This design comes from an exercise in tuning for small area, a short achievable clock period and few clock cycles per item on the open sky130 flow, not from production work.
Where RTL was checked, it was by simulation tests only, not by an equivalence proof against the original.
The series may have gaps, and a smaller design here may also do less where the tests do not look.
Only the layout flow was run in runs 1, 4 to 8, 14 and 15; the RTL was not checked for function there.
With no activity given, the tool overestimates toggling in this design, so its power and IR-drop figures are unreliable.

==> flow/design.v <==
`timescale 1ns / 1ps
module filter
	#(parameter DWIDTH = 16)
	(input clk,
		input rst,
		output req_in,
		input ack_in,
		input [0:DWIDTH-1] data_in,
		output req_out,
		input ack_out,
		output [0:DWIDTH-1] data_out);
	function [13:0] rom1;
		input [7:0] a;
		case (a)
			8'd0: rom1 = 14'h0;
			8'd1: rom1 = 14'h0;
			8'd2: rom1 = 14'h3fff;
			8'd3: rom1 = 14'h3ffd;
			8'd4: rom1 = 14'h3ffb;
			8'd5: rom1 = 14'h3ff8;
			8'd6: rom1 = 14'h3ff4;
			8'd7: rom1 = 14'h3ff0;
			8'd8: rom1 = 14'h3feb;
			8'd9: rom1 = 14'h3fe5;
			8'd10: rom1 = 14'h3fdf;
			8'd11: rom1 = 14'h3fd7;
			8'd12: rom1 = 14'h3fcf;
			8'd13: rom1 = 14'h3fc7;
			8'd14: rom1 = 14'h3fbd;
			8'd15: rom1 = 14'h3fb3;
			8'd16: rom1 = 14'h3fa8;
			8'd17: rom1 = 14'h3f9c;
			8'd18: rom1 = 14'h3f90;
			8'd19: rom1 = 14'h3f82;
			8'd20: rom1 = 14'h3f74;
			8'd21: rom1 = 14'h3f66;
			8'd22: rom1 = 14'h3f56;
			8'd23: rom1 = 14'h3f46;
			8'd24: rom1 = 14'h3f34;
			8'd25: rom1 = 14'h3f22;
			8'd26: rom1 = 14'h3f10;
			8'd27: rom1 = 14'h3efc;
			8'd28: rom1 = 14'h3ee8;
			8'd29: rom1 = 14'h3ed3;
			8'd30: rom1 = 14'h3ebd;
			8'd31: rom1 = 14'h3ea7;
			8'd32: rom1 = 14'h3e8f;
			8'd33: rom1 = 14'h3e77;
			8'd34: rom1 = 14'h3e5f;
			8'd35: rom1 = 14'h3e45;
			8'd36: rom1 = 14'h3e2b;
			8'd37: rom1 = 14'h3e10;
			8'd38: rom1 = 14'h3df4;
			8'd39: rom1 = 14'h3dd8;
			8'd40: rom1 = 14'h3dbb;
			8'd41: rom1 = 14'h3d9d;
			8'd42: rom1 = 14'h3d7f;
			8'd43: rom1 = 14'h3d60;
			8'd44: rom1 = 14'h3d40;
			8'd45: rom1 = 14'h3d20;
			8'd46: rom1 = 14'h3d00;
			8'd47: rom1 = 14'h3cde;
			8'd48: rom1 = 14'h3cbc;
			8'd49: rom1 = 14'h3c9a;
			8'd50: rom1 = 14'h3c77;
			8'd51: rom1 = 14'h3c53;
			8'd52: rom1 = 14'h3c30;
			8'd53: rom1 = 14'h3c0b;
			8'd54: rom1 = 14'h3be6;
			8'd55: rom1 = 14'h3bc1;
			8'd56: rom1 = 14'h3b9c;
			8'd57: rom1 = 14'h3b76;
			8'd58: rom1 = 14'h3b4f;
			8'd59: rom1 = 14'h3b29;
			8'd60: rom1 = 14'h3b02;
			8'd61: rom1 = 14'h3adb;
			8'd62: rom1 = 14'h3ab3;
			8'd63: rom1 = 14'h3a8c;
			8'd64: rom1 = 14'h3a64;
			8'd65: rom1 = 14'h3a3c;
			8'd66: rom1 = 14'h3a14;
			8'd67: rom1 = 14'h39ec;
			8'd68: rom1 = 14'h39c4;
			8'd69: rom1 = 14'h399c;
			8'd70: rom1 = 14'h3974;
			8'd71: rom1 = 14'h394c;
			8'd72: rom1 = 14'h3924;
			8'd73: rom1 = 14'h38fd;
			8'd74: rom1 = 14'h38d5;
			8'd75: rom1 = 14'h38ae;
			8'd76: rom1 = 14'h3887;
			8'd77: rom1 = 14'h3860;
			8'd78: rom1 = 14'h3839;
			8'd79: rom1 = 14'h3813;
			8'd80: rom1 = 14'h37ed;
			8'd81: rom1 = 14'h37c8;
			8'd82: rom1 = 14'h37a3;
			8'd83: rom1 = 14'h377f;
			8'd84: rom1 = 14'h375b;
			8'd85: rom1 = 14'h3738;
			8'd86: rom1 = 14'h3716;
			8'd87: rom1 = 14'h36f4;
			8'd88: rom1 = 14'h36d3;
			8'd89: rom1 = 14'h36b3;
			8'd90: rom1 = 14'h3693;
			8'd91: rom1 = 14'h3675;
			8'd92: rom1 = 14'h3657;
			8'd93: rom1 = 14'h363b;
			8'd94: rom1 = 14'h361f;
			8'd95: rom1 = 14'h3604;
			8'd96: rom1 = 14'h35eb;
			8'd97: rom1 = 14'h35d2;
			8'd98: rom1 = 14'h35bb;
			8'd99: rom1 = 14'h35a5;
			8'd100: rom1 = 14'h3590;
			8'd101: rom1 = 14'h357d;
			8'd102: rom1 = 14'h356b;
			8'd103: rom1 = 14'h355a;
			8'd104: rom1 = 14'h354b;
			8'd105: rom1 = 14'h353d;
			8'd106: rom1 = 14'h3531;
			8'd107: rom1 = 14'h3527;
			8'd108: rom1 = 14'h351e;
			8'd109: rom1 = 14'h3516;
			8'd110: rom1 = 14'h3511;
			8'd111: rom1 = 14'h350d;
			8'd112: rom1 = 14'h350b;
			8'd113: rom1 = 14'h350b;
			8'd114: rom1 = 14'h350d;
			8'd115: rom1 = 14'h3511;
			8'd116: rom1 = 14'h3517;
			8'd117: rom1 = 14'h351f;
			8'd118: rom1 = 14'h3528;
			8'd119: rom1 = 14'h3535;
			8'd120: rom1 = 14'h3543;
			8'd121: rom1 = 14'h3553;
			8'd122: rom1 = 14'h3566;
			8'd123: rom1 = 14'h357b;
			8'd124: rom1 = 14'h3592;
			8'd125: rom1 = 14'h35ac;
			8'd126: rom1 = 14'h35c8;
			8'd127: rom1 = 14'h35e6;
			8'd128: rom1 = 14'h3607;
			8'd129: rom1 = 14'h362b;
			8'd130: rom1 = 14'h3651;
			8'd131: rom1 = 14'h367a;
			8'd132: rom1 = 14'h36a5;
			8'd133: rom1 = 14'h36d3;
			8'd134: rom1 = 14'h3704;
			8'd135: rom1 = 14'h3737;
			8'd136: rom1 = 14'h376d;
			8'd137: rom1 = 14'h37a6;
			8'd138: rom1 = 14'h37e2;
			8'd139: rom1 = 14'h3820;
			8'd140: rom1 = 14'h3862;
			8'd141: rom1 = 14'h38a6;
			8'd142: rom1 = 14'h38ee;
			8'd143: rom1 = 14'h3938;
			8'd144: rom1 = 14'h3985;
			8'd145: rom1 = 14'h39d6;
			8'd146: rom1 = 14'h3a29;
			8'd147: rom1 = 14'h3a7f;
			8'd148: rom1 = 14'h3ad9;
			8'd149: rom1 = 14'h3b35;
			8'd150: rom1 = 14'h3b95;
			8'd151: rom1 = 14'h3bf8;
			8'd152: rom1 = 14'h3c5e;
			8'd153: rom1 = 14'h3cc7;
			8'd154: rom1 = 14'h3d33;
			8'd155: rom1 = 14'h3da3;
			8'd156: rom1 = 14'h3e15;
			8'd157: rom1 = 14'h3e8b;
			8'd158: rom1 = 14'h3f04;
			8'd159: rom1 = 14'h3f81;
			8'd160: rom1 = 14'h0;
			default: rom1 = 14'h0;
		endcase
	endfunction
	function [15:0] rom2;
		input [7:0] a;
		case (a)
			8'd0: rom2 = 16'h0;
			8'd1: rom2 = 16'h83;
			8'd2: rom2 = 16'h109;
			8'd3: rom2 = 16'h192;
			8'd4: rom2 = 16'h21e;
			8'd5: rom2 = 16'h2ae;
			8'd6: rom2 = 16'h341;
			8'd7: rom2 = 16'h3d7;
			8'd8: rom2 = 16'h470;
			8'd9: rom2 = 16'h50d;
			8'd10: rom2 = 16'h5ad;
			8'd11: rom2 = 16'h64f;
			8'd12: rom2 = 16'h6f6;
			8'd13: rom2 = 16'h79f;
			8'd14: rom2 = 16'h84b;
			8'd15: rom2 = 16'h8fb;
			8'd16: rom2 = 16'h9ae;
			8'd17: rom2 = 16'ha64;
			8'd18: rom2 = 16'hb1c;
			8'd19: rom2 = 16'hbd8;
			8'd20: rom2 = 16'hc98;
			8'd21: rom2 = 16'hd5a;
			8'd22: rom2 = 16'he1f;
			8'd23: rom2 = 16'hee7;
			8'd24: rom2 = 16'hfb2;
			8'd25: rom2 = 16'h1080;
			8'd26: rom2 = 16'h1150;
			8'd27: rom2 = 16'h1224;
			8'd28: rom2 = 16'h12fa;
			8'd29: rom2 = 16'h13d4;
			8'd30: rom2 = 16'h14b0;
			8'd31: rom2 = 16'h158e;
			8'd32: rom2 = 16'h1670;
			8'd33: rom2 = 16'h1754;
			8'd34: rom2 = 16'h183a;
			8'd35: rom2 = 16'h1923;
			8'd36: rom2 = 16'h1a0f;
			8'd37: rom2 = 16'h1afd;
			8'd38: rom2 = 16'h1bed;
			8'd39: rom2 = 16'h1ce0;
			8'd40: rom2 = 16'h1dd5;
			8'd41: rom2 = 16'h1ecc;
			8'd42: rom2 = 16'h1fc6;
			8'd43: rom2 = 16'h20c1;
			8'd44: rom2 = 16'h21bf;
			8'd45: rom2 = 16'h22bf;
			8'd46: rom2 = 16'h23c0;
			8'd47: rom2 = 16'h24c4;
			8'd48: rom2 = 16'h25c9;
			8'd49: rom2 = 16'h26d1;
			8'd50: rom2 = 16'h27da;
			8'd51: rom2 = 16'h28e4;
			8'd52: rom2 = 16'h29f0;
			8'd53: rom2 = 16'h2afe;
			8'd54: rom2 = 16'h2c0d;
			8'd55: rom2 = 16'h2d1e;
			8'd56: rom2 = 16'h2e30;
			8'd57: rom2 = 16'h2f43;
			8'd58: rom2 = 16'h3057;
			8'd59: rom2 = 16'h316d;
			8'd60: rom2 = 16'h3283;
			8'd61: rom2 = 16'h339b;
			8'd62: rom2 = 16'h34b3;
			8'd63: rom2 = 16'h35cc;
			8'd64: rom2 = 16'h36e6;
			8'd65: rom2 = 16'h3800;
			8'd66: rom2 = 16'h391c;
			8'd67: rom2 = 16'h3a37;
			8'd68: rom2 = 16'h3b53;
			8'd69: rom2 = 16'h3c70;
			8'd70: rom2 = 16'h3d8c;
			8'd71: rom2 = 16'h3ea9;
			8'd72: rom2 = 16'h3fc6;
			8'd73: rom2 = 16'h40e3;
			8'd74: rom2 = 16'h4200;
			8'd75: rom2 = 16'h431c;
			8'd76: rom2 = 16'h4439;
			8'd77: rom2 = 16'h4555;
			8'd78: rom2 = 16'h4671;
			8'd79: rom2 = 16'h478c;
			8'd80: rom2 = 16'h48a7;
			8'd81: rom2 = 16'h49c1;
			8'd82: rom2 = 16'h4ada;
			8'd83: rom2 = 16'h4bf2;
			8'd84: rom2 = 16'h4d0a;
			8'd85: rom2 = 16'h4e21;
			8'd86: rom2 = 16'h4f36;
			8'd87: rom2 = 16'h504a;
			8'd88: rom2 = 16'h515d;
			8'd89: rom2 = 16'h526f;
			8'd90: rom2 = 16'h537f;
			8'd91: rom2 = 16'h548e;
			8'd92: rom2 = 16'h559b;
			8'd93: rom2 = 16'h56a7;
			8'd94: rom2 = 16'h57b0;
			8'd95: rom2 = 16'h58b8;
			8'd96: rom2 = 16'h59be;
			8'd97: rom2 = 16'h5ac2;
			8'd98: rom2 = 16'h5bc4;
			8'd99: rom2 = 16'h5cc4;
			8'd100: rom2 = 16'h5dc1;
			8'd101: rom2 = 16'h5ebc;
			8'd102: rom2 = 16'h5fb4;
			8'd103: rom2 = 16'h60ab;
			8'd104: rom2 = 16'h619e;
			8'd105: rom2 = 16'h628f;
			8'd106: rom2 = 16'h637d;
			8'd107: rom2 = 16'h6468;
			8'd108: rom2 = 16'h6550;
			8'd109: rom2 = 16'h6636;
			8'd110: rom2 = 16'h6718;
			8'd111: rom2 = 16'h67f7;
			8'd112: rom2 = 16'h68d3;
			8'd113: rom2 = 16'h69ab;
			8'd114: rom2 = 16'h6a81;
			8'd115: rom2 = 16'h6b52;
			8'd116: rom2 = 16'h6c21;
			8'd117: rom2 = 16'h6ceb;
			8'd118: rom2 = 16'h6db3;
			8'd119: rom2 = 16'h6e76;
			8'd120: rom2 = 16'h6f36;
			8'd121: rom2 = 16'h6ff1;
			8'd122: rom2 = 16'h70a9;
			8'd123: rom2 = 16'h715d;
			8'd124: rom2 = 16'h720d;
			8'd125: rom2 = 16'h72b9;
			8'd126: rom2 = 16'h7360;
			8'd127: rom2 = 16'h7404;
			8'd128: rom2 = 16'h74a3;
			8'd129: rom2 = 16'h753e;
			8'd130: rom2 = 16'h75d5;
			8'd131: rom2 = 16'h7667;
			8'd132: rom2 = 16'h76f4;
			8'd133: rom2 = 16'h777d;
			8'd134: rom2 = 16'h7802;
			8'd135: rom2 = 16'h7882;
			8'd136: rom2 = 16'h78fd;
			8'd137: rom2 = 16'h7974;
			8'd138: rom2 = 16'h79e6;
			8'd139: rom2 = 16'h7a53;
			8'd140: rom2 = 16'h7abb;
			8'd141: rom2 = 16'h7b1e;
			8'd142: rom2 = 16'h7b7d;
			8'd143: rom2 = 16'h7bd6;
			8'd144: rom2 = 16'h7c2b;
			8'd145: rom2 = 16'h7c7b;
			8'd146: rom2 = 16'h7cc5;
			8'd147: rom2 = 16'h7d0b;
			8'd148: rom2 = 16'h7d4c;
			8'd149: rom2 = 16'h7d87;
			8'd150: rom2 = 16'h7dbd;
			8'd151: rom2 = 16'h7def;
			8'd152: rom2 = 16'h7e1b;
			8'd153: rom2 = 16'h7e42;
			8'd154: rom2 = 16'h7e64;
			8'd155: rom2 = 16'h7e80;
			8'd156: rom2 = 16'h7e98;
			8'd157: rom2 = 16'h7eaa;
			8'd158: rom2 = 16'h7eb7;
			8'd159: rom2 = 16'h7ebf;
			8'd160: rom2 = 16'h7ec1;
			default: rom2 = 16'h0;
		endcase
	endfunction
	function [3*8-1:0] booth;
		input [2*8-1:0] c;
		integer k;
		reg [2*8:0] b;
		begin
			b = {c, 1'b0};
			for (k = 0; k < 8; k = k + 1) begin
				booth[3*k] = b[2*k+1] ^ b[2*k];
				booth[3*k+1] = (b[2*k+2] & ~b[2*k+1] & ~b[2*k]) | (~b[2*k+2] & b[2*k+1] & b[2*k]);
				booth[3*k+2] = b[2*k+2];
			end
		end
	endfunction
	reg ph;                  
	reg first;               
	reg [7:0] l;             
	reg [7:0] a1, a2_n;      
	reg rst_r;               
	reg sht;                 
	reg [21-1:0] e1;
	reg [24-1:0] e2;
	reg [15:0] r0, r1, r2, r3;
	reg [30:0] cs_s, cs_c;
	reg [30:0] acc;
	reg [15:0] din;          
	reg dv;                  
	reg rqi, rqo;            
	reg rqi_n, rqo_n;        
	reg occ;                 
	reg [15:0] out;
	assign req_in = rqi;
	assign req_out = rqo;
	assign data_out = out;
	wire en = ~(ph ? (occ & ~first) : (sht & ~dv));
	wire load = en & ph & ~first;
	wire shift = en & ~ph & sht;
	wire [7:0] l_next = (l < 8'd13) ? l + 8'd147 : l - 8'd13;
	wire [7:0] a_next = ph ? l_next : 8'd160 - l;
	wire [13:0] c1 = rom1(a1);
	wire [23:0] e1n = booth({c1[13], c1[13], c1});
	wire [23:0] e2n = booth(rom2(~a2_n));
	wire [15:0] xa = r0;
	wire [15:0] xb = r1;
	wire [30:0] ts, tc;
	wire p0 = (e1[0] & xa[0]) ^ e1[2];
	wire p1 = ((e1[0] & xa[1]) | (e1[1] & xa[0])) ^ e1[2];
	wire p2 = ((e1[0] & xa[2]) | (e1[1] & xa[1])) ^ e1[2];
	wire p3 = ((e1[0] & xa[3]) | (e1[1] & xa[2])) ^ e1[2];
	wire p4 = ((e1[0] & xa[4]) | (e1[1] & xa[3])) ^ e1[2];
	wire p5 = ((e1[0] & xa[5]) | (e1[1] & xa[4])) ^ e1[2];
	wire p6 = ((e1[0] & xa[6]) | (e1[1] & xa[5])) ^ e1[2];
	wire p7 = ((e1[0] & xa[7]) | (e1[1] & xa[6])) ^ e1[2];
	wire p8 = ((e1[0] & xa[8]) | (e1[1] & xa[7])) ^ e1[2];
	wire p9 = ((e1[0] & xa[9]) | (e1[1] & xa[8])) ^ e1[2];
	wire p10 = ((e1[0] & xa[10]) | (e1[1] & xa[9])) ^ e1[2];
	wire p11 = ((e1[0] & xa[11]) | (e1[1] & xa[10])) ^ e1[2];
	wire p12 = ((e1[0] & xa[12]) | (e1[1] & xa[11])) ^ e1[2];
	wire p13 = ((e1[0] & xa[13]) | (e1[1] & xa[12])) ^ e1[2];
	wire p14 = ((e1[0] & xa[14]) | (e1[1] & xa[13])) ^ e1[2];
	wire p15 = ((e1[0] & xa[15]) | (e1[1] & xa[14])) ^ e1[2];
	wire p16 = ~(((e1[0] & xa[15]) | (e1[1] & xa[15])) ^ e1[2]);
	wire p17 = e1[2];
	wire p18 = (e1[3] & xa[0]) ^ e1[5];
	wire p19 = ((e1[3] & xa[1]) | (e1[4] & xa[0])) ^ e1[5];
	wire p20 = ((e1[3] & xa[2]) | (e1[4] & xa[1])) ^ e1[5];
	wire p21 = ((e1[3] & xa[3]) | (e1[4] & xa[2])) ^ e1[5];
	wire p22 = ((e1[3] & xa[4]) | (e1[4] & xa[3])) ^ e1[5];
	wire p23 = ((e1[3] & xa[5]) | (e1[4] & xa[4])) ^ e1[5];
	wire p24 = ((e1[3] & xa[6]) | (e1[4] & xa[5])) ^ e1[5];
	wire p25 = ((e1[3] & xa[7]) | (e1[4] & xa[6])) ^ e1[5];
	wire p26 = ((e1[3] & xa[8]) | (e1[4] & xa[7])) ^ e1[5];
	wire p27 = ((e1[3] & xa[9]) | (e1[4] & xa[8])) ^ e1[5];
	wire p28 = ((e1[3] & xa[10]) | (e1[4] & xa[9])) ^ e1[5];
	wire p29 = ((e1[3] & xa[11]) | (e1[4] & xa[10])) ^ e1[5];
	wire p30 = ((e1[3] & xa[12]) | (e1[4] & xa[11])) ^ e1[5];
	wire p31 = ((e1[3] & xa[13]) | (e1[4] & xa[12])) ^ e1[5];
	wire p32 = ((e1[3] & xa[14]) | (e1[4] & xa[13])) ^ e1[5];
	wire p33 = ((e1[3] & xa[15]) | (e1[4] & xa[14])) ^ e1[5];
	wire p34 = ~(((e1[3] & xa[15]) | (e1[4] & xa[15])) ^ e1[5]);
	wire p35 = e1[5];
	wire p36 = (e1[6] & xa[0]) ^ e1[8];
	wire p37 = ((e1[6] & xa[1]) | (e1[7] & xa[0])) ^ e1[8];
	wire p38 = ((e1[6] & xa[2]) | (e1[7] & xa[1])) ^ e1[8];
	wire p39 = ((e1[6] & xa[3]) | (e1[7] & xa[2])) ^ e1[8];
	wire p40 = ((e1[6] & xa[4]) | (e1[7] & xa[3])) ^ e1[8];
	wire p41 = ((e1[6] & xa[5]) | (e1[7] & xa[4])) ^ e1[8];
	wire p42 = ((e1[6] & xa[6]) | (e1[7] & xa[5])) ^ e1[8];
	wire p43 = ((e1[6] & xa[7]) | (e1[7] & xa[6])) ^ e1[8];
	wire p44 = ((e1[6] & xa[8]) | (e1[7] & xa[7])) ^ e1[8];
	wire p45 = ((e1[6] & xa[9]) | (e1[7] & xa[8])) ^ e1[8];
	wire p46 = ((e1[6] & xa[10]) | (e1[7] & xa[9])) ^ e1[8];
	wire p47 = ((e1[6] & xa[11]) | (e1[7] & xa[10])) ^ e1[8];
	wire p48 = ((e1[6] & xa[12]) | (e1[7] & xa[11])) ^ e1[8];
	wire p49 = ((e1[6] & xa[13]) | (e1[7] & xa[12])) ^ e1[8];
	wire p50 = ((e1[6] & xa[14]) | (e1[7] & xa[13])) ^ e1[8];
	wire p51 = ((e1[6] & xa[15]) | (e1[7] & xa[14])) ^ e1[8];
	wire p52 = ~(((e1[6] & xa[15]) | (e1[7] & xa[15])) ^ e1[8]);
	wire p53 = e1[8];
	wire p54 = (e1[9] & xa[0]) ^ e1[11];
	wire p55 = ((e1[9] & xa[1]) | (e1[10] & xa[0])) ^ e1[11];
	wire p56 = ((e1[9] & xa[2]) | (e1[10] & xa[1])) ^ e1[11];
	wire p57 = ((e1[9] & xa[3]) | (e1[10] & xa[2])) ^ e1[11];
	wire p58 = ((e1[9] & xa[4]) | (e1[10] & xa[3])) ^ e1[11];
	wire p59 = ((e1[9] & xa[5]) | (e1[10] & xa[4])) ^ e1[11];
	wire p60 = ((e1[9] & xa[6]) | (e1[10] & xa[5])) ^ e1[11];
	wire p61 = ((e1[9] & xa[7]) | (e1[10] & xa[6])) ^ e1[11];
	wire p62 = ((e1[9] & xa[8]) | (e1[10] & xa[7])) ^ e1[11];
	wire p63 = ((e1[9] & xa[9]) | (e1[10] & xa[8])) ^ e1[11];
	wire p64 = ((e1[9] & xa[10]) | (e1[10] & xa[9])) ^ e1[11];
	wire p65 = ((e1[9] & xa[11]) | (e1[10] & xa[10])) ^ e1[11];
	wire p66 = ((e1[9] & xa[12]) | (e1[10] & xa[11])) ^ e1[11];
	wire p67 = ((e1[9] & xa[13]) | (e1[10] & xa[12])) ^ e1[11];
	wire p68 = ((e1[9] & xa[14]) | (e1[10] & xa[13])) ^ e1[11];
	wire p69 = ((e1[9] & xa[15]) | (e1[10] & xa[14])) ^ e1[11];
	wire p70 = ~(((e1[9] & xa[15]) | (e1[10] & xa[15])) ^ e1[11]);
	wire p71 = e1[11];
	wire p72 = (e1[12] & xa[0]) ^ e1[14];
	wire p73 = ((e1[12] & xa[1]) | (e1[13] & xa[0])) ^ e1[14];
	wire p74 = ((e1[12] & xa[2]) | (e1[13] & xa[1])) ^ e1[14];
	wire p75 = ((e1[12] & xa[3]) | (e1[13] & xa[2])) ^ e1[14];
	wire p76 = ((e1[12] & xa[4]) | (e1[13] & xa[3])) ^ e1[14];
	wire p77 = ((e1[12] & xa[5]) | (e1[13] & xa[4])) ^ e1[14];
	wire p78 = ((e1[12] & xa[6]) | (e1[13] & xa[5])) ^ e1[14];
	wire p79 = ((e1[12] & xa[7]) | (e1[13] & xa[6])) ^ e1[14];
	wire p80 = ((e1[12] & xa[8]) | (e1[13] & xa[7])) ^ e1[14];
	wire p81 = ((e1[12] & xa[9]) | (e1[13] & xa[8])) ^ e1[14];
	wire p82 = ((e1[12] & xa[10]) | (e1[13] & xa[9])) ^ e1[14];
	wire p83 = ((e1[12] & xa[11]) | (e1[13] & xa[10])) ^ e1[14];
	wire p84 = ((e1[12] & xa[12]) | (e1[13] & xa[11])) ^ e1[14];
	wire p85 = ((e1[12] & xa[13]) | (e1[13] & xa[12])) ^ e1[14];
	wire p86 = ((e1[12] & xa[14]) | (e1[13] & xa[13])) ^ e1[14];
	wire p87 = ((e1[12] & xa[15]) | (e1[13] & xa[14])) ^ e1[14];
	wire p88 = ~(((e1[12] & xa[15]) | (e1[13] & xa[15])) ^ e1[14]);
	wire p89 = e1[14];
	wire p90 = (e1[15] & xa[0]) ^ e1[17];
	wire p91 = ((e1[15] & xa[1]) | (e1[16] & xa[0])) ^ e1[17];
	wire p92 = ((e1[15] & xa[2]) | (e1[16] & xa[1])) ^ e1[17];
	wire p93 = ((e1[15] & xa[3]) | (e1[16] & xa[2])) ^ e1[17];
	wire p94 = ((e1[15] & xa[4]) | (e1[16] & xa[3])) ^ e1[17];
	wire p95 = ((e1[15] & xa[5]) | (e1[16] & xa[4])) ^ e1[17];
	wire p96 = ((e1[15] & xa[6]) | (e1[16] & xa[5])) ^ e1[17];
	wire p97 = ((e1[15] & xa[7]) | (e1[16] & xa[6])) ^ e1[17];
	wire p98 = ((e1[15] & xa[8]) | (e1[16] & xa[7])) ^ e1[17];
	wire p99 = ((e1[15] & xa[9]) | (e1[16] & xa[8])) ^ e1[17];
	wire p100 = ((e1[15] & xa[10]) | (e1[16] & xa[9])) ^ e1[17];
	wire p101 = ((e1[15] & xa[11]) | (e1[16] & xa[10])) ^ e1[17];
	wire p102 = ((e1[15] & xa[12]) | (e1[16] & xa[11])) ^ e1[17];
	wire p103 = ((e1[15] & xa[13]) | (e1[16] & xa[12])) ^ e1[17];
	wire p104 = ((e1[15] & xa[14]) | (e1[16] & xa[13])) ^ e1[17];
	wire p105 = ((e1[15] & xa[15]) | (e1[16] & xa[14])) ^ e1[17];
	wire p106 = ~(((e1[15] & xa[15]) | (e1[16] & xa[15])) ^ e1[17]);
	wire p107 = e1[17];
	wire p108 = (e1[18] & xa[0]) ^ e1[20];
	wire p109 = ((e1[18] & xa[1]) | (e1[19] & xa[0])) ^ e1[20];
	wire p110 = ((e1[18] & xa[2]) | (e1[19] & xa[1])) ^ e1[20];
	wire p111 = ((e1[18] & xa[3]) | (e1[19] & xa[2])) ^ e1[20];
	wire p112 = ((e1[18] & xa[4]) | (e1[19] & xa[3])) ^ e1[20];
	wire p113 = ((e1[18] & xa[5]) | (e1[19] & xa[4])) ^ e1[20];
	wire p114 = ((e1[18] & xa[6]) | (e1[19] & xa[5])) ^ e1[20];
	wire p115 = ((e1[18] & xa[7]) | (e1[19] & xa[6])) ^ e1[20];
	wire p116 = ((e1[18] & xa[8]) | (e1[19] & xa[7])) ^ e1[20];
	wire p117 = ((e1[18] & xa[9]) | (e1[19] & xa[8])) ^ e1[20];
	wire p118 = ((e1[18] & xa[10]) | (e1[19] & xa[9])) ^ e1[20];
	wire p119 = ((e1[18] & xa[11]) | (e1[19] & xa[10])) ^ e1[20];
	wire p120 = ((e1[18] & xa[12]) | (e1[19] & xa[11])) ^ e1[20];
	wire p121 = ((e1[18] & xa[13]) | (e1[19] & xa[12])) ^ e1[20];
	wire p122 = ((e1[18] & xa[14]) | (e1[19] & xa[13])) ^ e1[20];
	wire p123 = ((e1[18] & xa[15]) | (e1[19] & xa[14])) ^ e1[20];
	wire p124 = ~(((e1[18] & xa[15]) | (e1[19] & xa[15])) ^ e1[20]);
	wire p125 = e1[20];
	wire p126 = (e2[0] & xb[0]) ^ e2[2];
	wire p127 = ((e2[0] & xb[1]) | (e2[1] & xb[0])) ^ e2[2];
	wire p128 = ((e2[0] & xb[2]) | (e2[1] & xb[1])) ^ e2[2];
	wire p129 = ((e2[0] & xb[3]) | (e2[1] & xb[2])) ^ e2[2];
	wire p130 = ((e2[0] & xb[4]) | (e2[1] & xb[3])) ^ e2[2];
	wire p131 = ((e2[0] & xb[5]) | (e2[1] & xb[4])) ^ e2[2];
	wire p132 = ((e2[0] & xb[6]) | (e2[1] & xb[5])) ^ e2[2];
	wire p133 = ((e2[0] & xb[7]) | (e2[1] & xb[6])) ^ e2[2];
	wire p134 = ((e2[0] & xb[8]) | (e2[1] & xb[7])) ^ e2[2];
	wire p135 = ((e2[0] & xb[9]) | (e2[1] & xb[8])) ^ e2[2];
	wire p136 = ((e2[0] & xb[10]) | (e2[1] & xb[9])) ^ e2[2];
	wire p137 = ((e2[0] & xb[11]) | (e2[1] & xb[10])) ^ e2[2];
	wire p138 = ((e2[0] & xb[12]) | (e2[1] & xb[11])) ^ e2[2];
	wire p139 = ((e2[0] & xb[13]) | (e2[1] & xb[12])) ^ e2[2];
	wire p140 = ((e2[0] & xb[14]) | (e2[1] & xb[13])) ^ e2[2];
	wire p141 = ((e2[0] & xb[15]) | (e2[1] & xb[14])) ^ e2[2];
	wire p142 = ~(((e2[0] & xb[15]) | (e2[1] & xb[15])) ^ e2[2]);
	wire p143 = e2[2];
	wire p144 = (e2[3] & xb[0]) ^ e2[5];
	wire p145 = ((e2[3] & xb[1]) | (e2[4] & xb[0])) ^ e2[5];
	wire p146 = ((e2[3] & xb[2]) | (e2[4] & xb[1])) ^ e2[5];
	wire p147 = ((e2[3] & xb[3]) | (e2[4] & xb[2])) ^ e2[5];
	wire p148 = ((e2[3] & xb[4]) | (e2[4] & xb[3])) ^ e2[5];
	wire p149 = ((e2[3] & xb[5]) | (e2[4] & xb[4])) ^ e2[5];
	wire p150 = ((e2[3] & xb[6]) | (e2[4] & xb[5])) ^ e2[5];
	wire p151 = ((e2[3] & xb[7]) | (e2[4] & xb[6])) ^ e2[5];
	wire p152 = ((e2[3] & xb[8]) | (e2[4] & xb[7])) ^ e2[5];
	wire p153 = ((e2[3] & xb[9]) | (e2[4] & xb[8])) ^ e2[5];
	wire p154 = ((e2[3] & xb[10]) | (e2[4] & xb[9])) ^ e2[5];
	wire p155 = ((e2[3] & xb[11]) | (e2[4] & xb[10])) ^ e2[5];
	wire p156 = ((e2[3] & xb[12]) | (e2[4] & xb[11])) ^ e2[5];
	wire p157 = ((e2[3] & xb[13]) | (e2[4] & xb[12])) ^ e2[5];
	wire p158 = ((e2[3] & xb[14]) | (e2[4] & xb[13])) ^ e2[5];
	wire p159 = ((e2[3] & xb[15]) | (e2[4] & xb[14])) ^ e2[5];
	wire p160 = ~(((e2[3] & xb[15]) | (e2[4] & xb[15])) ^ e2[5]);
	wire p161 = e2[5];
	wire p162 = (e2[6] & xb[0]) ^ e2[8];
	wire p163 = ((e2[6] & xb[1]) | (e2[7] & xb[0])) ^ e2[8];
	wire p164 = ((e2[6] & xb[2]) | (e2[7] & xb[1])) ^ e2[8];
	wire p165 = ((e2[6] & xb[3]) | (e2[7] & xb[2])) ^ e2[8];
	wire p166 = ((e2[6] & xb[4]) | (e2[7] & xb[3])) ^ e2[8];
	wire p167 = ((e2[6] & xb[5]) | (e2[7] & xb[4])) ^ e2[8];
	wire p168 = ((e2[6] & xb[6]) | (e2[7] & xb[5])) ^ e2[8];
	wire p169 = ((e2[6] & xb[7]) | (e2[7] & xb[6])) ^ e2[8];
	wire p170 = ((e2[6] & xb[8]) | (e2[7] & xb[7])) ^ e2[8];
	wire p171 = ((e2[6] & xb[9]) | (e2[7] & xb[8])) ^ e2[8];
	wire p172 = ((e2[6] & xb[10]) | (e2[7] & xb[9])) ^ e2[8];
	wire p173 = ((e2[6] & xb[11]) | (e2[7] & xb[10])) ^ e2[8];
	wire p174 = ((e2[6] & xb[12]) | (e2[7] & xb[11])) ^ e2[8];
	wire p175 = ((e2[6] & xb[13]) | (e2[7] & xb[12])) ^ e2[8];
	wire p176 = ((e2[6] & xb[14]) | (e2[7] & xb[13])) ^ e2[8];
	wire p177 = ((e2[6] & xb[15]) | (e2[7] & xb[14])) ^ e2[8];
	wire p178 = ~(((e2[6] & xb[15]) | (e2[7] & xb[15])) ^ e2[8]);
	wire p179 = e2[8];
	wire p180 = (e2[9] & xb[0]) ^ e2[11];
	wire p181 = ((e2[9] & xb[1]) | (e2[10] & xb[0])) ^ e2[11];
	wire p182 = ((e2[9] & xb[2]) | (e2[10] & xb[1])) ^ e2[11];
	wire p183 = ((e2[9] & xb[3]) | (e2[10] & xb[2])) ^ e2[11];
	wire p184 = ((e2[9] & xb[4]) | (e2[10] & xb[3])) ^ e2[11];
	wire p185 = ((e2[9] & xb[5]) | (e2[10] & xb[4])) ^ e2[11];
	wire p186 = ((e2[9] & xb[6]) | (e2[10] & xb[5])) ^ e2[11];
	wire p187 = ((e2[9] & xb[7]) | (e2[10] & xb[6])) ^ e2[11];
	wire p188 = ((e2[9] & xb[8]) | (e2[10] & xb[7])) ^ e2[11];
	wire p189 = ((e2[9] & xb[9]) | (e2[10] & xb[8])) ^ e2[11];
	wire p190 = ((e2[9] & xb[10]) | (e2[10] & xb[9])) ^ e2[11];
	wire p191 = ((e2[9] & xb[11]) | (e2[10] & xb[10])) ^ e2[11];
	wire p192 = ((e2[9] & xb[12]) | (e2[10] & xb[11])) ^ e2[11];
	wire p193 = ((e2[9] & xb[13]) | (e2[10] & xb[12])) ^ e2[11];
	wire p194 = ((e2[9] & xb[14]) | (e2[10] & xb[13])) ^ e2[11];
	wire p195 = ((e2[9] & xb[15]) | (e2[10] & xb[14])) ^ e2[11];
	wire p196 = ~(((e2[9] & xb[15]) | (e2[10] & xb[15])) ^ e2[11]);
	wire p197 = e2[11];
	wire p198 = (e2[12] & xb[0]) ^ e2[14];
	wire p199 = ((e2[12] & xb[1]) | (e2[13] & xb[0])) ^ e2[14];
	wire p200 = ((e2[12] & xb[2]) | (e2[13] & xb[1])) ^ e2[14];
	wire p201 = ((e2[12] & xb[3]) | (e2[13] & xb[2])) ^ e2[14];
	wire p202 = ((e2[12] & xb[4]) | (e2[13] & xb[3])) ^ e2[14];
	wire p203 = ((e2[12] & xb[5]) | (e2[13] & xb[4])) ^ e2[14];
	wire p204 = ((e2[12] & xb[6]) | (e2[13] & xb[5])) ^ e2[14];
	wire p205 = ((e2[12] & xb[7]) | (e2[13] & xb[6])) ^ e2[14];
	wire p206 = ((e2[12] & xb[8]) | (e2[13] & xb[7])) ^ e2[14];
	wire p207 = ((e2[12] & xb[9]) | (e2[13] & xb[8])) ^ e2[14];
	wire p208 = ((e2[12] & xb[10]) | (e2[13] & xb[9])) ^ e2[14];
	wire p209 = ((e2[12] & xb[11]) | (e2[13] & xb[10])) ^ e2[14];
	wire p210 = ((e2[12] & xb[12]) | (e2[13] & xb[11])) ^ e2[14];
	wire p211 = ((e2[12] & xb[13]) | (e2[13] & xb[12])) ^ e2[14];
	wire p212 = ((e2[12] & xb[14]) | (e2[13] & xb[13])) ^ e2[14];
	wire p213 = ((e2[12] & xb[15]) | (e2[13] & xb[14])) ^ e2[14];
	wire p214 = ~(((e2[12] & xb[15]) | (e2[13] & xb[15])) ^ e2[14]);
	wire p215 = e2[14];
	wire p216 = (e2[15] & xb[0]) ^ e2[17];
	wire p217 = ((e2[15] & xb[1]) | (e2[16] & xb[0])) ^ e2[17];
	wire p218 = ((e2[15] & xb[2]) | (e2[16] & xb[1])) ^ e2[17];
	wire p219 = ((e2[15] & xb[3]) | (e2[16] & xb[2])) ^ e2[17];
	wire p220 = ((e2[15] & xb[4]) | (e2[16] & xb[3])) ^ e2[17];
	wire p221 = ((e2[15] & xb[5]) | (e2[16] & xb[4])) ^ e2[17];
	wire p222 = ((e2[15] & xb[6]) | (e2[16] & xb[5])) ^ e2[17];
	wire p223 = ((e2[15] & xb[7]) | (e2[16] & xb[6])) ^ e2[17];
	wire p224 = ((e2[15] & xb[8]) | (e2[16] & xb[7])) ^ e2[17];
	wire p225 = ((e2[15] & xb[9]) | (e2[16] & xb[8])) ^ e2[17];
	wire p226 = ((e2[15] & xb[10]) | (e2[16] & xb[9])) ^ e2[17];
	wire p227 = ((e2[15] & xb[11]) | (e2[16] & xb[10])) ^ e2[17];
	wire p228 = ((e2[15] & xb[12]) | (e2[16] & xb[11])) ^ e2[17];
	wire p229 = ((e2[15] & xb[13]) | (e2[16] & xb[12])) ^ e2[17];
	wire p230 = ((e2[15] & xb[14]) | (e2[16] & xb[13])) ^ e2[17];
	wire p231 = ((e2[15] & xb[15]) | (e2[16] & xb[14])) ^ e2[17];
	wire p232 = ~(((e2[15] & xb[15]) | (e2[16] & xb[15])) ^ e2[17]);
	wire p233 = e2[17];
	wire p234 = (e2[18] & xb[0]) ^ e2[20];
	wire p235 = ((e2[18] & xb[1]) | (e2[19] & xb[0])) ^ e2[20];
	wire p236 = ((e2[18] & xb[2]) | (e2[19] & xb[1])) ^ e2[20];
	wire p237 = ((e2[18] & xb[3]) | (e2[19] & xb[2])) ^ e2[20];
	wire p238 = ((e2[18] & xb[4]) | (e2[19] & xb[3])) ^ e2[20];
	wire p239 = ((e2[18] & xb[5]) | (e2[19] & xb[4])) ^ e2[20];
	wire p240 = ((e2[18] & xb[6]) | (e2[19] & xb[5])) ^ e2[20];
	wire p241 = ((e2[18] & xb[7]) | (e2[19] & xb[6])) ^ e2[20];
	wire p242 = ((e2[18] & xb[8]) | (e2[19] & xb[7])) ^ e2[20];
	wire p243 = ((e2[18] & xb[9]) | (e2[19] & xb[8])) ^ e2[20];
	wire p244 = ((e2[18] & xb[10]) | (e2[19] & xb[9])) ^ e2[20];
	wire p245 = ((e2[18] & xb[11]) | (e2[19] & xb[10])) ^ e2[20];
	wire p246 = ((e2[18] & xb[12]) | (e2[19] & xb[11])) ^ e2[20];
	wire p247 = ((e2[18] & xb[13]) | (e2[19] & xb[12])) ^ e2[20];
	wire p248 = ((e2[18] & xb[14]) | (e2[19] & xb[13])) ^ e2[20];
	wire p249 = ((e2[18] & xb[15]) | (e2[19] & xb[14])) ^ e2[20];
	wire p250 = ~(((e2[18] & xb[15]) | (e2[19] & xb[15])) ^ e2[20]);
	wire p251 = e2[20];
	wire p252 = (e2[21] & xb[0]) ^ e2[23];
	wire p253 = ((e2[21] & xb[1]) | (e2[22] & xb[0])) ^ e2[23];
	wire p254 = ((e2[21] & xb[2]) | (e2[22] & xb[1])) ^ e2[23];
	wire p255 = ((e2[21] & xb[3]) | (e2[22] & xb[2])) ^ e2[23];
	wire p256 = ((e2[21] & xb[4]) | (e2[22] & xb[3])) ^ e2[23];
	wire p257 = ((e2[21] & xb[5]) | (e2[22] & xb[4])) ^ e2[23];
	wire p258 = ((e2[21] & xb[6]) | (e2[22] & xb[5])) ^ e2[23];
	wire p259 = ((e2[21] & xb[7]) | (e2[22] & xb[6])) ^ e2[23];
	wire p260 = ((e2[21] & xb[8]) | (e2[22] & xb[7])) ^ e2[23];
	wire p261 = ((e2[21] & xb[9]) | (e2[22] & xb[8])) ^ e2[23];
	wire p262 = ((e2[21] & xb[10]) | (e2[22] & xb[9])) ^ e2[23];
	wire p263 = ((e2[21] & xb[11]) | (e2[22] & xb[10])) ^ e2[23];
	wire p264 = ((e2[21] & xb[12]) | (e2[22] & xb[11])) ^ e2[23];
	wire p265 = ((e2[21] & xb[13]) | (e2[22] & xb[12])) ^ e2[23];
	wire p266 = ((e2[21] & xb[14]) | (e2[22] & xb[13])) ^ e2[23];
	wire p267 = ((e2[21] & xb[15]) | (e2[22] & xb[14])) ^ e2[23];
	wire p268 = ~(((e2[21] & xb[15]) | (e2[22] & xb[15])) ^ e2[23]);
	wire p269 = e2[23];
	wire fs0, fc0;
	filter_fa u_fs0 (.a(p17), .b(p143), .ci(p0), .s(fs0), .co(fc0));
	wire hs0, hc0;
	filter_ha u_hs0 (.a(p1), .b(p127), .s(hs0), .c(hc0));
	wire fs1, fc1;
	filter_fa u_fs1 (.a(p35), .b(p161), .ci(p2), .s(fs1), .co(fc1));
	wire fs2, fc2;
	filter_fa u_fs2 (.a(p18), .b(p128), .ci(p144), .s(fs2), .co(fc2));
	wire hs1, hc1;
	filter_ha u_hs1 (.a(hc0), .b(fs1), .s(hs1), .c(hc1));
	wire fs3, fc3;
	filter_fa u_fs3 (.a(p3), .b(p19), .ci(p129), .s(fs3), .co(fc3));
	wire fs4, fc4;
	filter_fa u_fs4 (.a(p145), .b(fc1), .ci(fc2), .s(fs4), .co(fc4));
	wire hs2, hc2;
	filter_ha u_hs2 (.a(fs3), .b(hc1), .s(hs2), .c(hc2));
	wire fs5, fc5;
	filter_fa u_fs5 (.a(p53), .b(p179), .ci(p4), .s(fs5), .co(fc5));
	wire fs6, fc6;
	filter_fa u_fs6 (.a(p20), .b(p36), .ci(p130), .s(fs6), .co(fc6));
	wire fs7, fc7;
	filter_fa u_fs7 (.a(p146), .b(p162), .ci(fc3), .s(fs7), .co(fc7));
	wire fs8, fc8;
	filter_fa u_fs8 (.a(fs5), .b(fs6), .ci(fc4), .s(fs8), .co(fc8));
	wire hs3, hc3;
	filter_ha u_hs3 (.a(hc2), .b(fs7), .s(hs3), .c(hc3));
	wire fs9, fc9;
	filter_fa u_fs9 (.a(p5), .b(p21), .ci(p37), .s(fs9), .co(fc9));
	wire fs10, fc10;
	filter_fa u_fs10 (.a(p131), .b(p147), .ci(p163), .s(fs10), .co(fc10));
	wire fs11, fc11;
	filter_fa u_fs11 (.a(fc5), .b(fc6), .ci(fs9), .s(fs11), .co(fc11));
	wire fs12, fc12;
	filter_fa u_fs12 (.a(fs10), .b(fc7), .ci(fs11), .s(fs12), .co(fc12));
	wire hs4, hc4;
	filter_ha u_hs4 (.a(hc3), .b(fc8), .s(hs4), .c(hc4));
	wire fs13, fc13;
	filter_fa u_fs13 (.a(p71), .b(p197), .ci(p6), .s(fs13), .co(fc13));
	wire fs14, fc14;
	filter_fa u_fs14 (.a(p22), .b(p38), .ci(p54), .s(fs14), .co(fc14));
	wire fs15, fc15;
	filter_fa u_fs15 (.a(p132), .b(p148), .ci(p164), .s(fs15), .co(fc15));
	wire fs16, fc16;
	filter_fa u_fs16 (.a(p180), .b(fc9), .ci(fc10), .s(fs16), .co(fc16));
	wire fs17, fc17;
	filter_fa u_fs17 (.a(fs13), .b(fs14), .ci(fs15), .s(fs17), .co(fc17));
	wire fs18, fc18;
	filter_fa u_fs18 (.a(fc11), .b(fs16), .ci(fs17), .s(fs18), .co(fc18));
	wire hs5, hc5;
	filter_ha u_hs5 (.a(fc12), .b(fs18), .s(hs5), .c(hc5));
	wire fs19, fc19;
	filter_fa u_fs19 (.a(p7), .b(p23), .ci(p39), .s(fs19), .co(fc19));
	wire fs20, fc20;
	filter_fa u_fs20 (.a(p55), .b(p133), .ci(p149), .s(fs20), .co(fc20));
	wire fs21, fc21;
	filter_fa u_fs21 (.a(p165), .b(p181), .ci(fc13), .s(fs21), .co(fc21));
	wire fs22, fc22;
	filter_fa u_fs22 (.a(fc14), .b(fc15), .ci(fs19), .s(fs22), .co(fc22));
	wire fs23, fc23;
	filter_fa u_fs23 (.a(fs20), .b(fc16), .ci(fc17), .s(fs23), .co(fc23));
	wire fs24, fc24;
	filter_fa u_fs24 (.a(fs21), .b(fs22), .ci(fc18), .s(fs24), .co(fc24));
	wire hs6, hc6;
	filter_ha u_hs6 (.a(fs23), .b(hc5), .s(hs6), .c(hc6));
	wire fs25, fc25;
	filter_fa u_fs25 (.a(p89), .b(p215), .ci(p8), .s(fs25), .co(fc25));
	wire fs26, fc26;
	filter_fa u_fs26 (.a(p24), .b(p40), .ci(p56), .s(fs26), .co(fc26));
	wire fs27, fc27;
	filter_fa u_fs27 (.a(p72), .b(p134), .ci(p150), .s(fs27), .co(fc27));
	wire fs28, fc28;
	filter_fa u_fs28 (.a(p166), .b(p182), .ci(p198), .s(fs28), .co(fc28));
	wire fs29, fc29;
	filter_fa u_fs29 (.a(fc19), .b(fc20), .ci(fs25), .s(fs29), .co(fc29));
	wire fs30, fc30;
	filter_fa u_fs30 (.a(fs26), .b(fs27), .ci(fs28), .s(fs30), .co(fc30));
	wire fs31, fc31;
	filter_fa u_fs31 (.a(fc21), .b(fc22), .ci(fs29), .s(fs31), .co(fc31));
	wire fs32, fc32;
	filter_fa u_fs32 (.a(fs30), .b(fc23), .ci(fs31), .s(fs32), .co(fc32));
	wire hs7, hc7;
	filter_ha u_hs7 (.a(fc24), .b(hc6), .s(hs7), .c(hc7));
	wire fs33, fc33;
	filter_fa u_fs33 (.a(p9), .b(p25), .ci(p41), .s(fs33), .co(fc33));
	wire fs34, fc34;
	filter_fa u_fs34 (.a(p57), .b(p73), .ci(p135), .s(fs34), .co(fc34));
	wire fs35, fc35;
	filter_fa u_fs35 (.a(p151), .b(p167), .ci(p183), .s(fs35), .co(fc35));
	wire fs36, fc36;
	filter_fa u_fs36 (.a(p199), .b(fc25), .ci(fc26), .s(fs36), .co(fc36));
	wire fs37, fc37;
	filter_fa u_fs37 (.a(fc27), .b(fc28), .ci(fs33), .s(fs37), .co(fc37));
	wire fs38, fc38;
	filter_fa u_fs38 (.a(fs34), .b(fs35), .ci(fc29), .s(fs38), .co(fc38));
	wire fs39, fc39;
	filter_fa u_fs39 (.a(fc30), .b(fs36), .ci(fs37), .s(fs39), .co(fc39));
	wire fs40, fc40;
	filter_fa u_fs40 (.a(fc31), .b(fs38), .ci(fs39), .s(fs40), .co(fc40));
	wire hs8, hc8;
	filter_ha u_hs8 (.a(fc32), .b(fs40), .s(hs8), .c(hc8));
	wire fs41, fc41;
	filter_fa u_fs41 (.a(p107), .b(p233), .ci(p10), .s(fs41), .co(fc41));
	wire fs42, fc42;
	filter_fa u_fs42 (.a(p26), .b(p42), .ci(p58), .s(fs42), .co(fc42));
	wire fs43, fc43;
	filter_fa u_fs43 (.a(p74), .b(p90), .ci(p136), .s(fs43), .co(fc43));
	wire fs44, fc44;
	filter_fa u_fs44 (.a(p152), .b(p168), .ci(p184), .s(fs44), .co(fc44));
	wire fs45, fc45;
	filter_fa u_fs45 (.a(p200), .b(p216), .ci(fc33), .s(fs45), .co(fc45));
	wire fs46, fc46;
	filter_fa u_fs46 (.a(fc34), .b(fc35), .ci(fs41), .s(fs46), .co(fc46));
	wire fs47, fc47;
	filter_fa u_fs47 (.a(fs42), .b(fs43), .ci(fs44), .s(fs47), .co(fc47));
	wire fs48, fc48;
	filter_fa u_fs48 (.a(fc36), .b(fc37), .ci(fs45), .s(fs48), .co(fc48));
	wire fs49, fc49;
	filter_fa u_fs49 (.a(fs46), .b(fs47), .ci(fc38), .s(fs49), .co(fc49));
	wire fs50, fc50;
	filter_fa u_fs50 (.a(fc39), .b(fs48), .ci(fs49), .s(fs50), .co(fc50));
	wire hs9, hc9;
	filter_ha u_hs9 (.a(fc40), .b(hc8), .s(hs9), .c(hc9));
	wire fs51, fc51;
	filter_fa u_fs51 (.a(p11), .b(p27), .ci(p43), .s(fs51), .co(fc51));
	wire fs52, fc52;
	filter_fa u_fs52 (.a(p59), .b(p75), .ci(p91), .s(fs52), .co(fc52));
	wire fs53, fc53;
	filter_fa u_fs53 (.a(p137), .b(p153), .ci(p169), .s(fs53), .co(fc53));
	wire fs54, fc54;
	filter_fa u_fs54 (.a(p185), .b(p201), .ci(p217), .s(fs54), .co(fc54));
	wire fs55, fc55;
	filter_fa u_fs55 (.a(fc41), .b(fc42), .ci(fc43), .s(fs55), .co(fc55));
	wire fs56, fc56;
	filter_fa u_fs56 (.a(fc44), .b(fs51), .ci(fs52), .s(fs56), .co(fc56));
	wire fs57, fc57;
	filter_fa u_fs57 (.a(fs53), .b(fs54), .ci(fc45), .s(fs57), .co(fc57));
	wire fs58, fc58;
	filter_fa u_fs58 (.a(fc46), .b(fc47), .ci(fs55), .s(fs58), .co(fc58));
	wire fs59, fc59;
	filter_fa u_fs59 (.a(fs56), .b(fc48), .ci(fs57), .s(fs59), .co(fc59));
	wire fs60, fc60;
	filter_fa u_fs60 (.a(fs58), .b(fc49), .ci(fs59), .s(fs60), .co(fc60));
	wire hs10, hc10;
	filter_ha u_hs10 (.a(fc50), .b(fs60), .s(hs10), .c(hc10));
	wire fs61, fc61;
	filter_fa u_fs61 (.a(p125), .b(p251), .ci(p12), .s(fs61), .co(fc61));
	wire fs62, fc62;
	filter_fa u_fs62 (.a(p28), .b(p44), .ci(p60), .s(fs62), .co(fc62));
	wire fs63, fc63;
	filter_fa u_fs63 (.a(p76), .b(p92), .ci(p108), .s(fs63), .co(fc63));
	wire fs64, fc64;
	filter_fa u_fs64 (.a(p138), .b(p154), .ci(p170), .s(fs64), .co(fc64));
	wire fs65, fc65;
	filter_fa u_fs65 (.a(p186), .b(p202), .ci(p218), .s(fs65), .co(fc65));
	wire fs66, fc66;
	filter_fa u_fs66 (.a(p234), .b(fc51), .ci(fc52), .s(fs66), .co(fc66));
	wire fs67, fc67;
	filter_fa u_fs67 (.a(fc53), .b(fc54), .ci(fs61), .s(fs67), .co(fc67));
	wire fs68, fc68;
	filter_fa u_fs68 (.a(fs62), .b(fs63), .ci(fs64), .s(fs68), .co(fc68));
	wire fs69, fc69;
	filter_fa u_fs69 (.a(fs65), .b(fc55), .ci(fc56), .s(fs69), .co(fc69));
	wire fs70, fc70;
	filter_fa u_fs70 (.a(fs66), .b(fs67), .ci(fs68), .s(fs70), .co(fc70));
	wire fs71, fc71;
	filter_fa u_fs71 (.a(fc57), .b(fc58), .ci(fs69), .s(fs71), .co(fc71));
	wire fs72, fc72;
	filter_fa u_fs72 (.a(fs70), .b(fc59), .ci(fs71), .s(fs72), .co(fc72));
	wire hs11, hc11;
	filter_ha u_hs11 (.a(fc60), .b(fs72), .s(hs11), .c(hc11));
	wire fs73, fc73;
	filter_fa u_fs73 (.a(p13), .b(p29), .ci(p45), .s(fs73), .co(fc73));
	wire fs74, fc74;
	filter_fa u_fs74 (.a(p61), .b(p77), .ci(p93), .s(fs74), .co(fc74));
	wire fs75, fc75;
	filter_fa u_fs75 (.a(p109), .b(p139), .ci(p155), .s(fs75), .co(fc75));
	wire fs76, fc76;
	filter_fa u_fs76 (.a(p171), .b(p187), .ci(p203), .s(fs76), .co(fc76));
	wire fs77, fc77;
	filter_fa u_fs77 (.a(p219), .b(p235), .ci(fc61), .s(fs77), .co(fc77));
	wire fs78, fc78;
	filter_fa u_fs78 (.a(fc62), .b(fc63), .ci(fc64), .s(fs78), .co(fc78));
	wire fs79, fc79;
	filter_fa u_fs79 (.a(fc65), .b(fs73), .ci(fs74), .s(fs79), .co(fc79));
	wire fs80, fc80;
	filter_fa u_fs80 (.a(fs75), .b(fs76), .ci(fc66), .s(fs80), .co(fc80));
	wire fs81, fc81;
	filter_fa u_fs81 (.a(fc67), .b(fc68), .ci(fs77), .s(fs81), .co(fc81));
	wire fs82, fc82;
	filter_fa u_fs82 (.a(fs78), .b(fs79), .ci(fc69), .s(fs82), .co(fc82));
	wire fs83, fc83;
	filter_fa u_fs83 (.a(fs80), .b(fc70), .ci(fs81), .s(fs83), .co(fc83));
	wire fs84, fc84;
	filter_fa u_fs84 (.a(fc71), .b(fs82), .ci(fs83), .s(fs84), .co(fc84));
	wire hs12, hc12;
	filter_ha u_hs12 (.a(fc72), .b(fs84), .s(hs12), .c(hc12));
	wire fs85, fc85;
	filter_fa u_fs85 (.a(p269), .b(p14), .ci(p30), .s(fs85), .co(fc85));
	wire fs86, fc86;
	filter_fa u_fs86 (.a(p46), .b(p62), .ci(p78), .s(fs86), .co(fc86));
	wire fs87, fc87;
	filter_fa u_fs87 (.a(p94), .b(p110), .ci(p140), .s(fs87), .co(fc87));
	wire fs88, fc88;
	filter_fa u_fs88 (.a(p156), .b(p172), .ci(p188), .s(fs88), .co(fc88));
	wire fs89, fc89;
	filter_fa u_fs89 (.a(p204), .b(p220), .ci(p236), .s(fs89), .co(fc89));
	wire fs90, fc90;
	filter_fa u_fs90 (.a(p252), .b(fc73), .ci(fc74), .s(fs90), .co(fc90));
	wire fs91, fc91;
	filter_fa u_fs91 (.a(fc75), .b(fc76), .ci(fs85), .s(fs91), .co(fc91));
	wire fs92, fc92;
	filter_fa u_fs92 (.a(fs86), .b(fs87), .ci(fs88), .s(fs92), .co(fc92));
	wire fs93, fc93;
	filter_fa u_fs93 (.a(fs89), .b(fc77), .ci(fc78), .s(fs93), .co(fc93));
	wire fs94, fc94;
	filter_fa u_fs94 (.a(fc79), .b(fs90), .ci(fs91), .s(fs94), .co(fc94));
	wire fs95, fc95;
	filter_fa u_fs95 (.a(fs92), .b(fc80), .ci(fc81), .s(fs95), .co(fc95));
	wire fs96, fc96;
	filter_fa u_fs96 (.a(fs93), .b(fs94), .ci(fc82), .s(fs96), .co(fc96));
	wire fs97, fc97;
	filter_fa u_fs97 (.a(fc83), .b(fs95), .ci(fs96), .s(fs97), .co(fc97));
	wire hs13, hc13;
	filter_ha u_hs13 (.a(fc84), .b(hc12), .s(hs13), .c(hc13));
	wire fs98, fc98;
	filter_fa u_fs98 (.a(p15), .b(p31), .ci(p47), .s(fs98), .co(fc98));
	wire fs99, fc99;
	filter_fa u_fs99 (.a(p63), .b(p79), .ci(p95), .s(fs99), .co(fc99));
	wire fs100, fc100;
	filter_fa u_fs100 (.a(p111), .b(p141), .ci(p157), .s(fs100), .co(fc100));
	wire fs101, fc101;
	filter_fa u_fs101 (.a(p173), .b(p189), .ci(p205), .s(fs101), .co(fc101));
	wire fs102, fc102;
	filter_fa u_fs102 (.a(p221), .b(p237), .ci(p253), .s(fs102), .co(fc102));
	wire fs103, fc103;
	filter_fa u_fs103 (.a(fc85), .b(fc86), .ci(fc87), .s(fs103), .co(fc103));
	wire fs104, fc104;
	filter_fa u_fs104 (.a(fc88), .b(fc89), .ci(fs98), .s(fs104), .co(fc104));
	wire fs105, fc105;
	filter_fa u_fs105 (.a(fs99), .b(fs100), .ci(fs101), .s(fs105), .co(fc105));
	wire fs106, fc106;
	filter_fa u_fs106 (.a(fs102), .b(fc90), .ci(fc91), .s(fs106), .co(fc106));
	wire fs107, fc107;
	filter_fa u_fs107 (.a(fc92), .b(fs103), .ci(fs104), .s(fs107), .co(fc107));
	wire fs108, fc108;
	filter_fa u_fs108 (.a(fs105), .b(fc93), .ci(fc94), .s(fs108), .co(fc108));
	wire fs109, fc109;
	filter_fa u_fs109 (.a(fs106), .b(fs107), .ci(fc95), .s(fs109), .co(fc109));
	wire fs110, fc110;
	filter_fa u_fs110 (.a(fs108), .b(fc96), .ci(fs109), .s(fs110), .co(fc110));
	wire hs14, hc14;
	filter_ha u_hs14 (.a(fc97), .b(fs110), .s(hs14), .c(hc14));
	wire fs111, fc111;
	filter_fa u_fs111 (.a(p16), .b(p32), .ci(p48), .s(fs111), .co(fc111));
	wire fs112, fc112;
	filter_fa u_fs112 (.a(p64), .b(p80), .ci(p96), .s(fs112), .co(fc112));
	wire fs113, fc113;
	filter_fa u_fs113 (.a(p112), .b(p142), .ci(p158), .s(fs113), .co(fc113));
	wire fs114, fc114;
	filter_fa u_fs114 (.a(p174), .b(p190), .ci(p206), .s(fs114), .co(fc114));
	wire fs115, fc115;
	filter_fa u_fs115 (.a(p222), .b(p238), .ci(p254), .s(fs115), .co(fc115));
	wire fs116, fc116;
	filter_fa u_fs116 (.a(fc98), .b(fc99), .ci(fc100), .s(fs116), .co(fc116));
	wire fs117, fc117;
	filter_fa u_fs117 (.a(fc101), .b(fc102), .ci(fs111), .s(fs117), .co(fc117));
	wire fs118, fc118;
	filter_fa u_fs118 (.a(fs112), .b(fs113), .ci(fs114), .s(fs118), .co(fc118));
	wire fs119, fc119;
	filter_fa u_fs119 (.a(fs115), .b(fc103), .ci(fc104), .s(fs119), .co(fc119));
	wire fs120, fc120;
	filter_fa u_fs120 (.a(fc105), .b(fs116), .ci(fs117), .s(fs120), .co(fc120));
	wire fs121, fc121;
	filter_fa u_fs121 (.a(fs118), .b(fc106), .ci(fc107), .s(fs121), .co(fc121));
	wire fs122, fc122;
	filter_fa u_fs122 (.a(fs119), .b(fs120), .ci(fc108), .s(fs122), .co(fc122));
	wire fs123, fc123;
	filter_fa u_fs123 (.a(fs121), .b(fc109), .ci(fs122), .s(fs123), .co(fc123));
	wire hs15, hc15;
	filter_ha u_hs15 (.a(fc110), .b(fs123), .s(hs15), .c(hc15));
	wire fs124, fc124;
	filter_fa u_fs124 (.a(p33), .b(p49), .ci(p65), .s(fs124), .co(fc124));
	wire fs125, fc125;
	filter_fa u_fs125 (.a(p81), .b(p97), .ci(p113), .s(fs125), .co(fc125));
	wire fs126, fc126;
	filter_fa u_fs126 (.a(p159), .b(p175), .ci(p191), .s(fs126), .co(fc126));
	wire fs127, fc127;
	filter_fa u_fs127 (.a(p207), .b(p223), .ci(p239), .s(fs127), .co(fc127));
	wire fs128, fc128;
	filter_fa u_fs128 (.a(p255), .b(fc111), .ci(fc112), .s(fs128), .co(fc128));
	wire fs129, fc129;
	filter_fa u_fs129 (.a(fc113), .b(fc114), .ci(fc115), .s(fs129), .co(fc129));
	wire fs130, fc130;
	filter_fa u_fs130 (.a(fs124), .b(fs125), .ci(fs126), .s(fs130), .co(fc130));
	wire fs131, fc131;
	filter_fa u_fs131 (.a(fs127), .b(fc116), .ci(fc117), .s(fs131), .co(fc131));
	wire fs132, fc132;
	filter_fa u_fs132 (.a(fc118), .b(fs128), .ci(fs129), .s(fs132), .co(fc132));
	wire fs133, fc133;
	filter_fa u_fs133 (.a(fs130), .b(fc119), .ci(fc120), .s(fs133), .co(fc133));
	wire fs134, fc134;
	filter_fa u_fs134 (.a(fs131), .b(fs132), .ci(fc121), .s(fs134), .co(fc134));
	wire fs135, fc135;
	filter_fa u_fs135 (.a(fs133), .b(fc122), .ci(fs134), .s(fs135), .co(fc135));
	wire hs16, hc16;
	filter_ha u_hs16 (.a(fc123), .b(fs135), .s(hs16), .c(hc16));
	wire fs136, fc136;
	filter_fa u_fs136 (.a(p34), .b(p50), .ci(p66), .s(fs136), .co(fc136));
	wire fs137, fc137;
	filter_fa u_fs137 (.a(p82), .b(p98), .ci(p114), .s(fs137), .co(fc137));
	wire fs138, fc138;
	filter_fa u_fs138 (.a(p160), .b(p176), .ci(p192), .s(fs138), .co(fc138));
	wire fs139, fc139;
	filter_fa u_fs139 (.a(p208), .b(p224), .ci(p240), .s(fs139), .co(fc139));
	wire fs140, fc140;
	filter_fa u_fs140 (.a(p256), .b(fc124), .ci(fc125), .s(fs140), .co(fc140));
	wire fs141, fc141;
	filter_fa u_fs141 (.a(fc126), .b(fc127), .ci(fs136), .s(fs141), .co(fc141));
	wire fs142, fc142;
	filter_fa u_fs142 (.a(fs137), .b(fs138), .ci(fs139), .s(fs142), .co(fc142));
	wire fs143, fc143;
	filter_fa u_fs143 (.a(fc128), .b(fc129), .ci(fc130), .s(fs143), .co(fc143));
	wire fs144, fc144;
	filter_fa u_fs144 (.a(fs140), .b(fs141), .ci(fs142), .s(fs144), .co(fc144));
	wire fs145, fc145;
	filter_fa u_fs145 (.a(fc131), .b(fc132), .ci(fs143), .s(fs145), .co(fc145));
	wire fs146, fc146;
	filter_fa u_fs146 (.a(fs144), .b(fc133), .ci(fs145), .s(fs146), .co(fc146));
	wire fs147, fc147;
	filter_fa u_fs147 (.a(fc134), .b(fs146), .ci(fc135), .s(fs147), .co(fc147));
	wire fs148, fc148;
	filter_fa u_fs148 (.a(p51), .b(p67), .ci(p83), .s(fs148), .co(fc148));
	wire fs149, fc149;
	filter_fa u_fs149 (.a(p99), .b(p115), .ci(p177), .s(fs149), .co(fc149));
	wire fs150, fc150;
	filter_fa u_fs150 (.a(p193), .b(p209), .ci(p225), .s(fs150), .co(fc150));
	wire fs151, fc151;
	filter_fa u_fs151 (.a(p241), .b(p257), .ci(fc136), .s(fs151), .co(fc151));
	wire fs152, fc152;
	filter_fa u_fs152 (.a(fc137), .b(fc138), .ci(fc139), .s(fs152), .co(fc152));
	wire fs153, fc153;
	filter_fa u_fs153 (.a(fs148), .b(fs149), .ci(fs150), .s(fs153), .co(fc153));
	wire fs154, fc154;
	filter_fa u_fs154 (.a(fc140), .b(fc141), .ci(fc142), .s(fs154), .co(fc154));
	wire fs155, fc155;
	filter_fa u_fs155 (.a(fs151), .b(fs152), .ci(fs153), .s(fs155), .co(fc155));
	wire fs156, fc156;
	filter_fa u_fs156 (.a(fc143), .b(fc144), .ci(fs154), .s(fs156), .co(fc156));
	wire fs157, fc157;
	filter_fa u_fs157 (.a(fs155), .b(fc145), .ci(fs156), .s(fs157), .co(fc157));
	wire hs17, hc17;
	filter_ha u_hs17 (.a(fc146), .b(fs157), .s(hs17), .c(hc17));
	wire fs158, fc158;
	filter_fa u_fs158 (.a(p52), .b(p68), .ci(p84), .s(fs158), .co(fc158));
	wire fs159, fc159;
	filter_fa u_fs159 (.a(p100), .b(p116), .ci(p178), .s(fs159), .co(fc159));
	wire fs160, fc160;
	filter_fa u_fs160 (.a(p194), .b(p210), .ci(p226), .s(fs160), .co(fc160));
	wire fs161, fc161;
	filter_fa u_fs161 (.a(p242), .b(p258), .ci(fc148), .s(fs161), .co(fc161));
	wire fs162, fc162;
	filter_fa u_fs162 (.a(fc149), .b(fc150), .ci(fs158), .s(fs162), .co(fc162));
	wire fs163, fc163;
	filter_fa u_fs163 (.a(fs159), .b(fs160), .ci(fc151), .s(fs163), .co(fc163));
	wire fs164, fc164;
	filter_fa u_fs164 (.a(fc152), .b(fc153), .ci(fs161), .s(fs164), .co(fc164));
	wire fs165, fc165;
	filter_fa u_fs165 (.a(fs162), .b(fc154), .ci(fs163), .s(fs165), .co(fc165));
	wire fs166, fc166;
	filter_fa u_fs166 (.a(fc155), .b(fs164), .ci(fc156), .s(fs166), .co(fc166));
	wire fs167, fc167;
	filter_fa u_fs167 (.a(fs165), .b(fs166), .ci(fc157), .s(fs167), .co(fc167));
	wire fs168, fc168;
	filter_fa u_fs168 (.a(p69), .b(p85), .ci(p101), .s(fs168), .co(fc168));
	wire fs169, fc169;
	filter_fa u_fs169 (.a(p117), .b(p195), .ci(p211), .s(fs169), .co(fc169));
	wire fs170, fc170;
	filter_fa u_fs170 (.a(p227), .b(p243), .ci(p259), .s(fs170), .co(fc170));
	wire fs171, fc171;
	filter_fa u_fs171 (.a(fc158), .b(fc159), .ci(fc160), .s(fs171), .co(fc171));
	wire fs172, fc172;
	filter_fa u_fs172 (.a(fs168), .b(fs169), .ci(fs170), .s(fs172), .co(fc172));
	wire fs173, fc173;
	filter_fa u_fs173 (.a(fc161), .b(fc162), .ci(fs171), .s(fs173), .co(fc173));
	wire fs174, fc174;
	filter_fa u_fs174 (.a(fs172), .b(fc163), .ci(fc164), .s(fs174), .co(fc174));
	wire fs175, fc175;
	filter_fa u_fs175 (.a(fs173), .b(fc165), .ci(fs174), .s(fs175), .co(fc175));
	wire hs18, hc18;
	filter_ha u_hs18 (.a(fc166), .b(fs175), .s(hs18), .c(hc18));
	wire fs176, fc176;
	filter_fa u_fs176 (.a(p70), .b(p86), .ci(p102), .s(fs176), .co(fc176));
	wire fs177, fc177;
	filter_fa u_fs177 (.a(p118), .b(p196), .ci(p212), .s(fs177), .co(fc177));
	wire fs178, fc178;
	filter_fa u_fs178 (.a(p228), .b(p244), .ci(p260), .s(fs178), .co(fc178));
	wire fs179, fc179;
	filter_fa u_fs179 (.a(fc168), .b(fc169), .ci(fc170), .s(fs179), .co(fc179));
	wire fs180, fc180;
	filter_fa u_fs180 (.a(fs176), .b(fs177), .ci(fs178), .s(fs180), .co(fc180));
	wire fs181, fc181;
	filter_fa u_fs181 (.a(fc171), .b(fc172), .ci(fs179), .s(fs181), .co(fc181));
	wire fs182, fc182;
	filter_fa u_fs182 (.a(fs180), .b(fc173), .ci(fs181), .s(fs182), .co(fc182));
	wire fs183, fc183;
	filter_fa u_fs183 (.a(fc174), .b(fs182), .ci(fc175), .s(fs183), .co(fc183));
	wire fs184, fc184;
	filter_fa u_fs184 (.a(p87), .b(p103), .ci(p119), .s(fs184), .co(fc184));
	wire fs185, fc185;
	filter_fa u_fs185 (.a(p213), .b(p229), .ci(p245), .s(fs185), .co(fc185));
	wire fs186, fc186;
	filter_fa u_fs186 (.a(p261), .b(fc176), .ci(fc177), .s(fs186), .co(fc186));
	wire fs187, fc187;
	filter_fa u_fs187 (.a(fc178), .b(fs184), .ci(fs185), .s(fs187), .co(fc187));
	wire fs188, fc188;
	filter_fa u_fs188 (.a(fc179), .b(fc180), .ci(fs186), .s(fs188), .co(fc188));
	wire fs189, fc189;
	filter_fa u_fs189 (.a(fs187), .b(fc181), .ci(fs188), .s(fs189), .co(fc189));
	wire hs19, hc19;
	filter_ha u_hs19 (.a(fc182), .b(fs189), .s(hs19), .c(hc19));
	wire fs190, fc190;
	filter_fa u_fs190 (.a(p88), .b(p104), .ci(p120), .s(fs190), .co(fc190));
	wire fs191, fc191;
	filter_fa u_fs191 (.a(p214), .b(p230), .ci(p246), .s(fs191), .co(fc191));
	wire fs192, fc192;
	filter_fa u_fs192 (.a(p262), .b(fc184), .ci(fc185), .s(fs192), .co(fc192));
	wire fs193, fc193;
	filter_fa u_fs193 (.a(fs190), .b(fs191), .ci(fc186), .s(fs193), .co(fc193));
	wire fs194, fc194;
	filter_fa u_fs194 (.a(fc187), .b(fs192), .ci(fc188), .s(fs194), .co(fc194));
	wire fs195, fc195;
	filter_fa u_fs195 (.a(fs193), .b(fc189), .ci(fs194), .s(fs195), .co(fc195));
	wire fs196, fc196;
	filter_fa u_fs196 (.a(p105), .b(p121), .ci(p231), .s(fs196), .co(fc196));
	wire fs197, fc197;
	filter_fa u_fs197 (.a(p247), .b(p263), .ci(fc190), .s(fs197), .co(fc197));
	wire fs198, fc198;
	filter_fa u_fs198 (.a(fc191), .b(fs196), .ci(fc192), .s(fs198), .co(fc198));
	wire fs199, fc199;
	filter_fa u_fs199 (.a(fs197), .b(fc193), .ci(fs198), .s(fs199), .co(fc199));
	wire hs20, hc20;
	filter_ha u_hs20 (.a(fc194), .b(fs199), .s(hs20), .c(hc20));
	wire fs200, fc200;
	filter_fa u_fs200 (.a(p106), .b(p122), .ci(p232), .s(fs200), .co(fc200));
	wire fs201, fc201;
	filter_fa u_fs201 (.a(p248), .b(p264), .ci(fc196), .s(fs201), .co(fc201));
	wire fs202, fc202;
	filter_fa u_fs202 (.a(fs200), .b(fc197), .ci(fs201), .s(fs202), .co(fc202));
	wire fs203, fc203;
	filter_fa u_fs203 (.a(fc198), .b(fs202), .ci(fc199), .s(fs203), .co(fc203));
	wire fs204, fc204;
	filter_fa u_fs204 (.a(p123), .b(p249), .ci(p265), .s(fs204), .co(fc204));
	wire fs205, fc205;
	filter_fa u_fs205 (.a(fc200), .b(fs204), .ci(fc201), .s(fs205), .co(fc205));
	wire hs21, hc21;
	filter_ha u_hs21 (.a(fc202), .b(fs205), .s(hs21), .c(hc21));
	wire fs206, fc206;
	filter_fa u_fs206 (.a(p124), .b(p250), .ci(p266), .s(fs206), .co(fc206));
	wire fs207, fc207;
	filter_fa u_fs207 (.a(fc204), .b(fs206), .ci(fc205), .s(fs207), .co(fc207));
	wire hs22, hc22;
	filter_ha u_hs22 (.a(p267), .b(fc206), .s(hs22), .c(hc22));
	assign ts = {p268, fc207, hc21, fc203, hc20, fc195, hc19, fc183, hc18, fc167, hc17, fc147, hc16, hc15, hc14, hc13, fs97, hc11, hc10, hc9, fs50, hc7, fs32, fs24, hc4, fs12, fs8, fs4, fs2, fc0, p126};
	assign tc = {hc22, hs22, fs207, hs21, fs203, hs20, fs195, hs19, fs183, hs18, fs167, hs17, fs147, hs16, hs15, hs14, hs13, hs12, hs11, hs10, hs9, hs8, hs7, hs6, hs5, hs4, hs3, hs2, hs1, hs0, fs0};
	wire [30:0] ag = ph ? acc : 31'h2aac0000;
	wire [30:0] as = ag ^ cs_s ^ cs_c;
	wire [30:0] ac = (ag & cs_s) | (ag & cs_c) | (cs_s & cs_c);
	wire [30:0] sum = as + {ac[29:0], 1'b0};
	wire rqi_next = ~rqi_n ? ~ack_in : (~ack_in & (~dv | shift));
	wire occ_next = load | (occ & ~(~rqo_n & ack_out));
	wire rqo_next = ~rqo_n ? ~ack_out : (~ack_out & (occ | load));
	always @(posedge clk) begin
		if (en) begin
			e1 <= e1n[21-1:0];
			e2 <= e2n;
			cs_s <= ts;
			cs_c <= tc;
		end
		if (~ph)
			acc <= sum;
		if (~rqi_n)
			din <= data_in;
		rst_r <= rst;
		if (rst_r) begin
			r0 <= 16'd0;
			r1 <= 16'd0;
			r2 <= 16'd0;
			r3 <= 16'd0;
			out <= 16'd0;
		end else begin
			if (en) begin
				if (ph) begin
					r0 <= r3;
					r1 <= r2;
					r2 <= r0;
					r3 <= r1;
				end else if (sht) begin
					r0 <= din;
					r1 <= r2;
					r2 <= r3;
					r3 <= r1;
				end else begin
					r0 <= r2;
					r1 <= r3;
					r2 <= r1;
					r3 <= r0;
				end
			end
			if (load)
				out <= sum[30:15];
		end
		if (rst) begin
			ph <= 1'b0;
			first <= 1'b1;
			l <= 8'd0;
			a1 <= 8'd0;
			a2_n <= 8'hff;
			sht <= 1'b0;
			dv <= 1'b0;
			rqi <= 1'b0;
			rqi_n <= 1'b1;
			rqo <= 1'b0;
			rqo_n <= 1'b1;
			occ <= 1'b1;
		end else begin
			if (en) begin
				ph <= ~ph;
				a1 <= a_next;
				a2_n <= ~a_next;
				if (ph) begin
					first <= 1'b0;
					sht <= (l >= 8'd13);
					l <= l_next;
				end
			end
			if (~rqi_n & ack_in)
				dv <= 1'b1;
			else if (shift)
				dv <= 1'b0;
			rqi <= rqi_next;
			rqi_n <= ~rqi_next;
			occ <= occ_next;
			rqo <= rqo_next;
			rqo_n <= ~rqo_next;
		end
	end
endmodule
module filter_fa(input a, input b, input ci, output s, output co);
	assign s = a ^ b ^ ci;
	assign co = (a & b) | (a & ci) | (b & ci);
endmodule
module filter_ha(input a, input b, output s, output c);
	assign s = a ^ b;
	assign c = a & b;
endmodule
==> flow/flow/run.sh <==
#!/bin/bash
# The standard layout (standard.sh: the standard flow's synthesis and ORFS flow with the
# settings of config.mk), with repair_timing asked for more setup slack than
# config.mk's SETUP_SLACK_MARGIN may ask for. The make output goes to
# standard_flow.log; ORFS's own logs stay under orfs/logs.
set -euo pipefail
MARGIN=$(cat flow/margin)
bash standard.sh SETUP_SLACK_MARGIN=$MARGIN finish > standard_flow.log 2>&1
==> flow/flow/margin <==
7.5
==> flow/standard.sh <==
#!/bin/bash
# synth_recipe.tcl (not shown) runs the flow's synth.tcl, then flattens the netlist and writes it again
# the make line also repeats each setting of config.mk as NAME=value (left out here)
make -C /OpenROAD-flow-scripts/flow DESIGN_CONFIG=/design/flow/config.mk WORK_HOME=/design/flow/orfs CLKGATE_MAP_FILE= SYNTH_SCRIPT=/design/flow/synth_recipe.tcl "${@:-finish}"
==> flow/config.mk <==
export PLATFORM = sky130hd
export DESIGN_NAME = filter
export DESIGN_NICKNAME = filter
export VERILOG_FILES = /design/flow/design.v
export SDC_FILE = /design/flow/constraint.sdc
export NUM_CORES = 4
export LEC_CHECK = 0
export CAP_MARGIN = 20
export CORE_MARGIN = 2
export CORE_UTILIZATION = 40
export SLEW_MARGIN = 20
export SYNTH_HIERARCHICAL = 1
export SYNTH_MEMORY_MAX_BITS = 16384
export SYNTH_MINIMUM_KEEP_SIZE = 0
==> flow/constraint.sdc <==
create_clock -name core_clock -period 11.0 [get_ports {clk}]
set_input_delay 2.2000 -clock core_clock [delete_from_list [all_inputs] [get_ports {clk}]]
set_output_delay 2.2000 -clock core_clock [all_outputs]
set_load 0.01 [all_outputs]
**Run 1: metal 2**

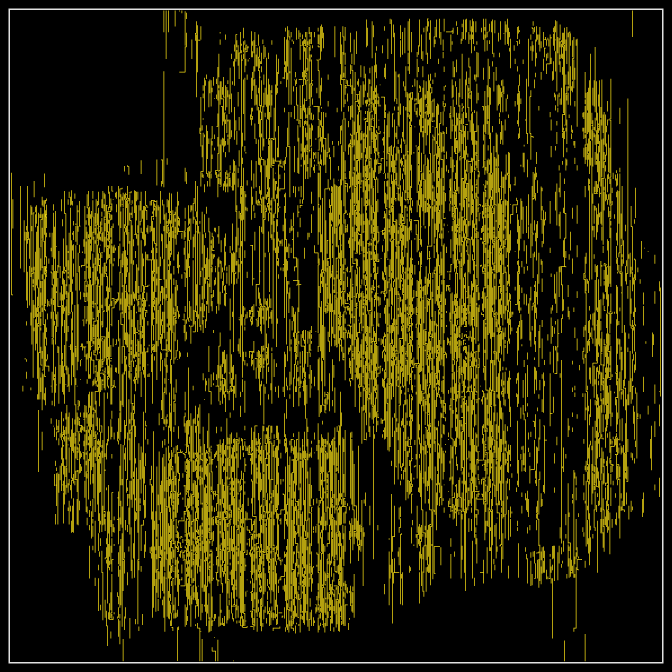
share of all routed wire = 45%
wire length on this layer = 44.5 mm
nets with wire on the layer = 2894

**Run 1: signal metal coverage by tile**

27 x 27 tiles, from black (low) to pale yellow (high), scaled to the fullest tile. Values are wire area over tile area, all layers added.
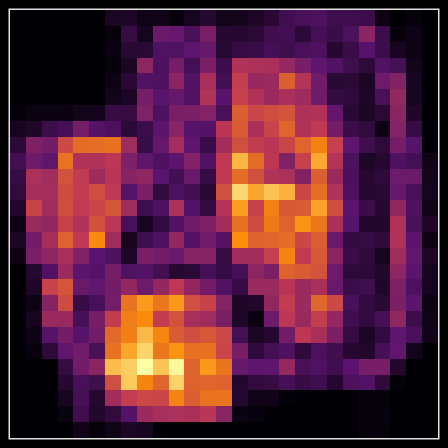
fullest tile = 0.86
densest ninth of the die = middle
emptiest ninth of the die = top left
tiles over half the peak = 19%

**Run 1: the metal 3 layer**

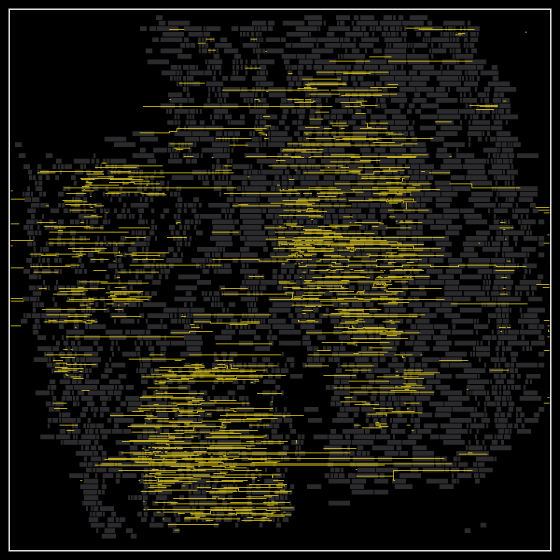
wire length on this layer = 10300 um
main direction = horizontal
share of all routed wire = 10%
longest straight run = 143 um
nets with wire on the layer = 449
routed via count: 25200
met3 track utilization from global routing: 6.25%
final WL: 98300 um

## run 1: registers in the layout, summed over array words and instances (netlist names), 16 cells and up
register / cells
acc: 31
cs_c: 31
cs_s: 31
din: 16
e1: 20
e2: 23
out: 16
r0: 16
r1: 16
r2: 16
r3: 16
## run 1: per-stage QoR
step / std cells / setup WS, ps
floorplan: 3069 / 6520
finish: 4040 / 6820
global placement: 3709 / 5260
CTS: 3998 / 6850
detailed placement: 3709 / 5330
global route: 4040 / 6760
## run 1: Yosys stat by module, one instance, submodules excluded
module     area (sq um)  flops+latches
filter            23100            279
filter_fa          20.0              0
filter_ha          12.5              0
## run 1: worst max-delay path: stages, from the launching register on
cell and delay [ps]:
edfxtp_1 500, buf_6 190, a22oi_2 230, xnor2_2 160, fa_2 470, fa_2 420
fa_2 400, fa_2 350, fa_1 410, fa_1 530, ha_2 270
## run 1: worst paths after layout
kind,startpoint,to,slack (ps)
min,out[0],out[0],450
max reg2reg,e1[0],cs_c[16],6820
min reg2reg,out[0],out[0],450
max,e1[0],cs_c[16],6820
## run 1: routing by layer
metal,vias up,global-route usage [%],share of wire [%]
met4,0,11.2,4.1
li1,11000,-,-
met3,300,6.25,10
met5,-,0,0
met1,12300,35.9,40
met2,1565,42.2,45
## run 1: kinds of logic (layout without fill, tap and decap cells)
logic type	Yosys count	count (layout)
AO/OA/AOI/OAI	913	914
AND/OR/NAND/NOR	721	721
buffers and inverters	480	568
adder cells (fa/ha/maj)	337	337
XOR/XNOR	287	287
flip-flops	279	279
multiplexers	51	51
other	1	1
## run 1: repair_timing
action	CTS	global route
endpoints found under the hold margin	0	0
resized for setup	379	189
setup endpoints to repair	134	85
buffers inserted	210	38
pin swaps	167	171
cloned	13	4
## run 1: final cells by class
cell class	count	share of cell area (%)
Clock buffer	48	2.97
Clock inverter	18	0.538
Sequential cell	279	20.9
Tap cell	882	3.19
Inverter	162	1.96
Multi-Input combinational cell	2311	59.9
Timing Repair inverter	4	0.152
Timing Repair Buffer	336	10.4
==> summary.txt, run 1 <==
RSZ-0062 raised after global routing - yes
Post-synth EDFFs - 152
DP Area - 28700 sq um
Seq/Total Area, Yosys - 25.8%
Largest fanout on the critical path - 4
Synth cell types - 95
Die Span Y - 266 um
Total GRT Usage - 27.0%
Commonest non-fill, non-tap cell in the layout - nand2_1
Reg area - 7220 sq um
Core ar. - 68300 sq um
DRT Pass-1 Iters - 6
Status - complete, no violations
Setup TNS - 0 ps
CTS sink cnt - 279
Period minus WS final - 4180 ps
Clk_skew - 28.8 ps
Post-synth top flop - edfxtp_1
H-tree lvl count - 2
Final Hold Viols - 0
Post-Synth XOR/XNOR Area - 9.16%
Ranking of synthesized cells by area - fa_1, edfxtp_1, dfxtp_1
Hold Crit Class - register to register
Crit share post-route - 38.0%
Initial cell density of the core - 40.3%
Adder-Cell Fraction of Synth Area - 21.8%
Mapped Area - 27500 sq um
GRT Residual Overflow - 0
Placement row count - 96
First DRT Iteration DRCs - 3238
Vias in the first global route - 24800
Setup crit start kind - register
Pin count of the biggest net entering global routing - 111
Synth Area in Compound Gates - 22.2%
Peak Freq - 239 MHz
Multiplexer share of the synthesized area - 2.23%
Top cell type's share of synthesized area - 17.4%
Area share of and/or/nand/nor cells after synthesis - 11.9%
Worst slew margin - 30.6%
Ant. Diodes - 0
Async SR Flop Fraction - 0%
Worst-Margin Slew - 1030 ps
Ys Warns - 7
R2r worst-path depth - 10
Average size of a mapped cell - 8.97 sq um
# hold bufs at CTS - 0
WS Path Type - register to register
## Run 2: what changed since run 1
--- a/flow/design.v
+++ b/flow/design.v
@@ -360,5 +360,5 @@
 	reg first;               
 	reg [7:0] l;             
-	reg [7:0] a1, a2_n;      
+	reg [7:0] a1_n, a2_n;    
 	reg rst_r;               
 	reg sht;                 
@@ -382,5 +382,5 @@
 	wire [7:0] l_next = (l < 8'd13) ? l + 8'd147 : l - 8'd13;
 	wire [7:0] a_next = ph ? l_next : 8'd160 - l;
-	wire [13:0] c1 = rom1(a1);
+	wire [13:0] c1 = rom1(~a1_n);
 	wire [23:0] e1n = booth({c1[13], c1[13], c1});
 	wire [23:0] e2n = booth(rom2(~a2_n));
@@ -1173,5 +1173,5 @@
 			first <= 1'b1;
 			l <= 8'd0;
-			a1 <= 8'd0;
+			a1_n <= 8'hff;
 			a2_n <= 8'hff;
 			sht <= 1'b0;
@@ -1185,5 +1185,5 @@
 			if (en) begin
 				ph <= ~ph;
-				a1 <= a_next;
+				a1_n <= ~a_next;
 				a2_n <= ~a_next;
 				if (ph) begin
==> run 2 against run 1 <==
Non-clock buffer count decreased by 109. Utilization decreased by 2.9 points. Synthesized cell count decreased by 8.7%. Clock skew increased by 9.1 ps. Die area decreased by 6.3%. Critical path type unchanged.
==> summary.txt, run 2 <==
Post-synth EDFFs - 152 (unchanged)
Seq/Total Area, Yosys - 26.0% (was 25.8%)
Syn Inst Count - 2802 (was 3069)
DP Area - 26800 sq um (was 28700 sq um)
Status - complete, no violations (unchanged)
Clock root buffer - clkbuf_16 (unchanged)
Most used cell, CP - fa_2 (unchanged)
Commonest non-fill, non-tap cell in the layout - nand2_1 (unchanged)
Avg Vias per Cell - 6.24 (was 6.23)
Worst slew margin - 29.8% (was 30.6%)
Die Span Y - 258 um (was 266 um)
Placer Congestion - 0.952 (was 0.965)
Fillers - 5915 (was 6102)
Hold Crit Class - register to register (unchanged)
Yosys reg bits - 258 (was 279)
Worst EP required - 11320 ps (was 11290 ps)
Ys Warns - 7 (unchanged)
Setup crit start kind - register (unchanged)
Period minus WS final - 4130 ps (was 4180 ps)
Slew Limit Fails - 0 (unchanged)
CP cell instances - buf_12 > a22oi_2 > xnor2_2 > fa_1 > fa_1 > fa_2 > fa_2 > fa_1 > fa_2 > fa_2 (was buf_6 > a22oi_2 > xnor2_2 > fa_2 > fa_2 > fa_2 > fa_2 > fa_1 > fa_1 > ha_2)
Critical Path End Type - register (unchanged)
Final cell count without fillers - 3647 (was 4040)
Hold_ws - 452 ps (was 450 ps)
Pin count of the biggest net entering global routing - 107 (was 111)
Largest fanout on the critical path - 9 (was 4)
First DRT Iteration DRCs - 2850 (was 3238)
Peak Freq - 242 MHz (was 239 MHz)
Residual DRC - 0 (unchanged)
CTS sink cnt - 258 (was 279)
Crit share post-route - 37.5% (was 38.0%)
Biggest regs - acc: 31 flops, cs_c: 31 flops, cs_s: 31 flops (unchanged)
Clock-pin slew on the worst setup and hold paths - 60 ps (about the same)
GRT Residual Overflow - 0 (unchanged)
Setup TNS - 0 ps (unchanged)
Post-synth top flop - edfxtp_1 (unchanged)
Post-DP HPWL - 65000 um (was 62300 um)
Crit-path max cell delay - 600 ps (was 530 ps)
Synth cell types - 85 (was 95)
Placed Cells incl. Taps - 3453 (was 3709)
Mapped Area - 25800 sq um (was 27500 sq um)
Die area - 66400 sq um (was 70900 sq um)
Initial cell density of the core - 40.2% (was 40.3%)
Final Hold Viols - 0 (unchanged)
Max-cap viol count - 0 (unchanged)
Vias in the first global route - 22200 (was 24800)
WS Path Type - register to register (unchanged)
Largest delay share family, worst path - adder cells (unchanged)
Worst-Margin Slew - 1050 ps (was 1030 ps)
Crit path DAT - 4450 ps (was 4470 ps)
Final #Nets - 3106 (was 3485)
Share of layout cells above drive strength 1 - 21.9% (was 27.2%)
Ranking of synthesized cells by area - fa_1, edfxtp_1, xnor2_1 (was fa_1, edfxtp_1, dfxtp_1)
Final worst slack - 6870 ps (was 6820 ps)
DRT Pass-1 Iters - 6 (unchanged)
RSZ-0062 raised after global routing - yes (unchanged)
Top cell type's share of synthesized area - 18.6% (was 17.4%)
Clock latency (worst-skew pair) - 580 ps (was 570 ps)
CTS tree - done (unchanged)
WP buf/inv - 1 (unchanged)
Total GRT Usage - 27.8% (was 27.0%)
Yosys top cell by area - fa_1 (unchanged)
Drt wl/cell - 26.1 um (was 24.3 um)
Critical-path top delay cell - fa_1 (unchanged)
Average size of a mapped cell - 9.19 sq um (was 8.97 sq um)
Most frequent cells after synthesis - xnor2_1, fa_1, nand2_1, clkbuf_1, nor2_1 (was nand2_1, xnor2_1, clkbuf_1, fa_1, a22oi_1)
Placement Setup Slack - 6410 ps (was 5330 ps)
Async SR Flop Fraction - 0% (unchanged)
H-tree lvl count - 1 (was 2)
# hold bufs at CTS - 0 (unchanged)
Layout overhead on the synthesized area - 18.6% (was 25.9%)
Clk_skew - 37.8 ps (was 28.8 ps)
Testbench counts for the RTL of run 2, summed over its fixed seeds: cycles 64,000, items 32,000.
-- run 2: layout make-up --
| class | instances | area, sq um | share of cell area, % |
|---|---|---|---|
| diodes | 1 | 2.50 | 0.00819 |
| flip-flops and latches | 258 | 6800 | 22.3 |
| repair buffers | 227 | 2350 | 7.69 |
| well taps | 855 | 1070 | 3.50 |
| clock inverters | 17 | 195 | 0.639 |
| clock buffers | 37 | 766 | 2.51 |
| inverters | 150 | 597 | 1.95 |
| multi-input cells | 2102 | 18800 | 61.4 |
-- run 2: repair_timing --
action                     CTS  global route
pin swaps                   98            77
buffers inserted           121            16
setup endpoints to repair  142            74
cloned                       2             0
resized for setup          228           121
hold endpoints to repair     0             0
-- run 2: worst register-to-register path: cells and delay by family, from the launching register on --
family	cells	cell delay [ps]
xor gates and xnor gates	1	100
buffers and inverters	1	170
adders and majority gates	7	2990
DFF	1	420
AOI/OAI and AO/OA	1	210
-- run 2: cells by family (layout without fill, tap and decap cells) --
| kind of cell | after synthesis | after routing | share of synthesized area [%] |
|---|---|---|---|
| AOI/OAI and AO/OA | 811 | 811 | 21.7 |
| xor gates and xnor gates | 289 | 289 | 9.86 |
| adders and majority gates | 319 | 319 | 22.5 |
| buffers and inverters | 442 | 431 | 6.90 |
| DFF | 258 | 258 | 26.0 |
| muxes | 53 | 53 | 2.35 |
| other | 1 | 2 | 0.0146 |
| and+or+nand+nor | 629 | 629 | 10.7 |
-- run 2: Yosys stat by module, one instance, submodules excluded --
module     times used  flops+latches  cell area [sq um]
filter_fa         208              0               20.0
filter              1            258              21300
filter_ha          23              0               12.5
-- run 2: layer usage --
metal	vias up	track usage, %	wire, um
met5	-	0	27
met4	4	9.09	3870
met3	257	6.66	10800
met2	1420	41.2	40100
met1	11300	39.6	40300
li1	9826	-	-
-- run 2: path summary, 6_finish.rpt --
| kind | from | to | slack [ps] | depth (start not counted) |
|---|---|---|---|---|
| max | e1[6] | cs_c[18] | 6870 | 10 |
| min | out[4] | out[4] | 450 | 2 |
| max reg2reg | e1[6] | cs_c[18] | 6870 | 10 |
| min reg2reg | out[4] | out[4] | 450 | 2 |
**Run 2: cell classes on the final placement**

Fill, decap, tap and diode cells in grey.
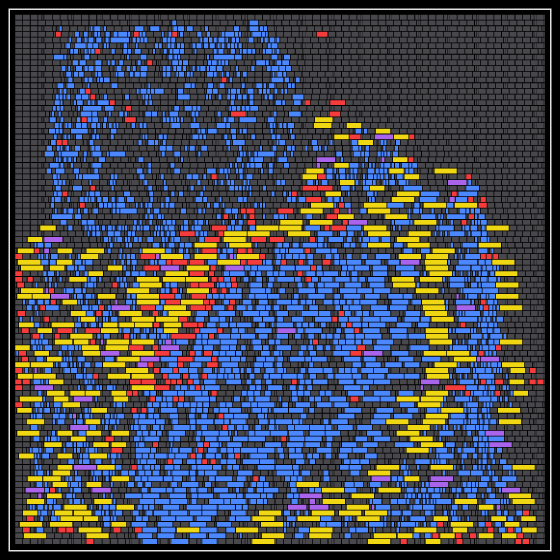
red -> other buffers and delay cells  # cells 227, share of their area 8.0%
purple -> clock drivers and dummy loads  # cells 54, share of their area 3.3%
blue -> combinational and other logic  # cells 2252, share of their area 66%
yellow -> flops  # cells 258, share of their area 23%
sequential share of cell area: 22.3%
Finished Cell Area: 30500 sq um
final core occ: 47.7%
Core ar.: 64000 sq um
placement row count: 93

**Run 2: the metal 3 layer**

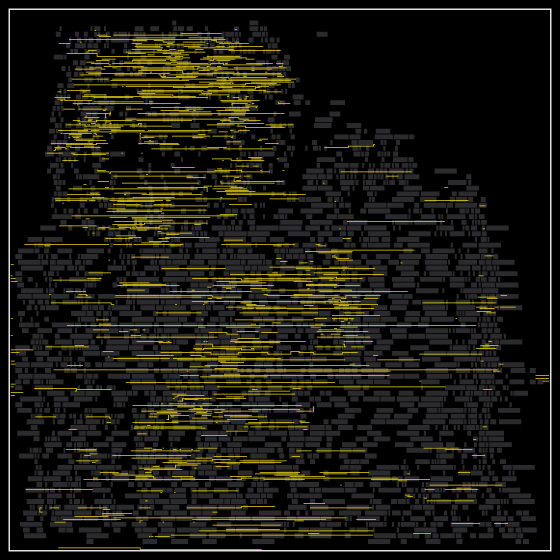
share of all routed wire = 11%
wire length on this layer = 10800 um

**Run 2: static IR drop**

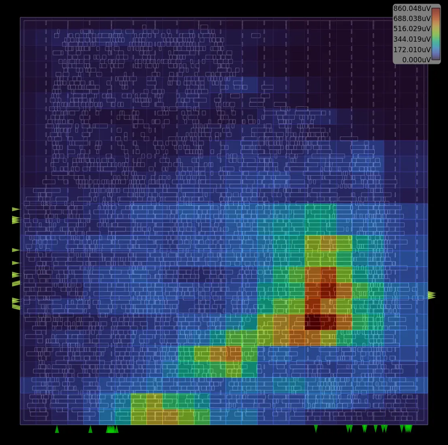

**Run 2: metal 2**

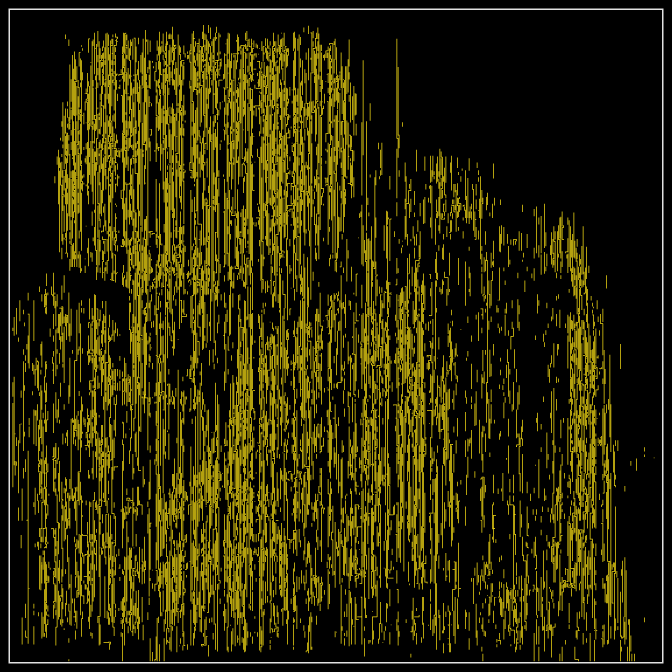
longest straight run = 76.2 um
wire length on this layer = 40.1 mm
main direction = vertical
nets with wire on the layer = 2542
share of all routed wire = 42%
routed via count: 22800
final WL: 95000 um
M2 GR Usage: 41.2%

## Run 3: what changed since run 2
==> flow/flow/margin (replaced) <==
7
==> run 3 against run 2 <==
Sequential share of layout area rose by 0.88 points. Register-to-register slack got worse by 130 ps. Die area did not move. Fmax fell by 3.0%.
==> summary.txt, run 3 <==
Yosys reg bits - 258 (unchanged)
Final #Nets - 3079 (was 3106)
First-pass GRT wire length - 133000 um (was 142000 um)
Placement row count - 93 (unchanged)
Status - complete, no violations (unchanged)
Residual DRC - 0 (unchanged)
Hold Crit Class - register to register (unchanged)
Die area - 66400 sq um (unchanged)
Syn Inst Count - 2802 (unchanged)
Post-synth EDFFs - 152 (unchanged)
Final cell count without fillers - 3622 (was 3647)
Period minus WS final - 4260 ps (was 4130 ps)
Peak Freq - 235 MHz (was 242 MHz)
Ranking of synthesized cells by area - fa_1, edfxtp_1, xnor2_1 (unchanged)
Worst slew margin - 30.1% (was 29.8%)
Placer Congestion - 1.05 (was 0.952)
Max-cap viol count - 0 (unchanged)
Clock-pin slew on the worst setup and hold paths - 60 ps (about the same)
Layout overhead on the synthesized area - 14.0% (was 18.6%)
Crit path DAT - 4590 ps (was 4450 ps)
WS Path Type - register to register (unchanged)
DP Area - 26400 sq um (was 26800 sq um)
Setup crit start kind - register (unchanged)
Placed Cells incl. Taps - 3435 (was 3453)
Most frequent cells in the layout - nand2_1, xnor2_1, nor2_1 (unchanged)
Drt wl/cell - 24.2 um (was 26.1 um)
Worst-Margin Slew - 1030 ps (was 1050 ps)
# hold bufs at CTS - 0 (unchanged)
Most frequent cells after synthesis - xnor2_1, fa_1, nand2_1, clkbuf_1, nor2_1 (unchanged)
Endpoints failing setup - 0 (unchanged)
Die W - 258 um (unchanged)
Ys Warns - 7 (unchanged)
Biggest regs - acc: 31 flops, cs_c: 31 flops, cs_s: 31 flops (unchanged)
Avg Vias per Cell - 6.13 (was 6.24)
Worst EP required - 11330 ps (was 11320 ps)
Slew Limit Fails - 0 (unchanged)
Final Hold Viols - 0 (unchanged)
Fillers - 6056 (was 5915)
Reg area - 6800 sq um (about the same)
Post-DP HPWL - 61500 um (was 65000 um)
Async SR Flop Fraction - 0% (unchanged)
Clock latency (worst-skew pair) - 620 ps (was 580 ps)
Die Span Y - 258 um (unchanged)
Seq/Total Area, Yosys - 26.0% (unchanged)
RSZ-0062 raised after global routing - yes (unchanged)
First DRT Iteration DRCs - 2511 (was 2850)
I/O pin count - 38 (unchanged)
Maximum root-to-sink buffer count - 3 (unchanged)
Critical Path End Type - register (unchanged)
Clock root buffer - clkbuf_16 (unchanged)
CTS tree - done (unchanged)
GRT Residual Overflow - 0 (unchanged)
Number of CTS-inserted buffers - 30 (was 29)
Crit share post-route - 38.7% (was 37.5%)
Top cell type's share of synthesized area - 18.6% (unchanged)
Average size of a mapped cell - 9.19 sq um (unchanged)
Reg2reg setup slack - 6740 ps (was 6870 ps)
Pin count of the biggest net entering global routing - 93 (was 107)
Largest fanout on the critical path - 9 (unchanged)
Yosys top cell by area - fa_1 (unchanged)
Core ar. - 64000 sq um (unchanged)
Share of layout cells above drive strength 1 - 15.5% (was 21.9%)
Post-synth top flop - edfxtp_1 (unchanged)
Synth cell types - 85 (unchanged)
Setup TNS - 0 ps (unchanged)
Initial cell density of the core - 40.2% (unchanged)
Mapped Area - 25800 sq um (unchanged)
IO Port Bufs - 37 (unchanged)
CTS sink cnt - 258 (unchanged)
Initial antenna violation count - 2 (was 3)
Most numerous cell in the Yosys netlist - xnor2_1 (unchanged)
H-tree lvl count - 1 (unchanged)
DRT Pass-1 Iters - 6 (unchanged)
Multi-input logic area - 17900 sq um (was 18800 sq um)
Vias in the first global route - 21800 (was 22200)
Total GRT Usage - 25.6% (was 27.8%)
Clk_skew - 50.0 ps (was 37.8 ps)
Final ANT Viol Nets - 0 (unchanged)
run 3: cell counts after synthesis:
Identical to the previous run, type by type.
run 3: metal layers:
layer	wire length (um)	global-route usage [%]
met2	39200	40.4
met3	8440	4.96
met4	4180	10.8
met5	0	0
met1	35800	34.3
run 3: final timing paths:
| check | startpoint | end | cells past startpoint |
|---|---|---|---|
| setup reg to reg | e1[9] | cs_c[16] | 11 |
| hold / removal | out[2] | out[2] | 2 |
| setup / recovery | e1[9] | cs_c[16] | 11 |
| hold reg to reg | out[2] | out[2] | 2 |
run 3: cell families (layout without fill, tap and decap cells):
logic type,count (synthesis),count (layout),share of synthesized area [%]
DFF,258,258,26.0
and+or+nand+nor,629,629,10.7
xor gates and xnor gates,289,289,9.86
muxes,53,53,2.35
other,1,3,0.0146
adders and majority gates,319,319,22.5
AOI/OAI and AO/OA,811,811,21.7
buffers and inverters,442,405,6.90
run 3: metrics by stage:
stage	worst slack (ps)	hold WS, ps
CTS	6820	458
detailed placement	6390	449
floorplan	6930	440
global route	6650	473
global placement	6420	445
finish	6740	454
run 3: modules after synthesis (local to each module, per instance):
| module | copies in the design | flops+latches |
|---|---|---|
| filter_fa | 208 | 0 |
| filter | 1 | 258 |
| filter_ha | 23 | 0 |
run 3: critical path, cell delays in order (launching register included):
cell and delay, ps:
edfxtp_1 440, buf_12 180, buf_4 130, a22oi_2 200
xnor2_2 160, fa_2 510, fa_2 430, fa_2 380
fa_2 340, fa_1 410, fa_1 530, ha_2 260
run 3: area by class of cell:
class / instances / area share [%]
Antenna cell: 2 / 0.0170
Tap cell: 855 / 3.64
Inverter: 150 / 1.94
Clock inverter: 7 / 0.230
Timing Repair Buffer: 199 / 6.86
Clock buffer: 49 / 3.08
Sequential cell: 258 / 23.2
Multi-Input combinational cell: 2102 / 61.1
run 3: timing repair:
| action | CTS | global route |
|---|---|---|
| gates resized for setup | 121 | 58 |
| hold endpoints to repair | 0 | 0 |
| setup buffers | 123 | 6 |
| setup endpoints to repair | 55 | 59 |
| gates cloned | 0 | 0 |
| pin swaps | 22 | 33 |
**Run 3: signal metal coverage by tile**

26 x 26 tiles, from black (low) to pale yellow (high), scaled to the fullest tile. Values are wire area over tile area, all layers added.
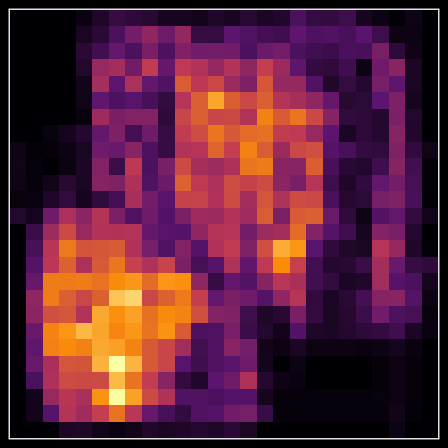
fullest tile = 0.81
emptiest ninth of the die = bottom right
nearly empty tiles = 16%
tiles over half the peak = 20%

**Run 3: static IR drop**

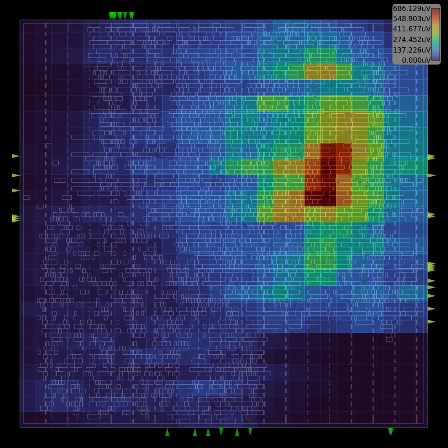

**Run 3: the metal 3 layer**

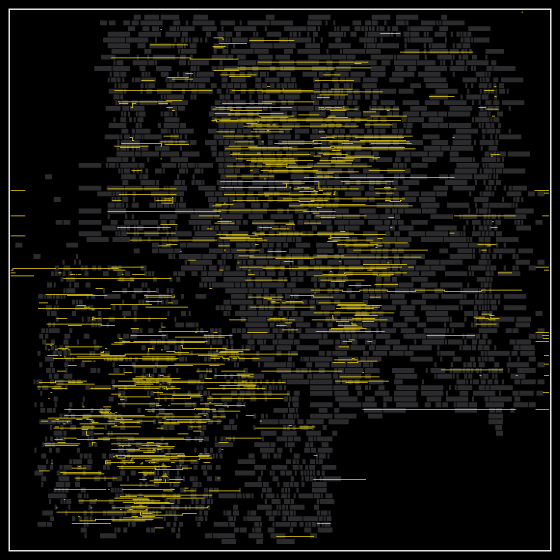
longest straight run = 90.6 um
nets with wire on the layer = 381
main direction = horizontal
share of all routed wire = 9.6%
wire length on this layer = 8440 um
met3 track utilization from global routing: 4.96%
routed via count: 22200
final WL: 87600 um

**Run 3: cell classes on the final placement**

Fill, decap, tap and diode cells in grey.
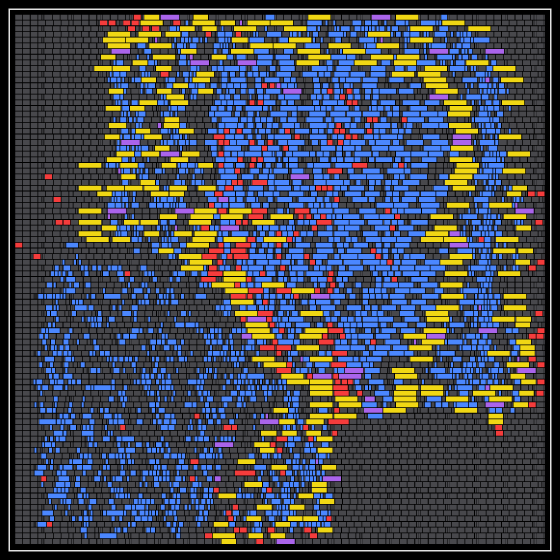
purple -> clock drivers and dummy loads  # cells 56, share of their area 3.4%
blue -> combinational and other logic  # cells 2252, share of their area 65%
red -> other buffers and delay cells  # cells 199, share of their area 7.1%
yellow -> flops  # cells 258, share of their area 24%
sequential share of cell area: 23.2%
final core occ: 45.9%
Finished Cell Area: 29400 sq um

## Run 4: what changed since run 3
--- a/flow/design.v
+++ b/flow/design.v
@@ -360,5 +360,5 @@
 	reg first;               
 	reg [7:0] l;             
-	reg [7:0] a1_n, a2_n;    
+	reg [7:0] a1, a2_n;      
 	reg rst_r;               
 	reg sht;                 
@@ -382,5 +382,5 @@
 	wire [7:0] l_next = (l < 8'd13) ? l + 8'd147 : l - 8'd13;
 	wire [7:0] a_next = ph ? l_next : 8'd160 - l;
-	wire [13:0] c1 = rom1(~a1_n);
+	wire [13:0] c1 = rom1(a1);
 	wire [23:0] e1n = booth({c1[13], c1[13], c1});
 	wire [23:0] e2n = booth(rom2(~a2_n));
@@ -1173,5 +1173,5 @@
 			first <= 1'b1;
 			l <= 8'd0;
-			a1_n <= 8'hff;
+			a1 <= 8'd0;
 			a2_n <= 8'hff;
 			sht <= 1'b0;
@@ -1185,5 +1185,5 @@
 			if (en) begin
 				ph <= ~ph;
-				a1_n <= ~a_next;
+				a1 <= a_next;
 				a2_n <= ~a_next;
 				if (ph) begin
==> flow/run.sh (new file) <==
#!/bin/bash
# synth_recipe.tcl (not shown) runs the flow's synth.tcl, then flattens the netlist and writes it again
# the make line also repeats each setting of config.mk as NAME=value (left out here)
make -C /OpenROAD-flow-scripts/flow DESIGN_CONFIG=/design/flow/config.mk WORK_HOME=/design/flow/orfs CLKGATE_MAP_FILE= SYNTH_SCRIPT=/design/flow/synth_recipe.tcl finish
--- a/flow/config.mk
+++ b/flow/config.mk
@@ -9,4 +9,5 @@
 export CORE_MARGIN = 2
 export CORE_UTILIZATION = 40
+export SETUP_SLACK_MARGIN = 5
 export SLEW_MARGIN = 20
 export SYNTH_HIERARCHICAL = 1
removed: flow/flow/run.sh
removed: flow/flow/margin
removed: flow/standard.sh
==> run 4 against run 3 <==
Clock skew shrank 20 ps. Sequential share of layout area increased by 1.2 points. Worst setup slack got worse by 1600 ps. Die area up 6.7%. Synthesized cell count increased by 9.5%.
==> summary.txt, run 4 <==
First DRT Iteration DRCs - 2355 (was 2511)
First-pass GRT wire length - 131000 um (was 133000 um)
Yosys top cell by area - fa_1 (unchanged)
Ant. Diodes - 0 (was 2)
Clock root buffer - clkbuf_16 (unchanged)
Commonest non-fill, non-tap cell in the layout - nand2_1
Async SR Flop Fraction - 0% (unchanged)
H-tree lvl count - 2 (was 1)
DRT Pass-1 Iters - 6 (unchanged)
Drt wl/cell - 22.3 um (was 24.2 um)
Die W - 266 um (was 258 um)
Share of layout cells above drive strength 1 - 5.18% (was 15.5%)
Ranking of synthesized cells by area - fa_1, edfxtp_1, dfxtp_1 (was fa_1, edfxtp_1, xnor2_1)
Clock latency (worst-skew pair) - 560 ps (was 620 ps)
Mapped Area - 27500 sq um (was 25800 sq um)
WS Path Type - primary input to register (was register to register)
Final WL - 84200 um (was 87600 um)
Period minus WS final - 5840 ps (was 4260 ps)
Endpoints failing setup - 0 (unchanged)
Number of CTS-inserted buffers - 36 (was 30)
Worst slew margin - 25.5% (was 30.1%)
Reg area - 7120 sq um (was 6800 sq um)
Placer Congestion - 0.963 (was 1.05)
Status - complete, no violations (unchanged)
RSZ-0062 raised after global routing - no (was yes)
Multi-input logic area - 18500 sq um (was 17900 sq um)
Initial cell density of the core - 40.3% (was 40.2%)
Slew Limit Fails - 0 (unchanged)
Most frequent cells after synthesis - nand2_1, xnor2_1, clkbuf_1, fa_1, a22oi_1 (was xnor2_1, fa_1, nand2_1, clkbuf_1, nor2_1)
Die Span Y - 266 um (was 258 um)
Worst-Margin Slew - 1120 ps (was 1030 ps)
Post-synth top flop - edfxtp_1 (unchanged)
Worst EP required - 11430 ps (was 11330 ps)
CTS tree - done (unchanged)
I/O pin count - 38 (unchanged)
Biggest regs - acc: 31 flops, cs_c: 31 flops, cs_s: 31 flops (unchanged)
Total GRT Usage - 23.2% (was 25.6%)
CTS sink cnt - 279 (was 258)
Max-cap viol count - 0 (unchanged)
Maximum root-to-sink buffer count - 3 (unchanged)
Setup crit start kind - primary input (was register)
Post-DP HPWL - 59300 um (was 61500 um)
Core ar. - 68300 sq um (was 64000 sq um)
Largest fanout on the critical path - 51 (was 9)
# hold bufs at CTS - 0 (unchanged)
Final Hold Viols - 0 (unchanged)
Setup TNS - 0 ps (unchanged)
Top cell type's share of synthesized area - 17.4% (was 18.6%)
Residual DRC - 0 (unchanged)
Final ANT Viol Nets - 0 (unchanged)
Hold Crit Class - register to register (unchanged)
Average size of a mapped cell - 8.97 sq um (was 9.19 sq um)
Critical Path End Type - register (unchanged)
Most numerous cell in the Yosys netlist - nand2_1 (was xnor2_1)
Placement row count - 96 (was 93)
Ys Warns - 7 (unchanged)
Post-CTS Resized - 0 (was 121)
Seq/Total Area, Yosys - 25.8% (was 26.0%)
Yosys reg bits - 279 (was 258)
Final core occ - 42.8% (was 45.9%)
Crit share post-route - 53.1% (was 38.7%)
Fillers - 6559 (was 6056)
Syn Inst Count - 3069 (was 2802)
Most frequent cells in the layout - nand2_1, xnor2_1, fa_1 (was nand2_1, xnor2_1, nor2_1)
Post-synth EDFFs - 152 (unchanged)
Post-CTS Setup Bufs - 0 (was 123)
Initial antenna violation count - 0 (was 2)
Layout overhead on the synthesized area - 6.33% (was 14.0%)
Crit path DAT - 6270 ps (was 4590 ps)
Clock-pin slew on the worst setup and hold paths - 60 ps (about the same)
Avg Vias per Cell - 6.17 (was 6.13)
Final #Nets - 3224 (was 3079)
Pin count of the biggest net entering global routing - 95 (was 93)
Die area - 70900 sq um (was 66400 sq um)
Routed via count - 23300 (was 22200)
GRT Residual Overflow - 0 (unchanged)
Vias in the first global route - 23000 (was 21800)
run 4: changes by cell type in the layout (fill, tap and decap cells not counted), sizes merged, moves of 12 or more:
cell / before / now
a211oi: 23 / 39
a21oi: 128 / 179
a221oi: 35 / 9
a22o: 29 / 17
buf: 162 / 43
clkinv: 3 / 18
dfxtp: 106 / 127
ha: 79 / 96
nand2: 236 / 335
nand3: 39 / 51
nor2: 209 / 162
o21ai: 160 / 203
run 4: kinds of logic (layout without fill, tap and decap cells):
group | Yosys count | count (layout) | synth area share, %
xor+xnor | 287 | 287 | 9.16
other cells | 1 | 1 | 0.0136
fa+ha+maj | 337 | 337 | 21.8
flops | 279 | 279 | 25.8
buf+inv | 480 | 308 | 6.88
simple gates | 721 | 721 | 11.9
compound gates | 913 | 913 | 22.2
mux | 51 | 51 | 2.23
run 4: per-module statistics from Yosys (local to each module, per instance):
module | copies in the design | area, sq um | flops+latches | cells inside
filter | 1 | 23100 | 279 | 2838
filter_fa | 208 | 20.0 | 0 | 1
filter_ha | 23 | 12.5 | 0 | 1
run 4: worst paths after layout:
| path | cells past startpoint | slack (ps) | start | endpoint |
|---|---|---|---|---|
| min reg2reg | 0 | 450 | c1[12] | e1[20] |
| max reg2reg | 14 | 5870 | ph | out[14] |
| min | 0 | 450 | c1[12] | e1[20] |
| max | 12 | 5160 | rst | c1[6] |
run 4: cell type report:
cell class	instances	area share (%)
clock inverters	19	0.654
multi-input cells	2310	63.3
well taps	882	3.77
repair buffers	80	2.39
flip-flops and latches	279	24.3
clock buffers	47	3.40
inverters	162	2.11
run 4: layer usage:
metal | share of wire [%] | global-route usage [%]
met5 | 0 | 0
met4 | 4.2 | 10.4
met3 | 6.2 | 3.07
met2 | 48 | 38.4
met1 | 42 | 30.4
run 4: per-stage QoR:
stage	cell area, sq um	setup WS (ps)	hold slack (ps)	cells
floorplan	27500	6030	409	3069
global placement	28100	4770	442	3712
detailed placement	28100	4760	443	3712
CTS	29200	5360	456	3778
global route	29300	5130	457	3779
finish	29300	5160	454	3779
run 4: worst max-delay path, cell delays in order:
cell,delay [ps]
clkdlybuf4s50_1,390
buf_4,300
a31o_2,340
nor3_2,180
buf_4,210
inv_1,270
ha_1,590
nor2_1,610
o21ai_0,160
a221o_1,320
a21o_1,160
or4_1,510
**Run 4: cell classes on the final placement**

Fill, decap, tap and diode cells in grey.
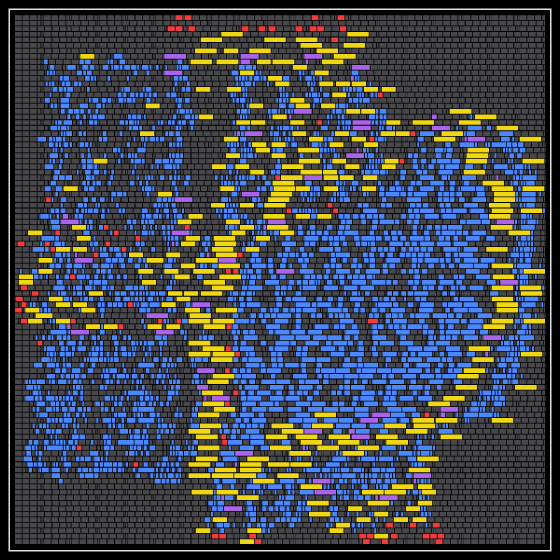
blue -> combinational and other logic  # cells 2472, share of their area 68%
red -> other buffers and delay cells  # cells 80, share of their area 2.5%
yellow -> flops  # cells 279, share of their area 25%
purple -> clock drivers and dummy loads  # cells 66, share of their area 4.2%

**Run 4: signal metal coverage by tile**

27 x 27 tiles, from black (low) to pale yellow (high), scaled to the fullest tile. Values are wire area over tile area, all layers added.
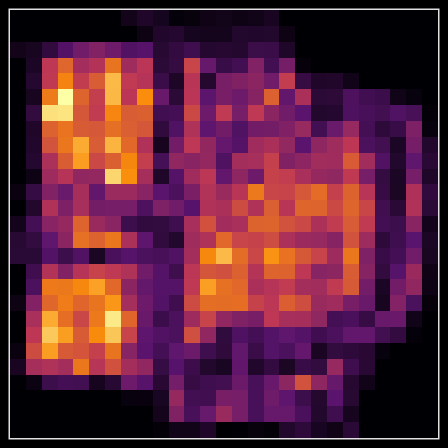
densest ninth of the die = middle
mean over tiles = 0.19
nearly empty tiles = 18%

**Run 4: the metal 3 layer**

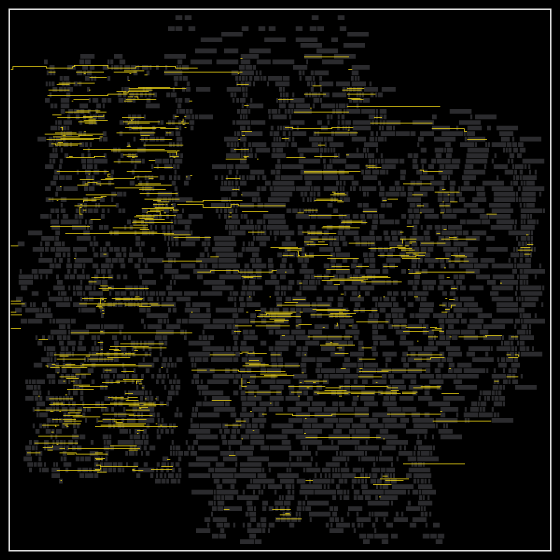
longest straight run = 59.6 um
share of all routed wire = 6.2%
main direction = horizontal
nets with wire on the layer = 299
wire length on this layer = 5240 um

**Run 4: static IR drop**

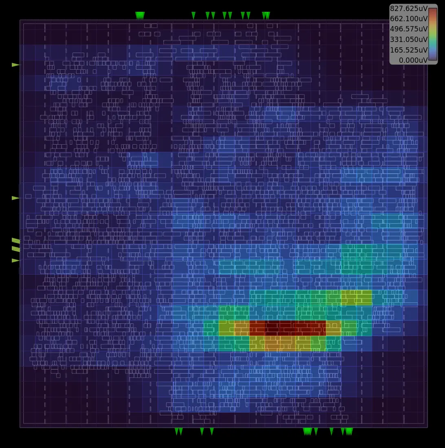

--- run 5: outline of the changes from run 4 ---
flow/design.v: 1214 -> 1260 lines; modules unchanged: 2
  filter: edited, 1205 -> 1251 lines
==> flow/flow/run.sh (new file) <==
#!/bin/bash
# The standard layout (standard.sh: the standard flow's synthesis and ORFS flow with the
# settings of config.mk), with repair_timing asked for more setup slack than
# config.mk's SETUP_SLACK_MARGIN may ask for. The make output goes to
# standard_flow.log; ORFS's own logs stay under orfs/logs.
set -euo pipefail
MARGIN=$(cat flow/margin)
bash standard.sh SETUP_SLACK_MARGIN=$MARGIN finish > standard_flow.log 2>&1
==> flow/flow/margin (new file) <==
7
==> flow/standard.sh (new file) <==
#!/bin/bash
# synth_recipe.tcl (not shown) runs the flow's synth.tcl, then flattens the netlist and writes it again
# the make line also repeats each setting of config.mk as NAME=value (left out here)
make -C /OpenROAD-flow-scripts/flow DESIGN_CONFIG=/design/flow/config.mk WORK_HOME=/design/flow/orfs CLKGATE_MAP_FILE= SYNTH_SCRIPT=/design/flow/synth_recipe.tcl "${@:-finish}"
--- a/flow/config.mk
+++ b/flow/config.mk
@@ -6,8 +6,8 @@
 export NUM_CORES = 4
 export LEC_CHECK = 0
+export ABC_AREA = 1
 export CAP_MARGIN = 20
 export CORE_MARGIN = 2
 export CORE_UTILIZATION = 40
-export SETUP_SLACK_MARGIN = 5
 export SLEW_MARGIN = 20
 export SYNTH_HIERARCHICAL = 1
removed: flow/run.sh
==> run 5 against run 4 <==
Register-to-register slack gained 1100 ps. First-iteration DRC count grew 26%. Cell area is essentially flat. Global-route usage grew 5.9 points. Clock-buffer cell count shrank 5. Highest routed layer is now met5. Synthesized cell count grew 5.6%.
==> summary.txt, run 5 <==
Most numerous cell in the Yosys netlist - nand2_1 (unchanged)
I/O pin count - 38 (unchanged)
Status - complete, no violations (unchanged)
Worst-Margin Slew - 1010 ps (was 1120 ps)
Multi-input gates - 2489 (was 2310)
Multi-input logic area - 17200 sq um (was 18500 sq um)
Fillers - 6449 (was 6559)
NonClk Buf Share - 5.86% (was 2.39%)
Critical Path End Type - register (unchanged)
Seq cells - 268 (was 279)
Placement row count - 93 (was 96)
Commonest non-fill, non-tap cell in the layout - nand2_1 (unchanged)
GRT Residual Overflow - 0 (unchanged)
DRT Pass-1 Iters - 7 (was 6)
Post-DP HPWL - 72300 um (was 59300 um)
Avg Vias per Cell - 5.86 (was 6.17)
Number of CTS-inserted buffers - 30 (was 36)
Clk_skew - 35.3 ps (was 29.8 ps)
Inverters excl. clock - 293 (was 162)
M2 GR Usage - 46.8% (was 38.4%)
Clock-pin slew on the worst setup and hold paths - 70 ps (was 60 ps)
Final #Nets - 3618 (was 3224)
Die Span Y - 259 um (was 266 um)
Seq/Total Area, Yosys - 26.8% (was 25.8%)
Worst r2r dst - cs2[18] (was out[14])
Clock root buffer - clkbuf_16 (unchanged)
Max-cap viol count - 0 (unchanged)
Syn Inst Count - 3242 (was 3069)
# hold bufs at CTS - 0 (unchanged)
Initial antenna violation count - 1 (was 0)
Worst EP required - 11310 ps (was 11430 ps)
Final ANT Viol Nets - 0 (unchanged)
Residual DRC - 0 (unchanged)
Layout overhead on the synthesized area - 12.4% (was 6.33%)
Post-synth EDFFs - 162 (was 152)
First-pass GRT wire length - 148000 um (was 131000 um)
Endpoints failing setup - 0 (unchanged)
Hold Crit Class - register to register (unchanged)
WS Path Type - register to register (was primary input to register)
Most frequent cells in the layout - nand2_1, xor2_1, inv_1 (was nand2_1, xnor2_1, fa_1)
Average size of a mapped cell - 8.04 sq um (was 8.97 sq um)
Leading cell kind - multi-input combinational cells (unchanged)
Vias in the first global route - 23300 (was 23000)
Initial cell density of the core - 40.4% (was 40.3%)
Crit share post-route - 36.6% (was 53.1%)
Ys Warns - 7 (unchanged)
First DRT Iteration DRCs - 2976 (was 2355)
Reg area - 7000 sq um (was 7120 sq um)
Final Hold Viols - 0 (unchanged)
R2r worst-path depth - 8 (was 14)
CTS tree - done (unchanged)
Yosys reg bits - 268 (was 279)
Pin count of the biggest net entering global routing - 141 (was 95)
CTS sink cnt - 268 (was 279)
Period minus WS final - 4030 ps (was 5840 ps)
==> run 5: changes by cell type after synthesis, sizes merged, moves of 154 or more <==
cell | previous run | this run
clkbuf | 242 | 88
nand3 | 51 | 212
nand2 | 335 | 792
o22ai | 13 | 212
xor2 | 30 | 247
xnor2 | 257 | 17
a22oi | 200 | 6
==> run 5: routing by layer <==
metal	routed length (um)	vias up	part of all wire [%]
met2	45100	1437	45
met5	10	-	0.010
li1	-	10900	-
met3	8640	377	8.7
met4	7990	2	8.0
met1	38100	11600	38
==> run 5: critical path, cell delays in order, from the launching register on <==
cell        delay, ps
edfxtp_1          510
clkinvlp_4        290
o22ai_1           260
xor2_1            260
fa_1              500
fa_2              400
fa_1              570
fa_1              470
fa_1              470
==> run 5: what timing repair did <==
item,in CTS,in global routing
gates resized for setup,18,61
buffers inserted,43,76
cloned,0,5
pin swaps,0,19
setup endpoints to repair,15,19
==> run 5: worst min path at each step <==
stage | start | endpoint | slack (ps) | cells after the start
after floorplan | rqo_n | rqo_n | 440 | 2
after global placement | rqo_n | rqo_n | 470 | 2
after detailed placement | r1[5] | r3[5] | 480 | 2
after CTS | r2[8] | r1[8] | 500 | 2
after global routing | r3[15] | r3[15] | 530 | 2
final | l[7] | l[7] | 500 | 2
==> run 5: kinds of logic after synthesis <==
kind of cell	count (synthesis)	share of synthesized area (%)
compound gates	656	14.8
xor+xnor	264	8.88
fa+ha+maj	329	22.7
buf+inv	486	7.41
flops	268	26.8
other cells	1	0.0144
simple gates	1238	19.4
==> run 5: Yosys stat by module, one instance, submodules excluded <==
module | times used | area, sq um | flops+latches | cells inside
filter_fa | 238 | 20.0 | 0 | 1
filter | 1 | 20800 | 268 | 2962
filter_ha | 42 | 12.5 | 0 | 1
==> run 5: stage by stage <==
| step | setup WS [ps] | cells | utilization (%) | hold WS [ps] |
|---|---|---|---|---|
| after floorplan | 7190 | 3243 | - | 441 |
| after global placement | 6860 | 3967 | 41.7 | 467 |
| final | 6970 | 4148 | 45.4 | 498 |
| after CTS | 7000 | 4066 | 44.0 | 497 |
| after global routing | 6890 | 4148 | 45.4 | 530 |
| after detailed placement | 6860 | 3967 | 41.7 | 479 |
**Run 5: signal metal coverage by tile**

26 x 26 tiles, from black (low) to pale yellow (high), scaled to the fullest tile. Values are wire area over tile area, all layers added.
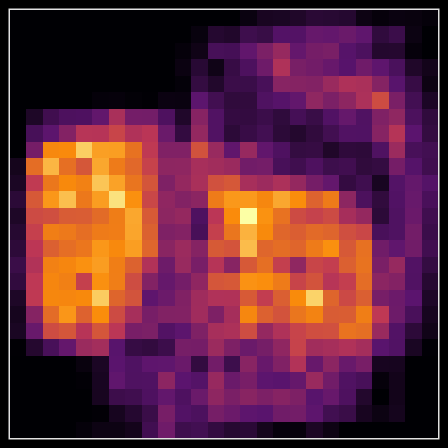
mean over tiles = 0.26
emptiest ninth of the die = top left
nearly empty tiles = 18%
densest ninth of the die = left middle
Total GRT Usage: 29.1%
final WL: 99800 um
drt wl/cell: 24.1 um
routed via count: 24300

**Run 5: metal 2**

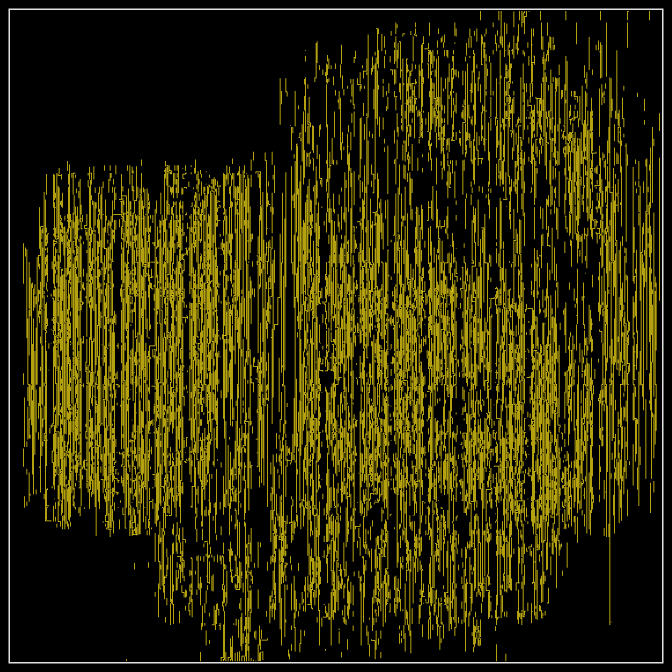
nets with wire on the layer = 2912
main direction = vertical
share of all routed wire = 45%

**Run 5: cell classes on the final placement**

Fill, decap, tap and diode cells in grey.
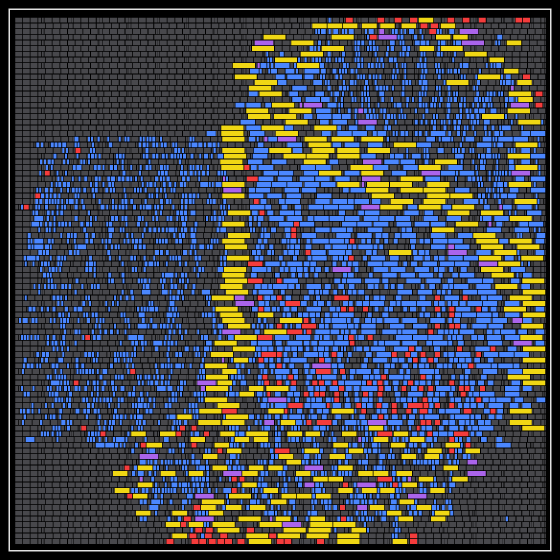
yellow -> flops  # cells 268, share of their area 25%
red -> other buffers and delay cells  # cells 187, share of their area 6.1%
blue -> combinational and other logic  # cells 2782, share of their area 66%
purple -> clock drivers and dummy loads  # cells 56, share of their area 3.5%
sequential share of cell area: 23.9%
final core occ: 45.4%
Core ar.: 64500 sq um

**Run 5: the metal 3 layer**

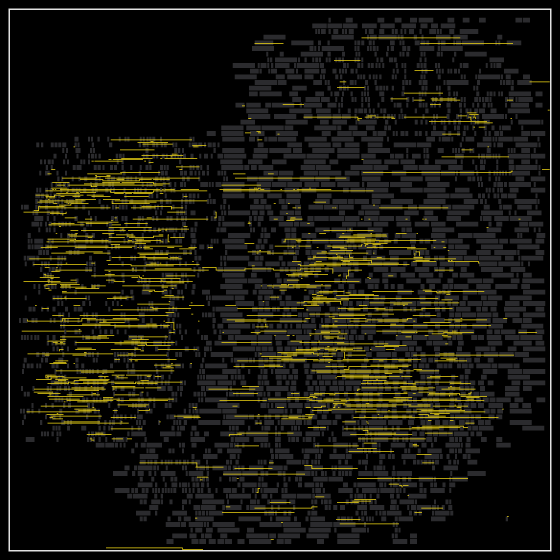
main direction = horizontal
share of all routed wire = 8.7%
longest straight run = 81.0 um
wire length on this layer = 8640 um
met3 track utilization from global routing: 4.23%

## Run 6: what changed since run 5
--- a/flow/design.v
+++ b/flow/design.v
@@ -358,9 +358,9 @@
 	endfunction
 	reg ph;                  
-	reg first;               
+	reg vr, vt, vd;          
 	reg [7:0] l;             
+	reg pend;                
 	reg [7:0] a1_n, a2_n;    
 	reg rst_r;               
-	reg sht;                 
 	reg [21-1:0] e1;
 	reg [24-1:0] e2;
@@ -373,14 +373,16 @@
 	reg rqi, rqo;            
 	reg rqi_n, rqo_n;        
-	reg occ;                 
-	reg [15:0] out;
+	reg [15:0] q0, q1, q2;   
+	reg [1:0] cnt;           
 	assign req_in = rqi;
 	assign req_out = rqo;
-	assign data_out = out;
-	wire en = ~(ph ? (occ & ~first) : (sht & ~dv));
-	wire load = en & ph & ~first;
-	wire shift = en & ~ph & sht;
+	assign data_out = q0;
+	wire take = ~rqi_n & ack_in;
+	wire go = ({1'b0, cnt} + vd + vt <= 3'd2) & (~pend | dv | take);
+	wire shift = ~ph & vr & pend;
+	wire push = ph & vd;
+	wire pop = ~rqo_n & ack_out;
 	wire [7:0] l_next = (l < 8'd13) ? l + 8'd147 : l - 8'd13;
-	wire [7:0] a_next = ph ? l_next : 8'd160 - l;
+	wire [7:0] a_next = ph ? l : 8'd160 - l;
 	wire [13:0] c1 = rom1(~a1_n);
 	wire [23:0] e1n = booth({c1[13], c1[13], c1});
@@ -1171,19 +1173,19 @@
 	assign ag = ph ? acc : 31'h2aac0000;
 	wire [30:0] sum = bs + bc;
+	wire [15:0] y = sum[30:15];
 	wire rqi_next = ~rqi_n ? ~ack_in : (~ack_in & (~dv | shift));
-	wire occ_next = load | (occ & ~(~rqo_n & ack_out));
-	wire rqo_next = ~rqo_n ? ~ack_out : (~ack_out & (occ | load));
+	wire rqo_next = ~rqo_n ? ~ack_out : (~ack_out & ((cnt != 2'd0) | push));
 	always @(posedge clk) begin
-		if (en) begin
-			e1 <= e1n[21-1:0];
-			e2 <= e2n;
-			cs0 <= t0;
-			cs1 <= t1;
-			cs2 <= t2;
-		end
+		e1 <= e1n[21-1:0];
+		e2 <= e2n;
+		cs0 <= t0;
+		cs1 <= t1;
+		cs2 <= t2;
 		if (~ph)
 			acc <= sum;
 		if (~rqi_n)
 			din <= data_in;
+		a1_n <= ~a_next;
+		a2_n <= ~a_next;
 		rst_r <= rst;
 		if (rst_r) begin
@@ -1192,34 +1194,51 @@
 			r2 <= 16'd0;
 			r3 <= 16'd0;
-			out <= 16'd0;
-		end else begin
-			if (en) begin
-				if (ph) begin
-					r0 <= r3;
-					r1 <= r2;
-					r2 <= r0;
-					r3 <= r1;
-				end else if (sht) begin
-					r0 <= din;
-					r1 <= r2;
-					r2 <= r3;
-					r3 <= r1;
-				end else begin
-					r0 <= r2;
-					r1 <= r3;
-					r2 <= r1;
-					r3 <= r0;
-				end
+		end else if (ph) begin
+			if (vt) begin
+				r0 <= r3;
+				r1 <= r2;
+				r2 <= r0;
+				r3 <= r1;
 			end
-			if (load)
-				out <= sum[30:15];
+		end else if (vt) begin
+			if (shift) begin
+				r0 <= din;
+				r1 <= r2;
+				r2 <= r3;
+				r3 <= r1;
+			end else begin
+				r0 <= r2;
+				r1 <= r3;
+				r2 <= r1;
+				r3 <= r0;
+			end
+		end else if (shift) begin
+			r0 <= din;
+			r1 <= r0;
+			r2 <= r1;
+			r3 <= r2;
+		end
+		if (pop) begin
+			q0 <= (cnt[1] | ~push) ? q1 : y;
+			q1 <= (cnt == 2'd3 | ~push) ? q2 : y;
+			if (cnt == 2'd3)
+				q2 <= y;
+		end else if (push) begin
+			if (cnt == 2'd0)
+				q0 <= y;
+			if (cnt == 2'd1)
+				q1 <= y;
+			if (cnt == 2'd2)
+				q2 <= y;
 		end
 		if (rst) begin
 			ph <= 1'b0;
-			first <= 1'b1;
+			vr <= 1'b1;
+			vt <= 1'b0;
+			vd <= 1'b0;
 			l <= 8'd0;
+			pend <= 1'b0;
 			a1_n <= 8'hff;
 			a2_n <= 8'hff;
-			sht <= 1'b0;
 			dv <= 1'b0;
 			rqi <= 1'b0;
@@ -1227,17 +1246,19 @@
 			rqo <= 1'b0;
 			rqo_n <= 1'b1;
-			occ <= 1'b1;
+			q0 <= 16'd0;
+			cnt <= 2'd1;
 		end else begin
-			if (en) begin
-				ph <= ~ph;
-				a1_n <= ~a_next;
-				a2_n <= ~a_next;
-				if (ph) begin
-					first <= 1'b0;
-					sht <= (l >= 8'd13);
+			ph <= ~ph;
+			if (ph) begin
+				vr <= go;
+				vd <= vt;
+			end else begin
+				vt <= vr;
+				if (vr) begin
 					l <= l_next;
+					pend <= (l >= 8'd13);
 				end
 			end
-			if (~rqi_n & ack_in)
+			if (take)
 				dv <= 1'b1;
 			else if (shift)
@@ -1245,5 +1266,5 @@
 			rqi <= rqi_next;
 			rqi_n <= ~rqi_next;
-			occ <= occ_next;
+			cnt <= cnt + push - pop;
 			rqo <= rqo_next;
 			rqo_n <= ~rqo_next;
==> run 6 against run 5 <==
First-iteration DRC count is 2.2% lower. Final cell count is 1.3% higher. Cell area down 1.0%. Clock skew fell by 8.1 ps. Global-route usage fell by 1.7 points.
==> summary.txt, run 6 <==
H-tree lvl count - 2 (was 1)
Final Hold Viols - 0 (unchanged)
WP buf/inv - 1 (unchanged)
Average size of a mapped cell - 7.89 sq um (was 8.04 sq um)
Ant. Diodes - 0 (unchanged)
Clock-pin slew on the worst setup and hold paths - 60 ps (was 70 ps)
Initial cell density of the core - 40.5% (was 40.4%)
Fillers - 6745 (was 6449)
Worst r2r dst - cs2[16] (was cs2[18])
Final ANT Viol Nets - 0 (unchanged)
Hold path cells - 1 (was 2)
First DRT Iteration DRCs - 2912 (was 2976)
Status - complete, no violations (unchanged)
Crit path DAT - 4400 ps (was 4330 ps)
# hold bufs at CTS - 0 (unchanged)
RSZ-0062 raised after global routing - yes (unchanged)
Ys Warns - 7 (unchanged)
Die area - 68900 sq um (was 67200 sq um)
Hold Startpoint - l[0] (was l[7])
Reg2reg setup slack - 7030 ps (was 6970 ps)
Hold Crit Endpoint - a1_n[0] (was l[7])
DP Area - 27600 sq um (was 26900 sq um)
Critical Path End Type - register (unchanged)
Setup crit start kind - register (unchanged)
Worst-Margin Slew - 1100 ps (was 1010 ps)
Share of layout cells above drive strength 1 - 6.32% (was 9.41%)
Period minus WS final - 3970 ps (was 4030 ps)
Worst EP required - 11430 ps (was 11310 ps)
Top cell type's share of synthesized area - 18.0% (was 18.7%)
Initial antenna violation count - 0 (was 1)
Placed Cells incl. Taps - 4122 (was 3967)
R2r worst-path depth - 9 (was 8)
Routed via count - 24600 (was 24300)
Total GRT Usage - 27.4% (was 29.1%)
Placer Congestion - 1.07 (was 1.02)
Post-synth EDFFs - 79 (was 162)
Die W - 263 um (was 259 um)
Seq/Total Area, Yosys - 25.6% (was 26.8%)
Hold_ws - 450 ps (was 498 ps)
Layout overhead on the synthesized area - 8.40% (was 12.4%)
Most frequent cells in the layout - nand2_1, inv_1, xor2_1 (was nand2_1, xor2_1, inv_1)
Avg Vias per Cell - 5.86 (about the same)
Post-synth top flop - dfxtp_1 (was edfxtp_1)
First-pass GRT wire length - 147000 um (was 148000 um)
Crit-path max cell delay - 690 ps (was 570 ps)
Clock root buffer - clkbuf_16 (unchanged)
Placement Setup Slack - 6210 ps (was 6860 ps)
WS Path Type - register to register (unchanged)
Yosys reg bits - 303 (was 268)
Worst slew margin - 26.8% (was 32.5%)
Max-cap viol count - 0 (unchanged)
Mapped Area - 26700 sq um (was 26100 sq um)
IO Port Bufs - 37 (unchanged)
Final cell count without fillers - 4203 (was 4148)
Endpoints failing setup - 0 (unchanged)
Multi-input logic area - 17800 sq um (was 17200 sq um)
Final WL - 96900 um (was 99800 um)
Largest fanout on the critical path - 11 (was 7)
Clk_skew - 27.2 ps (was 35.3 ps)
Hold Crit Class - register to register (unchanged)
Peak Freq - 252 MHz (was 248 MHz)
CTS tree - done (unchanged)
Syn Inst Count - 3388 (was 3242)
Commonest non-fill, non-tap cell in the layout - nand2_1 (unchanged)
Synth cell types - 55 (was 51)
Crit share post-route - 36.1% (was 36.6%)
Maximum root-to-sink buffer count - 3 (unchanged)
Drt wl/cell - 23.0 um (was 24.1 um)
Reg area - 6870 sq um (was 7000 sq um)
Critical-path top delay cell - dfxtp_1 (was fa_1)
Most numerous cell in the Yosys netlist - nand2_1 (unchanged)
CP cell instances - clkinv_2 > o22ai_1 > xor2_1 > fa_1 > fa_1 > fa_1 > fa_1 > fa_1 > ha_1 (was clkinvlp_4 > o22ai_1 > xor2_1 > fa_1 > fa_2 > fa_1 > fa_1 > fa_1)
R2r startpoint - r1[0] (was e1[12])
Most used cell, CP - fa_1 (unchanged)
Slew Limit Fails - 0 (unchanged)
DRT Pass-1 Iters - 6 (was 7)
Die Span Y - 263 um (was 259 um)
Number of CTS-inserted buffers - 37 (was 30)
Yosys top cell by area - fa_1 (was edfxtp_1)
GRT Residual Overflow - 0 (unchanged)
I/O pin count - 38 (unchanged)
Largest delay share family, worst path - adder cells (unchanged)
Setup TNS - 0 ps (unchanged)
Post-DP HPWL - 71500 um (was 72300 um)
Vias in the first global route - 24000 (was 23300)
Clock latency (worst-skew pair) - 560 ps (was 590 ps)
Final #Nets - 3667 (was 3618)
Pin count of the biggest net entering global routing - 75 (was 141)
Residual DRC - 0 (unchanged)
Most frequent cells after synthesis - nand2_1, inv_1, xor2_1, fa_1, o22ai_1 (was nand2_1, inv_1, xor2_1, fa_1)
Final worst slack - 7030 ps (was 6970 ps)
CTS sink cnt - 303 (was 268)
Async SR Flop Fraction - 0% (unchanged)
Ranking of synthesized cells by area - fa_1, dfxtp_1, nand2_1 (was edfxtp_1, fa_1, nand2_1)
Biggest regs - acc: 31 flops, cs0: 31 flops, cs1: 31 flops (unchanged)
## run 6: cell count changes in the layout (fill, tap and decap cells not counted), sizes merged, moves of 25 or more
cell	change
dfxtp	+118
buf	-100
edfxtp	-83
inv	+77
o211ai	+55
nor2	+51
a21oi	+46
nand3	-43
o21ai	-40
a221oi	+27
clkinvlp	-25
## run 6: timing repair
item                       in CTS  in global routing
gates cloned                    1                  0
gates resized for setup        15                 19
pin swaps                       1                  0
setup buffers                   0                 14
setup endpoints to repair      55                103
## run 6: kinds of logic after synthesis
family | Yosys count | share of synthesized area (%)
AOI/OAI and AO/OA | 736 | 16.6
xor gates and xnor gates | 264 | 8.65
adders and majority gates | 335 | 22.4
buffers and inverters | 540 | 8.14
DFF | 303 | 25.6
muxes | 2 | 0.0842
other | 1 | 0.0140
and+or+nand+nor | 1207 | 18.4
## run 6: routing by layer
metal  global-route usage, %  vias to the layer above  routed length [um]
met4                    15.6                        0                6430
met3                    5.68                      368                9720
met5                       0                        -                   0
li1                        -                    11100                   -
met2                    42.1                     1455               41300
met1                    35.9                    11700               39400
## run 6: worst max path at each step
stage / from / endpoint / slack (ps) / cells after the start
6_report: r1[0] / cs2[16] / 7030 / 9
5_1_grt: r1[0] / cs2[16] / 6940 / 9
4_1_cts: r1[1] / cs2[17] / 7000 / 9
3_5_place_dp: ack_out / q2[14] / 6210 / 6
3_3_place_gp: ack_out / q2[13] / 6440 / 6
2_1_floorplan: ack_out / q1[0] / 7030 / 5
## run 6: Yosys stat by module (local to each module, per instance)
module | cells | area, sq um | times used
filter_ha | 1 | 12.5 | 42
filter_fa | 1 | 20.0 | 238
filter | 3108 | 21400 | 1
## run 6: final cells by class
cell class	count	area share, %
multi-input cells	2547	61.4
clock inverters	19	0.570
flip-flops and latches	303	23.7
repair buffers	85	2.62
clock buffers	47	3.43
inverters	338	4.57
well taps	864	3.73
**Run 6: static IR drop**

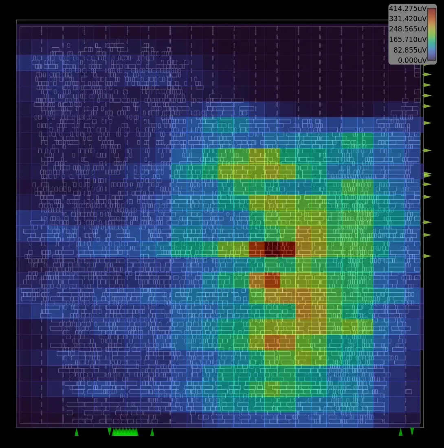

**Run 6: signal metal coverage by tile**

26 x 26 tiles, from black (low) to pale yellow (high), scaled to the fullest tile. Values are wire area over tile area, all layers added.
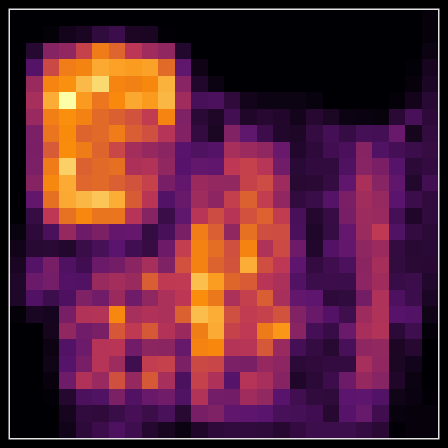
nearly empty tiles = 19%
fullest tile = 0.86
tiles over half the peak = 20%
emptiest ninth of the die = top right
mean over tiles = 0.24

**Run 6: metal 2**

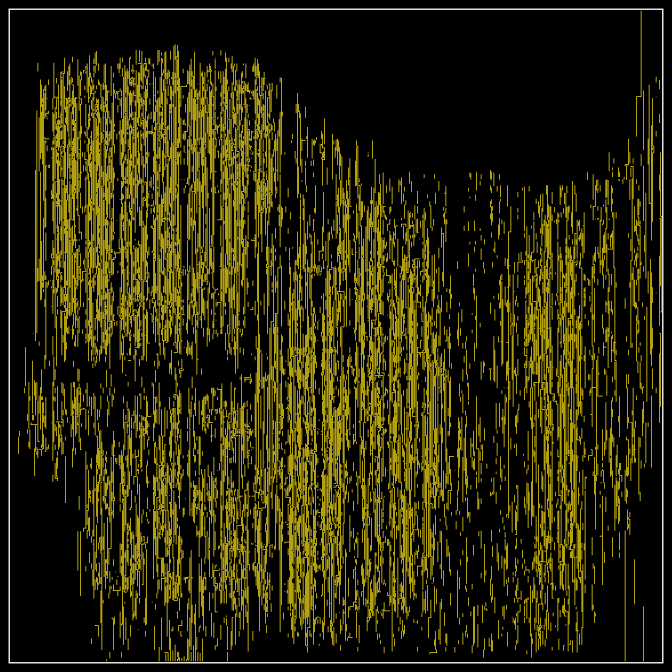
main direction = vertical
longest straight run = 115 um
nets with wire on the layer = 2859
share of all routed wire = 43%

**Run 6: cell classes on the final placement**

Fill, decap, tap and diode cells in grey.
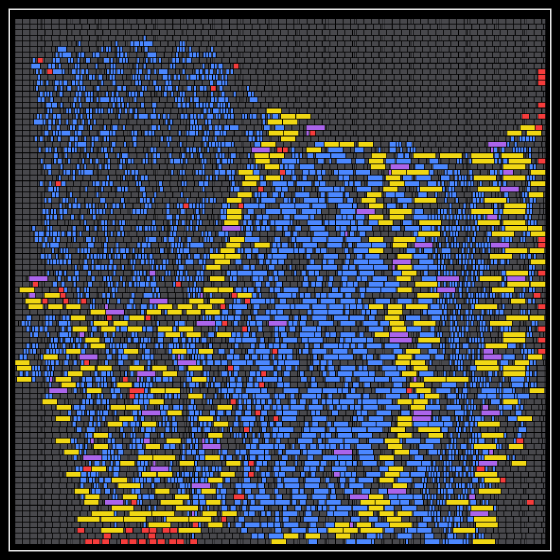
red -> other buffers and delay cells  # cells 85, share of their area 2.7%
purple -> clock drivers and dummy loads  # cells 66, share of their area 4.2%
yellow -> flops  # cells 303, share of their area 25%
blue -> combinational and other logic  # cells 2885, share of their area 69%
final core occ: 43.9%
Core ar.: 66000 sq um
sequential share of cell area: 23.7%
Finished Cell Area: 29000 sq um
placement row count: 94

## Run 7: what changed since run 6
==> flow/flow/margin (replaced) <==
8
==> run 7 against run 6 <==
Critical endpoint is now cs2[17]. Die area stayed put. Final cell count rose by 3.6%.
==> summary.txt, run 7 <==
Status - complete, no violations (unchanged)
Crit path DAT - 3970 ps (was 4400 ps)
Slew Limit Fails - 0 (unchanged)
Most frequent cells in the layout - nand2_1, inv_1, xor2_1 (unchanged)
Mapped Area - 26700 sq um (unchanged)
Ys Warns - 7 (unchanged)
Final core occ - 51.2% (was 43.9%)
WS Path Type - register to register (unchanged)
I/O pin count - 38 (unchanged)
Syn Inst Count - 3388 (unchanged)
Endpoints failing setup - 0 (unchanged)
Synth cell types - 55 (unchanged)
Commonest non-fill, non-tap cell in the layout - nand2_1 (unchanged)
Average size of a mapped cell - 7.89 sq um (unchanged)
CTS tree - done (unchanged)
Final ANT Viol Nets - 0 (unchanged)
Die Span Y - 263 um (unchanged)
Final Hold Viols - 0 (unchanged)
RSZ-0062 raised after global routing - yes (unchanged)
Residual DRC - 0 (unchanged)
Worst-Margin Slew - 1160 ps (was 1100 ps)
Critical Path End Type - register (unchanged)
Most frequent cells after synthesis - nand2_1, inv_1, xor2_1, fa_1, o22ai_1 (unchanged)
DRT Pass-1 Iters - 8 (was 6)
Clock latency (worst-skew pair) - 570 ps (was 560 ps)
Most numerous cell in the Yosys netlist - nand2_1 (unchanged)
Final #Nets - 3819 (was 3667)
Ranking of synthesized cells by area - fa_1, dfxtp_1, nand2_1 (unchanged)
Seq/Total Area, Yosys - 25.6% (unchanged)
First DRT Iteration DRCs - 3043 (was 2912)
Setup TNS - 0 ps (unchanged)
Layout overhead on the synthesized area - 26.4% (was 8.40%)
Maximum root-to-sink buffer count - 3 (unchanged)
CTS sink cnt - 303 (unchanged)
Top cell type's share of synthesized area - 18.0% (unchanged)
Die W - 263 um (unchanged)
Vias in the first global route - 24800 (was 24000)
Worst EP required - 11490 ps (was 11430 ps)
Largest fanout on the critical path - 6 (was 11)
R2r worst-path depth - 10 (was 9)
Post-synth top flop - dfxtp_1 (unchanged)
Crit share post-route - 31.6% (was 36.1%)
Clock-pin slew on the worst setup and hold paths - 60 ps (about the same)
Yosys top cell by area - fa_1 (unchanged)
Max-cap viol count - 0 (unchanged)
Post-synth EDFFs - 79 (unchanged)
Fillers - 6120 (was 6745)
Biggest regs - acc: 31 flops, cs0: 31 flops, cs1: 31 flops (unchanged)
Avg Vias per Cell - 5.93 (was 5.86)
Hold path cells - 1 (unchanged)
Clk_skew - 43.9 ps (was 27.2 ps)
# hold bufs at CTS - 0 (unchanged)
Initial cell density of the core - 40.5% (unchanged)
Core ar. - 66000 sq um (unchanged)
H-tree lvl count - 2 (unchanged)
GRT Residual Overflow - 0 (unchanged)
Yosys reg bits - 303 (unchanged)
Post-DP HPWL - 71800 um (was 71500 um)
Initial antenna violation count - 1 (was 0)
Clock root buffer - clkbuf_16 (unchanged)
Share of layout cells above drive strength 1 - 28.0% (was 6.32%)
Worst slew margin - 22.7% (was 26.8%)
Placer Congestion - 1.04 (was 1.07)
Pin count of the biggest net entering global routing - 74 (was 75)
Peak Freq - 287 MHz (was 252 MHz)
Placement row count - 94 (unchanged)
Number of CTS-inserted buffers - 35 (was 37)
Ant. Diodes - 0 (unchanged)
Routed via count - 25800 (was 24600)
Die area - 68900 sq um (unchanged)
IO Port Bufs - 37 (unchanged)
Async SR Flop Fraction - 0% (unchanged)
[run 7: what timing repair did]
action	in CTS	in global routing
pin swaps	101	151
resized for setup	545	236
endpoints found under the setup margin	295	210
setup buffers	126	37
cloned	8	5
[run 7: area by class of cell]
cell class / instances / area [sq um] / area share [%]
Clock buffer: 45 / 933 / 2.76
Clock inverter: 17 / 140 / 0.415
Inverter: 338 / 1720 / 5.10
Multi-Input combinational cell: 2551 / 20600 / 61.0
Sequential cell: 303 / 7050 / 20.9
Tap cell: 864 / 1080 / 3.20
Timing Repair Buffer: 228 / 2180 / 6.45
Timing Repair inverter: 7 / 63.8 / 0.189
[run 7: layer usage]
metal  part of all wire, %  vias up  global-route usage [%]
met5                0.0028        -                       0
met4                   4.7        2                    12.0
met3                    11      310                    6.11
met2                    43     1587                    44.2
met1                    41    12500                    40.2
li1                      -    11400                       -
[run 7: per-stage QoR]
step / worst slack [ps] / area [sq um] / std cells / hold slack (ps)
4_1_cts: 7620 / 32400 / 4311 / 448
2_1_floorplan: 7670 / 28300 / 3389 / 409
6_report: 7520 / 33800 / 4353 / 444
3_3_place_gp: 6820 / 28400 / 4115 / 439
5_1_grt: 7480 / 33800 / 4353 / 488
3_5_place_dp: 6790 / 28400 / 4115 / 444
[run 7: per-module statistics from Yosys, one instance, submodules excluded]
module	cells inside	times used	flops+latches
filter_ha	1	42	0
filter_fa	1	238	0
filter	3108	1	303
[run 7: cells by family (layout without fill, tap and decap cells)]
kind of cell             Yosys count  after routing  share of synthesized area [%]
AO/OA/AOI/OAI                    736            740                           16.6
buffers and inverters            540            635                           8.14
AND/OR/NAND/NOR                 1207           1208                           18.4
multiplexers                       2              2                         0.0842
adder cells (fa/ha/maj)          335            335                           22.4
other                              1              2                         0.0140
flip-flops                       303            303                           25.6
XOR/XNOR                         264            264                           8.65
[run 7: final timing paths]
| kind | startpoint | slack (ps) | end |
|---|---|---|---|
| setup / recovery | r0[8] | 7520 | cs2[17] |
| hold / removal | l[7] | 440 | l[7] |
| setup reg to reg | r0[8] | 7520 | cs2[17] |
| hold reg to reg | l[7] | 440 | l[7] |
[run 7: worst max-delay path: stages (launching register included)]
cell and delay, ps:
dfxtp_4 370, inv_8 60, buf_4 170, o22ai_2 210
xor2_1 250, fa_1 540, fa_2 390, fa_2 400
fa_2 360, fa_2 340, ha_2 320
**Run 7: cell classes on the final placement**

Fill, decap, tap and diode cells in grey.
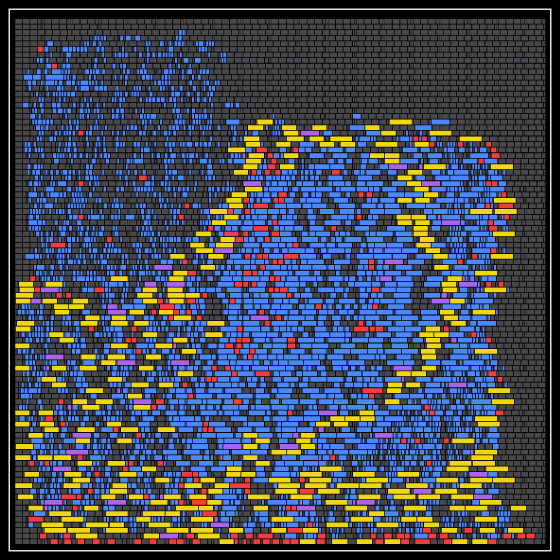
purple -> clock drivers and dummy loads  # cells 62, share of their area 3.3%
red -> other buffers and delay cells  # cells 228, share of their area 6.7%
yellow -> flops  # cells 303, share of their area 22%
blue -> combinational and other logic  # cells 2896, share of their area 68%

**Run 7: metal 2**

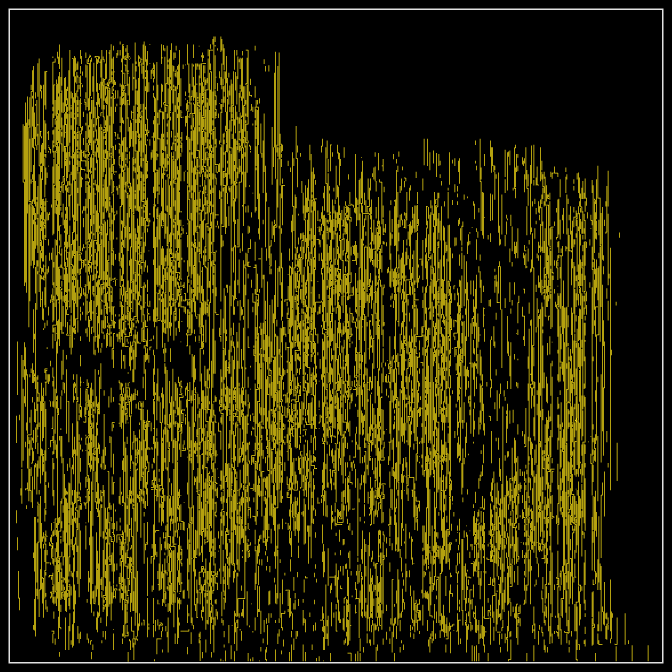
longest straight run = 97.6 um
nets with wire on the layer = 3109

**Run 7: signal metal coverage by tile**

26 x 26 tiles, from black (low) to pale yellow (high), scaled to the fullest tile. Values are wire area over tile area, all layers added.
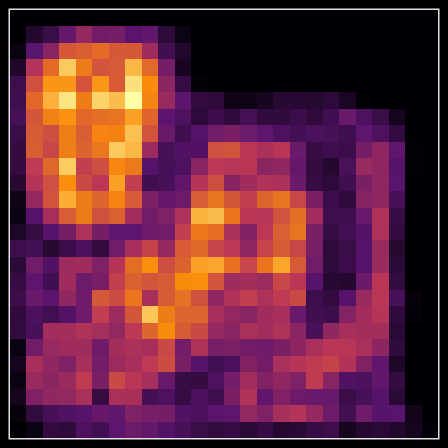
tiles over half the peak = 22%
mean over tiles = 0.26
emptiest ninth of the die = top right
fullest tile = 0.86
nearly empty tiles = 20%
drt wl/cell: 24.3 um
Total GRT Usage: 29.1%
final WL: 106000 um

**Run 7: static IR drop**

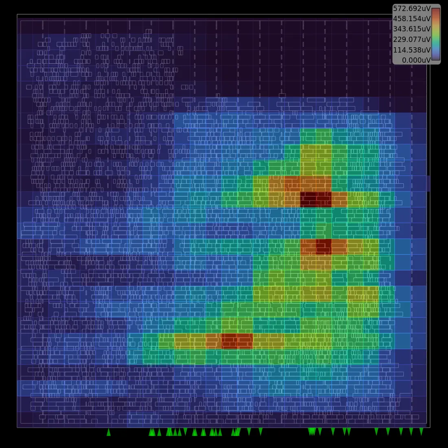

## Run 8: what changed since run 7
==> flow/flow/margin (replaced) <==
7.5
==> run 8 against run 7 <==
Synthesized cell count is the same. Still clean on timing, DRC and antenna. Die area stayed put.
==> summary.txt, run 8 <==
Max-cap viol count - 0 (unchanged)
First DRT Iteration DRCs - 3167 (was 3043)
Maximum root-to-sink buffer count - 3 (unchanged)
Final #Nets - 3841 (was 3819)
Die Span Y - 263 um (unchanged)
Ys Warns - 7 (unchanged)
Vias in the first global route - 25100 (was 24800)
Clock latency (worst-skew pair) - 570 ps (about the same)
Worst EP required - 11450 ps (was 11490 ps)
Syn Inst Count - 3388 (unchanged)
Placer Congestion - 1.03 (was 1.04)
Post-synth EDFFs - 79 (unchanged)
Period minus WS final - 3640 ps (was 3480 ps)
Met1 wire length - 39400 um (was 43500 um)
Hold Crit Class - register to register (unchanged)
Status - complete, no violations (unchanged)
Grt met1 use - 35.7% (was 40.2%)
Reg2reg setup slack - 7360 ps (was 7520 ps)
Total GRT Usage - 28.9% (was 29.1%)
Top routing layer used - met4 (was met5)
Most frequent cells after synthesis - nand2_1, inv_1, xor2_1, fa_1, o22ai_1 (unchanged)
Clk_skew - 31.8 ps (was 43.9 ps)
Final Hold Viols - 0 (unchanged)
Biggest regs - acc: 31 flops, cs0: 31 flops, cs1: 31 flops (unchanged)
Share of layout cells above drive strength 1 - 17.4% (was 28.0%)
CTS tree - done (unchanged)
Die W - 263 um (unchanged)
Residual DRC - 0 (unchanged)
DRT Pass-1 Iters - 7 (was 8)
GRT Residual Overflow - 0 (unchanged)
Ranking of synthesized cells by area - fa_1, dfxtp_1, nand2_1 (unchanged)
Hold_ws - 445 ps (was 444 ps)
Worst slew margin - 35.0% (was 22.7%)
Largest fanout on the critical path - 7 (was 6)
Pin count of the biggest net entering global routing - 75 (was 74)
Slew Limit Fails - 0 (unchanged)
M2 GR Usage - 46.1% (was 44.2%)
Post-synth top flop - dfxtp_1 (unchanged)
Number of CTS-inserted buffers - 36 (was 35)
Hold path cells - 1 (unchanged)
Commonest non-fill, non-tap cell in the layout - nand2_1 (unchanged)
==> run 8: cell count changes in the layout (fill, tap and decap cells not counted), moves of 36 or more <==
cell,before,now
ha_1,52,88
nand2_1,655,749
o22ai_1,131,192
fa_2,116,74
nand2_2,78,18
o22ai_2,82,31
fa_1,124,166
==> run 8: kinds of logic (layout without fill, tap and decap cells) <==
family	Yosys count	in the layout	share of synthesized area, %
compound gates	736	738	16.6
xor+xnor	264	264	8.65
fa+ha+maj	335	335	22.4
buf+inv	540	663	8.14
flops	303	303	25.6
mux	2	2	0.0842
other cells	1	3	0.0140
simple gates	1207	1207	18.4
==> run 8: modules after synthesis, one instance, submodules excluded <==
module	cells	area [sq um]	flip-flops and latches	times used
filter_ha	1	12.5	0	42
filter_fa	1	20.0	0	238
filter	3108	21400	303	1
==> run 8: timing repair <==
action                                  in CTS  in global routing
endpoints found under the setup margin     176                101
gates cloned                                 8                  2
pin swaps                                   31                 44
gates resized for setup                    218                135
setup buffers                              136                 43
==> run 8: final cells by class <==
class / count / area share, %
multi-input combinational: 2548 / 58.3
sequential: 303 / 22.1
timing repair buffer: 251 / 7.50
inverter: 338 / 4.75
tap: 864 / 3.41
clock buffer: 48 / 3.25
clock inverter: 18 / 0.561
timing repair inverter: 8 / 0.174
antenna: 1 / 0.00790
==> run 8: final timing paths <==
check | from | to
max | r0[8] | cs2[17]
min | e2[22] | cs0[30]
max reg2reg | r0[8] | cs2[17]
min reg2reg | e2[22] | cs0[30]
==> run 8: critical path: stages, from the launching register on <==
cell and delay (ps):
dfxtp_4 370, clkinvlp_4 250, buf_6 210, buf_6 110, o22ai_4 170, xor2_2 180
fa_2 500, fa_2 370, fa_2 400, fa_2 380, fa_2 370, ha_4 220
==> run 8: stage by stage <==
step / cells / cell area, sq um / utilization (%) / setup WS [ps]
floorplan: 3389 / 26800 / - / 7500
global placement: 4123 / 27600 / 41.8 / 6500
detailed placement: 4123 / 27600 / 41.8 / 6420
CTS: 4333 / 30700 / 46.5 / 7370
global route: 4378 / 31700 / 48.0 / 7230
finish: 4379 / 31700 / 48.0 / 7360
**Run 8: static IR drop**

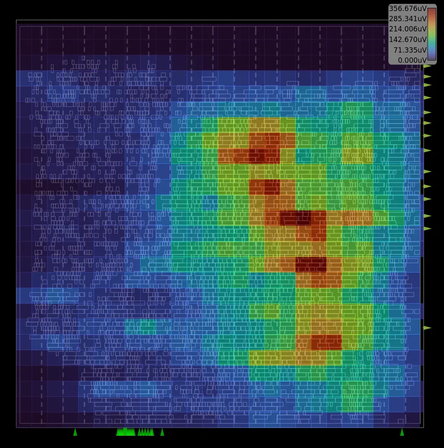

**Run 8: the metal 3 layer**

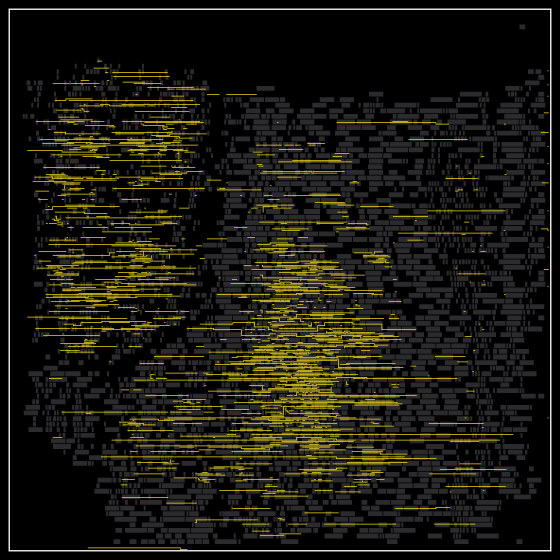
longest straight run = 127 um
nets with wire on the layer = 488
main direction = horizontal

**Run 8: cell classes on the final placement**

Fill, decap, tap and diode cells in grey.
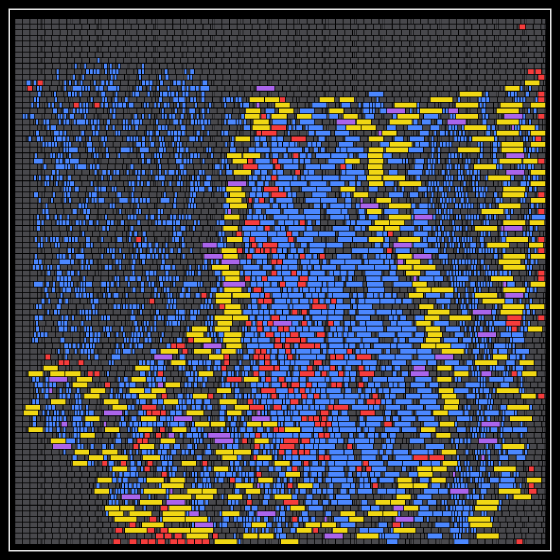
red -> other buffers and delay cells  # cells 251, share of their area 7.8%
yellow -> flops  # cells 303, share of their area 23%
blue -> combinational and other logic  # cells 2894, share of their area 65%
purple -> clock drivers and dummy loads  # cells 66, share of their area 3.9%

**Run 8: metal 2**

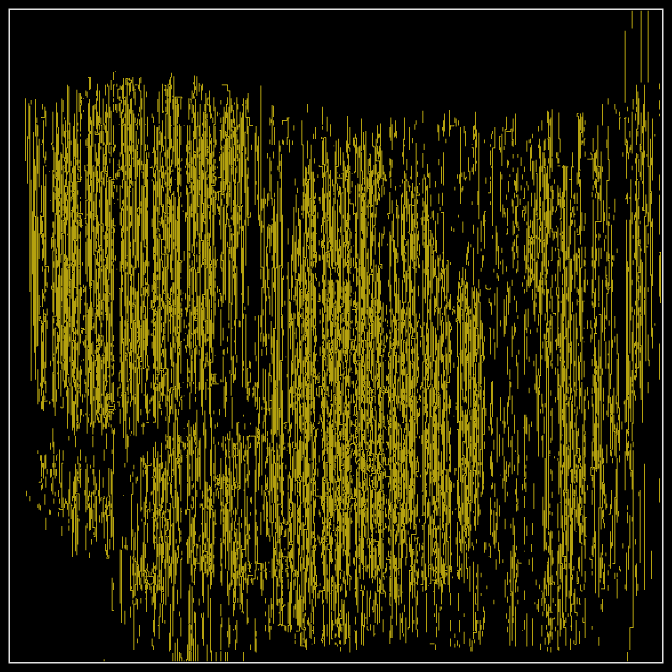
wire length on this layer = 46.5 mm
longest straight run = 100 um
share of all routed wire = 45%
main direction = vertical

==> run 9: too many edits to list; what changed since run 8 <==
flow/design.v: 1281 -> 1160 lines; modules unchanged: 2
  filter: edited, 1272 -> 1151 lines
==> run 9 against run 8 <==
Still clean. Final cell count is 1.1% lower. Register-to-register slack worse by 150 ps. Worst setup slack worse by 150 ps. First-iteration DRC count is 3.5% lower. Non-clock buffer count is 3 higher. Highest routed layer unchanged.
==> summary.txt, run 9 <==
Status - complete, no violations (unchanged)
Peak Freq - 264 MHz (was 275 MHz)
IO Port Bufs - 37 (unchanged)
Ranking of synthesized cells by area - edfxtp_1, fa_1, nand2_1 (was fa_1, dfxtp_1, nand2_1)
Syn Inst Count - 3335 (was 3388)
Vias in the first global route - 24400 (was 25100)
RSZ-0062 raised after global routing - yes (unchanged)
Max-cap viol count - 0 (unchanged)
Clk_skew - 26.9 ps (was 31.8 ps)
Multi-input logic area - 17800 sq um (was 18500 sq um)
Hold Crit Class - register to register (unchanged)
Final core occ - 47.0% (was 48.0%)
Post-DP HPWL - 69100 um (was 72900 um)
H-tree lvl count - 1 (was 2)
Clock-pin slew on the worst setup and hold paths - 60 ps (about the same)
Seq/Total Area, Yosys - 28.0% (was 25.6%)
Share of layout cells above drive strength 1 - 15.6% (was 17.4%)
Biggest regs - acc: 31 flops, cs0: 31 flops, cs1: 30 flops (was acc: 31 flops, cs0: 31 flops, cs1: 31 flops)
Ant. Diodes - 0 (was 1)
Largest fanout on the critical path - 5 (was 7)
Most frequent cells after synthesis - nand2_1, inv_1, xor2_1, fa_1, o22ai_1 (unchanged)
Total GRT Usage - 27.1% (was 28.9%)
Crit share post-route - 34.5% (was 33.1%)
Worst EP required - 11320 ps (was 11450 ps)
Maximum root-to-sink buffer count - 3 (unchanged)
Ys Warns - 7 (unchanged)
First DRT Iteration DRCs - 3055 (was 3167)
Hold_ws - 484 ps (was 445 ps)
WP buf/inv - 2 (was 3)
Clock root buffer - clkbuf_16 (unchanged)
Fillers - 6411 (was 6361)
Placement Setup Slack - 6850 ps (was 6420 ps)
Worst-Margin Slew - 1020 ps (was 975 ps)
I/O pin count - 38 (unchanged)
Worst slew margin - 31.7% (was 35.0%)
Avg Vias per Cell - 5.83 (was 5.86)
Final worst slack - 7210 ps (was 7360 ps)
CP startpoint - e1[3] (was r0[8])
Post-synth EDFFs - 180 (was 79)
Average size of a mapped cell - 8.06 sq um (was 7.89 sq um)
Final cell count without fillers - 4329 (was 4379)
WS Path Type - register to register (unchanged)
Async SR Flop Fraction - 0% (unchanged)
Slew Limit Fails - 0 (unchanged)
Most frequent cells in the layout - nand2_1, inv_1, xor2_1 (unchanged)
Finished Cell Area - 31400 sq um (was 31700 sq um)
R2r startpoint - e1[3] (was r0[8])
CTS sink cnt - 286 (was 303)
Placed Cells incl. Taps - 4075 (was 4123)
Setup TNS - 0 ps (unchanged)
Synth cell types - 49 (was 55)
Drt wl/cell - 22.6 um (was 23.8 um)
Critical Path End Type - register (unchanged)
Mapped Area - 26900 sq um (was 26700 sq um)
Reg area - 7580 sq um (was 7000 sq um)
Die Span Y - 263 um (about the same)
Crit path DAT - 4110 ps (was 4090 ps)
Pin count of the biggest net entering global routing - 183 (was 75)
Layout overhead on the synthesized area - 17.0% (was 18.5%)
Final Hold Viols - 0 (unchanged)
Testbench counts for the RTL of run 9, summed over its fixed seeds: cycles 64,000, items 32,000.
==> run 9: cell types whose count changed after synthesis, sizes merged, moves of 14 or more <==
| cell | before | now |
|---|---|---|
| dfxtp | 224 | 106 |
| edfxtp | 79 | 180 |
| inv | 321 | 378 |
| o211ai | 69 | 13 |
| a21oi | 183 | 133 |
| nor2 | 233 | 188 |
| nand3 | 169 | 211 |
| a221oi | 31 | 4 |
| nand2 | 768 | 792 |
| a31oi | 25 | 43 |
| o221ai | 4 | 18 |
| o22ai | 229 | 215 |
==> run 9: area by class of cell <==
class                           count  share of cell area, %
Clock buffer                       42                   2.73
Clock inverter                     16                  0.366
Inverter                          395                   5.44
Multi-Input combinational cell   2458                   56.5
Sequential cell                   286                   24.1
Tap cell                          873                   3.48
Timing Repair Buffer              254                   7.21
Timing Repair inverter              5                  0.119
==> run 9: kinds of logic after synthesis <==
| group | synth area share (%) |
|---|---|
| flip-flops | 28.0 |
| XOR/XNOR | 8.61 |
| buffers and inverters | 8.94 |
| adder cells (fa/ha/maj) | 21.7 |
| AO/OA/AOI/OAI | 14.0 |
| AND/OR/NAND/NOR | 18.8 |
| other | 0.0140 |
==> run 9: worst paths after layout <==
kind                                 to  slack [ps]  cells after the start
worst max register to register  cs2[17]        7210                     10
worst max-delay path            cs2[17]        7210                     10
worst min register to register    rqo_n         480                      2
worst min-delay path              rqo_n         480                      2
==> run 9: routing by layer <==
metal  GRT usage, %  share of wire, %  routed length, um
met2           44.4                46              44500
met3           3.77               8.9               8700
met1           34.2                38              37100
met4           16.0               7.6               7390
met5              0                 0                  0
==> run 9: Yosys stat by module (local to each module, per instance) <==
module / cell area (sq um) / cells inside
filter_fa: 20.0 / 1
filter_ha: 12.5 / 1
filter: 23000 / 3133
==> run 9: what timing repair did <==
item                                    in CTS  in global routing
gates cloned                                 4                  1
pin swaps                                   60                 71
hold buffers                                 0                  0
endpoints found under the setup margin     168                142
setup buffers                              153                 38
gates resized for setup                    187                120
==> run 9: tightest hold or removal path: stages (launching register included) <==
cell and delay [ps]:
dfxtp_1 320, a21oi_1 60, nand2_1 60
**Run 9: signal metal coverage by tile**

26 x 26 tiles, from black (low) to pale yellow (high), scaled to the fullest tile. Values are wire area over tile area, all layers added.
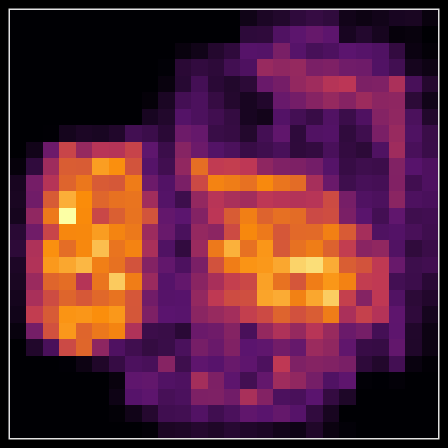
fullest tile = 0.88
tiles over half the peak = 21%
emptiest ninth of the die = top left
nearly empty tiles = 20%
densest ninth of the die = left middle
routed via count: 25200
final WL: 97700 um

**Run 9: the metal 3 layer**

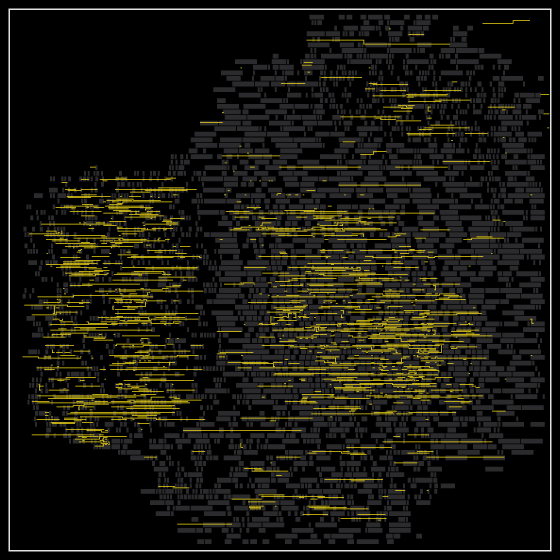
longest straight run = 74.1 um
share of all routed wire = 8.9%
nets with wire on the layer = 529
main direction = horizontal
wire length on this layer = 8700 um

**Run 9: metal 2**

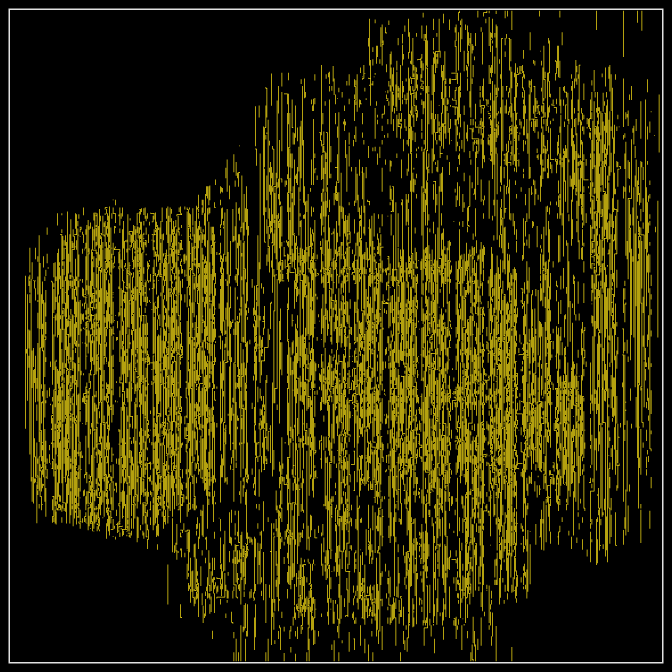
wire length on this layer = 44.5 mm
nets with wire on the layer = 3068

**Run 9: cell classes on the final placement**

Fill, decap, tap and diode cells in grey.
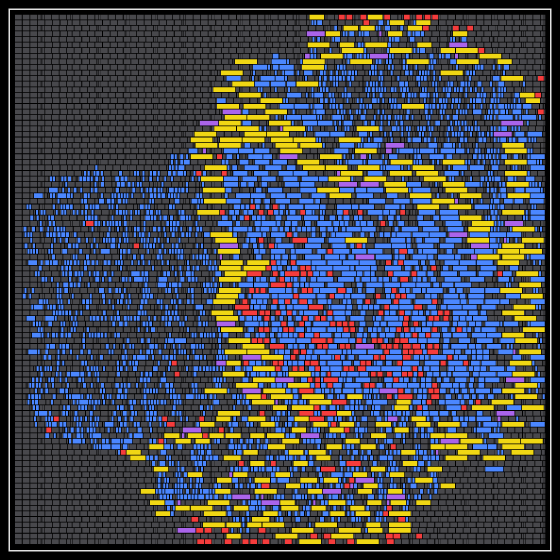
blue -> combinational and other logic  # cells 2858, share of their area 64%
purple -> clock drivers and dummy loads  # cells 58, share of their area 3.2%
red -> other buffers and delay cells  # cells 254, share of their area 7.5%
yellow -> flops  # cells 286, share of their area 25%

## Run 10: what changed since run 9
==> flow/flow/margin (replaced) <==
7
==> run 10 against run 9 <==
Worst setup slack worse by 120 ps. Synthesized area did not move. Register-to-register slack worse by 120 ps.
==> summary.txt, run 10 <==
Total GRT Usage - 27.8% (was 27.1%)
WS Path Type - register to register (unchanged)
Final worst slack - 7090 ps (was 7210 ps)
Hold path cells - 2 (unchanged)
Final WL - 99100 um (was 97700 um)
IO Port Bufs - 37 (unchanged)
Placed Cells incl. Taps - 4076 (was 4075)
Post-Synth XOR/XNOR Area - 8.61% (unchanged)
I/O pin count - 38 (unchanged)
Post-DP HPWL - 72700 um (was 69100 um)
CTS sink cnt - 286 (unchanged)
Biggest regs - acc: 31 flops, cs0: 31 flops, cs1: 30 flops (unchanged)
Setup crit start kind - register (unchanged)
Vias in the first global route - 23600 (was 24400)
Final #Nets - 3727 (was 3773)
Critical Path End Type - register (unchanged)
Post-synth top flop - edfxtp_1 (unchanged)
Average size of a mapped cell - 8.06 sq um (unchanged)
Syn Inst Count - 3335 (unchanged)
Largest family of logic cells by synthesized area - adder cells (unchanged)
Max-cap viol count - 0 (unchanged)
Mapped Area - 26900 sq um (unchanged)
Share of layout cells above drive strength 1 - 9.71% (was 15.6%)
Area share of and/or/nand/nor cells after synthesis - 18.8% (unchanged)
Final core occ - 45.1% (was 47.0%)
Hold Crit Class - register to register (unchanged)
Crit share post-route - 35.6% (was 34.5%)
CP cell instances - inv_1 > o22ai_1 > xor2_1 > fa_1 > fa_2 > fa_1 > fa_1 > fa_1 > ha_1 (was clkinvlp_4 > buf_4 > o22ai_2 > xor2_1 > fa_1 > fa_2 > fa_2 > fa_2 > fa_2 > ha_2)
Synth cell types - 49 (unchanged)
First DRT Iteration DRCs - 2998 (was 3055)
Status - complete, no violations (unchanged)
Crit-path max cell delay - 460 ps (was 600 ps)
R2r worst-path depth - 9 (was 10)
Most numerous cell in the Yosys netlist - nand2_1 (unchanged)
Fillers - 6679 (was 6411)
Placer Congestion - 1.01 (was 1.02)
Most frequent cells after synthesis - nand2_1, inv_1, xor2_1, fa_1, o22ai_1 (unchanged)
Placement Setup Slack - 6840 ps (was 6850 ps)
Met3 WL - 7900 um (was 8700 um)
Initial cell density of the core - 40.2% (unchanged)
Ranking of synthesized cells by area - edfxtp_1, fa_1, nand2_1 (unchanged)
RSZ-0062 raised after global routing - yes (unchanged)
Yosys reg bits - 286 (unchanged)
Clk_skew - 14.4 ps (was 26.9 ps)
Final cell count without fillers - 4281 (was 4329)
Top routing layer used - met4 (unchanged)
Initial antenna violation count - 0 (unchanged)
Die Span Y - 263 um (unchanged)
DRT Pass-1 Iters - 7 (was 6)
Setup TNS - 0 ps (unchanged)
## run 10: layout make-up
class	count	area, sq um	area share, %
well taps	873	1090	3.63
repair buffers	211	1850	6.15
clock buffers	38	801	2.66
inverters	395	1650	5.48
clock inverters	16	153	0.507
repair inverters	4	27.5	0.0915
flip-flops and latches	286	7540	25.1
multi-input cells	2458	17000	56.4
## run 10: what timing repair did
item | CTS | global route
buffers inserted | 33 | 114
pin swaps | 0 | 7
hold endpoints to repair | 0 | 0
endpoints found under the setup margin | 9 | 40
resized for setup | 16 | 57
cloned | 0 | 4
## run 10: cells by family (layout without fill, tap and decap cells)
group	count (synthesis)	count (layout)
simple gates	1241	1241
buf+inv	591	664
compound gates	630	630
xor+xnor	264	264
fa+ha+maj	322	322
flops	286	286
other cells	1	1
## run 10: modules after synthesis (local to each module, per instance)
| module | cells inside | area (sq um) |
|---|---|---|
| filter | 3133 | 23000 |
| filter_fa | 1 | 20.0 |
| filter_ha | 1 | 12.5 |
## run 10: metal layers
layer / track usage (%) / vias to the layer above
met3: 3.32 / 361
met4: 16.3 / 0
met2: 45.3 / 1358
met5: 0 / -
met1: 35.6 / 11800
li1: - / 11100
## run 10: per-stage QoR
stage               area [sq um]
global placement           27600
global route               30100
CTS                        29000
finish                     30100
floorplan                  26900
detailed placement         27600
## run 10: critical path, delay by kind of cell (launching register included)
family	cells	cell delay, ps
xor+xnor	1	270
compound gates	1	310
flops	1	420
fa+ha+maj	6	2350
buf+inv	1	290
## run 10: path summary, 6_finish.rpt
path | slack, ps | startpoint | to
setup / recovery | 7090 | r0[3] | cs2[16]
hold / removal | 490 | rqo_n | rqo_n
setup reg to reg | 7090 | r0[3] | cs2[16]
hold reg to reg | 490 | rqo_n | rqo_n
**Run 10: signal metal coverage by tile**

26 x 26 tiles, from black (low) to pale yellow (high), scaled to the fullest tile. Values are wire area over tile area, all layers added.
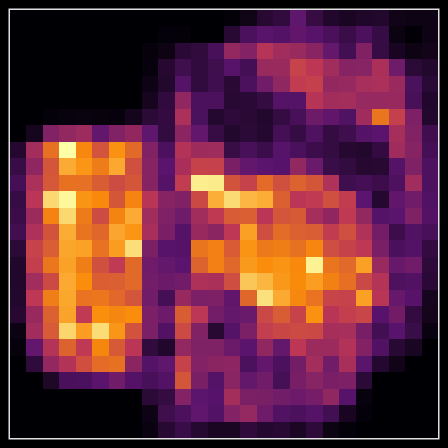
fullest tile = 0.77
densest ninth of the die = left middle
tiles over half the peak = 25%
emptiest ninth of the die = top left
mean over tiles = 0.24
nearly empty tiles = 18%

**Run 10: static IR drop**

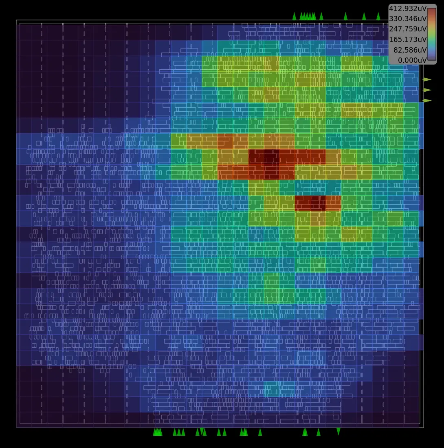

**Run 10: cell classes on the final placement**

Fill, decap, tap and diode cells in grey.
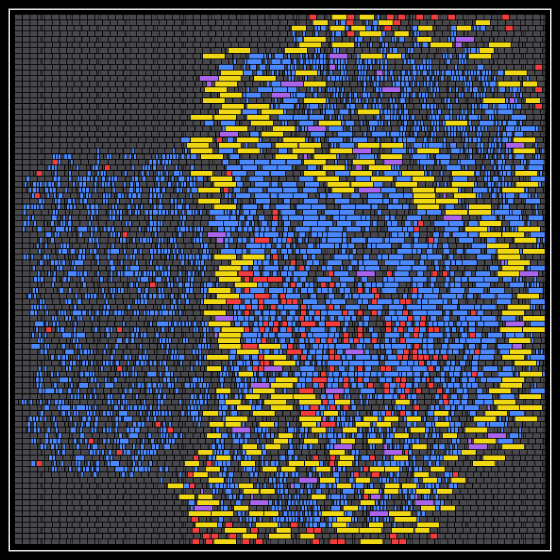
blue -> combinational and other logic  # cells 2857, share of their area 64%
purple -> clock drivers and dummy loads  # cells 54, share of their area 3.3%
red -> other buffers and delay cells  # cells 211, share of their area 6.4%
yellow -> flops  # cells 286, share of their area 26%

**Run 10: the metal 3 layer**

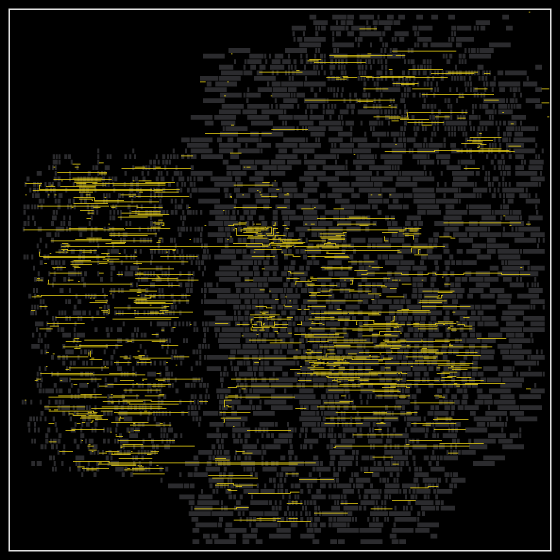
nets with wire on the layer = 467
share of all routed wire = 8.0%
longest straight run = 101 um
wire length on this layer = 7900 um
main direction = horizontal

## Run 11: what changed since run 10
--- a/flow/config.mk
+++ b/flow/config.mk
@@ -6,5 +6,4 @@
 export NUM_CORES = 4
 export LEC_CHECK = 0
-export ABC_AREA = 1
 export CAP_MARGIN = 20
 export CORE_MARGIN = 2
==> run 11 against run 10 <==
Largest cell class unchanged. Global-route usage is 2.2 points lower. Wire length is 8.9% lower. Non-clock buffer count is 28 lower. Hold slack worse by 35 ps. Fmax is 1.6% lower. Register-to-register slack worse by 70 ps. Clock skew is 17 ps higher. Sequential share of layout area is 0.41 points higher. Cell area is 1.2% lower. Synthesized area is 0.15% higher.
==> summary.txt, run 11 <==
Status - complete, no violations (unchanged)
CP startpoint - cs2[1] (was r0[3])
Critical Path End Type - register (unchanged)
First-pass GRT wire length - 138000 um (was 147000 um)
Peak Freq - 251 MHz (was 256 MHz)
Worst r2r dst - out[14] (was cs2[16])
Yosys reg bits - 286 (unchanged)
First DRT Iteration DRCs - 2790 (was 2998)
CTS sink cnt - 286 (unchanged)
Final ANT Viol Nets - 0 (unchanged)
Placer Congestion - 1.02 (was 1.01)
GRT Residual Overflow - 0 (unchanged)
Post-CTS Setup Bufs - 62 (was 33)
Post-synth top flop - edfxtp_1 (unchanged)
IO Port Bufs - 37 (unchanged)
Share of layout cells above drive strength 1 - 10.5% (was 9.71%)
Final Hold Viols - 0 (unchanged)
Crit share post-route - 36.2% (was 35.6%)
Seq/Total Area, Yosys - 28.0% (about the same)
# hold bufs at CTS - 0 (unchanged)
Synth cell types - 89 (was 49)
Setup crit end - out[14] (was cs2[16])
Initial cell density of the core - 40.2% (about the same)
Maximum root-to-sink buffer count - 3 (unchanged)
Die Span Y - 263 um (about the same)
CTS tree - done (unchanged)
Ranking of synthesized cells by area - edfxtp_1, fa_1, xnor2_1 (was edfxtp_1, fa_1, nand2_1)
Top cell type's share of synthesized area - 20.1% (about the same)
Synth Area in Compound Gates - 21.1% (was 14.0%)
Largest fanout on the critical path - 3 (was 13)
DRT Pass-1 Iters - 6 (was 7)
R2r worst-path depth - 16 (was 9)
Most frequent cells in the layout - nand2_1, xnor2_1, fa_1 (was nand2_1, inv_1, xor2_1)
Clock-pin slew on the worst setup and hold paths - 60 ps (about the same)
Most frequent cells after synthesis - nand2_1, xnor2_1, fa_1, clkbuf_1, a22oi_1 (was nand2_1, inv_1, xor2_1, fa_1, o22ai_1)
Average size of a mapped cell - 9.35 sq um (was 8.06 sq um)
H-tree lvl count - 2 (was 1)
Worst EP required - 11440 ps (was 11330 ps)
Worst slew margin - 23.8% (was 32.4%)
CP cell instances - inv_2 > fa_1 > fa_1 > inv_1 > ha_2 > inv_2 > fa_2 > and2b_1 > o2111ai_2 > a2111oi_4 > buf_4 > o21ai_2 > or2_1 > a31oi_1 > xor2_1 > a22o_1 (was inv_1 > o22ai_1 > xor2_1 > fa_1 > fa_2 > fa_1 > fa_1 > fa_1 > ha_1)
Adder-Cell Fraction of Synth Area - 21.6% (was 21.7%)
Multiplexer share of the synthesized area - 2.52% (was 0%)
Reg2reg setup slack - 7020 ps (was 7090 ps)
Area share of and/or/nand/nor cells after synthesis - 10.4% (was 18.8%)
Vias in the first global route - 22300 (was 23600)
Yosys top cell by area - edfxtp_1 (unchanged)
Placed Cells incl. Taps - 3535 (was 4076)
Final cell count without fillers - 3702 (was 4281)
WS Path Type - register to register (unchanged)
Period minus WS final - 3980 ps (was 3910 ps)
Crit-path max cell delay - 540 ps (was 460 ps)
Async SR Flop Fraction - 0% (unchanged)
Mapped Area - 26900 sq um (about the same)
Layout overhead on the synthesized area - 10.5% (was 12.0%)
Syn Inst Count - 2878 (was 3335)
Clk_skew - 31.4 ps (was 14.4 ps)
Endpoints failing setup - 0 (unchanged)
Post-synth EDFFs - 180 (unchanged)
Largest family of logic cells by synthesized area - adder cells (unchanged)
Placement Setup Slack - 6570 ps (was 6840 ps)
Setup TNS - 0 ps (unchanged)
## run 11: cell types whose count changed after synthesis, sizes merged, moves of 33 or more
| cell | before | now |
|---|---|---|
| nand3 | 211 | 34 |
| mux2i | 0 | 42 |
| o211ai | 13 | 50 |
| xor2 | 243 | 40 |
| a211oi | 1 | 34 |
| clkbuf | 86 | 208 |
| inv | 378 | 169 |
| nand2 | 792 | 260 |
| nand2b | 0 | 34 |
| a311oi | 0 | 43 |
| a22oi | 5 | 205 |
| o22ai | 215 | 9 |
| xnor2 | 21 | 250 |
## run 11: worst min path at each step
stage                      start  endpoint  slack [ps]  cells past startpoint
after global placement    out[0]    out[0]         450                      2
final                     out[0]    out[0]         450                      2
after detailed placement  out[0]    out[0]         450                      2
after global routing       r2[6]     r2[6]         490                      2
after CTS                 out[0]    out[0]         460                      2
after floorplan            r2[0]     r2[0]         440                      2
## run 11: area by class of cell
type	instances	area, sq um
Tap cell	873	1090
Inverter	170	651
Fill cell	6398	37200
Multi-Input combinational cell	2129	17600
Clock buffer	41	888
Sequential cell	286	7580
Timing Repair Buffer	183	1790
Clock inverter	20	153
## run 11: metal layers
layer,vias to the layer above,GRT usage [%],part of all wire [%],wire (um)
met5,-,0,0.014,13
met4,2,14.2,6.0,5450
met3,348,5.39,9.7,8770
met1,11100,33.3,40,36100
met2,1311,39.7,44,40000
li1,9964,-,-,-
## run 11: stage by stage
stage	area (sq um)	util [%]	hold WS, ps
2_1_floorplan	26900	-	439
3_3_place_gp	27500	41.0	449
3_5_place_dp	27500	41.1	449
4_1_cts	29200	43.6	457
5_1_grt	29700	44.4	487
6_report	29700	44.4	455
## run 11: critical path: cells and delay by family, from the launching register on
family / cells / cell delay, ps
fa+ha+maj: 4 / 1510
compound gates: 5 / 1060
simple gates: 2 / 480
buf+inv: 4 / 360
flops: 1 / 340
xor+xnor: 1 / 100
## run 11: cell families after synthesis
family | after synthesis
adder cells (fa/ha/maj) | 322
AO/OA/AOI/OAI | 830
buffers and inverters | 463
flip-flops | 286
multiplexers | 57
other | 1
AND/OR/NAND/NOR | 629
XOR/XNOR | 290
## run 11: modules after synthesis, one instance, submodules excluded
module     flops+latches  cells inside
filter               286          2676
filter_fa              0             1
filter_ha              0             1
**Run 11: cell classes on the final placement**

Fill, decap, tap and diode cells in grey.
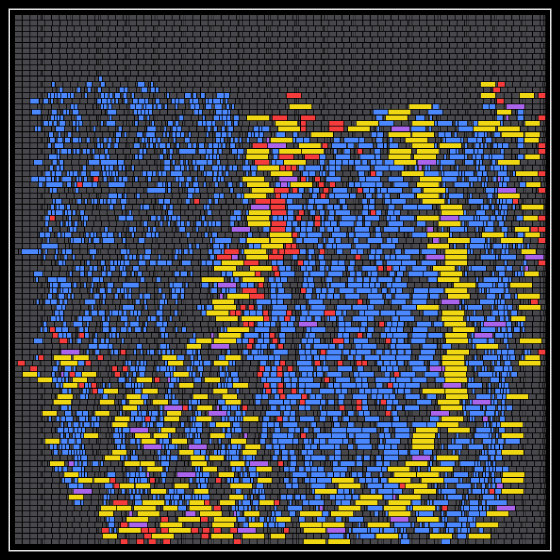
red -> other buffers and delay cells  # cells 183, share of their area 6.2%
yellow -> flops  # cells 286, share of their area 26%
purple -> clock drivers and dummy loads  # cells 61, share of their area 3.6%
blue -> combinational and other logic  # cells 2299, share of their area 64%

**Run 11: metal 2**

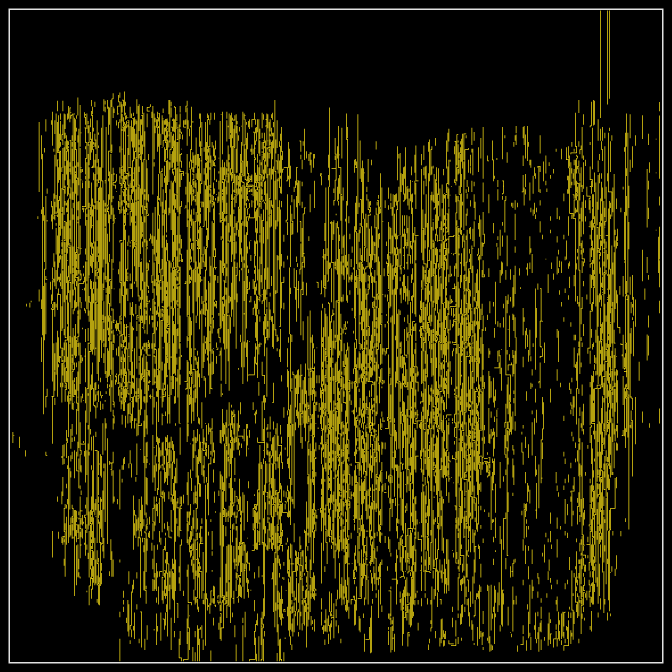
share of all routed wire = 44%
nets with wire on the layer = 2531
wire length on this layer = 40.0 mm
routed via count: 22700
final WL: 90300 um

**Run 11: signal metal coverage by tile**

26 x 26 tiles, from black (low) to pale yellow (high), scaled to the fullest tile. Values are wire area over tile area, all layers added.
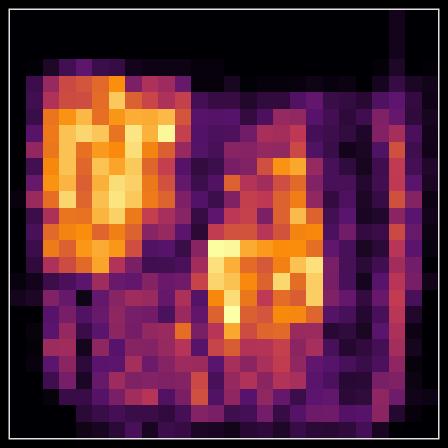
nearly empty tiles = 21%
fullest tile = 0.75
tiles over half the peak = 23%
emptiest ninth of the die = top right
mean over tiles = 0.22
drt wl/cell: 24.4 um
Total GRT Usage: 25.6%

**Run 11: the metal 3 layer**

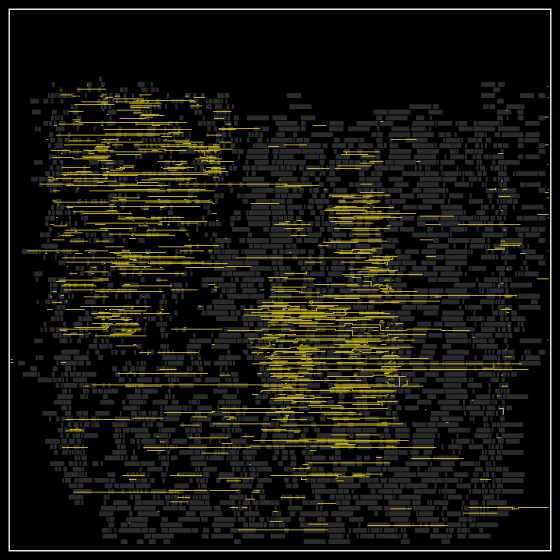
nets with wire on the layer = 343
wire length on this layer = 8770 um
main direction = horizontal
share of all routed wire = 9.7%
longest straight run = 132 um

## Run 12: large edit since run 11, in outline
flow/design.v: 1160 -> 1325 lines; modules unchanged: 2
  filter: edited, 1151 -> 1316 lines
==> flow/flow/margin (replaced) <==
8
--- a/flow/config.mk
+++ b/flow/config.mk
@@ -6,4 +6,5 @@
 export NUM_CORES = 4
 export LEC_CHECK = 0
+export ABC_AREA = 1
 export CAP_MARGIN = 20
 export CORE_MARGIN = 2
==> run 12 against run 11 <==
Fmax is 22% higher. First-iteration DRC count increased by 24%. Utilization up 7.1 points. Cell area rose by 19%. Clock-buffer cell count grew 9. Synthesized area rose by 2.9%. Critical endpoint is now acc[16]. Global-route usage is 3.0 points higher. Sequential cell count up 34.
==> summary.txt, run 12 <==
Setup crit start kind - register (unchanged)
Worst slew margin - 32.2% (was 23.8%)
Most frequent cells after synthesis - nand2_1, inv_1, xor2_1, dfxtp_1, fa_1 (was nand2_1, xnor2_1, fa_1, clkbuf_1, a22oi_1)
Endpoints failing setup - 0 (unchanged)
DRT Pass-1 Iters - 10 (was 6)
Total GRT Usage - 28.6% (was 25.6%)
GRT Residual Overflow - 0 (unchanged)
Yosys reg bits - 320 (was 286)
Die area - 71400 sq um (was 69400 sq um)
Worst EP required - 11330 ps (was 11440 ps)
Async SR Flop Fraction - 0% (unchanged)
CTS tree - done (unchanged)
IO Port Bufs - 37 (unchanged)
Number of CTS-inserted buffers - 38 (was 34)
Die Span Y - 267 um (was 263 um)
Drt wl/cell - 22.8 um (was 24.4 um)
Fillers - 6298 (was 6398)
RSZ-0062 raised after global routing - yes (unchanged)
Slew Limit Fails - 0 (unchanged)
Layout overhead on the synthesized area - 27.5% (was 10.5%)
Final #Nets - 4073 (was 3146)
Hold_ws - 467 ps (was 455 ps)
Post-synth top flop - dfxtp_1 (was edfxtp_1)
Crit share post-route - 29.7% (was 36.2%)
Synth cell types - 48 (was 89)
Yosys top cell by area - dfxtp_1 (was edfxtp_1)
Vias in the first global route - 25900 (was 22300)
Critical Path End Type - register (unchanged)
Worst-Margin Slew - 1020 ps (was 1130 ps)
Clock-pin slew on the worst setup and hold paths - 60 ps (about the same)
Placer Congestion - 0.983 (was 1.02)
Commonest non-fill, non-tap cell in the layout - nand2_1 (unchanged)
Residual DRC - 0 (unchanged)
Share of layout cells above drive strength 1 - 27.3% (was 10.5%)
Max-cap viol count - 0 (unchanged)
Final ANT Viol Nets - 0 (unchanged)
Core ar. - 68600 sq um (was 66900 sq um)
H-tree lvl count - 2 (unchanged)
Setup TNS - 0 ps (unchanged)
Clk_skew - 17.5 ps (was 31.4 ps)
Pin count of the biggest net entering global routing - 77 (was 142)
Peak Freq - 306 MHz (was 251 MHz)
Seq/Total Area, Yosys - 26.0% (was 28.0%)
First DRT Iteration DRCs - 3455 (was 2790)
Clock latency (worst-skew pair) - 580 ps (was 560 ps)
CTS sink cnt - 320 (was 286)
Die W - 267 um (was 263 um)
WS Path Type - register to register (unchanged)
Most numerous cell in the Yosys netlist - nand2_1 (unchanged)
I/O pin count - 38 (unchanged)
Maximum root-to-sink buffer count - 3 (unchanged)
Placement Setup Slack - 6610 ps (was 6570 ps)
Avg Vias per Cell - 5.82 (was 6.13)
Ranking of synthesized cells by area - dfxtp_1, fa_1, nand2_1 (was edfxtp_1, fa_1, xnor2_1)
Ant. Diodes - 0 (unchanged)
Period minus WS final - 3270 ps (was 3980 ps)
Clock root buffer - clkbuf_16 (unchanged)
Mapped Area - 27700 sq um (was 26900 sq um)
Final worst slack - 7730 ps (was 7020 ps)
Crit path DAT - 3600 ps (was 4410 ps)
Status - complete, no violations (unchanged)
Hold Crit Class - register to register (unchanged)
Average size of a mapped cell - 7.83 sq um (was 9.35 sq um)
Most frequent cells in the layout - nand2_1, inv_1, buf_4 (was nand2_1, xnor2_1, fa_1)
Initial antenna violation count - 0 (was 1)
Biggest regs - acc: 31 flops, cs0: 31 flops, cs1: 31 flops (was acc: 31 flops, cs0: 31 flops, cs1: 30 flops)
Top cell type's share of synthesized area - 17.4% (was 20.1%)
Syn Inst Count - 3540 (was 2878)
First-pass GRT wire length - 157000 um (was 138000 um)
Ys Warns - 7 (unchanged)
Initial cell density of the core - 40.4% (was 40.2%)
Final Hold Viols - 0 (unchanged)
Post-synth EDFFs - 79 (was 180)
Post-DP HPWL - 68400 um (was 63300 um)
Largest fanout on the critical path - 6 (was 3)
Testbench counts for the RTL of run 12, summed over its fixed seeds: cycles 64,000, items 32,000.
run 12: layout make-up:
type | instances | area [sq um] | area share, %
tap | 931 | 1160 | 3.30
multi-input combinational | 2659 | 20500 | 58.1
sequential | 320 | 7410 | 21.0
clock inverter | 20 | 173 | 0.489
timing repair inverter | 15 | 100 | 0.283
clock buffer | 50 | 1130 | 3.20
inverter | 347 | 1610 | 4.54
timing repair buffer | 326 | 3210 | 9.09
run 12: cells by family after synthesis:
family	share of synthesized area [%]
AND/OR/NAND/NOR	19.3
XOR/XNOR	8.41
buffers and inverters	8.12
AO/OA/AOI/OAI	16.0
multiplexers	0.0813
other	0.0135
adder cells (fa/ha/maj)	22.1
flip-flops	26.0
run 12: critical path: stages, from the launching register on:
cell and delay (ps):
dfxtp_4 350, buf_12 140, buf_8 130, nand2_4 50, inv_2 40, fa_1 560, fa_2 470, ha_4 330
nand2_4 80, inv_4 60, nand2_4 60, nor3_4 190, nand2_1 90, nand2_2 110, xor2_4 100, buf_4 140
buf_6 110
run 12: what timing repair did:
action,in CTS,in global routing
setup endpoints to repair,301,216
buffers inserted,193,58
hold buffers,0,0
cloned,15,4
resized for setup,529,309
pin swaps,122,116
run 12: stage by stage:
step / instance area (sq um) / instances
final: 35300 / 4668
after floorplan: 28100 / 3540
after global placement: 28900 / 4328
after global routing: 35300 / 4668
after detailed placement: 28900 / 4328
after CTS: 33400 / 4606
run 12: final timing paths:
| kind | startpoint | end | slack (ps) | depth (start not counted) |
|---|---|---|---|---|
| max | ph | acc[16] | 7730 | 16 |
| min | l[0] | a2_x[0] | 470 | 1 |
| max reg2reg | ph | acc[16] | 7730 | 16 |
| min reg2reg | l[0] | a2_x[0] | 470 | 1 |
run 12: layer usage:
metal  GRT usage, %  vias up  part of all wire (%)
li1               -    12100                     -
met1           39.5    13000                    41
met2           43.4     1697                    43
met3           5.95      387                    11
met4           11.8        0                   4.9
met5              0        -                     0
**Run 12: metal 2**

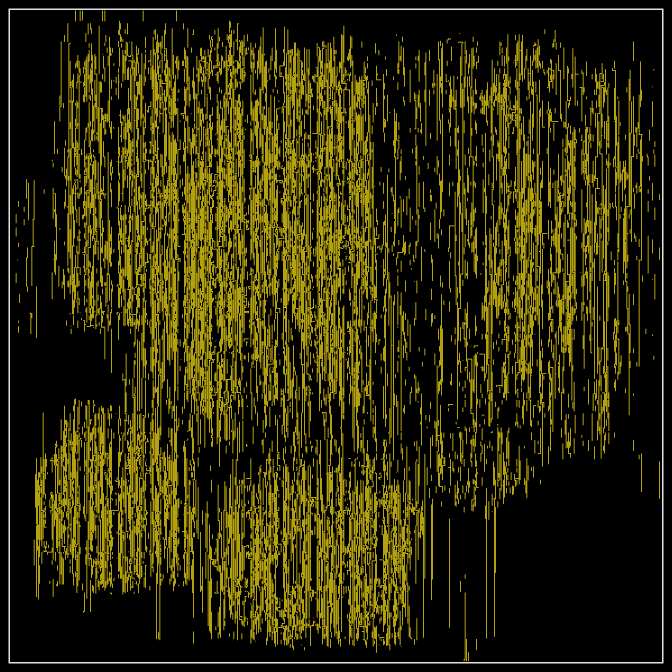
nets with wire on the layer = 3257
longest straight run = 83.5 um
final WL: 107000 um
M2 GR Usage: 43.4%
routed via count: 27200

**Run 12: cell classes on the final placement**

Fill, decap, tap and diode cells in grey.
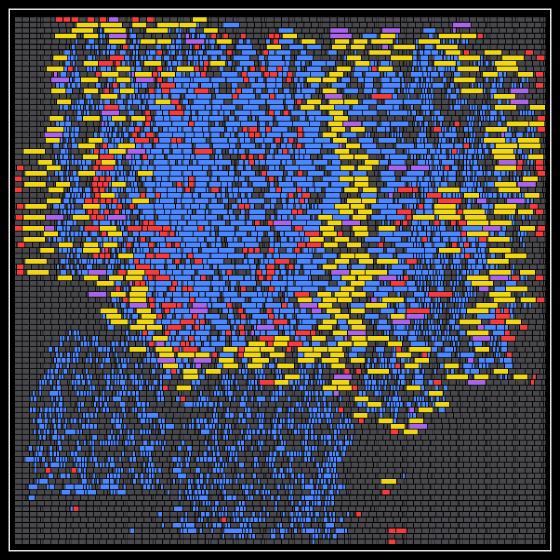
blue -> combinational and other logic  # cells 3021, share of their area 65%
red -> other buffers and delay cells  # cells 326, share of their area 9.4%
purple -> clock drivers and dummy loads  # cells 70, share of their area 3.8%
yellow -> flops  # cells 320, share of their area 22%
final core occ: 51.5%
placement row count: 96

**Run 12: the metal 3 layer**

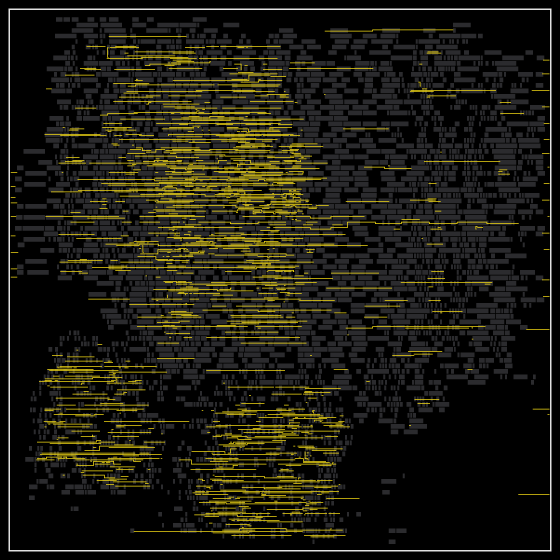
wire length on this layer = 11200 um
share of all routed wire = 11%
nets with wire on the layer = 530
longest straight run = 104 um
main direction = horizontal
met3 track utilization from global routing: 5.95%

**Run 12: static IR drop**

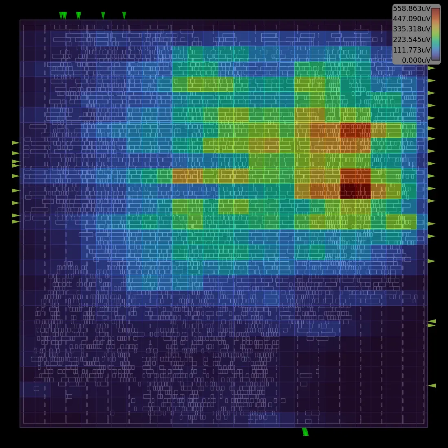

## Run 13: what changed since run 12
==> flow/flow/margin (replaced) <==
7.5
==> run 13 against run 12 <==
Wire length is 11% lower. Synthesized area stayed put. Die area stayed put. Hold slack worse by 8.3 ps. Final cell count is 5.6% lower. Register-to-register slack worse by 160 ps. Non-clock buffer count is 242 lower. Clock-buffer cell count is 3 lower. First-iteration DRC count is 17% lower. Global-route usage is 2.2 points lower. Cell area is 14% lower. Critical endpoint is now q0[14]. Largest cell class unchanged.
==> summary.txt, run 13 <==
Async SR Flop Fraction - 0% (unchanged)
Maximum root-to-sink buffer count - 3 (unchanged)
Layout overhead on the synthesized area - 9.32% (was 27.5%)
Setup TNS - 0 ps (unchanged)
Initial antenna violation count - 3 (was 0)
Ys Warns - 7 (unchanged)
Yosys reg bits - 320 (unchanged)
Worst-Margin Slew - 1140 ps (was 1020 ps)
RSZ-0062 raised after global routing - yes (unchanged)
Reg2reg setup slack - 7570 ps (was 7730 ps)
Fillers - 6925 (was 6298)
CTS tree - done (unchanged)
GRT Residual Overflow - 0 (unchanged)
Mapped Area - 27700 sq um (unchanged)
Biggest regs - acc: 31 flops, cs0: 31 flops, cs1: 31 flops (unchanged)
Worst EP required - 11420 ps (was 11330 ps)
Worst r2r dst - cs2[9] (was acc[16])
Hold path cells - 2 (was 1)
Max-cap viol count - 0 (unchanged)
Share of layout cells above drive strength 1 - 6.71% (was 27.3%)
Period minus WS final - 3440 ps (was 3270 ps)
Commonest non-fill, non-tap cell in the layout - nand2_1 (unchanged)
Core ar. - 68600 sq um (unchanged)
Hold_ws - 459 ps (was 467 ps)
Most numerous cell in the Yosys netlist - nand2_1 (unchanged)
Setup crit start kind - primary input (was register)
Worst slew margin - 23.9% (was 32.2%)
Placer Congestion - 0.988 (was 0.983)
Reg area - 7220 sq um (was 7410 sq um)
Hold Startpoint - q0[12] (was l[0])
Crit-path max cell delay - 480 ps (was 560 ps)
Hold Crit Class - register to register (unchanged)
Crit share post-route - 31.3% (was 29.7%)
CTS sink cnt - 320 (unchanged)
Largest fanout on the critical path - 7 (was 6)
Status - complete, no violations (unchanged)
Post-synth top flop - dfxtp_1 (unchanged)
Slew Limit Fails - 0 (unchanged)
Top cell type's share of synthesized area - 17.4% (unchanged)
Most frequent cells after synthesis - nand2_1, inv_1, xor2_1, dfxtp_1, fa_1 (unchanged)
WS Path Type - primary input to register (was register to register)
Initial cell density of the core - 40.4% (unchanged)
DRT Pass-1 Iters - 6 (was 10)
Syn Inst Count - 3540 (unchanged)
Yosys top cell by area - dfxtp_1 (unchanged)
R2r worst-path depth - 7 (was 16)
Vias in the first global route - 24600 (was 25900)
I/O pin count - 38 (unchanged)
Post-DP HPWL - 68700 um (was 68400 um)
Clk_skew - 19.5 ps (was 17.5 ps)
Clock latency (worst-skew pair) - 560 ps (was 580 ps)
Crit path DAT - 3860 ps (was 3600 ps)
H-tree lvl count - 2 (unchanged)
Seq/Total Area, Yosys - 26.0% (unchanged)
Number of CTS-inserted buffers - 35 (was 38)
Die Span Y - 267 um (unchanged)
Endpoints failing setup - 0 (unchanged)
Synth cell types - 48 (unchanged)
R2r startpoint - e2[0] (was ph)
Final Hold Viols - 0 (unchanged)
Average size of a mapped cell - 7.83 sq um (unchanged)
Most frequent cells in the layout - nand2_1, inv_1, xor2_1 (was nand2_1, inv_1, buf_4)
Drt wl/cell - 21.5 um (was 22.8 um)
Final #Nets - 3814 (was 4073)
## run 13: timing repair
item,CTS,global route
hold endpoints to repair,0,0
gates resized for setup,43,58
setup buffers,10,7
cloned,1,0
endpoints found under the setup margin,182,121
hold buffers,0,0
pin swaps,2,9
## run 13: final cells by class
| cell class | count | area share (%) |
|---|---|---|
| Clock buffer | 47 | 3.32 |
| Antenna cell | 2 | 0.0165 |
| Sequential cell | 320 | 23.8 |
| Timing Repair Buffer | 84 | 2.43 |
| Inverter | 347 | 4.46 |
| Tap cell | 931 | 3.85 |
| Clock inverter | 17 | 0.963 |
| Timing Repair inverter | 1 | 0.0248 |
| Multi-Input combinational cell | 2659 | 61.1 |
## run 13: worst max-delay path by stage
stage | start | to | slack, ps | cells after the start
final | ack_out | q0[14] | 7560 | 12
after detailed placement | ack_out | q0[1] | 6510 | 10
after global placement | rst | a2_x[1] | 6550 | 5
after global routing | cs0[13] | q0[13] | 7490 | 16
after floorplan | ack_out | q0[11] | 7540 | 10
after CTS | rqo | req_out | 7200 | 1
## run 13: Yosys stat by module, one instance, submodules excluded
module | cells | area, sq um
filter_ha | 1 | 12.5
filter | 3270 | 22500
filter_fa | 1 | 20.0
## run 13: through the flow
step                      util [%]  instances  instance area [sq um]  setup WS [ps]
after floorplan                  -       3540                  27700           7540
after global placement        41.7       4324                  28600           6550
after detailed placement      41.7       4324                  28600           6510
after CTS                     43.8       4399                  30000           7200
after global routing          44.2       4407                  30300           7490
final                         44.2       4408                  30300           7560
## run 13: logic make-up (layout without fill, tap and decap cells)
group	after synthesis	in the layout	synth area share [%]
adders and majority gates	346	346	22.1
other	1	3	0.0135
DFF	320	320	26.0
AOI/OAI and AO/OA	731	731	16.0
muxes	2	2	0.0813
and+or+nand+nor	1313	1313	19.3
xor gates and xnor gates	266	266	8.41
buffers and inverters	561	496	8.12
## run 13: per-layer routing
layer,vias up,track usage [%],part of all wire [%]
li1,11600,-,-
met1,12100,34.3,41
met2,1231,42.3,45
met3,287,4.30,8.1
met4,2,13.4,5.7
met5,-,0,0.014
## run 13: worst max-delay path: cells and delay by family
family                   cells  cell delay, ps
buffers and inverters        7            1090
adder cells (fa/ha/maj)      1             190
AND/OR/NAND/NOR              3             310
AO/OA/AOI/OAI                1              60
**Run 13: static IR drop**

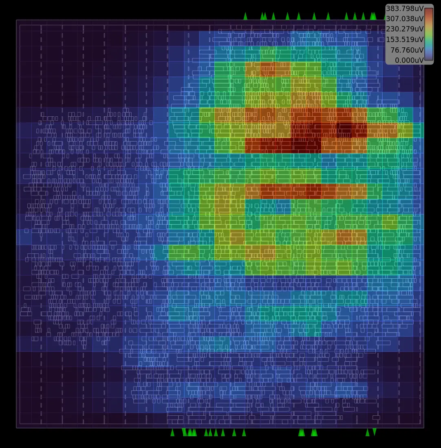

**Run 13: the metal 3 layer**

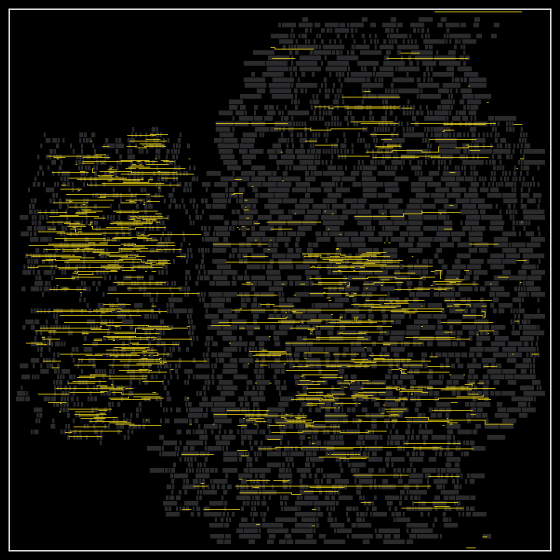
wire length on this layer = 7700 um
share of all routed wire = 8.1%

**Run 13: signal metal coverage by tile**

27 x 27 tiles, from black (low) to pale yellow (high), scaled to the fullest tile. Values are wire area over tile area, all layers added.
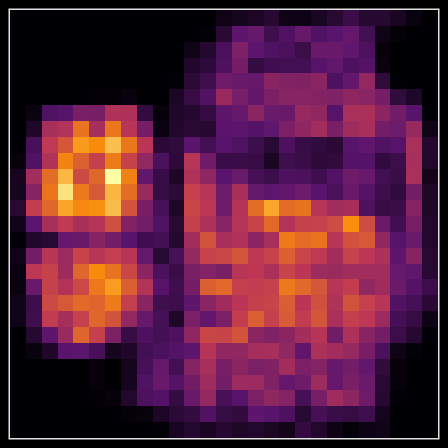
tiles over half the peak = 16%
emptiest ninth of the die = top left
mean over tiles = 0.22
Total GRT Usage: 26.4%
final WL: 94700 um

**Run 13: metal 2**

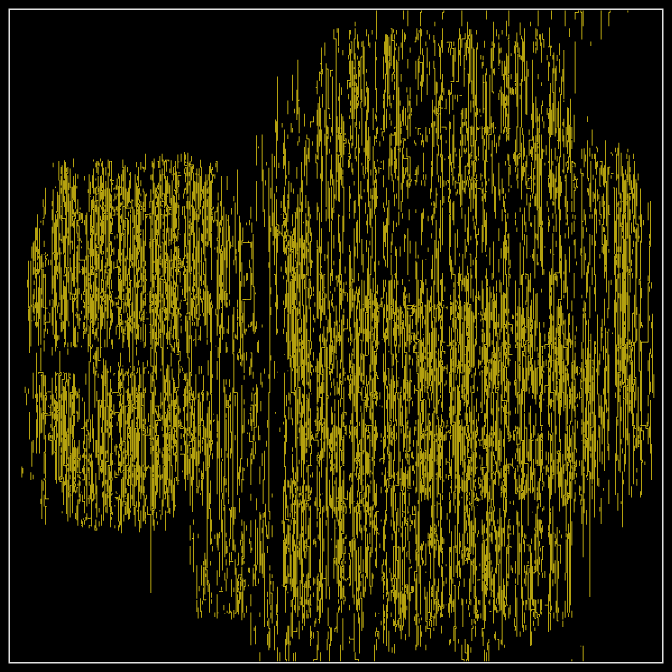
nets with wire on the layer = 3037
share of all routed wire = 45%

## Run 14: what changed since run 13
--- a/flow/design.v
+++ b/flow/design.v
@@ -377,9 +377,10 @@
 	reg [15:0] q0, q1, q2;   
 	reg [1:0] cnt;           
+	reg popd;                
 	assign req_in = rqi;
 	assign req_out = rqo;
 	assign data_out = q0;
 	wire take = ~rqi_n & ack_in;
-	wire go = ({1'b0, cnt} + vd + vt <= 3'd2) & (~pend | dv | take);
+	wire go = ({1'b0, cnt} - popd + vd + vt <= 3'd2) & (~pend | dv | take);
 	wire shift = ~ph & vr & pend;
 	wire push = ph & vd;
@@ -1218,5 +1219,6 @@
 	wire [15:0] y = sum[30:15];
 	wire rqi_next = ~rqi_n ? ~ack_in : (~ack_in & (~dv | shift));
-	wire rqo_next = ~rqo_n ? ~ack_out : (~ack_out & ((cnt != 2'd0) | push));
+	wire [1:0] left = cnt - popd;    
+	wire rqo_next = ~rqo_n ? ~ack_out : (~ack_out & ((left != 2'd0) | push));
 	always @(posedge clk) begin
 		e1 <= e1n[21-1:0];
@@ -1263,5 +1265,5 @@
 			r3 <= r2;
 		end
-		if (pop) begin
+		if (popd) begin
 			q0 <= (cnt[1] | ~push) ? q1 : y;
 			q1 <= (cnt == 2'd3 | ~push) ? q2 : y;
@@ -1292,4 +1294,5 @@
 			q0 <= 16'd0;
 			cnt <= 2'd1;
+			popd <= 1'b0;
 		end else begin
 			ph <= ~ph;
@@ -1310,5 +1313,6 @@
 			rqi <= rqi_next;
 			rqi_n <= ~rqi_next;
-			cnt <= cnt + push - pop;
+			cnt <= cnt + push - popd;
+			popd <= pop;
 			rqo <= rqo_next;
 			rqo_n <= ~rqo_next;
==> run 14 against run 13 <==
Critical path depth decreased by 11. Cell area is 0.50% higher. Critical path type is now register to primary output. Highest routed layer is now met4.
==> summary.txt, run 14 <==
R2r startpoint - e2[8] (was e2[0])
GRT Residual Overflow - 0 (unchanged)
Max-cap viol count - 0 (unchanged)
Critical Path End Type - primary output (was register)
Post-synth top flop - dfxtp_1 (unchanged)
Fillers - 6970 (was 6925)
Hold Crit Endpoint - popd (was q0[12])
Worst slew margin - 22.2% (was 23.9%)
Final ANT Viol Nets - 0 (unchanged)
Worst r2r dst - cs3[0] (was cs2[9])
Residual DRC - 0 (unchanged)
Final core occ - 44.2% (about the same)
First DRT Iteration DRCs - 2606 (was 2883)
Placement row count - 96 (unchanged)
Maximum root-to-sink buffer count - 3 (unchanged)
Ys Warns - 7 (unchanged)
Layout overhead on the synthesized area - 9.20% (was 9.32%)
RSZ-0062 raised after global routing - yes (unchanged)
Die W - 268 um (was 267 um)
First-pass GRT wire length - 148000 um (was 146000 um)
CP cell instances - clkdlybuf4s15_2 (was clkdlybuf4s50_1 > inv_1 > nor2_4 > inv_2 > ha_4 > nor2_4 > buf_4 > buf_12 > clkinvlp_4 > buf_4 > nand2_1 > a21oi_1)
Crit path DAT - 1250 ps (was 3860 ps)
Drt wl/cell - 21.9 um (was 21.5 um)
Average size of a mapped cell - 7.85 sq um (was 7.83 sq um)
Ranking of synthesized cells by area - dfxtp_1, fa_1, nand2_1 (unchanged)
Status - complete, no violations (unchanged)
Largest delay share family, worst path - flip-flops (was buffers and inverters)
Hold path cells - 1 (was 2)
Hold Startpoint - rqo_n (was q0[12])
Critical-path top delay cell - dfxtp_1 (was clkdlybuf4s50_1)
Most numerous cell in the Yosys netlist - nand2_1 (unchanged)
Seq/Total Area, Yosys - 25.9% (was 26.0%)
H-tree lvl count - 2 (unchanged)
Synth cell types - 57 (was 48)
Top cell type's share of synthesized area - 17.4% (about the same)
WP buf/inv - 1 (was 7)
Most frequent cells after synthesis - nand2_1, inv_1, xor2_1, dfxtp_1, fa_1 (unchanged)
Number of CTS-inserted buffers - 37 (was 35)
Avg Vias per Cell - 5.69 (was 5.72)
Clk_skew - 37.5 ps (was 19.5 ps)
Yosys top cell by area - dfxtp_1 (unchanged)
Final Hold Viols - 0 (unchanged)
Syn Inst Count - 3549 (was 3540)
Post-synth EDFFs - 79 (unchanged)
Period minus WS final - 3450 ps (was 3440 ps)
Initial cell density of the core - 40.5% (was 40.4%)
Reg2reg setup slack - 7600 ps (was 7570 ps)
Endpoints failing setup - 0 (unchanged)
Share of layout cells above drive strength 1 - 7.22% (was 6.71%)
Pin count of the biggest net entering global routing - 78 (was 96)
DRT Pass-1 Iters - 6 (unchanged)
Post-DP HPWL - 70100 um (was 68700 um)
Yosys reg bits - 321 (was 320)
Crit share post-route - 31.4% (was 31.3%)
CTS sink cnt - 321 (was 320)
Placer Congestion - 0.982 (was 0.988)
IO Port Bufs - 37 (unchanged)
Clock-pin slew on the worst setup and hold paths - 60 ps (about the same)
Die Span Y - 268 um (was 267 um)
Clock root buffer - clkbuf_16 (unchanged)
Largest fanout on the critical path - 2 (was 7)
Setup crit start kind - register (was primary input)
Slew Limit Fails - 0 (unchanged)
Final #Nets - 3827 (was 3814)
# hold bufs at CTS - 0 (unchanged)
Most frequent cells in the layout - nand2_1, inv_1, xor2_1 (unchanged)
[run 14: what timing repair did]
item                                    in CTS  in global routing
pin swaps                                    1                 16
gates cloned                                 2                  2
resized for setup                           66                 60
buffers inserted                             4                  7
endpoints found under the setup margin     113                 85
[run 14: area by class of cell]
type	count	area (sq um)	area share [%]
diodes	1	2.50	0.00822
clock buffers	48	1030	3.38
clock inverters	20	164	0.538
inverters	362	1420	4.67
multi-input cells	2654	18600	61.1
flip-flops and latches	321	7240	23.8
well taps	931	1160	3.83
repair buffers	83	807	2.65
repair inverters	2	22.5	0.0740
[run 14: cell families after synthesis]
kind of cell	share of synthesized area (%)
xor gates and xnor gates	8.33
other	0.0135
and+or+nand+nor	19.2
buffers and inverters	8.43
DFF	25.9
adders and majority gates	22.0
muxes	0.0808
AOI/OAI and AO/OA	16.1
[run 14: how the worst max path moves through the flow]
stage,depth (start not counted),endpoint,slack (ps),start
finish,1,data_out[5],7550,q0[10]
global route,19,q0[14],7460,ph
CTS,16,q0[12],7460,ph
detailed placement,15,q0[12],6290,ph
global placement,15,q0[10],6390,ph
floorplan,17,q1[1],7520,ph
[run 14: Yosys stat by module (local to each module, per instance)]
module,cell area [sq um],copies in the design
filter_ha,12.5,33
filter_fa,20.0,237
filter,22700,1
[run 14: through the flow]
stage          std cells  instance area, sq um  worst slack [ps]  hold WS [ps]
6_report            4422                 30400              7550           443
2_1_floorplan       3549                 27900              7520           399
3_5_place_dp        4338                 28700              6290           435
5_1_grt             4421                 30400              7460           456
4_1_cts             4412                 30100              7460           444
3_3_place_gp        4338                 28700              6390           437
[run 14: routing by layer]
| metal | global-route usage [%] | part of all wire, % |
|---|---|---|
| met5 | 0 | 0 |
| met4 | 8.17 | 3.0 |
| met3 | 5.15 | 9.3 |
| met2 | 40.7 | 43 |
| met1 | 38.6 | 45 |
**Run 14: signal metal coverage by tile**

27 x 27 tiles, from black (low) to pale yellow (high), scaled to the fullest tile. Values are wire area over tile area, all layers added.
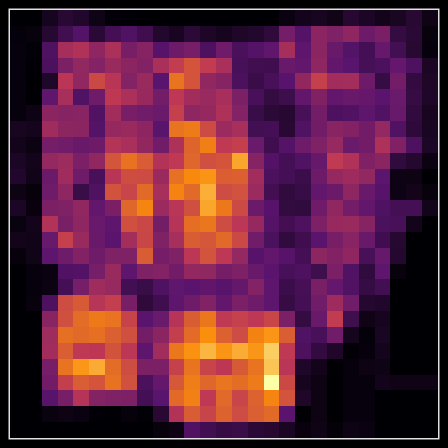
tiles over half the peak = 19%
densest ninth of the die = bottom middle
fullest tile = 0.79
emptiest ninth of the die = bottom right
nearly empty tiles = 16%
mean over tiles = 0.22
final WL: 97100 um
Total GRT Usage: 26.8%

**Run 14: metal 2**

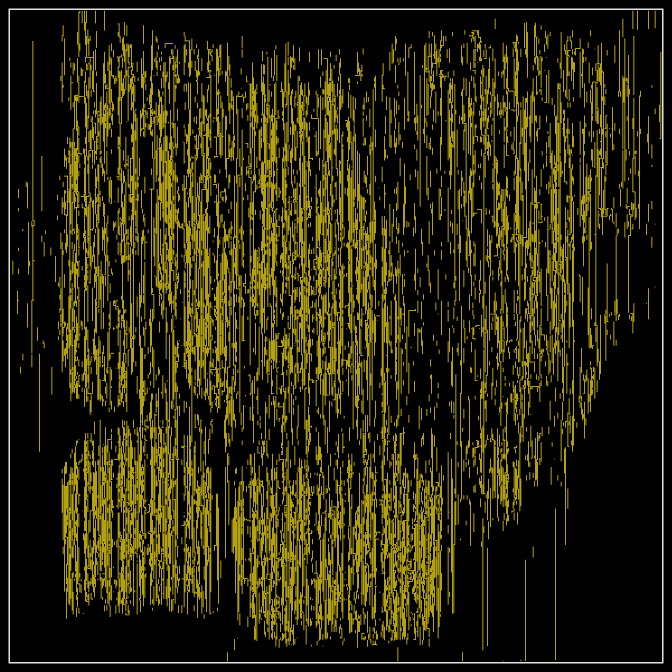
main direction = vertical
longest straight run = 115 um
share of all routed wire = 43%
nets with wire on the layer = 2975
wire length on this layer = 41.8 mm
routed via count: 25200
M2 GR Usage: 40.7%

**Run 14: cell classes on the final placement**

Fill, decap, tap and diode cells in grey.
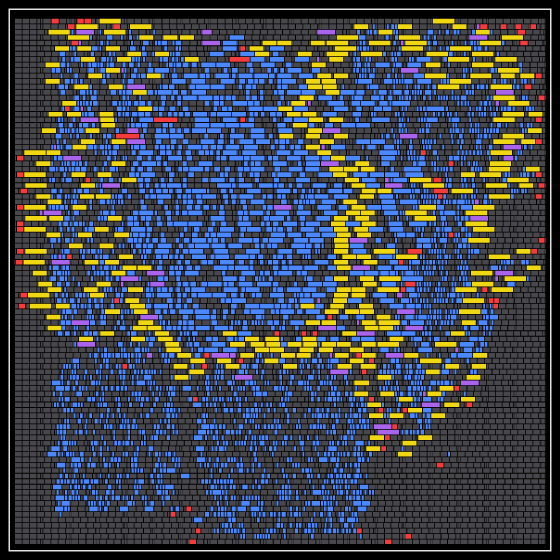
yellow -> flops  # cells 321, share of their area 25%
blue -> combinational and other logic  # cells 3018, share of their area 68%
red -> other buffers and delay cells  # cells 83, share of their area 2.8%
purple -> clock drivers and dummy loads  # cells 68, share of their area 4.1%
Core ar.: 68800 sq um
sequential share of cell area: 23.8%

**Run 14: static IR drop**

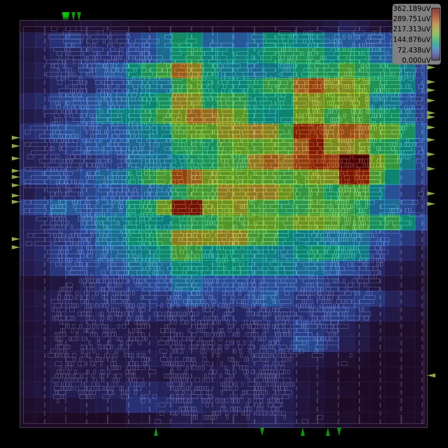

## Run 15: what changed since run 14
--- a/flow/design.v
+++ b/flow/design.v
@@ -361,5 +361,5 @@
 	reg [7:0] l;             
 	reg pend;                
-	reg [7:0] a1_n, a2_x;    
+	reg [7:0] a_n;           
 	reg rst_r;               
 	reg [21-1:0] e1;
@@ -388,7 +388,7 @@
 	wire [7:0] l_next = (l < 8'd13) ? l + 8'd147 : l - 8'd13;
 	wire [7:0] a_next = ph ? l : 8'd160 - l;
-	wire [13:0] c1 = rom1(~a1_n);
+	wire [13:0] c1 = rom1(~a_n);
 	wire [23:0] e1n = booth({c1[13], c1[13], c1});
-	wire [23:0] e2n = booth(rom2(a2_x ^ 8'ha5));
+	wire [23:0] e2n = booth(rom2(~a_n));
 	wire [15:0] xa = r0;
 	wire [15:0] xb = r1;
@@ -1232,6 +1232,5 @@
 		if (~rqi_n)
 			din <= data_in;
-		a1_n <= ~a_next;
-		a2_x <= a_next ^ 8'ha5;
+		a_n <= ~a_next;
 		rst_r <= rst;
 		if (rst_r) begin
@@ -1285,6 +1284,5 @@
 			l <= 8'd0;
 			pend <= 1'b0;
-			a1_n <= 8'hff;
-			a2_x <= 8'ha5;
+			a_n <= 8'hff;
 			dv <= 1'b0;
 			rqi <= 1'b0;
==> run 15 against run 14 <==
Still clean on timing, DRC and antenna. Sequential share of layout area is 0.68 points higher. Critical path type unchanged. Largest cell class unchanged.
==> summary.txt, run 15 <==
Status - complete, no violations (unchanged)
Vias in the first global route - 24000 (was 24400)
Clock latency (worst-skew pair) - 560 ps (was 580 ps)
Post-synth EDFFs - 79 (unchanged)
Post-DP HPWL - 74100 um (was 70100 um)
Ys Warns - 7 (unchanged)
Clock root buffer - clkbuf_16 (unchanged)
CTS tree - done (unchanged)
Avg Vias per Cell - 5.85 (was 5.69)
Initial antenna violation count - 0 (was 1)
Number of CTS-inserted buffers - 35 (was 37)
Most frequent cells after synthesis - nand2_1, inv_1, xor2_1, fa_1, dfxtp_1 (was nand2_1, inv_1, xor2_1, dfxtp_1, fa_1)
# hold bufs at CTS - 0 (unchanged)
Most frequent cells in the layout - nand2_1, inv_1, xor2_1 (unchanged)
Syn Inst Count - 3396 (was 3549)
Worst r2r dst - cs2[9] (was cs3[0])
Peak Freq - 289 MHz (was 290 MHz)
CP cell instances - clkdlybuf4s15_1 (was clkdlybuf4s15_2)
Period minus WS final - 3460 ps (was 3450 ps)
Critical path depth in cells - 1 (unchanged)
Maximum root-to-sink buffer count - 3 (unchanged)
Async SR Flop Fraction - 0% (unchanged)
R2r worst-path depth - 5 (unchanged)
Ant. Diodes - 0 (was 1)
GRT Residual Overflow - 0 (unchanged)
Most numerous cell in the Yosys netlist - nand2_1 (unchanged)
Worst-Margin Slew - 1180 ps (was 1170 ps)
Share of layout cells above drive strength 1 - 7.15% (was 7.22%)
Setup TNS - 0 ps (unchanged)
I/O pin count - 38 (unchanged)
Clk_skew - 25.2 ps (was 37.5 ps)
CP startpoint - q0[15] (was q0[10])
Max-cap viol count - 0 (unchanged)
Setup crit start kind - register (unchanged)
Area share of and/or/nand/nor cells after synthesis - 18.0% (was 19.2%)
Synth cell types - 55 (was 57)
Post-synth top flop - dfxtp_1 (unchanged)
Worst slew margin - 20.7% (was 22.2%)
Pin count of the biggest net entering global routing - 63 (was 78)
Critical Path End Type - primary output (unchanged)
Critical-path top delay cell - dfxtp_1 (unchanged)
Ranking of synthesized cells by area - fa_1, dfxtp_1, nand2_1 (was dfxtp_1, fa_1, nand2_1)
H-tree lvl count - 2 (unchanged)
Placed Cells incl. Taps - 4136 (was 4338)
Seq/Total Area, Yosys - 26.4% (was 25.9%)
Clock-pin slew on the worst setup and hold paths - 60 ps (about the same)
Mapped Area - 27000 sq um (was 27900 sq um)
Average size of a mapped cell - 7.95 sq um (was 7.85 sq um)
First-pass GRT wire length - 153000 um (was 148000 um)
WP buf/inv - 1 (unchanged)
Yosys top cell by area - fa_1 (was dfxtp_1)
WS Path Type - register to primary output (unchanged)
[run 15: cell count changes in the layout (fill, tap and decap cells not counted), sizes merged, moves of 6 or more]
cell   delta
a21oi    +10
buf       +6
ha       -18
inv       -6
nand2    -78
nand3    -28
nand4     -7
o21ai     -7
[run 15: layout make-up]
| class | instances | area [sq um] |
|---|---|---|
| clock buffer | 46 | 991 |
| clock inverter | 17 | 128 |
| fill | 6884 | 37800 |
| inverter | 360 | 1400 |
| multi-input combinational | 2516 | 17700 |
| sequential | 317 | 7160 |
| tap | 873 | 1090 |
| timing repair buffer | 87 | 761 |
[run 15: repair_timing]
item | 4_1_cts | 5_1_grt
buffers inserted | 5 | 12
resized for setup | 31 | 50
endpoints found under the setup margin | 120 | 113
pin swaps | 0 | 1
endpoints found under the hold margin | 0 | 0
[run 15: worst min path at each step]
stage,start,end,slack [ps]
global route,rqo_n,popd,450
detailed placement,rqo_n,popd,430
finish,rqo_n,popd,430
floorplan,l[0],a_n[0],400
CTS,rqo_n,popd,430
global placement,rqo_n,popd,420
[run 15: metrics by stage]
stage	hold slack (ps)	util, %	cell area, sq um	worst slack (ps)
6_report	435	43.6	29300	7540
2_1_floorplan	396	-	27000	7530
4_1_cts	434	43.2	29000	7500
3_5_place_dp	426	41.5	27800	7070
5_1_grt	454	43.6	29300	7450
3_3_place_gp	423	41.5	27800	7100
[run 15: per-layer routing]
layer	up-vias	GRT usage, %	routed length [um]
li1	11100	-	-
met1	11800	36.8	39800
met2	1394	46.0	45600
met3	360	4.30	8000
met4	0	18.1	7580
met5	-	0	0
[run 15: kinds of logic after synthesis]
group / Yosys count
mux: 1
compound gates: 744
other cells: 1
flops: 317
buf+inv: 563
fa+ha+maj: 328
simple gates: 1179
xor+xnor: 263
[run 15: modules after synthesis (local to each module, per instance)]
module | cells | times used
filter_ha | 1 | 33
filter | 3126 | 1
filter_fa | 1 | 237
**Run 15: metal 2**

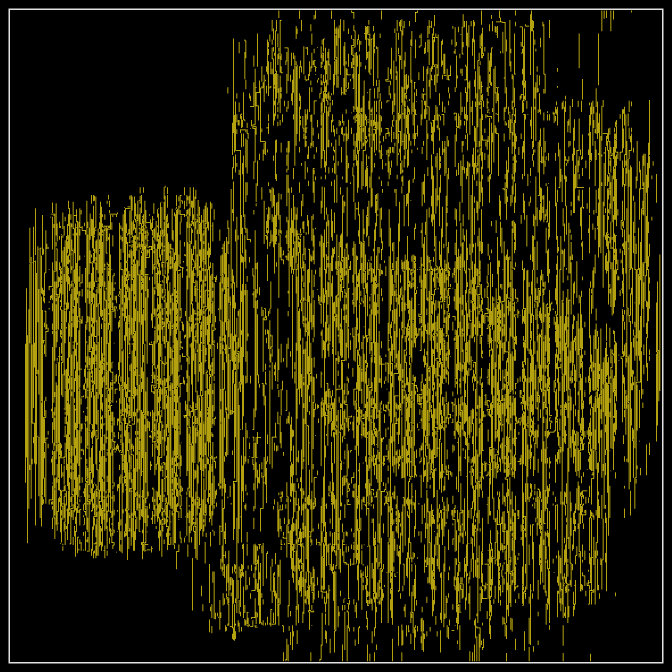
main direction = vertical
share of all routed wire = 45%
routed via count: 24700
M2 GR Usage: 46.0%
final WL: 101000 um

**Run 15: cell classes on the final placement**

Fill, decap, tap and diode cells in grey.
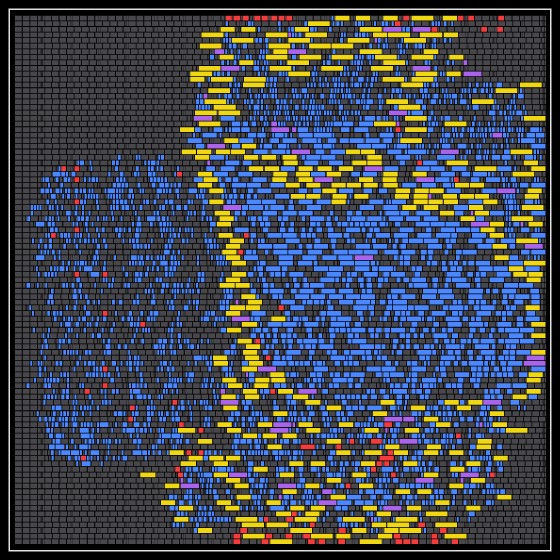
yellow -> flops  # cells 317, share of their area 25%
red -> other buffers and delay cells  # cells 87, share of their area 2.7%
blue -> combinational and other logic  # cells 2876, share of their area 68%
purple -> clock drivers and dummy loads  # cells 63, share of their area 4.0%

**Run 15: the metal 3 layer**

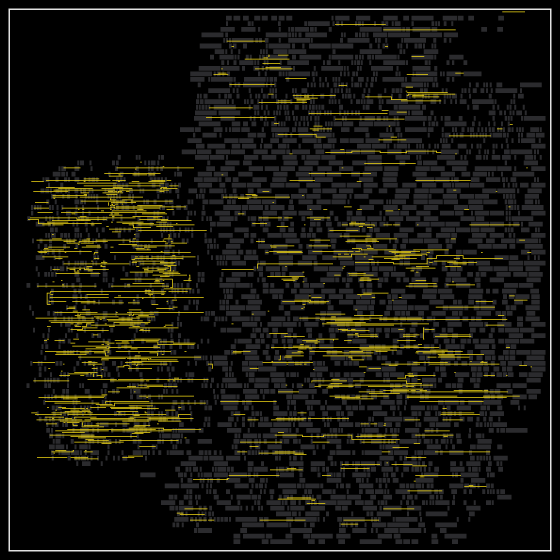
share of all routed wire = 7.9%
wire length on this layer = 8000 um
main direction = horizontal

**Run 15: signal metal coverage by tile**

26 x 26 tiles, from black (low) to pale yellow (high), scaled to the fullest tile. Values are wire area over tile area, all layers added.
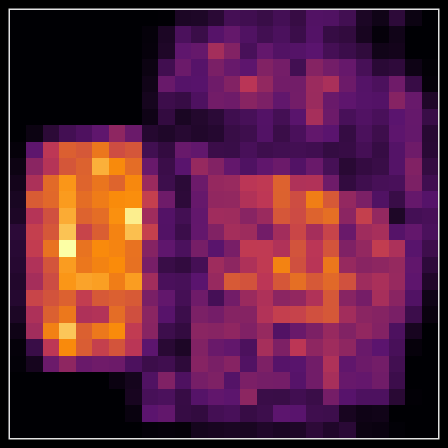
densest ninth of the die = left middle
nearly empty tiles = 18%
emptiest ninth of the die = top left
Total GRT Usage: 28.8%
drt wl/cell: 24.0 um

## Run 16: what changed since run 15
--- a/flow/design.v
+++ b/flow/design.v
@@ -1228,6 +1228,5 @@
 		cs2 <= t2;
 		cs3 <= t3;
-		if (~ph)
-			acc <= sum;
+		acc <= sum;              
 		if (~rqi_n)
 			din <= data_in;
==> flow/flow/margin (replaced) <==
7.75
==> run 16 against run 15 <==
Still clean on timing, DRC and antenna. Sequential share of layout area decreased by 2.0 points. Wire length rose by 2.2%. Cell area up 5.4%. Die area is 1.1% lower. First-iteration DRC count grew 7.1%. Global-route usage grew 0.14 points. Critical path type is now register to register.
==> summary.txt, run 16 <==
Most Crowded Layer GR - met2 (unchanged)
Final worst slack - 7730 ps (was 7540 ps)
Most used cell, CP - fa_1
R2r worst-path depth - 9 (was 5)
Wire length on met2 - 47300 um (was 45600 um)
Number of CTS-inserted buffers - 36 (was 35)
Period minus WS final - 3270 ps (was 3460 ps)
Largest fanout on the critical path - 6 (was 2)
Met1 wire length - 40200 um (was 39800 um)
Setup TNS - 0 ps (unchanged)
Crit path DAT - 3700 ps (was 1260 ps)
Critical-path top delay cell - fa_1 (was dfxtp_1)
Share of layout cells above drive strength 1 - 16.2% (was 7.15%)
Hold path cells - 1 (unchanged)
Clk_skew - 29.5 ps (was 25.2 ps)
Top routing layer used - met4 (unchanged)
Residual DRC - 0 (unchanged)
Post-DP HPWL - 74600 um (was 74100 um)
R2r startpoint - e1[4] (was e1[17])
Async SR Flop Fraction - 0% (unchanged)
IO Port Bufs - 37 (unchanged)
Die area - 68800 sq um (was 69600 sq um)
Die Span Y - 262 um (was 264 um)
Ant. Diodes - 0 (unchanged)
Critical Path End Type - register (was primary output)
Most frequent cells in the layout - nand2_1, inv_1, xor2_1 (unchanged)
Setup crit start kind - register (unchanged)
Synth cell types - 56 (was 55)
DRT Pass-1 Iters - 10 (was 6)
H-tree lvl count - 2 (unchanged)
Worst slew margin - 20.5% (was 20.7%)
Vias in the first global route - 24300 (was 24000)
Status - complete, no violations (unchanged)
Hold Crit Endpoint - popd (unchanged)
Final cell count without fillers - 4326 (was 4216)
Commonest non-fill, non-tap cell in the layout - nand2_1 (unchanged)
I/O pin count - 38 (unchanged)
Post-synth EDFFs - 48 (was 79)
Met3 WL - 8600 um (was 8000 um)
First DRT Iteration DRCs - 2991 (was 2792)
Grt met1 use - 36.9% (was 36.8%)
Biggest regs - acc: 31 flops, cs0: 31 flops, cs1: 31 flops (unchanged)
M2 GR Usage - 46.8% (was 46.0%)
Met3 track utilization from global routing - 3.89% (was 4.30%)
Hold Crit Class - register to register (unchanged)
Slew Limit Fails - 0 (unchanged)
Worst-Margin Slew - 1190 ps (was 1180 ps)
Top cell type's share of synthesized area - 20.2% (was 17.8%)
CTS tree - done (unchanged)
Hold Startpoint - rqo_n (unchanged)
Ys Warns - 7 (unchanged)
Fillers - 6593 (was 6884)
Worst r2r dst - cs2[9] (unchanged)
Initial antenna violation count - 0 (unchanged)
Placer Congestion - 1.07 (about the same)
Die W - 262 um (was 264 um)
Clock-pin slew on the worst setup and hold paths - 60 ps (about the same)
Post-synth top flop - dfxtp_1 (unchanged)
Final #Nets - 3782 (was 3665)
Crit-path max cell delay - 520 ps (was 360 ps)
Mapped Area - 26700 sq um (was 27000 sq um)
RSZ-0062 raised after global routing - yes (unchanged)
Maximum root-to-sink buffer count - 3 (unchanged)
Avg Vias per Cell - 5.81 (was 5.85)
Clock root buffer - clkbuf_16 (unchanged)
Most frequent cells after synthesis - nand2_1, inv_1, dfxtp_1, xor2_1, o22ai_1 (was nand2_1, inv_1, xor2_1, fa_1, dfxtp_1)
Crit share post-route - 29.7% (was 31.4%)
Yosys top cell by area - dfxtp_1 (was fa_1)
Worst EP required - 11430 ps (was 8800 ps)
Peak Freq - 306 MHz (was 289 MHz)
Placed Cells incl. Taps - 4150 (was 4136)
Testbench counts for the RTL of run 16, summed over its fixed seeds: cycles 64,000, items 32,000.
==> run 16: final cells by class <==
class | count | area, sq um | share of cell area [%]
inverters | 357 | 1550 | 5.01
flip-flops and latches | 317 | 6940 | 22.5
clock buffers | 53 | 1100 | 3.57
well taps | 864 | 1080 | 3.51
clock inverters | 13 | 136 | 0.442
repair buffers | 184 | 1680 | 5.45
multi-input cells | 2538 | 18300 | 59.5
==> run 16: worst max-delay path by stage <==
stage	from	endpoint	slack, ps
floorplan	ph	q1[1]	7770
CTS	r0[11]	cs1[23]	7710
global placement	ph	q0[12]	7100
detailed placement	ph	q1[12]	7060
finish	e1[4]	cs2[9]	7730
global route	cs2[7]	q0[1]	7640
==> run 16: modules after synthesis, one instance, submodules excluded <==
module / copies in the design / cells
filter: 1 / 3147
filter_fa: 237 / 1
filter_ha: 33 / 1
==> run 16: worst max-delay path: cells and delay by family (launching register included) <==
kind,cells,cell delay (ps)
adders and majority gates,4,1860
buffers and inverters,3,500
DFF,1,370
xor gates and xnor gates,1,260
AOI/OAI and AO/OA,1,170
==> run 16: kinds of logic (layout without fill, tap and decap cells) <==
logic type / count (synthesis) / in the layout / share of synthesized area (%)
xor gates and xnor gates: 266 / 266 / 8.73
buffers and inverters: 562 / 607 / 8.39
other: 1 / 1 / 0.0141
AOI/OAI and AO/OA: 737 / 737 / 16.4
muxes: 1 / 1 / 0.0422
adders and majority gates: 328 / 328 / 22.1
and+or+nand+nor: 1205 / 1205 / 18.7
DFF: 317 / 317 / 25.6
==> run 16: metrics by stage <==
step	util, %	area [sq um]	hold slack (ps)
finish	46.8	30800	440
CTS	44.9	29600	438
detailed placement	41.8	27500	427
global route	46.8	30800	447
global placement	41.8	27500	421
floorplan	-	26700	396
==> run 16: timing repair <==
item / in CTS / in global routing
gates resized for setup: 221 / 198
endpoints found under the hold margin: 0 / 0
setup endpoints to repair: 166 / 115
buffers inserted: 38 / 72
pin swaps: 19 / 51
hold buffers: 0 / 0
**Run 16: static IR drop**

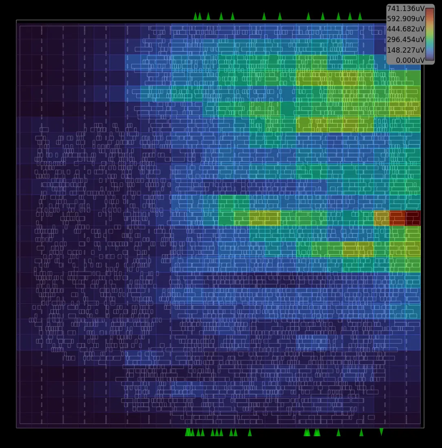

**Run 16: the metal 3 layer**

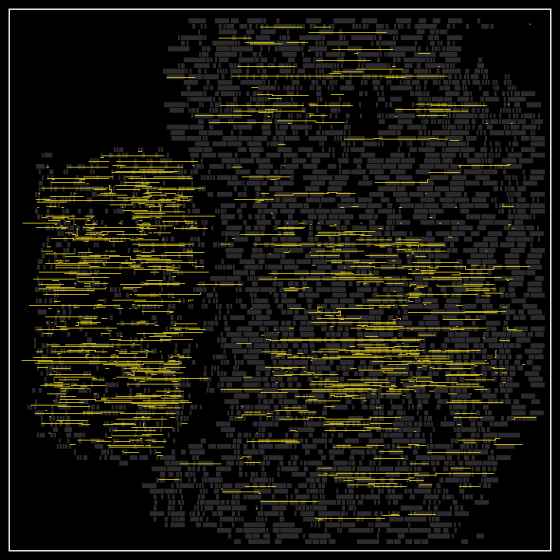
share of all routed wire = 8.3%
wire length on this layer = 8600 um
routed via count: 25100
final WL: 103000 um

**Run 16: cell classes on the final placement**

Fill, decap, tap and diode cells in grey.
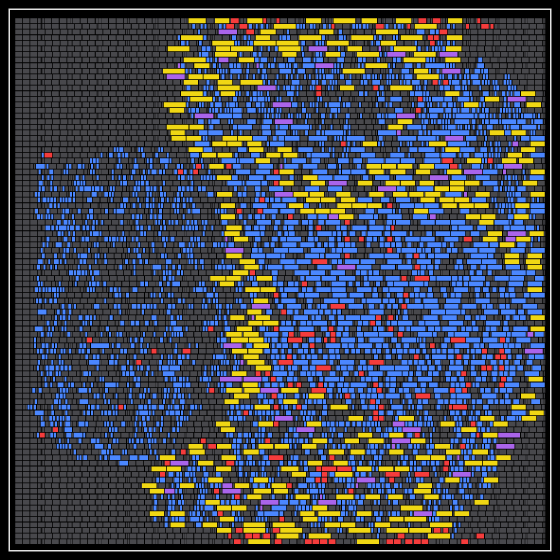
blue -> combinational and other logic  # cells 2895, share of their area 67%
red -> other buffers and delay cells  # cells 184, share of their area 5.6%
yellow -> flops  # cells 317, share of their area 23%
purple -> clock drivers and dummy loads  # cells 66, share of their area 4.2%
placement row count: 94
sequential share of cell area: 22.5%
Core ar.: 65900 sq um
final core occ: 46.8%
Finished Cell Area: 30800 sq um

**Run 16: signal metal coverage by tile**

26 x 26 tiles, from black (low) to pale yellow (high), scaled to the fullest tile. Values are wire area over tile area, all layers added.
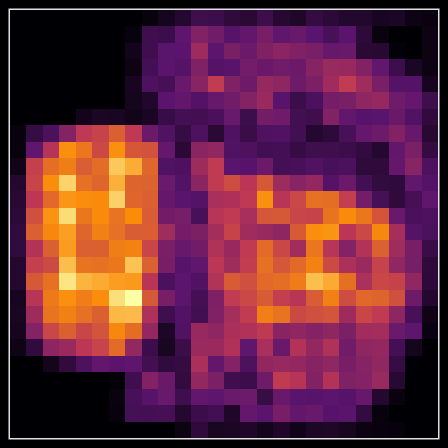
densest ninth of the die = left middle
nearly empty tiles = 14%
tiles over half the peak = 24%
fullest tile = 0.82
mean over tiles = 0.26
Total GRT Usage: 29.0%
drt wl/cell: 23.9 um

## Run 17: what changed since run 16
==> flow/flow/margin (replaced) <==
7.5
==> run 17 against run 16 <==
Die area did not move. Clock skew fell by 4.6 ps. Critical path depth fell by 8. First-iteration DRC count rose by 3.7%. Worst setup slack got worse by 180 ps. Critical path type is now register to primary output. Highest routed layer unchanged.
==> summary.txt, run 17 <==
Status - complete, no violations (unchanged)
Post-synth EDFFs - 48 (unchanged)
Slew Limit Fails - 0 (unchanged)
Final #Nets - 3678 (was 3782)
Hold Startpoint - rqo_n (unchanged)
WS Path Type - register to primary output (was register to register)
Avg Vias per Cell - 5.83 (was 5.81)
DRT Pass-1 Iters - 9 (was 10)
Ys Warns - 7 (unchanged)
Critical path depth in cells - 1 (was 9)
Most numerous cell in the Yosys netlist - nand2_1 (unchanged)
Post-DP HPWL - 72600 um (was 74600 um)
Mapped Area - 26700 sq um (unchanged)
Final Hold Viols - 0 (unchanged)
Biggest regs - acc: 31 flops, cs0: 31 flops, cs1: 31 flops (unchanged)
Layout overhead on the synthesized area - 8.72% (was 15.5%)
Share of layout cells above drive strength 1 - 7.45% (was 16.2%)
CTS sink cnt - 317 (unchanged)
Die W - 262 um (unchanged)
Clock latency (worst-skew pair) - 560 ps (about the same)
WP buf/inv - 1 (was 3)
CP startpoint - q0[10] (was e1[4])
Clock root buffer - clkbuf_16 (unchanged)
First DRT Iteration DRCs - 3102 (was 2991)
Pin count of the biggest net entering global routing - 79 (was 97)
I/O pin count - 38 (unchanged)
First-pass GRT wire length - 149000 um (was 153000 um)
Maximum root-to-sink buffer count - 3 (unchanged)
Placer Congestion - 1.10 (was 1.07)
Average size of a mapped cell - 7.81 sq um (unchanged)
Async SR Flop Fraction - 0% (unchanged)
# hold bufs at CTS - 0 (unchanged)
H-tree lvl count - 2 (unchanged)
Critical-path top delay cell - dfxtp_1 (was fa_1)
Die Span Y - 262 um (unchanged)
Worst EP required - 8800 ps (was 11430 ps)
Top cell type's share of synthesized area - 20.2% (unchanged)
Drt wl/cell - 23.4 um (was 23.9 um)
Setup crit start kind - register (unchanged)
Synth cell types - 56 (unchanged)
IO Port Bufs - 37 (unchanged)
Clock-pin slew on the worst setup and hold paths - 60 ps (about the same)
Vias in the first global route - 23900 (was 24300)
Initial antenna violation count - 1 (was 0)
Largest delay share family, worst path - flip-flops (was adder cells)
Seq/Total Area, Yosys - 25.6% (unchanged)
RSZ-0062 raised after global routing - yes (unchanged)
Core ar. - 65900 sq um (unchanged)
Residual DRC - 0 (unchanged)
R2r worst-path depth - 7 (was 9)
Commonest non-fill, non-tap cell in the layout - nand2_1 (unchanged)
Critical Path End Type - primary output (was register)
Die area - 68800 sq um (unchanged)
Peak Freq - 290 MHz (was 306 MHz)
Number of CTS-inserted buffers - 35 (was 36)
Syn Inst Count - 3417 (unchanged)
GRT Residual Overflow - 0 (unchanged)
Crit-path max cell delay - 400 ps (was 520 ps)
Period minus WS final - 3450 ps (was 3270 ps)
Clk_skew - 24.8 ps (was 29.5 ps)
CTS tree - done (unchanged)
Hold path cells - 1 (unchanged)
Crit share post-route - 31.4% (was 29.7%)
Max-cap viol count - 0 (unchanged)
Ranking of synthesized cells by area - dfxtp_1, fa_1, nand2_1 (unchanged)
Initial cell density of the core - 40.5% (unchanged)
Worst slew margin - 24.9% (was 20.5%)
Largest fanout on the critical path - 2 (was 6)
Most frequent cells after synthesis - nand2_1, inv_1, dfxtp_1, xor2_1, o22ai_1 (unchanged)
Hold Crit Class - register to register (unchanged)
## run 17: repair_timing
item / CTS / global route
endpoints found under the setup margin: 98 / 99
pin swaps: 0 / 2
setup buffers: 5 / 8
resized for setup: 28 / 60
## run 17: Yosys stat by module (local to each module, per instance)
module / cells inside / cell area (sq um)
filter_ha: 1 / 12.5
filter: 3147 / 21500
filter_fa: 1 / 20.0
## run 17: per-layer routing
metal	wire [um]	vias up	track usage [%]
met2	43900	1439	44.0
met3	8770	371	5.51
met5	0	-	0
met4	7240	0	17.3
li1	-	11200	-
met1	39000	11700	35.6
## run 17: layout make-up
cell class                 count  area (sq um)
fill                        6692         36900
multi-input combinational   2538         17800
sequential                   317          6850
inverter                     357          1400
tap                          864          1080
clock buffer                  45          1020
timing repair buffer          81           706
clock inverter                19           155
antenna                        1          2.50
## run 17: metrics by stage
stage          hold WS (ps)  cell area [sq um]  worst slack (ps)  cells
2_1_floorplan           396              26700              7500   3417
3_3_place_gp            418              27500              7120   4144
3_5_place_dp            430              27500              7090   4144
4_1_cts                 439              28700              7500   4213
5_1_grt                 479              29000              7430   4221
6_report                440              29000              7550   4222
## run 17: path summary, 6_finish.rpt
check | slack, ps | to
max | 7550 | data_out[5]
min | 440 | popd
max reg2reg | 7560 | cs2[6]
min reg2reg | 440 | popd
## run 17: kinds of logic after synthesis
logic type               after synthesis  synth area share [%]
other                                  1                0.0141
adder cells (fa/ha/maj)              328                  22.1
AND/OR/NAND/NOR                     1205                  18.7
flip-flops                           317                  25.6
buffers and inverters                562                  8.39
XOR/XNOR                             266                  8.73
AO/OA/AOI/OAI                        737                  16.4
multiplexers                           1                0.0422
**Run 17: static IR drop**

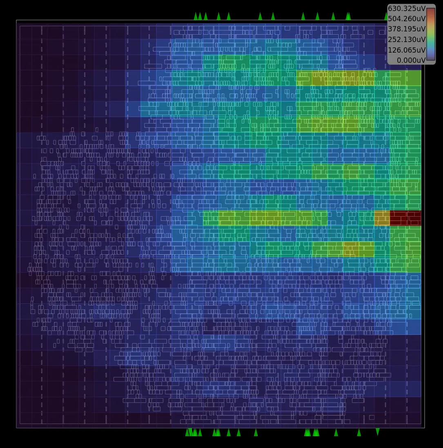

**Run 17: the metal 3 layer**

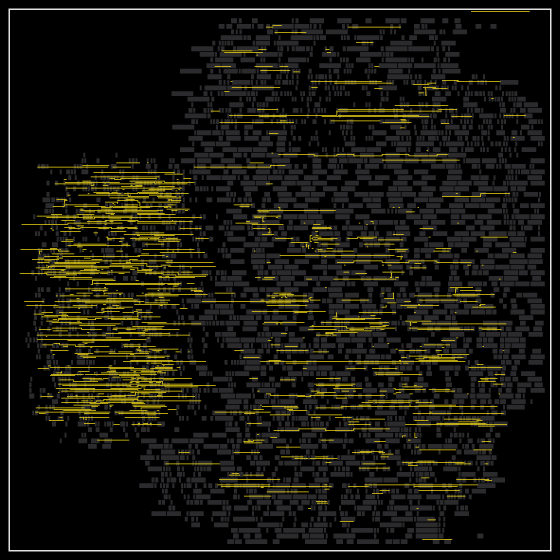
main direction = horizontal
longest straight run = 99.4 um
nets with wire on the layer = 416
share of all routed wire = 8.9%

**Run 17: metal 2**

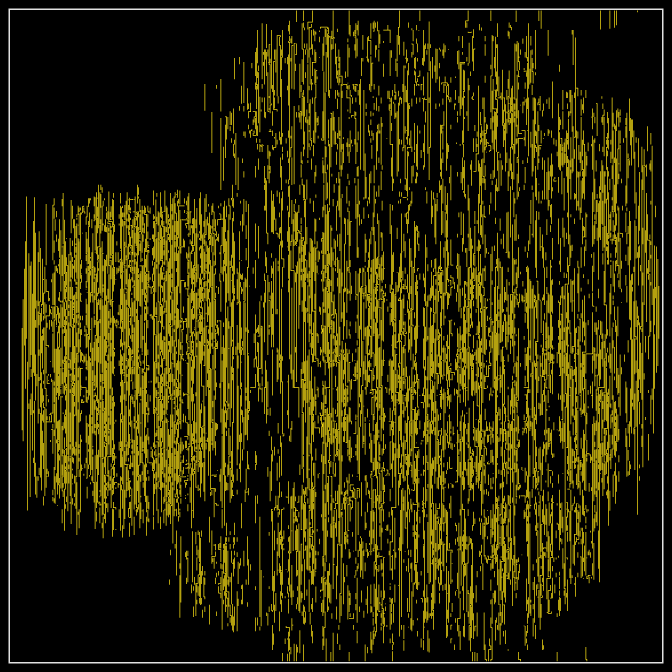
wire length on this layer = 43.9 mm
share of all routed wire = 44%
routed via count: 24600
M2 GR Usage: 44.0%
final WL: 98900 um

**Run 17: cell classes on the final placement**

Fill, decap, tap and diode cells in grey.
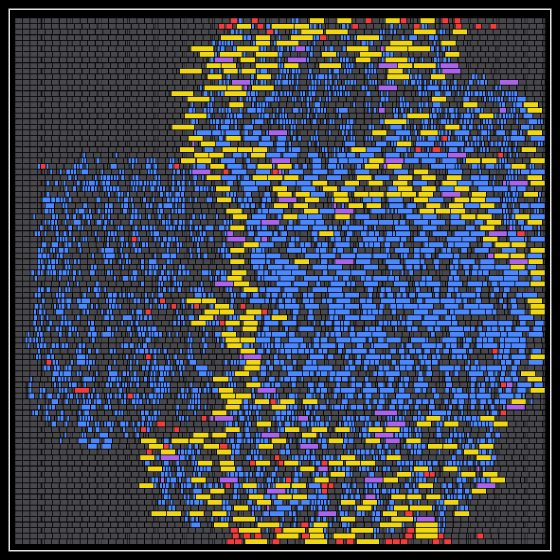
purple -> clock drivers and dummy loads  # cells 64, share of their area 4.2%
blue -> combinational and other logic  # cells 2895, share of their area 69%
yellow -> flops  # cells 317, share of their area 25%
red -> other buffers and delay cells  # cells 81, share of their area 2.5%
sequential share of cell area: 23.6%
final core occ: 44.0%
Finished Cell Area: 29000 sq um


==> gallery <==
Signal metal coverage by tile.
picture 1
27 x 27 tiles, from black (low) to pale yellow (high), scaled to the fullest tile. Values are wire area over tile area, all layers added.
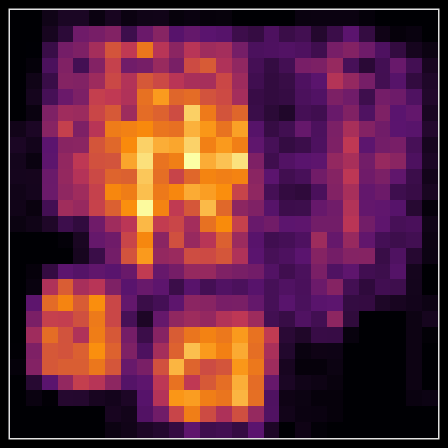
picture 2
26 x 26 tiles, from black (low) to pale yellow (high), scaled to the fullest tile. Values are wire area over tile area, all layers added.
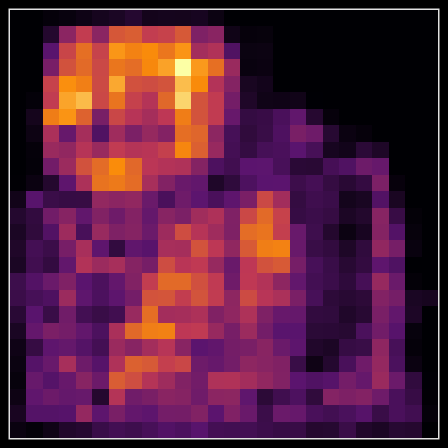
picture 3
26 x 26 tiles, from black (low) to pale yellow (high), scaled to the fullest tile. Values are wire area over tile area, all layers added.
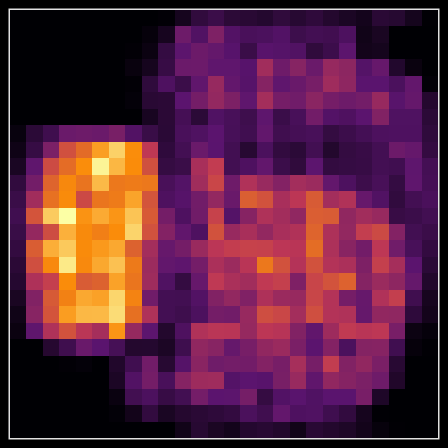
picture 4
26 x 26 tiles, from black (low) to pale yellow (high), scaled to the fullest tile. Values are wire area over tile area, all layers added.
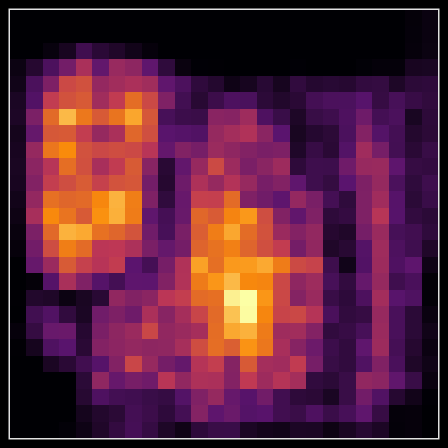
| from | picture |
|---|---|
| run 17 | picture 3 |
| run 2 | picture 2 |
| run 8 | picture 4 |
| run 12 | picture 1 |

Key to picture 4:
emptiest ninth of the die = top right
tiles over half the peak = 18%
fullest tile = 0.96
nearly empty tiles = 17%
mean over tiles = 0.26


## Gallery

Metal 2.
shot_01.png
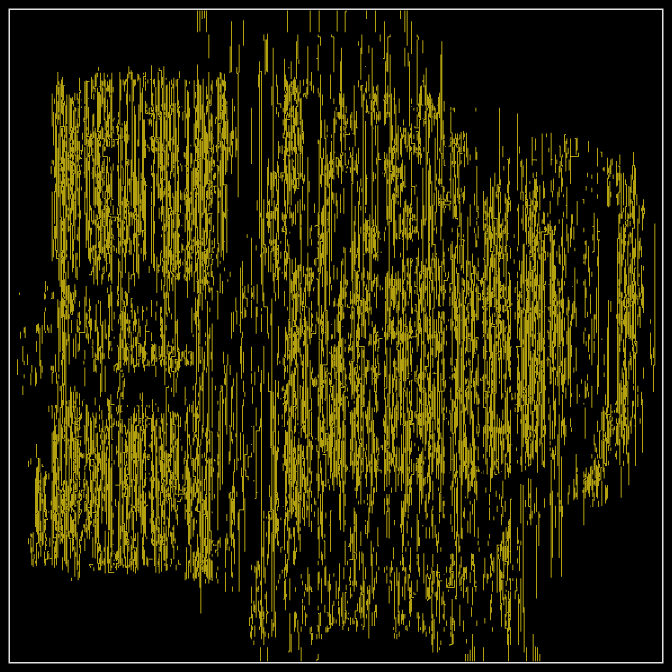
shot_02.png
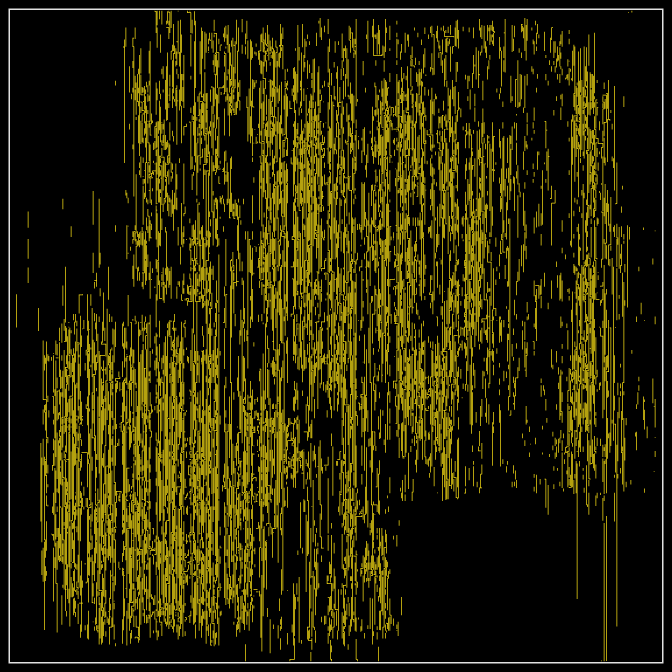
shot_03.png
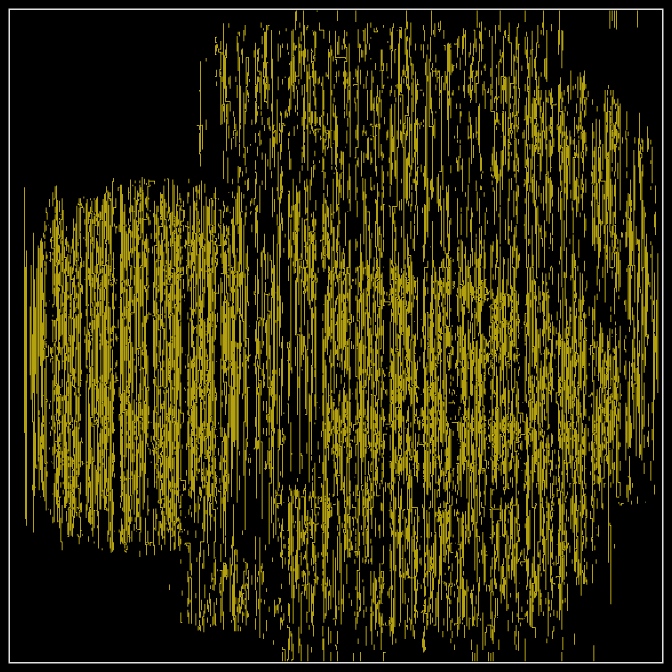
shot_03.png is run 16.
shot_02.png is run 3.
shot_01.png is run 4.

==> re-timing with driven ports <==
No port has a modelled driver above. Below, the same layouts with a new extraction and two added sets of constraints. Step 1 sets driving cells, clkbuf_16 on the clock port and buf_2 on the other inputs (assumed; they add their load-dependent delay and slew). Step 2 adds t to the input delays and takes it off the output delays; t is the mean of the earliest and latest rising clock arrival at the registers after step 1. Input paths then give back, and output paths get back, about the clock's delay inside the block. a / b / c = no drivers / after step 1 / after step 2; a / b = the first two.
| run | t, ns | setup slack, ns | worst hold slack (ns) | slew at the worst register clock pin (ns) | worst data-port slew with drivers (ns) |
|---|---|---|---|---|---|
| run 1 | 0.617 | 6.820 / 6.820 / 6.237 | 0.450 / 0.450 / 0.450 | 0.07 / 0.07 | 0.06 |
| run 2 | 0.619 | 6.870 / 6.870 / 6.870 | 0.452 / 0.452 / 0.452 | 0.07 / 0.07 | 0.08 |
| run 3 | 0.653 | 6.744 / 6.744 / 6.744 | 0.454 / 0.454 / 0.454 | 0.07 / 0.07 | 0.05 |
| run 4 | 0.609 | 5.162 / 5.202 / 4.592 | 0.454 / 0.454 / 0.454 | 0.07 / 0.07 | 0.04 |
| run 5 | 0.641 | 6.974 / 6.974 / 6.974 | 0.498 / 0.498 / 0.498 | 0.07 / 0.07 | 0.07 |
| run 6 | 0.601 | 7.027 / 7.027 / 6.693 | 0.450 / 0.450 / 0.450 | 0.07 / 0.07 | 0.05 |
| run 7 | 0.599 | 7.519 / 7.519 / 7.398 | 0.444 / 0.444 / 0.444 | 0.06 / 0.06 | 0.12 |
| run 8 | 0.613 | 7.361 / 7.361 / 7.184 | 0.445 / 0.445 / 0.445 | 0.07 / 0.07 | 0.04 |
| run 9 | 0.635 | 7.209 / 7.209 / 7.119 | 0.484 / 0.484 / 0.484 | 0.07 / 0.07 | 0.05 |
| run 10 | 0.639 | 7.089 / 7.089 / 7.089 | 0.490 / 0.490 / 0.490 | 0.07 / 0.07 | 0.04 |
| run 11 | 0.607 | 7.023 / 7.023 / 7.023 | 0.455 / 0.455 / 0.455 | 0.06 / 0.06 | 0.07 |
| run 12 | 0.633 | 7.732 / 7.687 / 7.379 | 0.467 / 0.467 / 0.467 | 0.07 / 0.07 | 0.03 |
| run 13 | 0.613 | 7.561 / 7.425 / 6.812 | 0.459 / 0.459 / 0.459 | 0.07 / 0.07 | 0.19 |
| run 14 | 0.630 | 7.549 / 7.482 / 7.030 | 0.443 / 0.443 / 0.443 | 0.07 / 0.07 | 0.05 |
| run 15 | 0.605 | 7.541 / 7.482 / 7.159 | 0.435 / 0.435 / 0.435 | 0.07 / 0.07 | 0.05 |
| run 16 | 0.609 | 7.730 / 7.684 / 7.249 | 0.440 / 0.440 / 0.440 | 0.06 / 0.06 | 0.04 |
| run 17 | 0.608 | 7.546 / 7.486 / 7.048 | 0.440 / 0.440 / 0.440 | 0.07 / 0.07 | 0.04 |
After both steps every run listed still meets setup and hold. For run 13, which loses most, drivers alone change the setup slack by -0.136 ns; drivers and shift together by -0.749 ns.
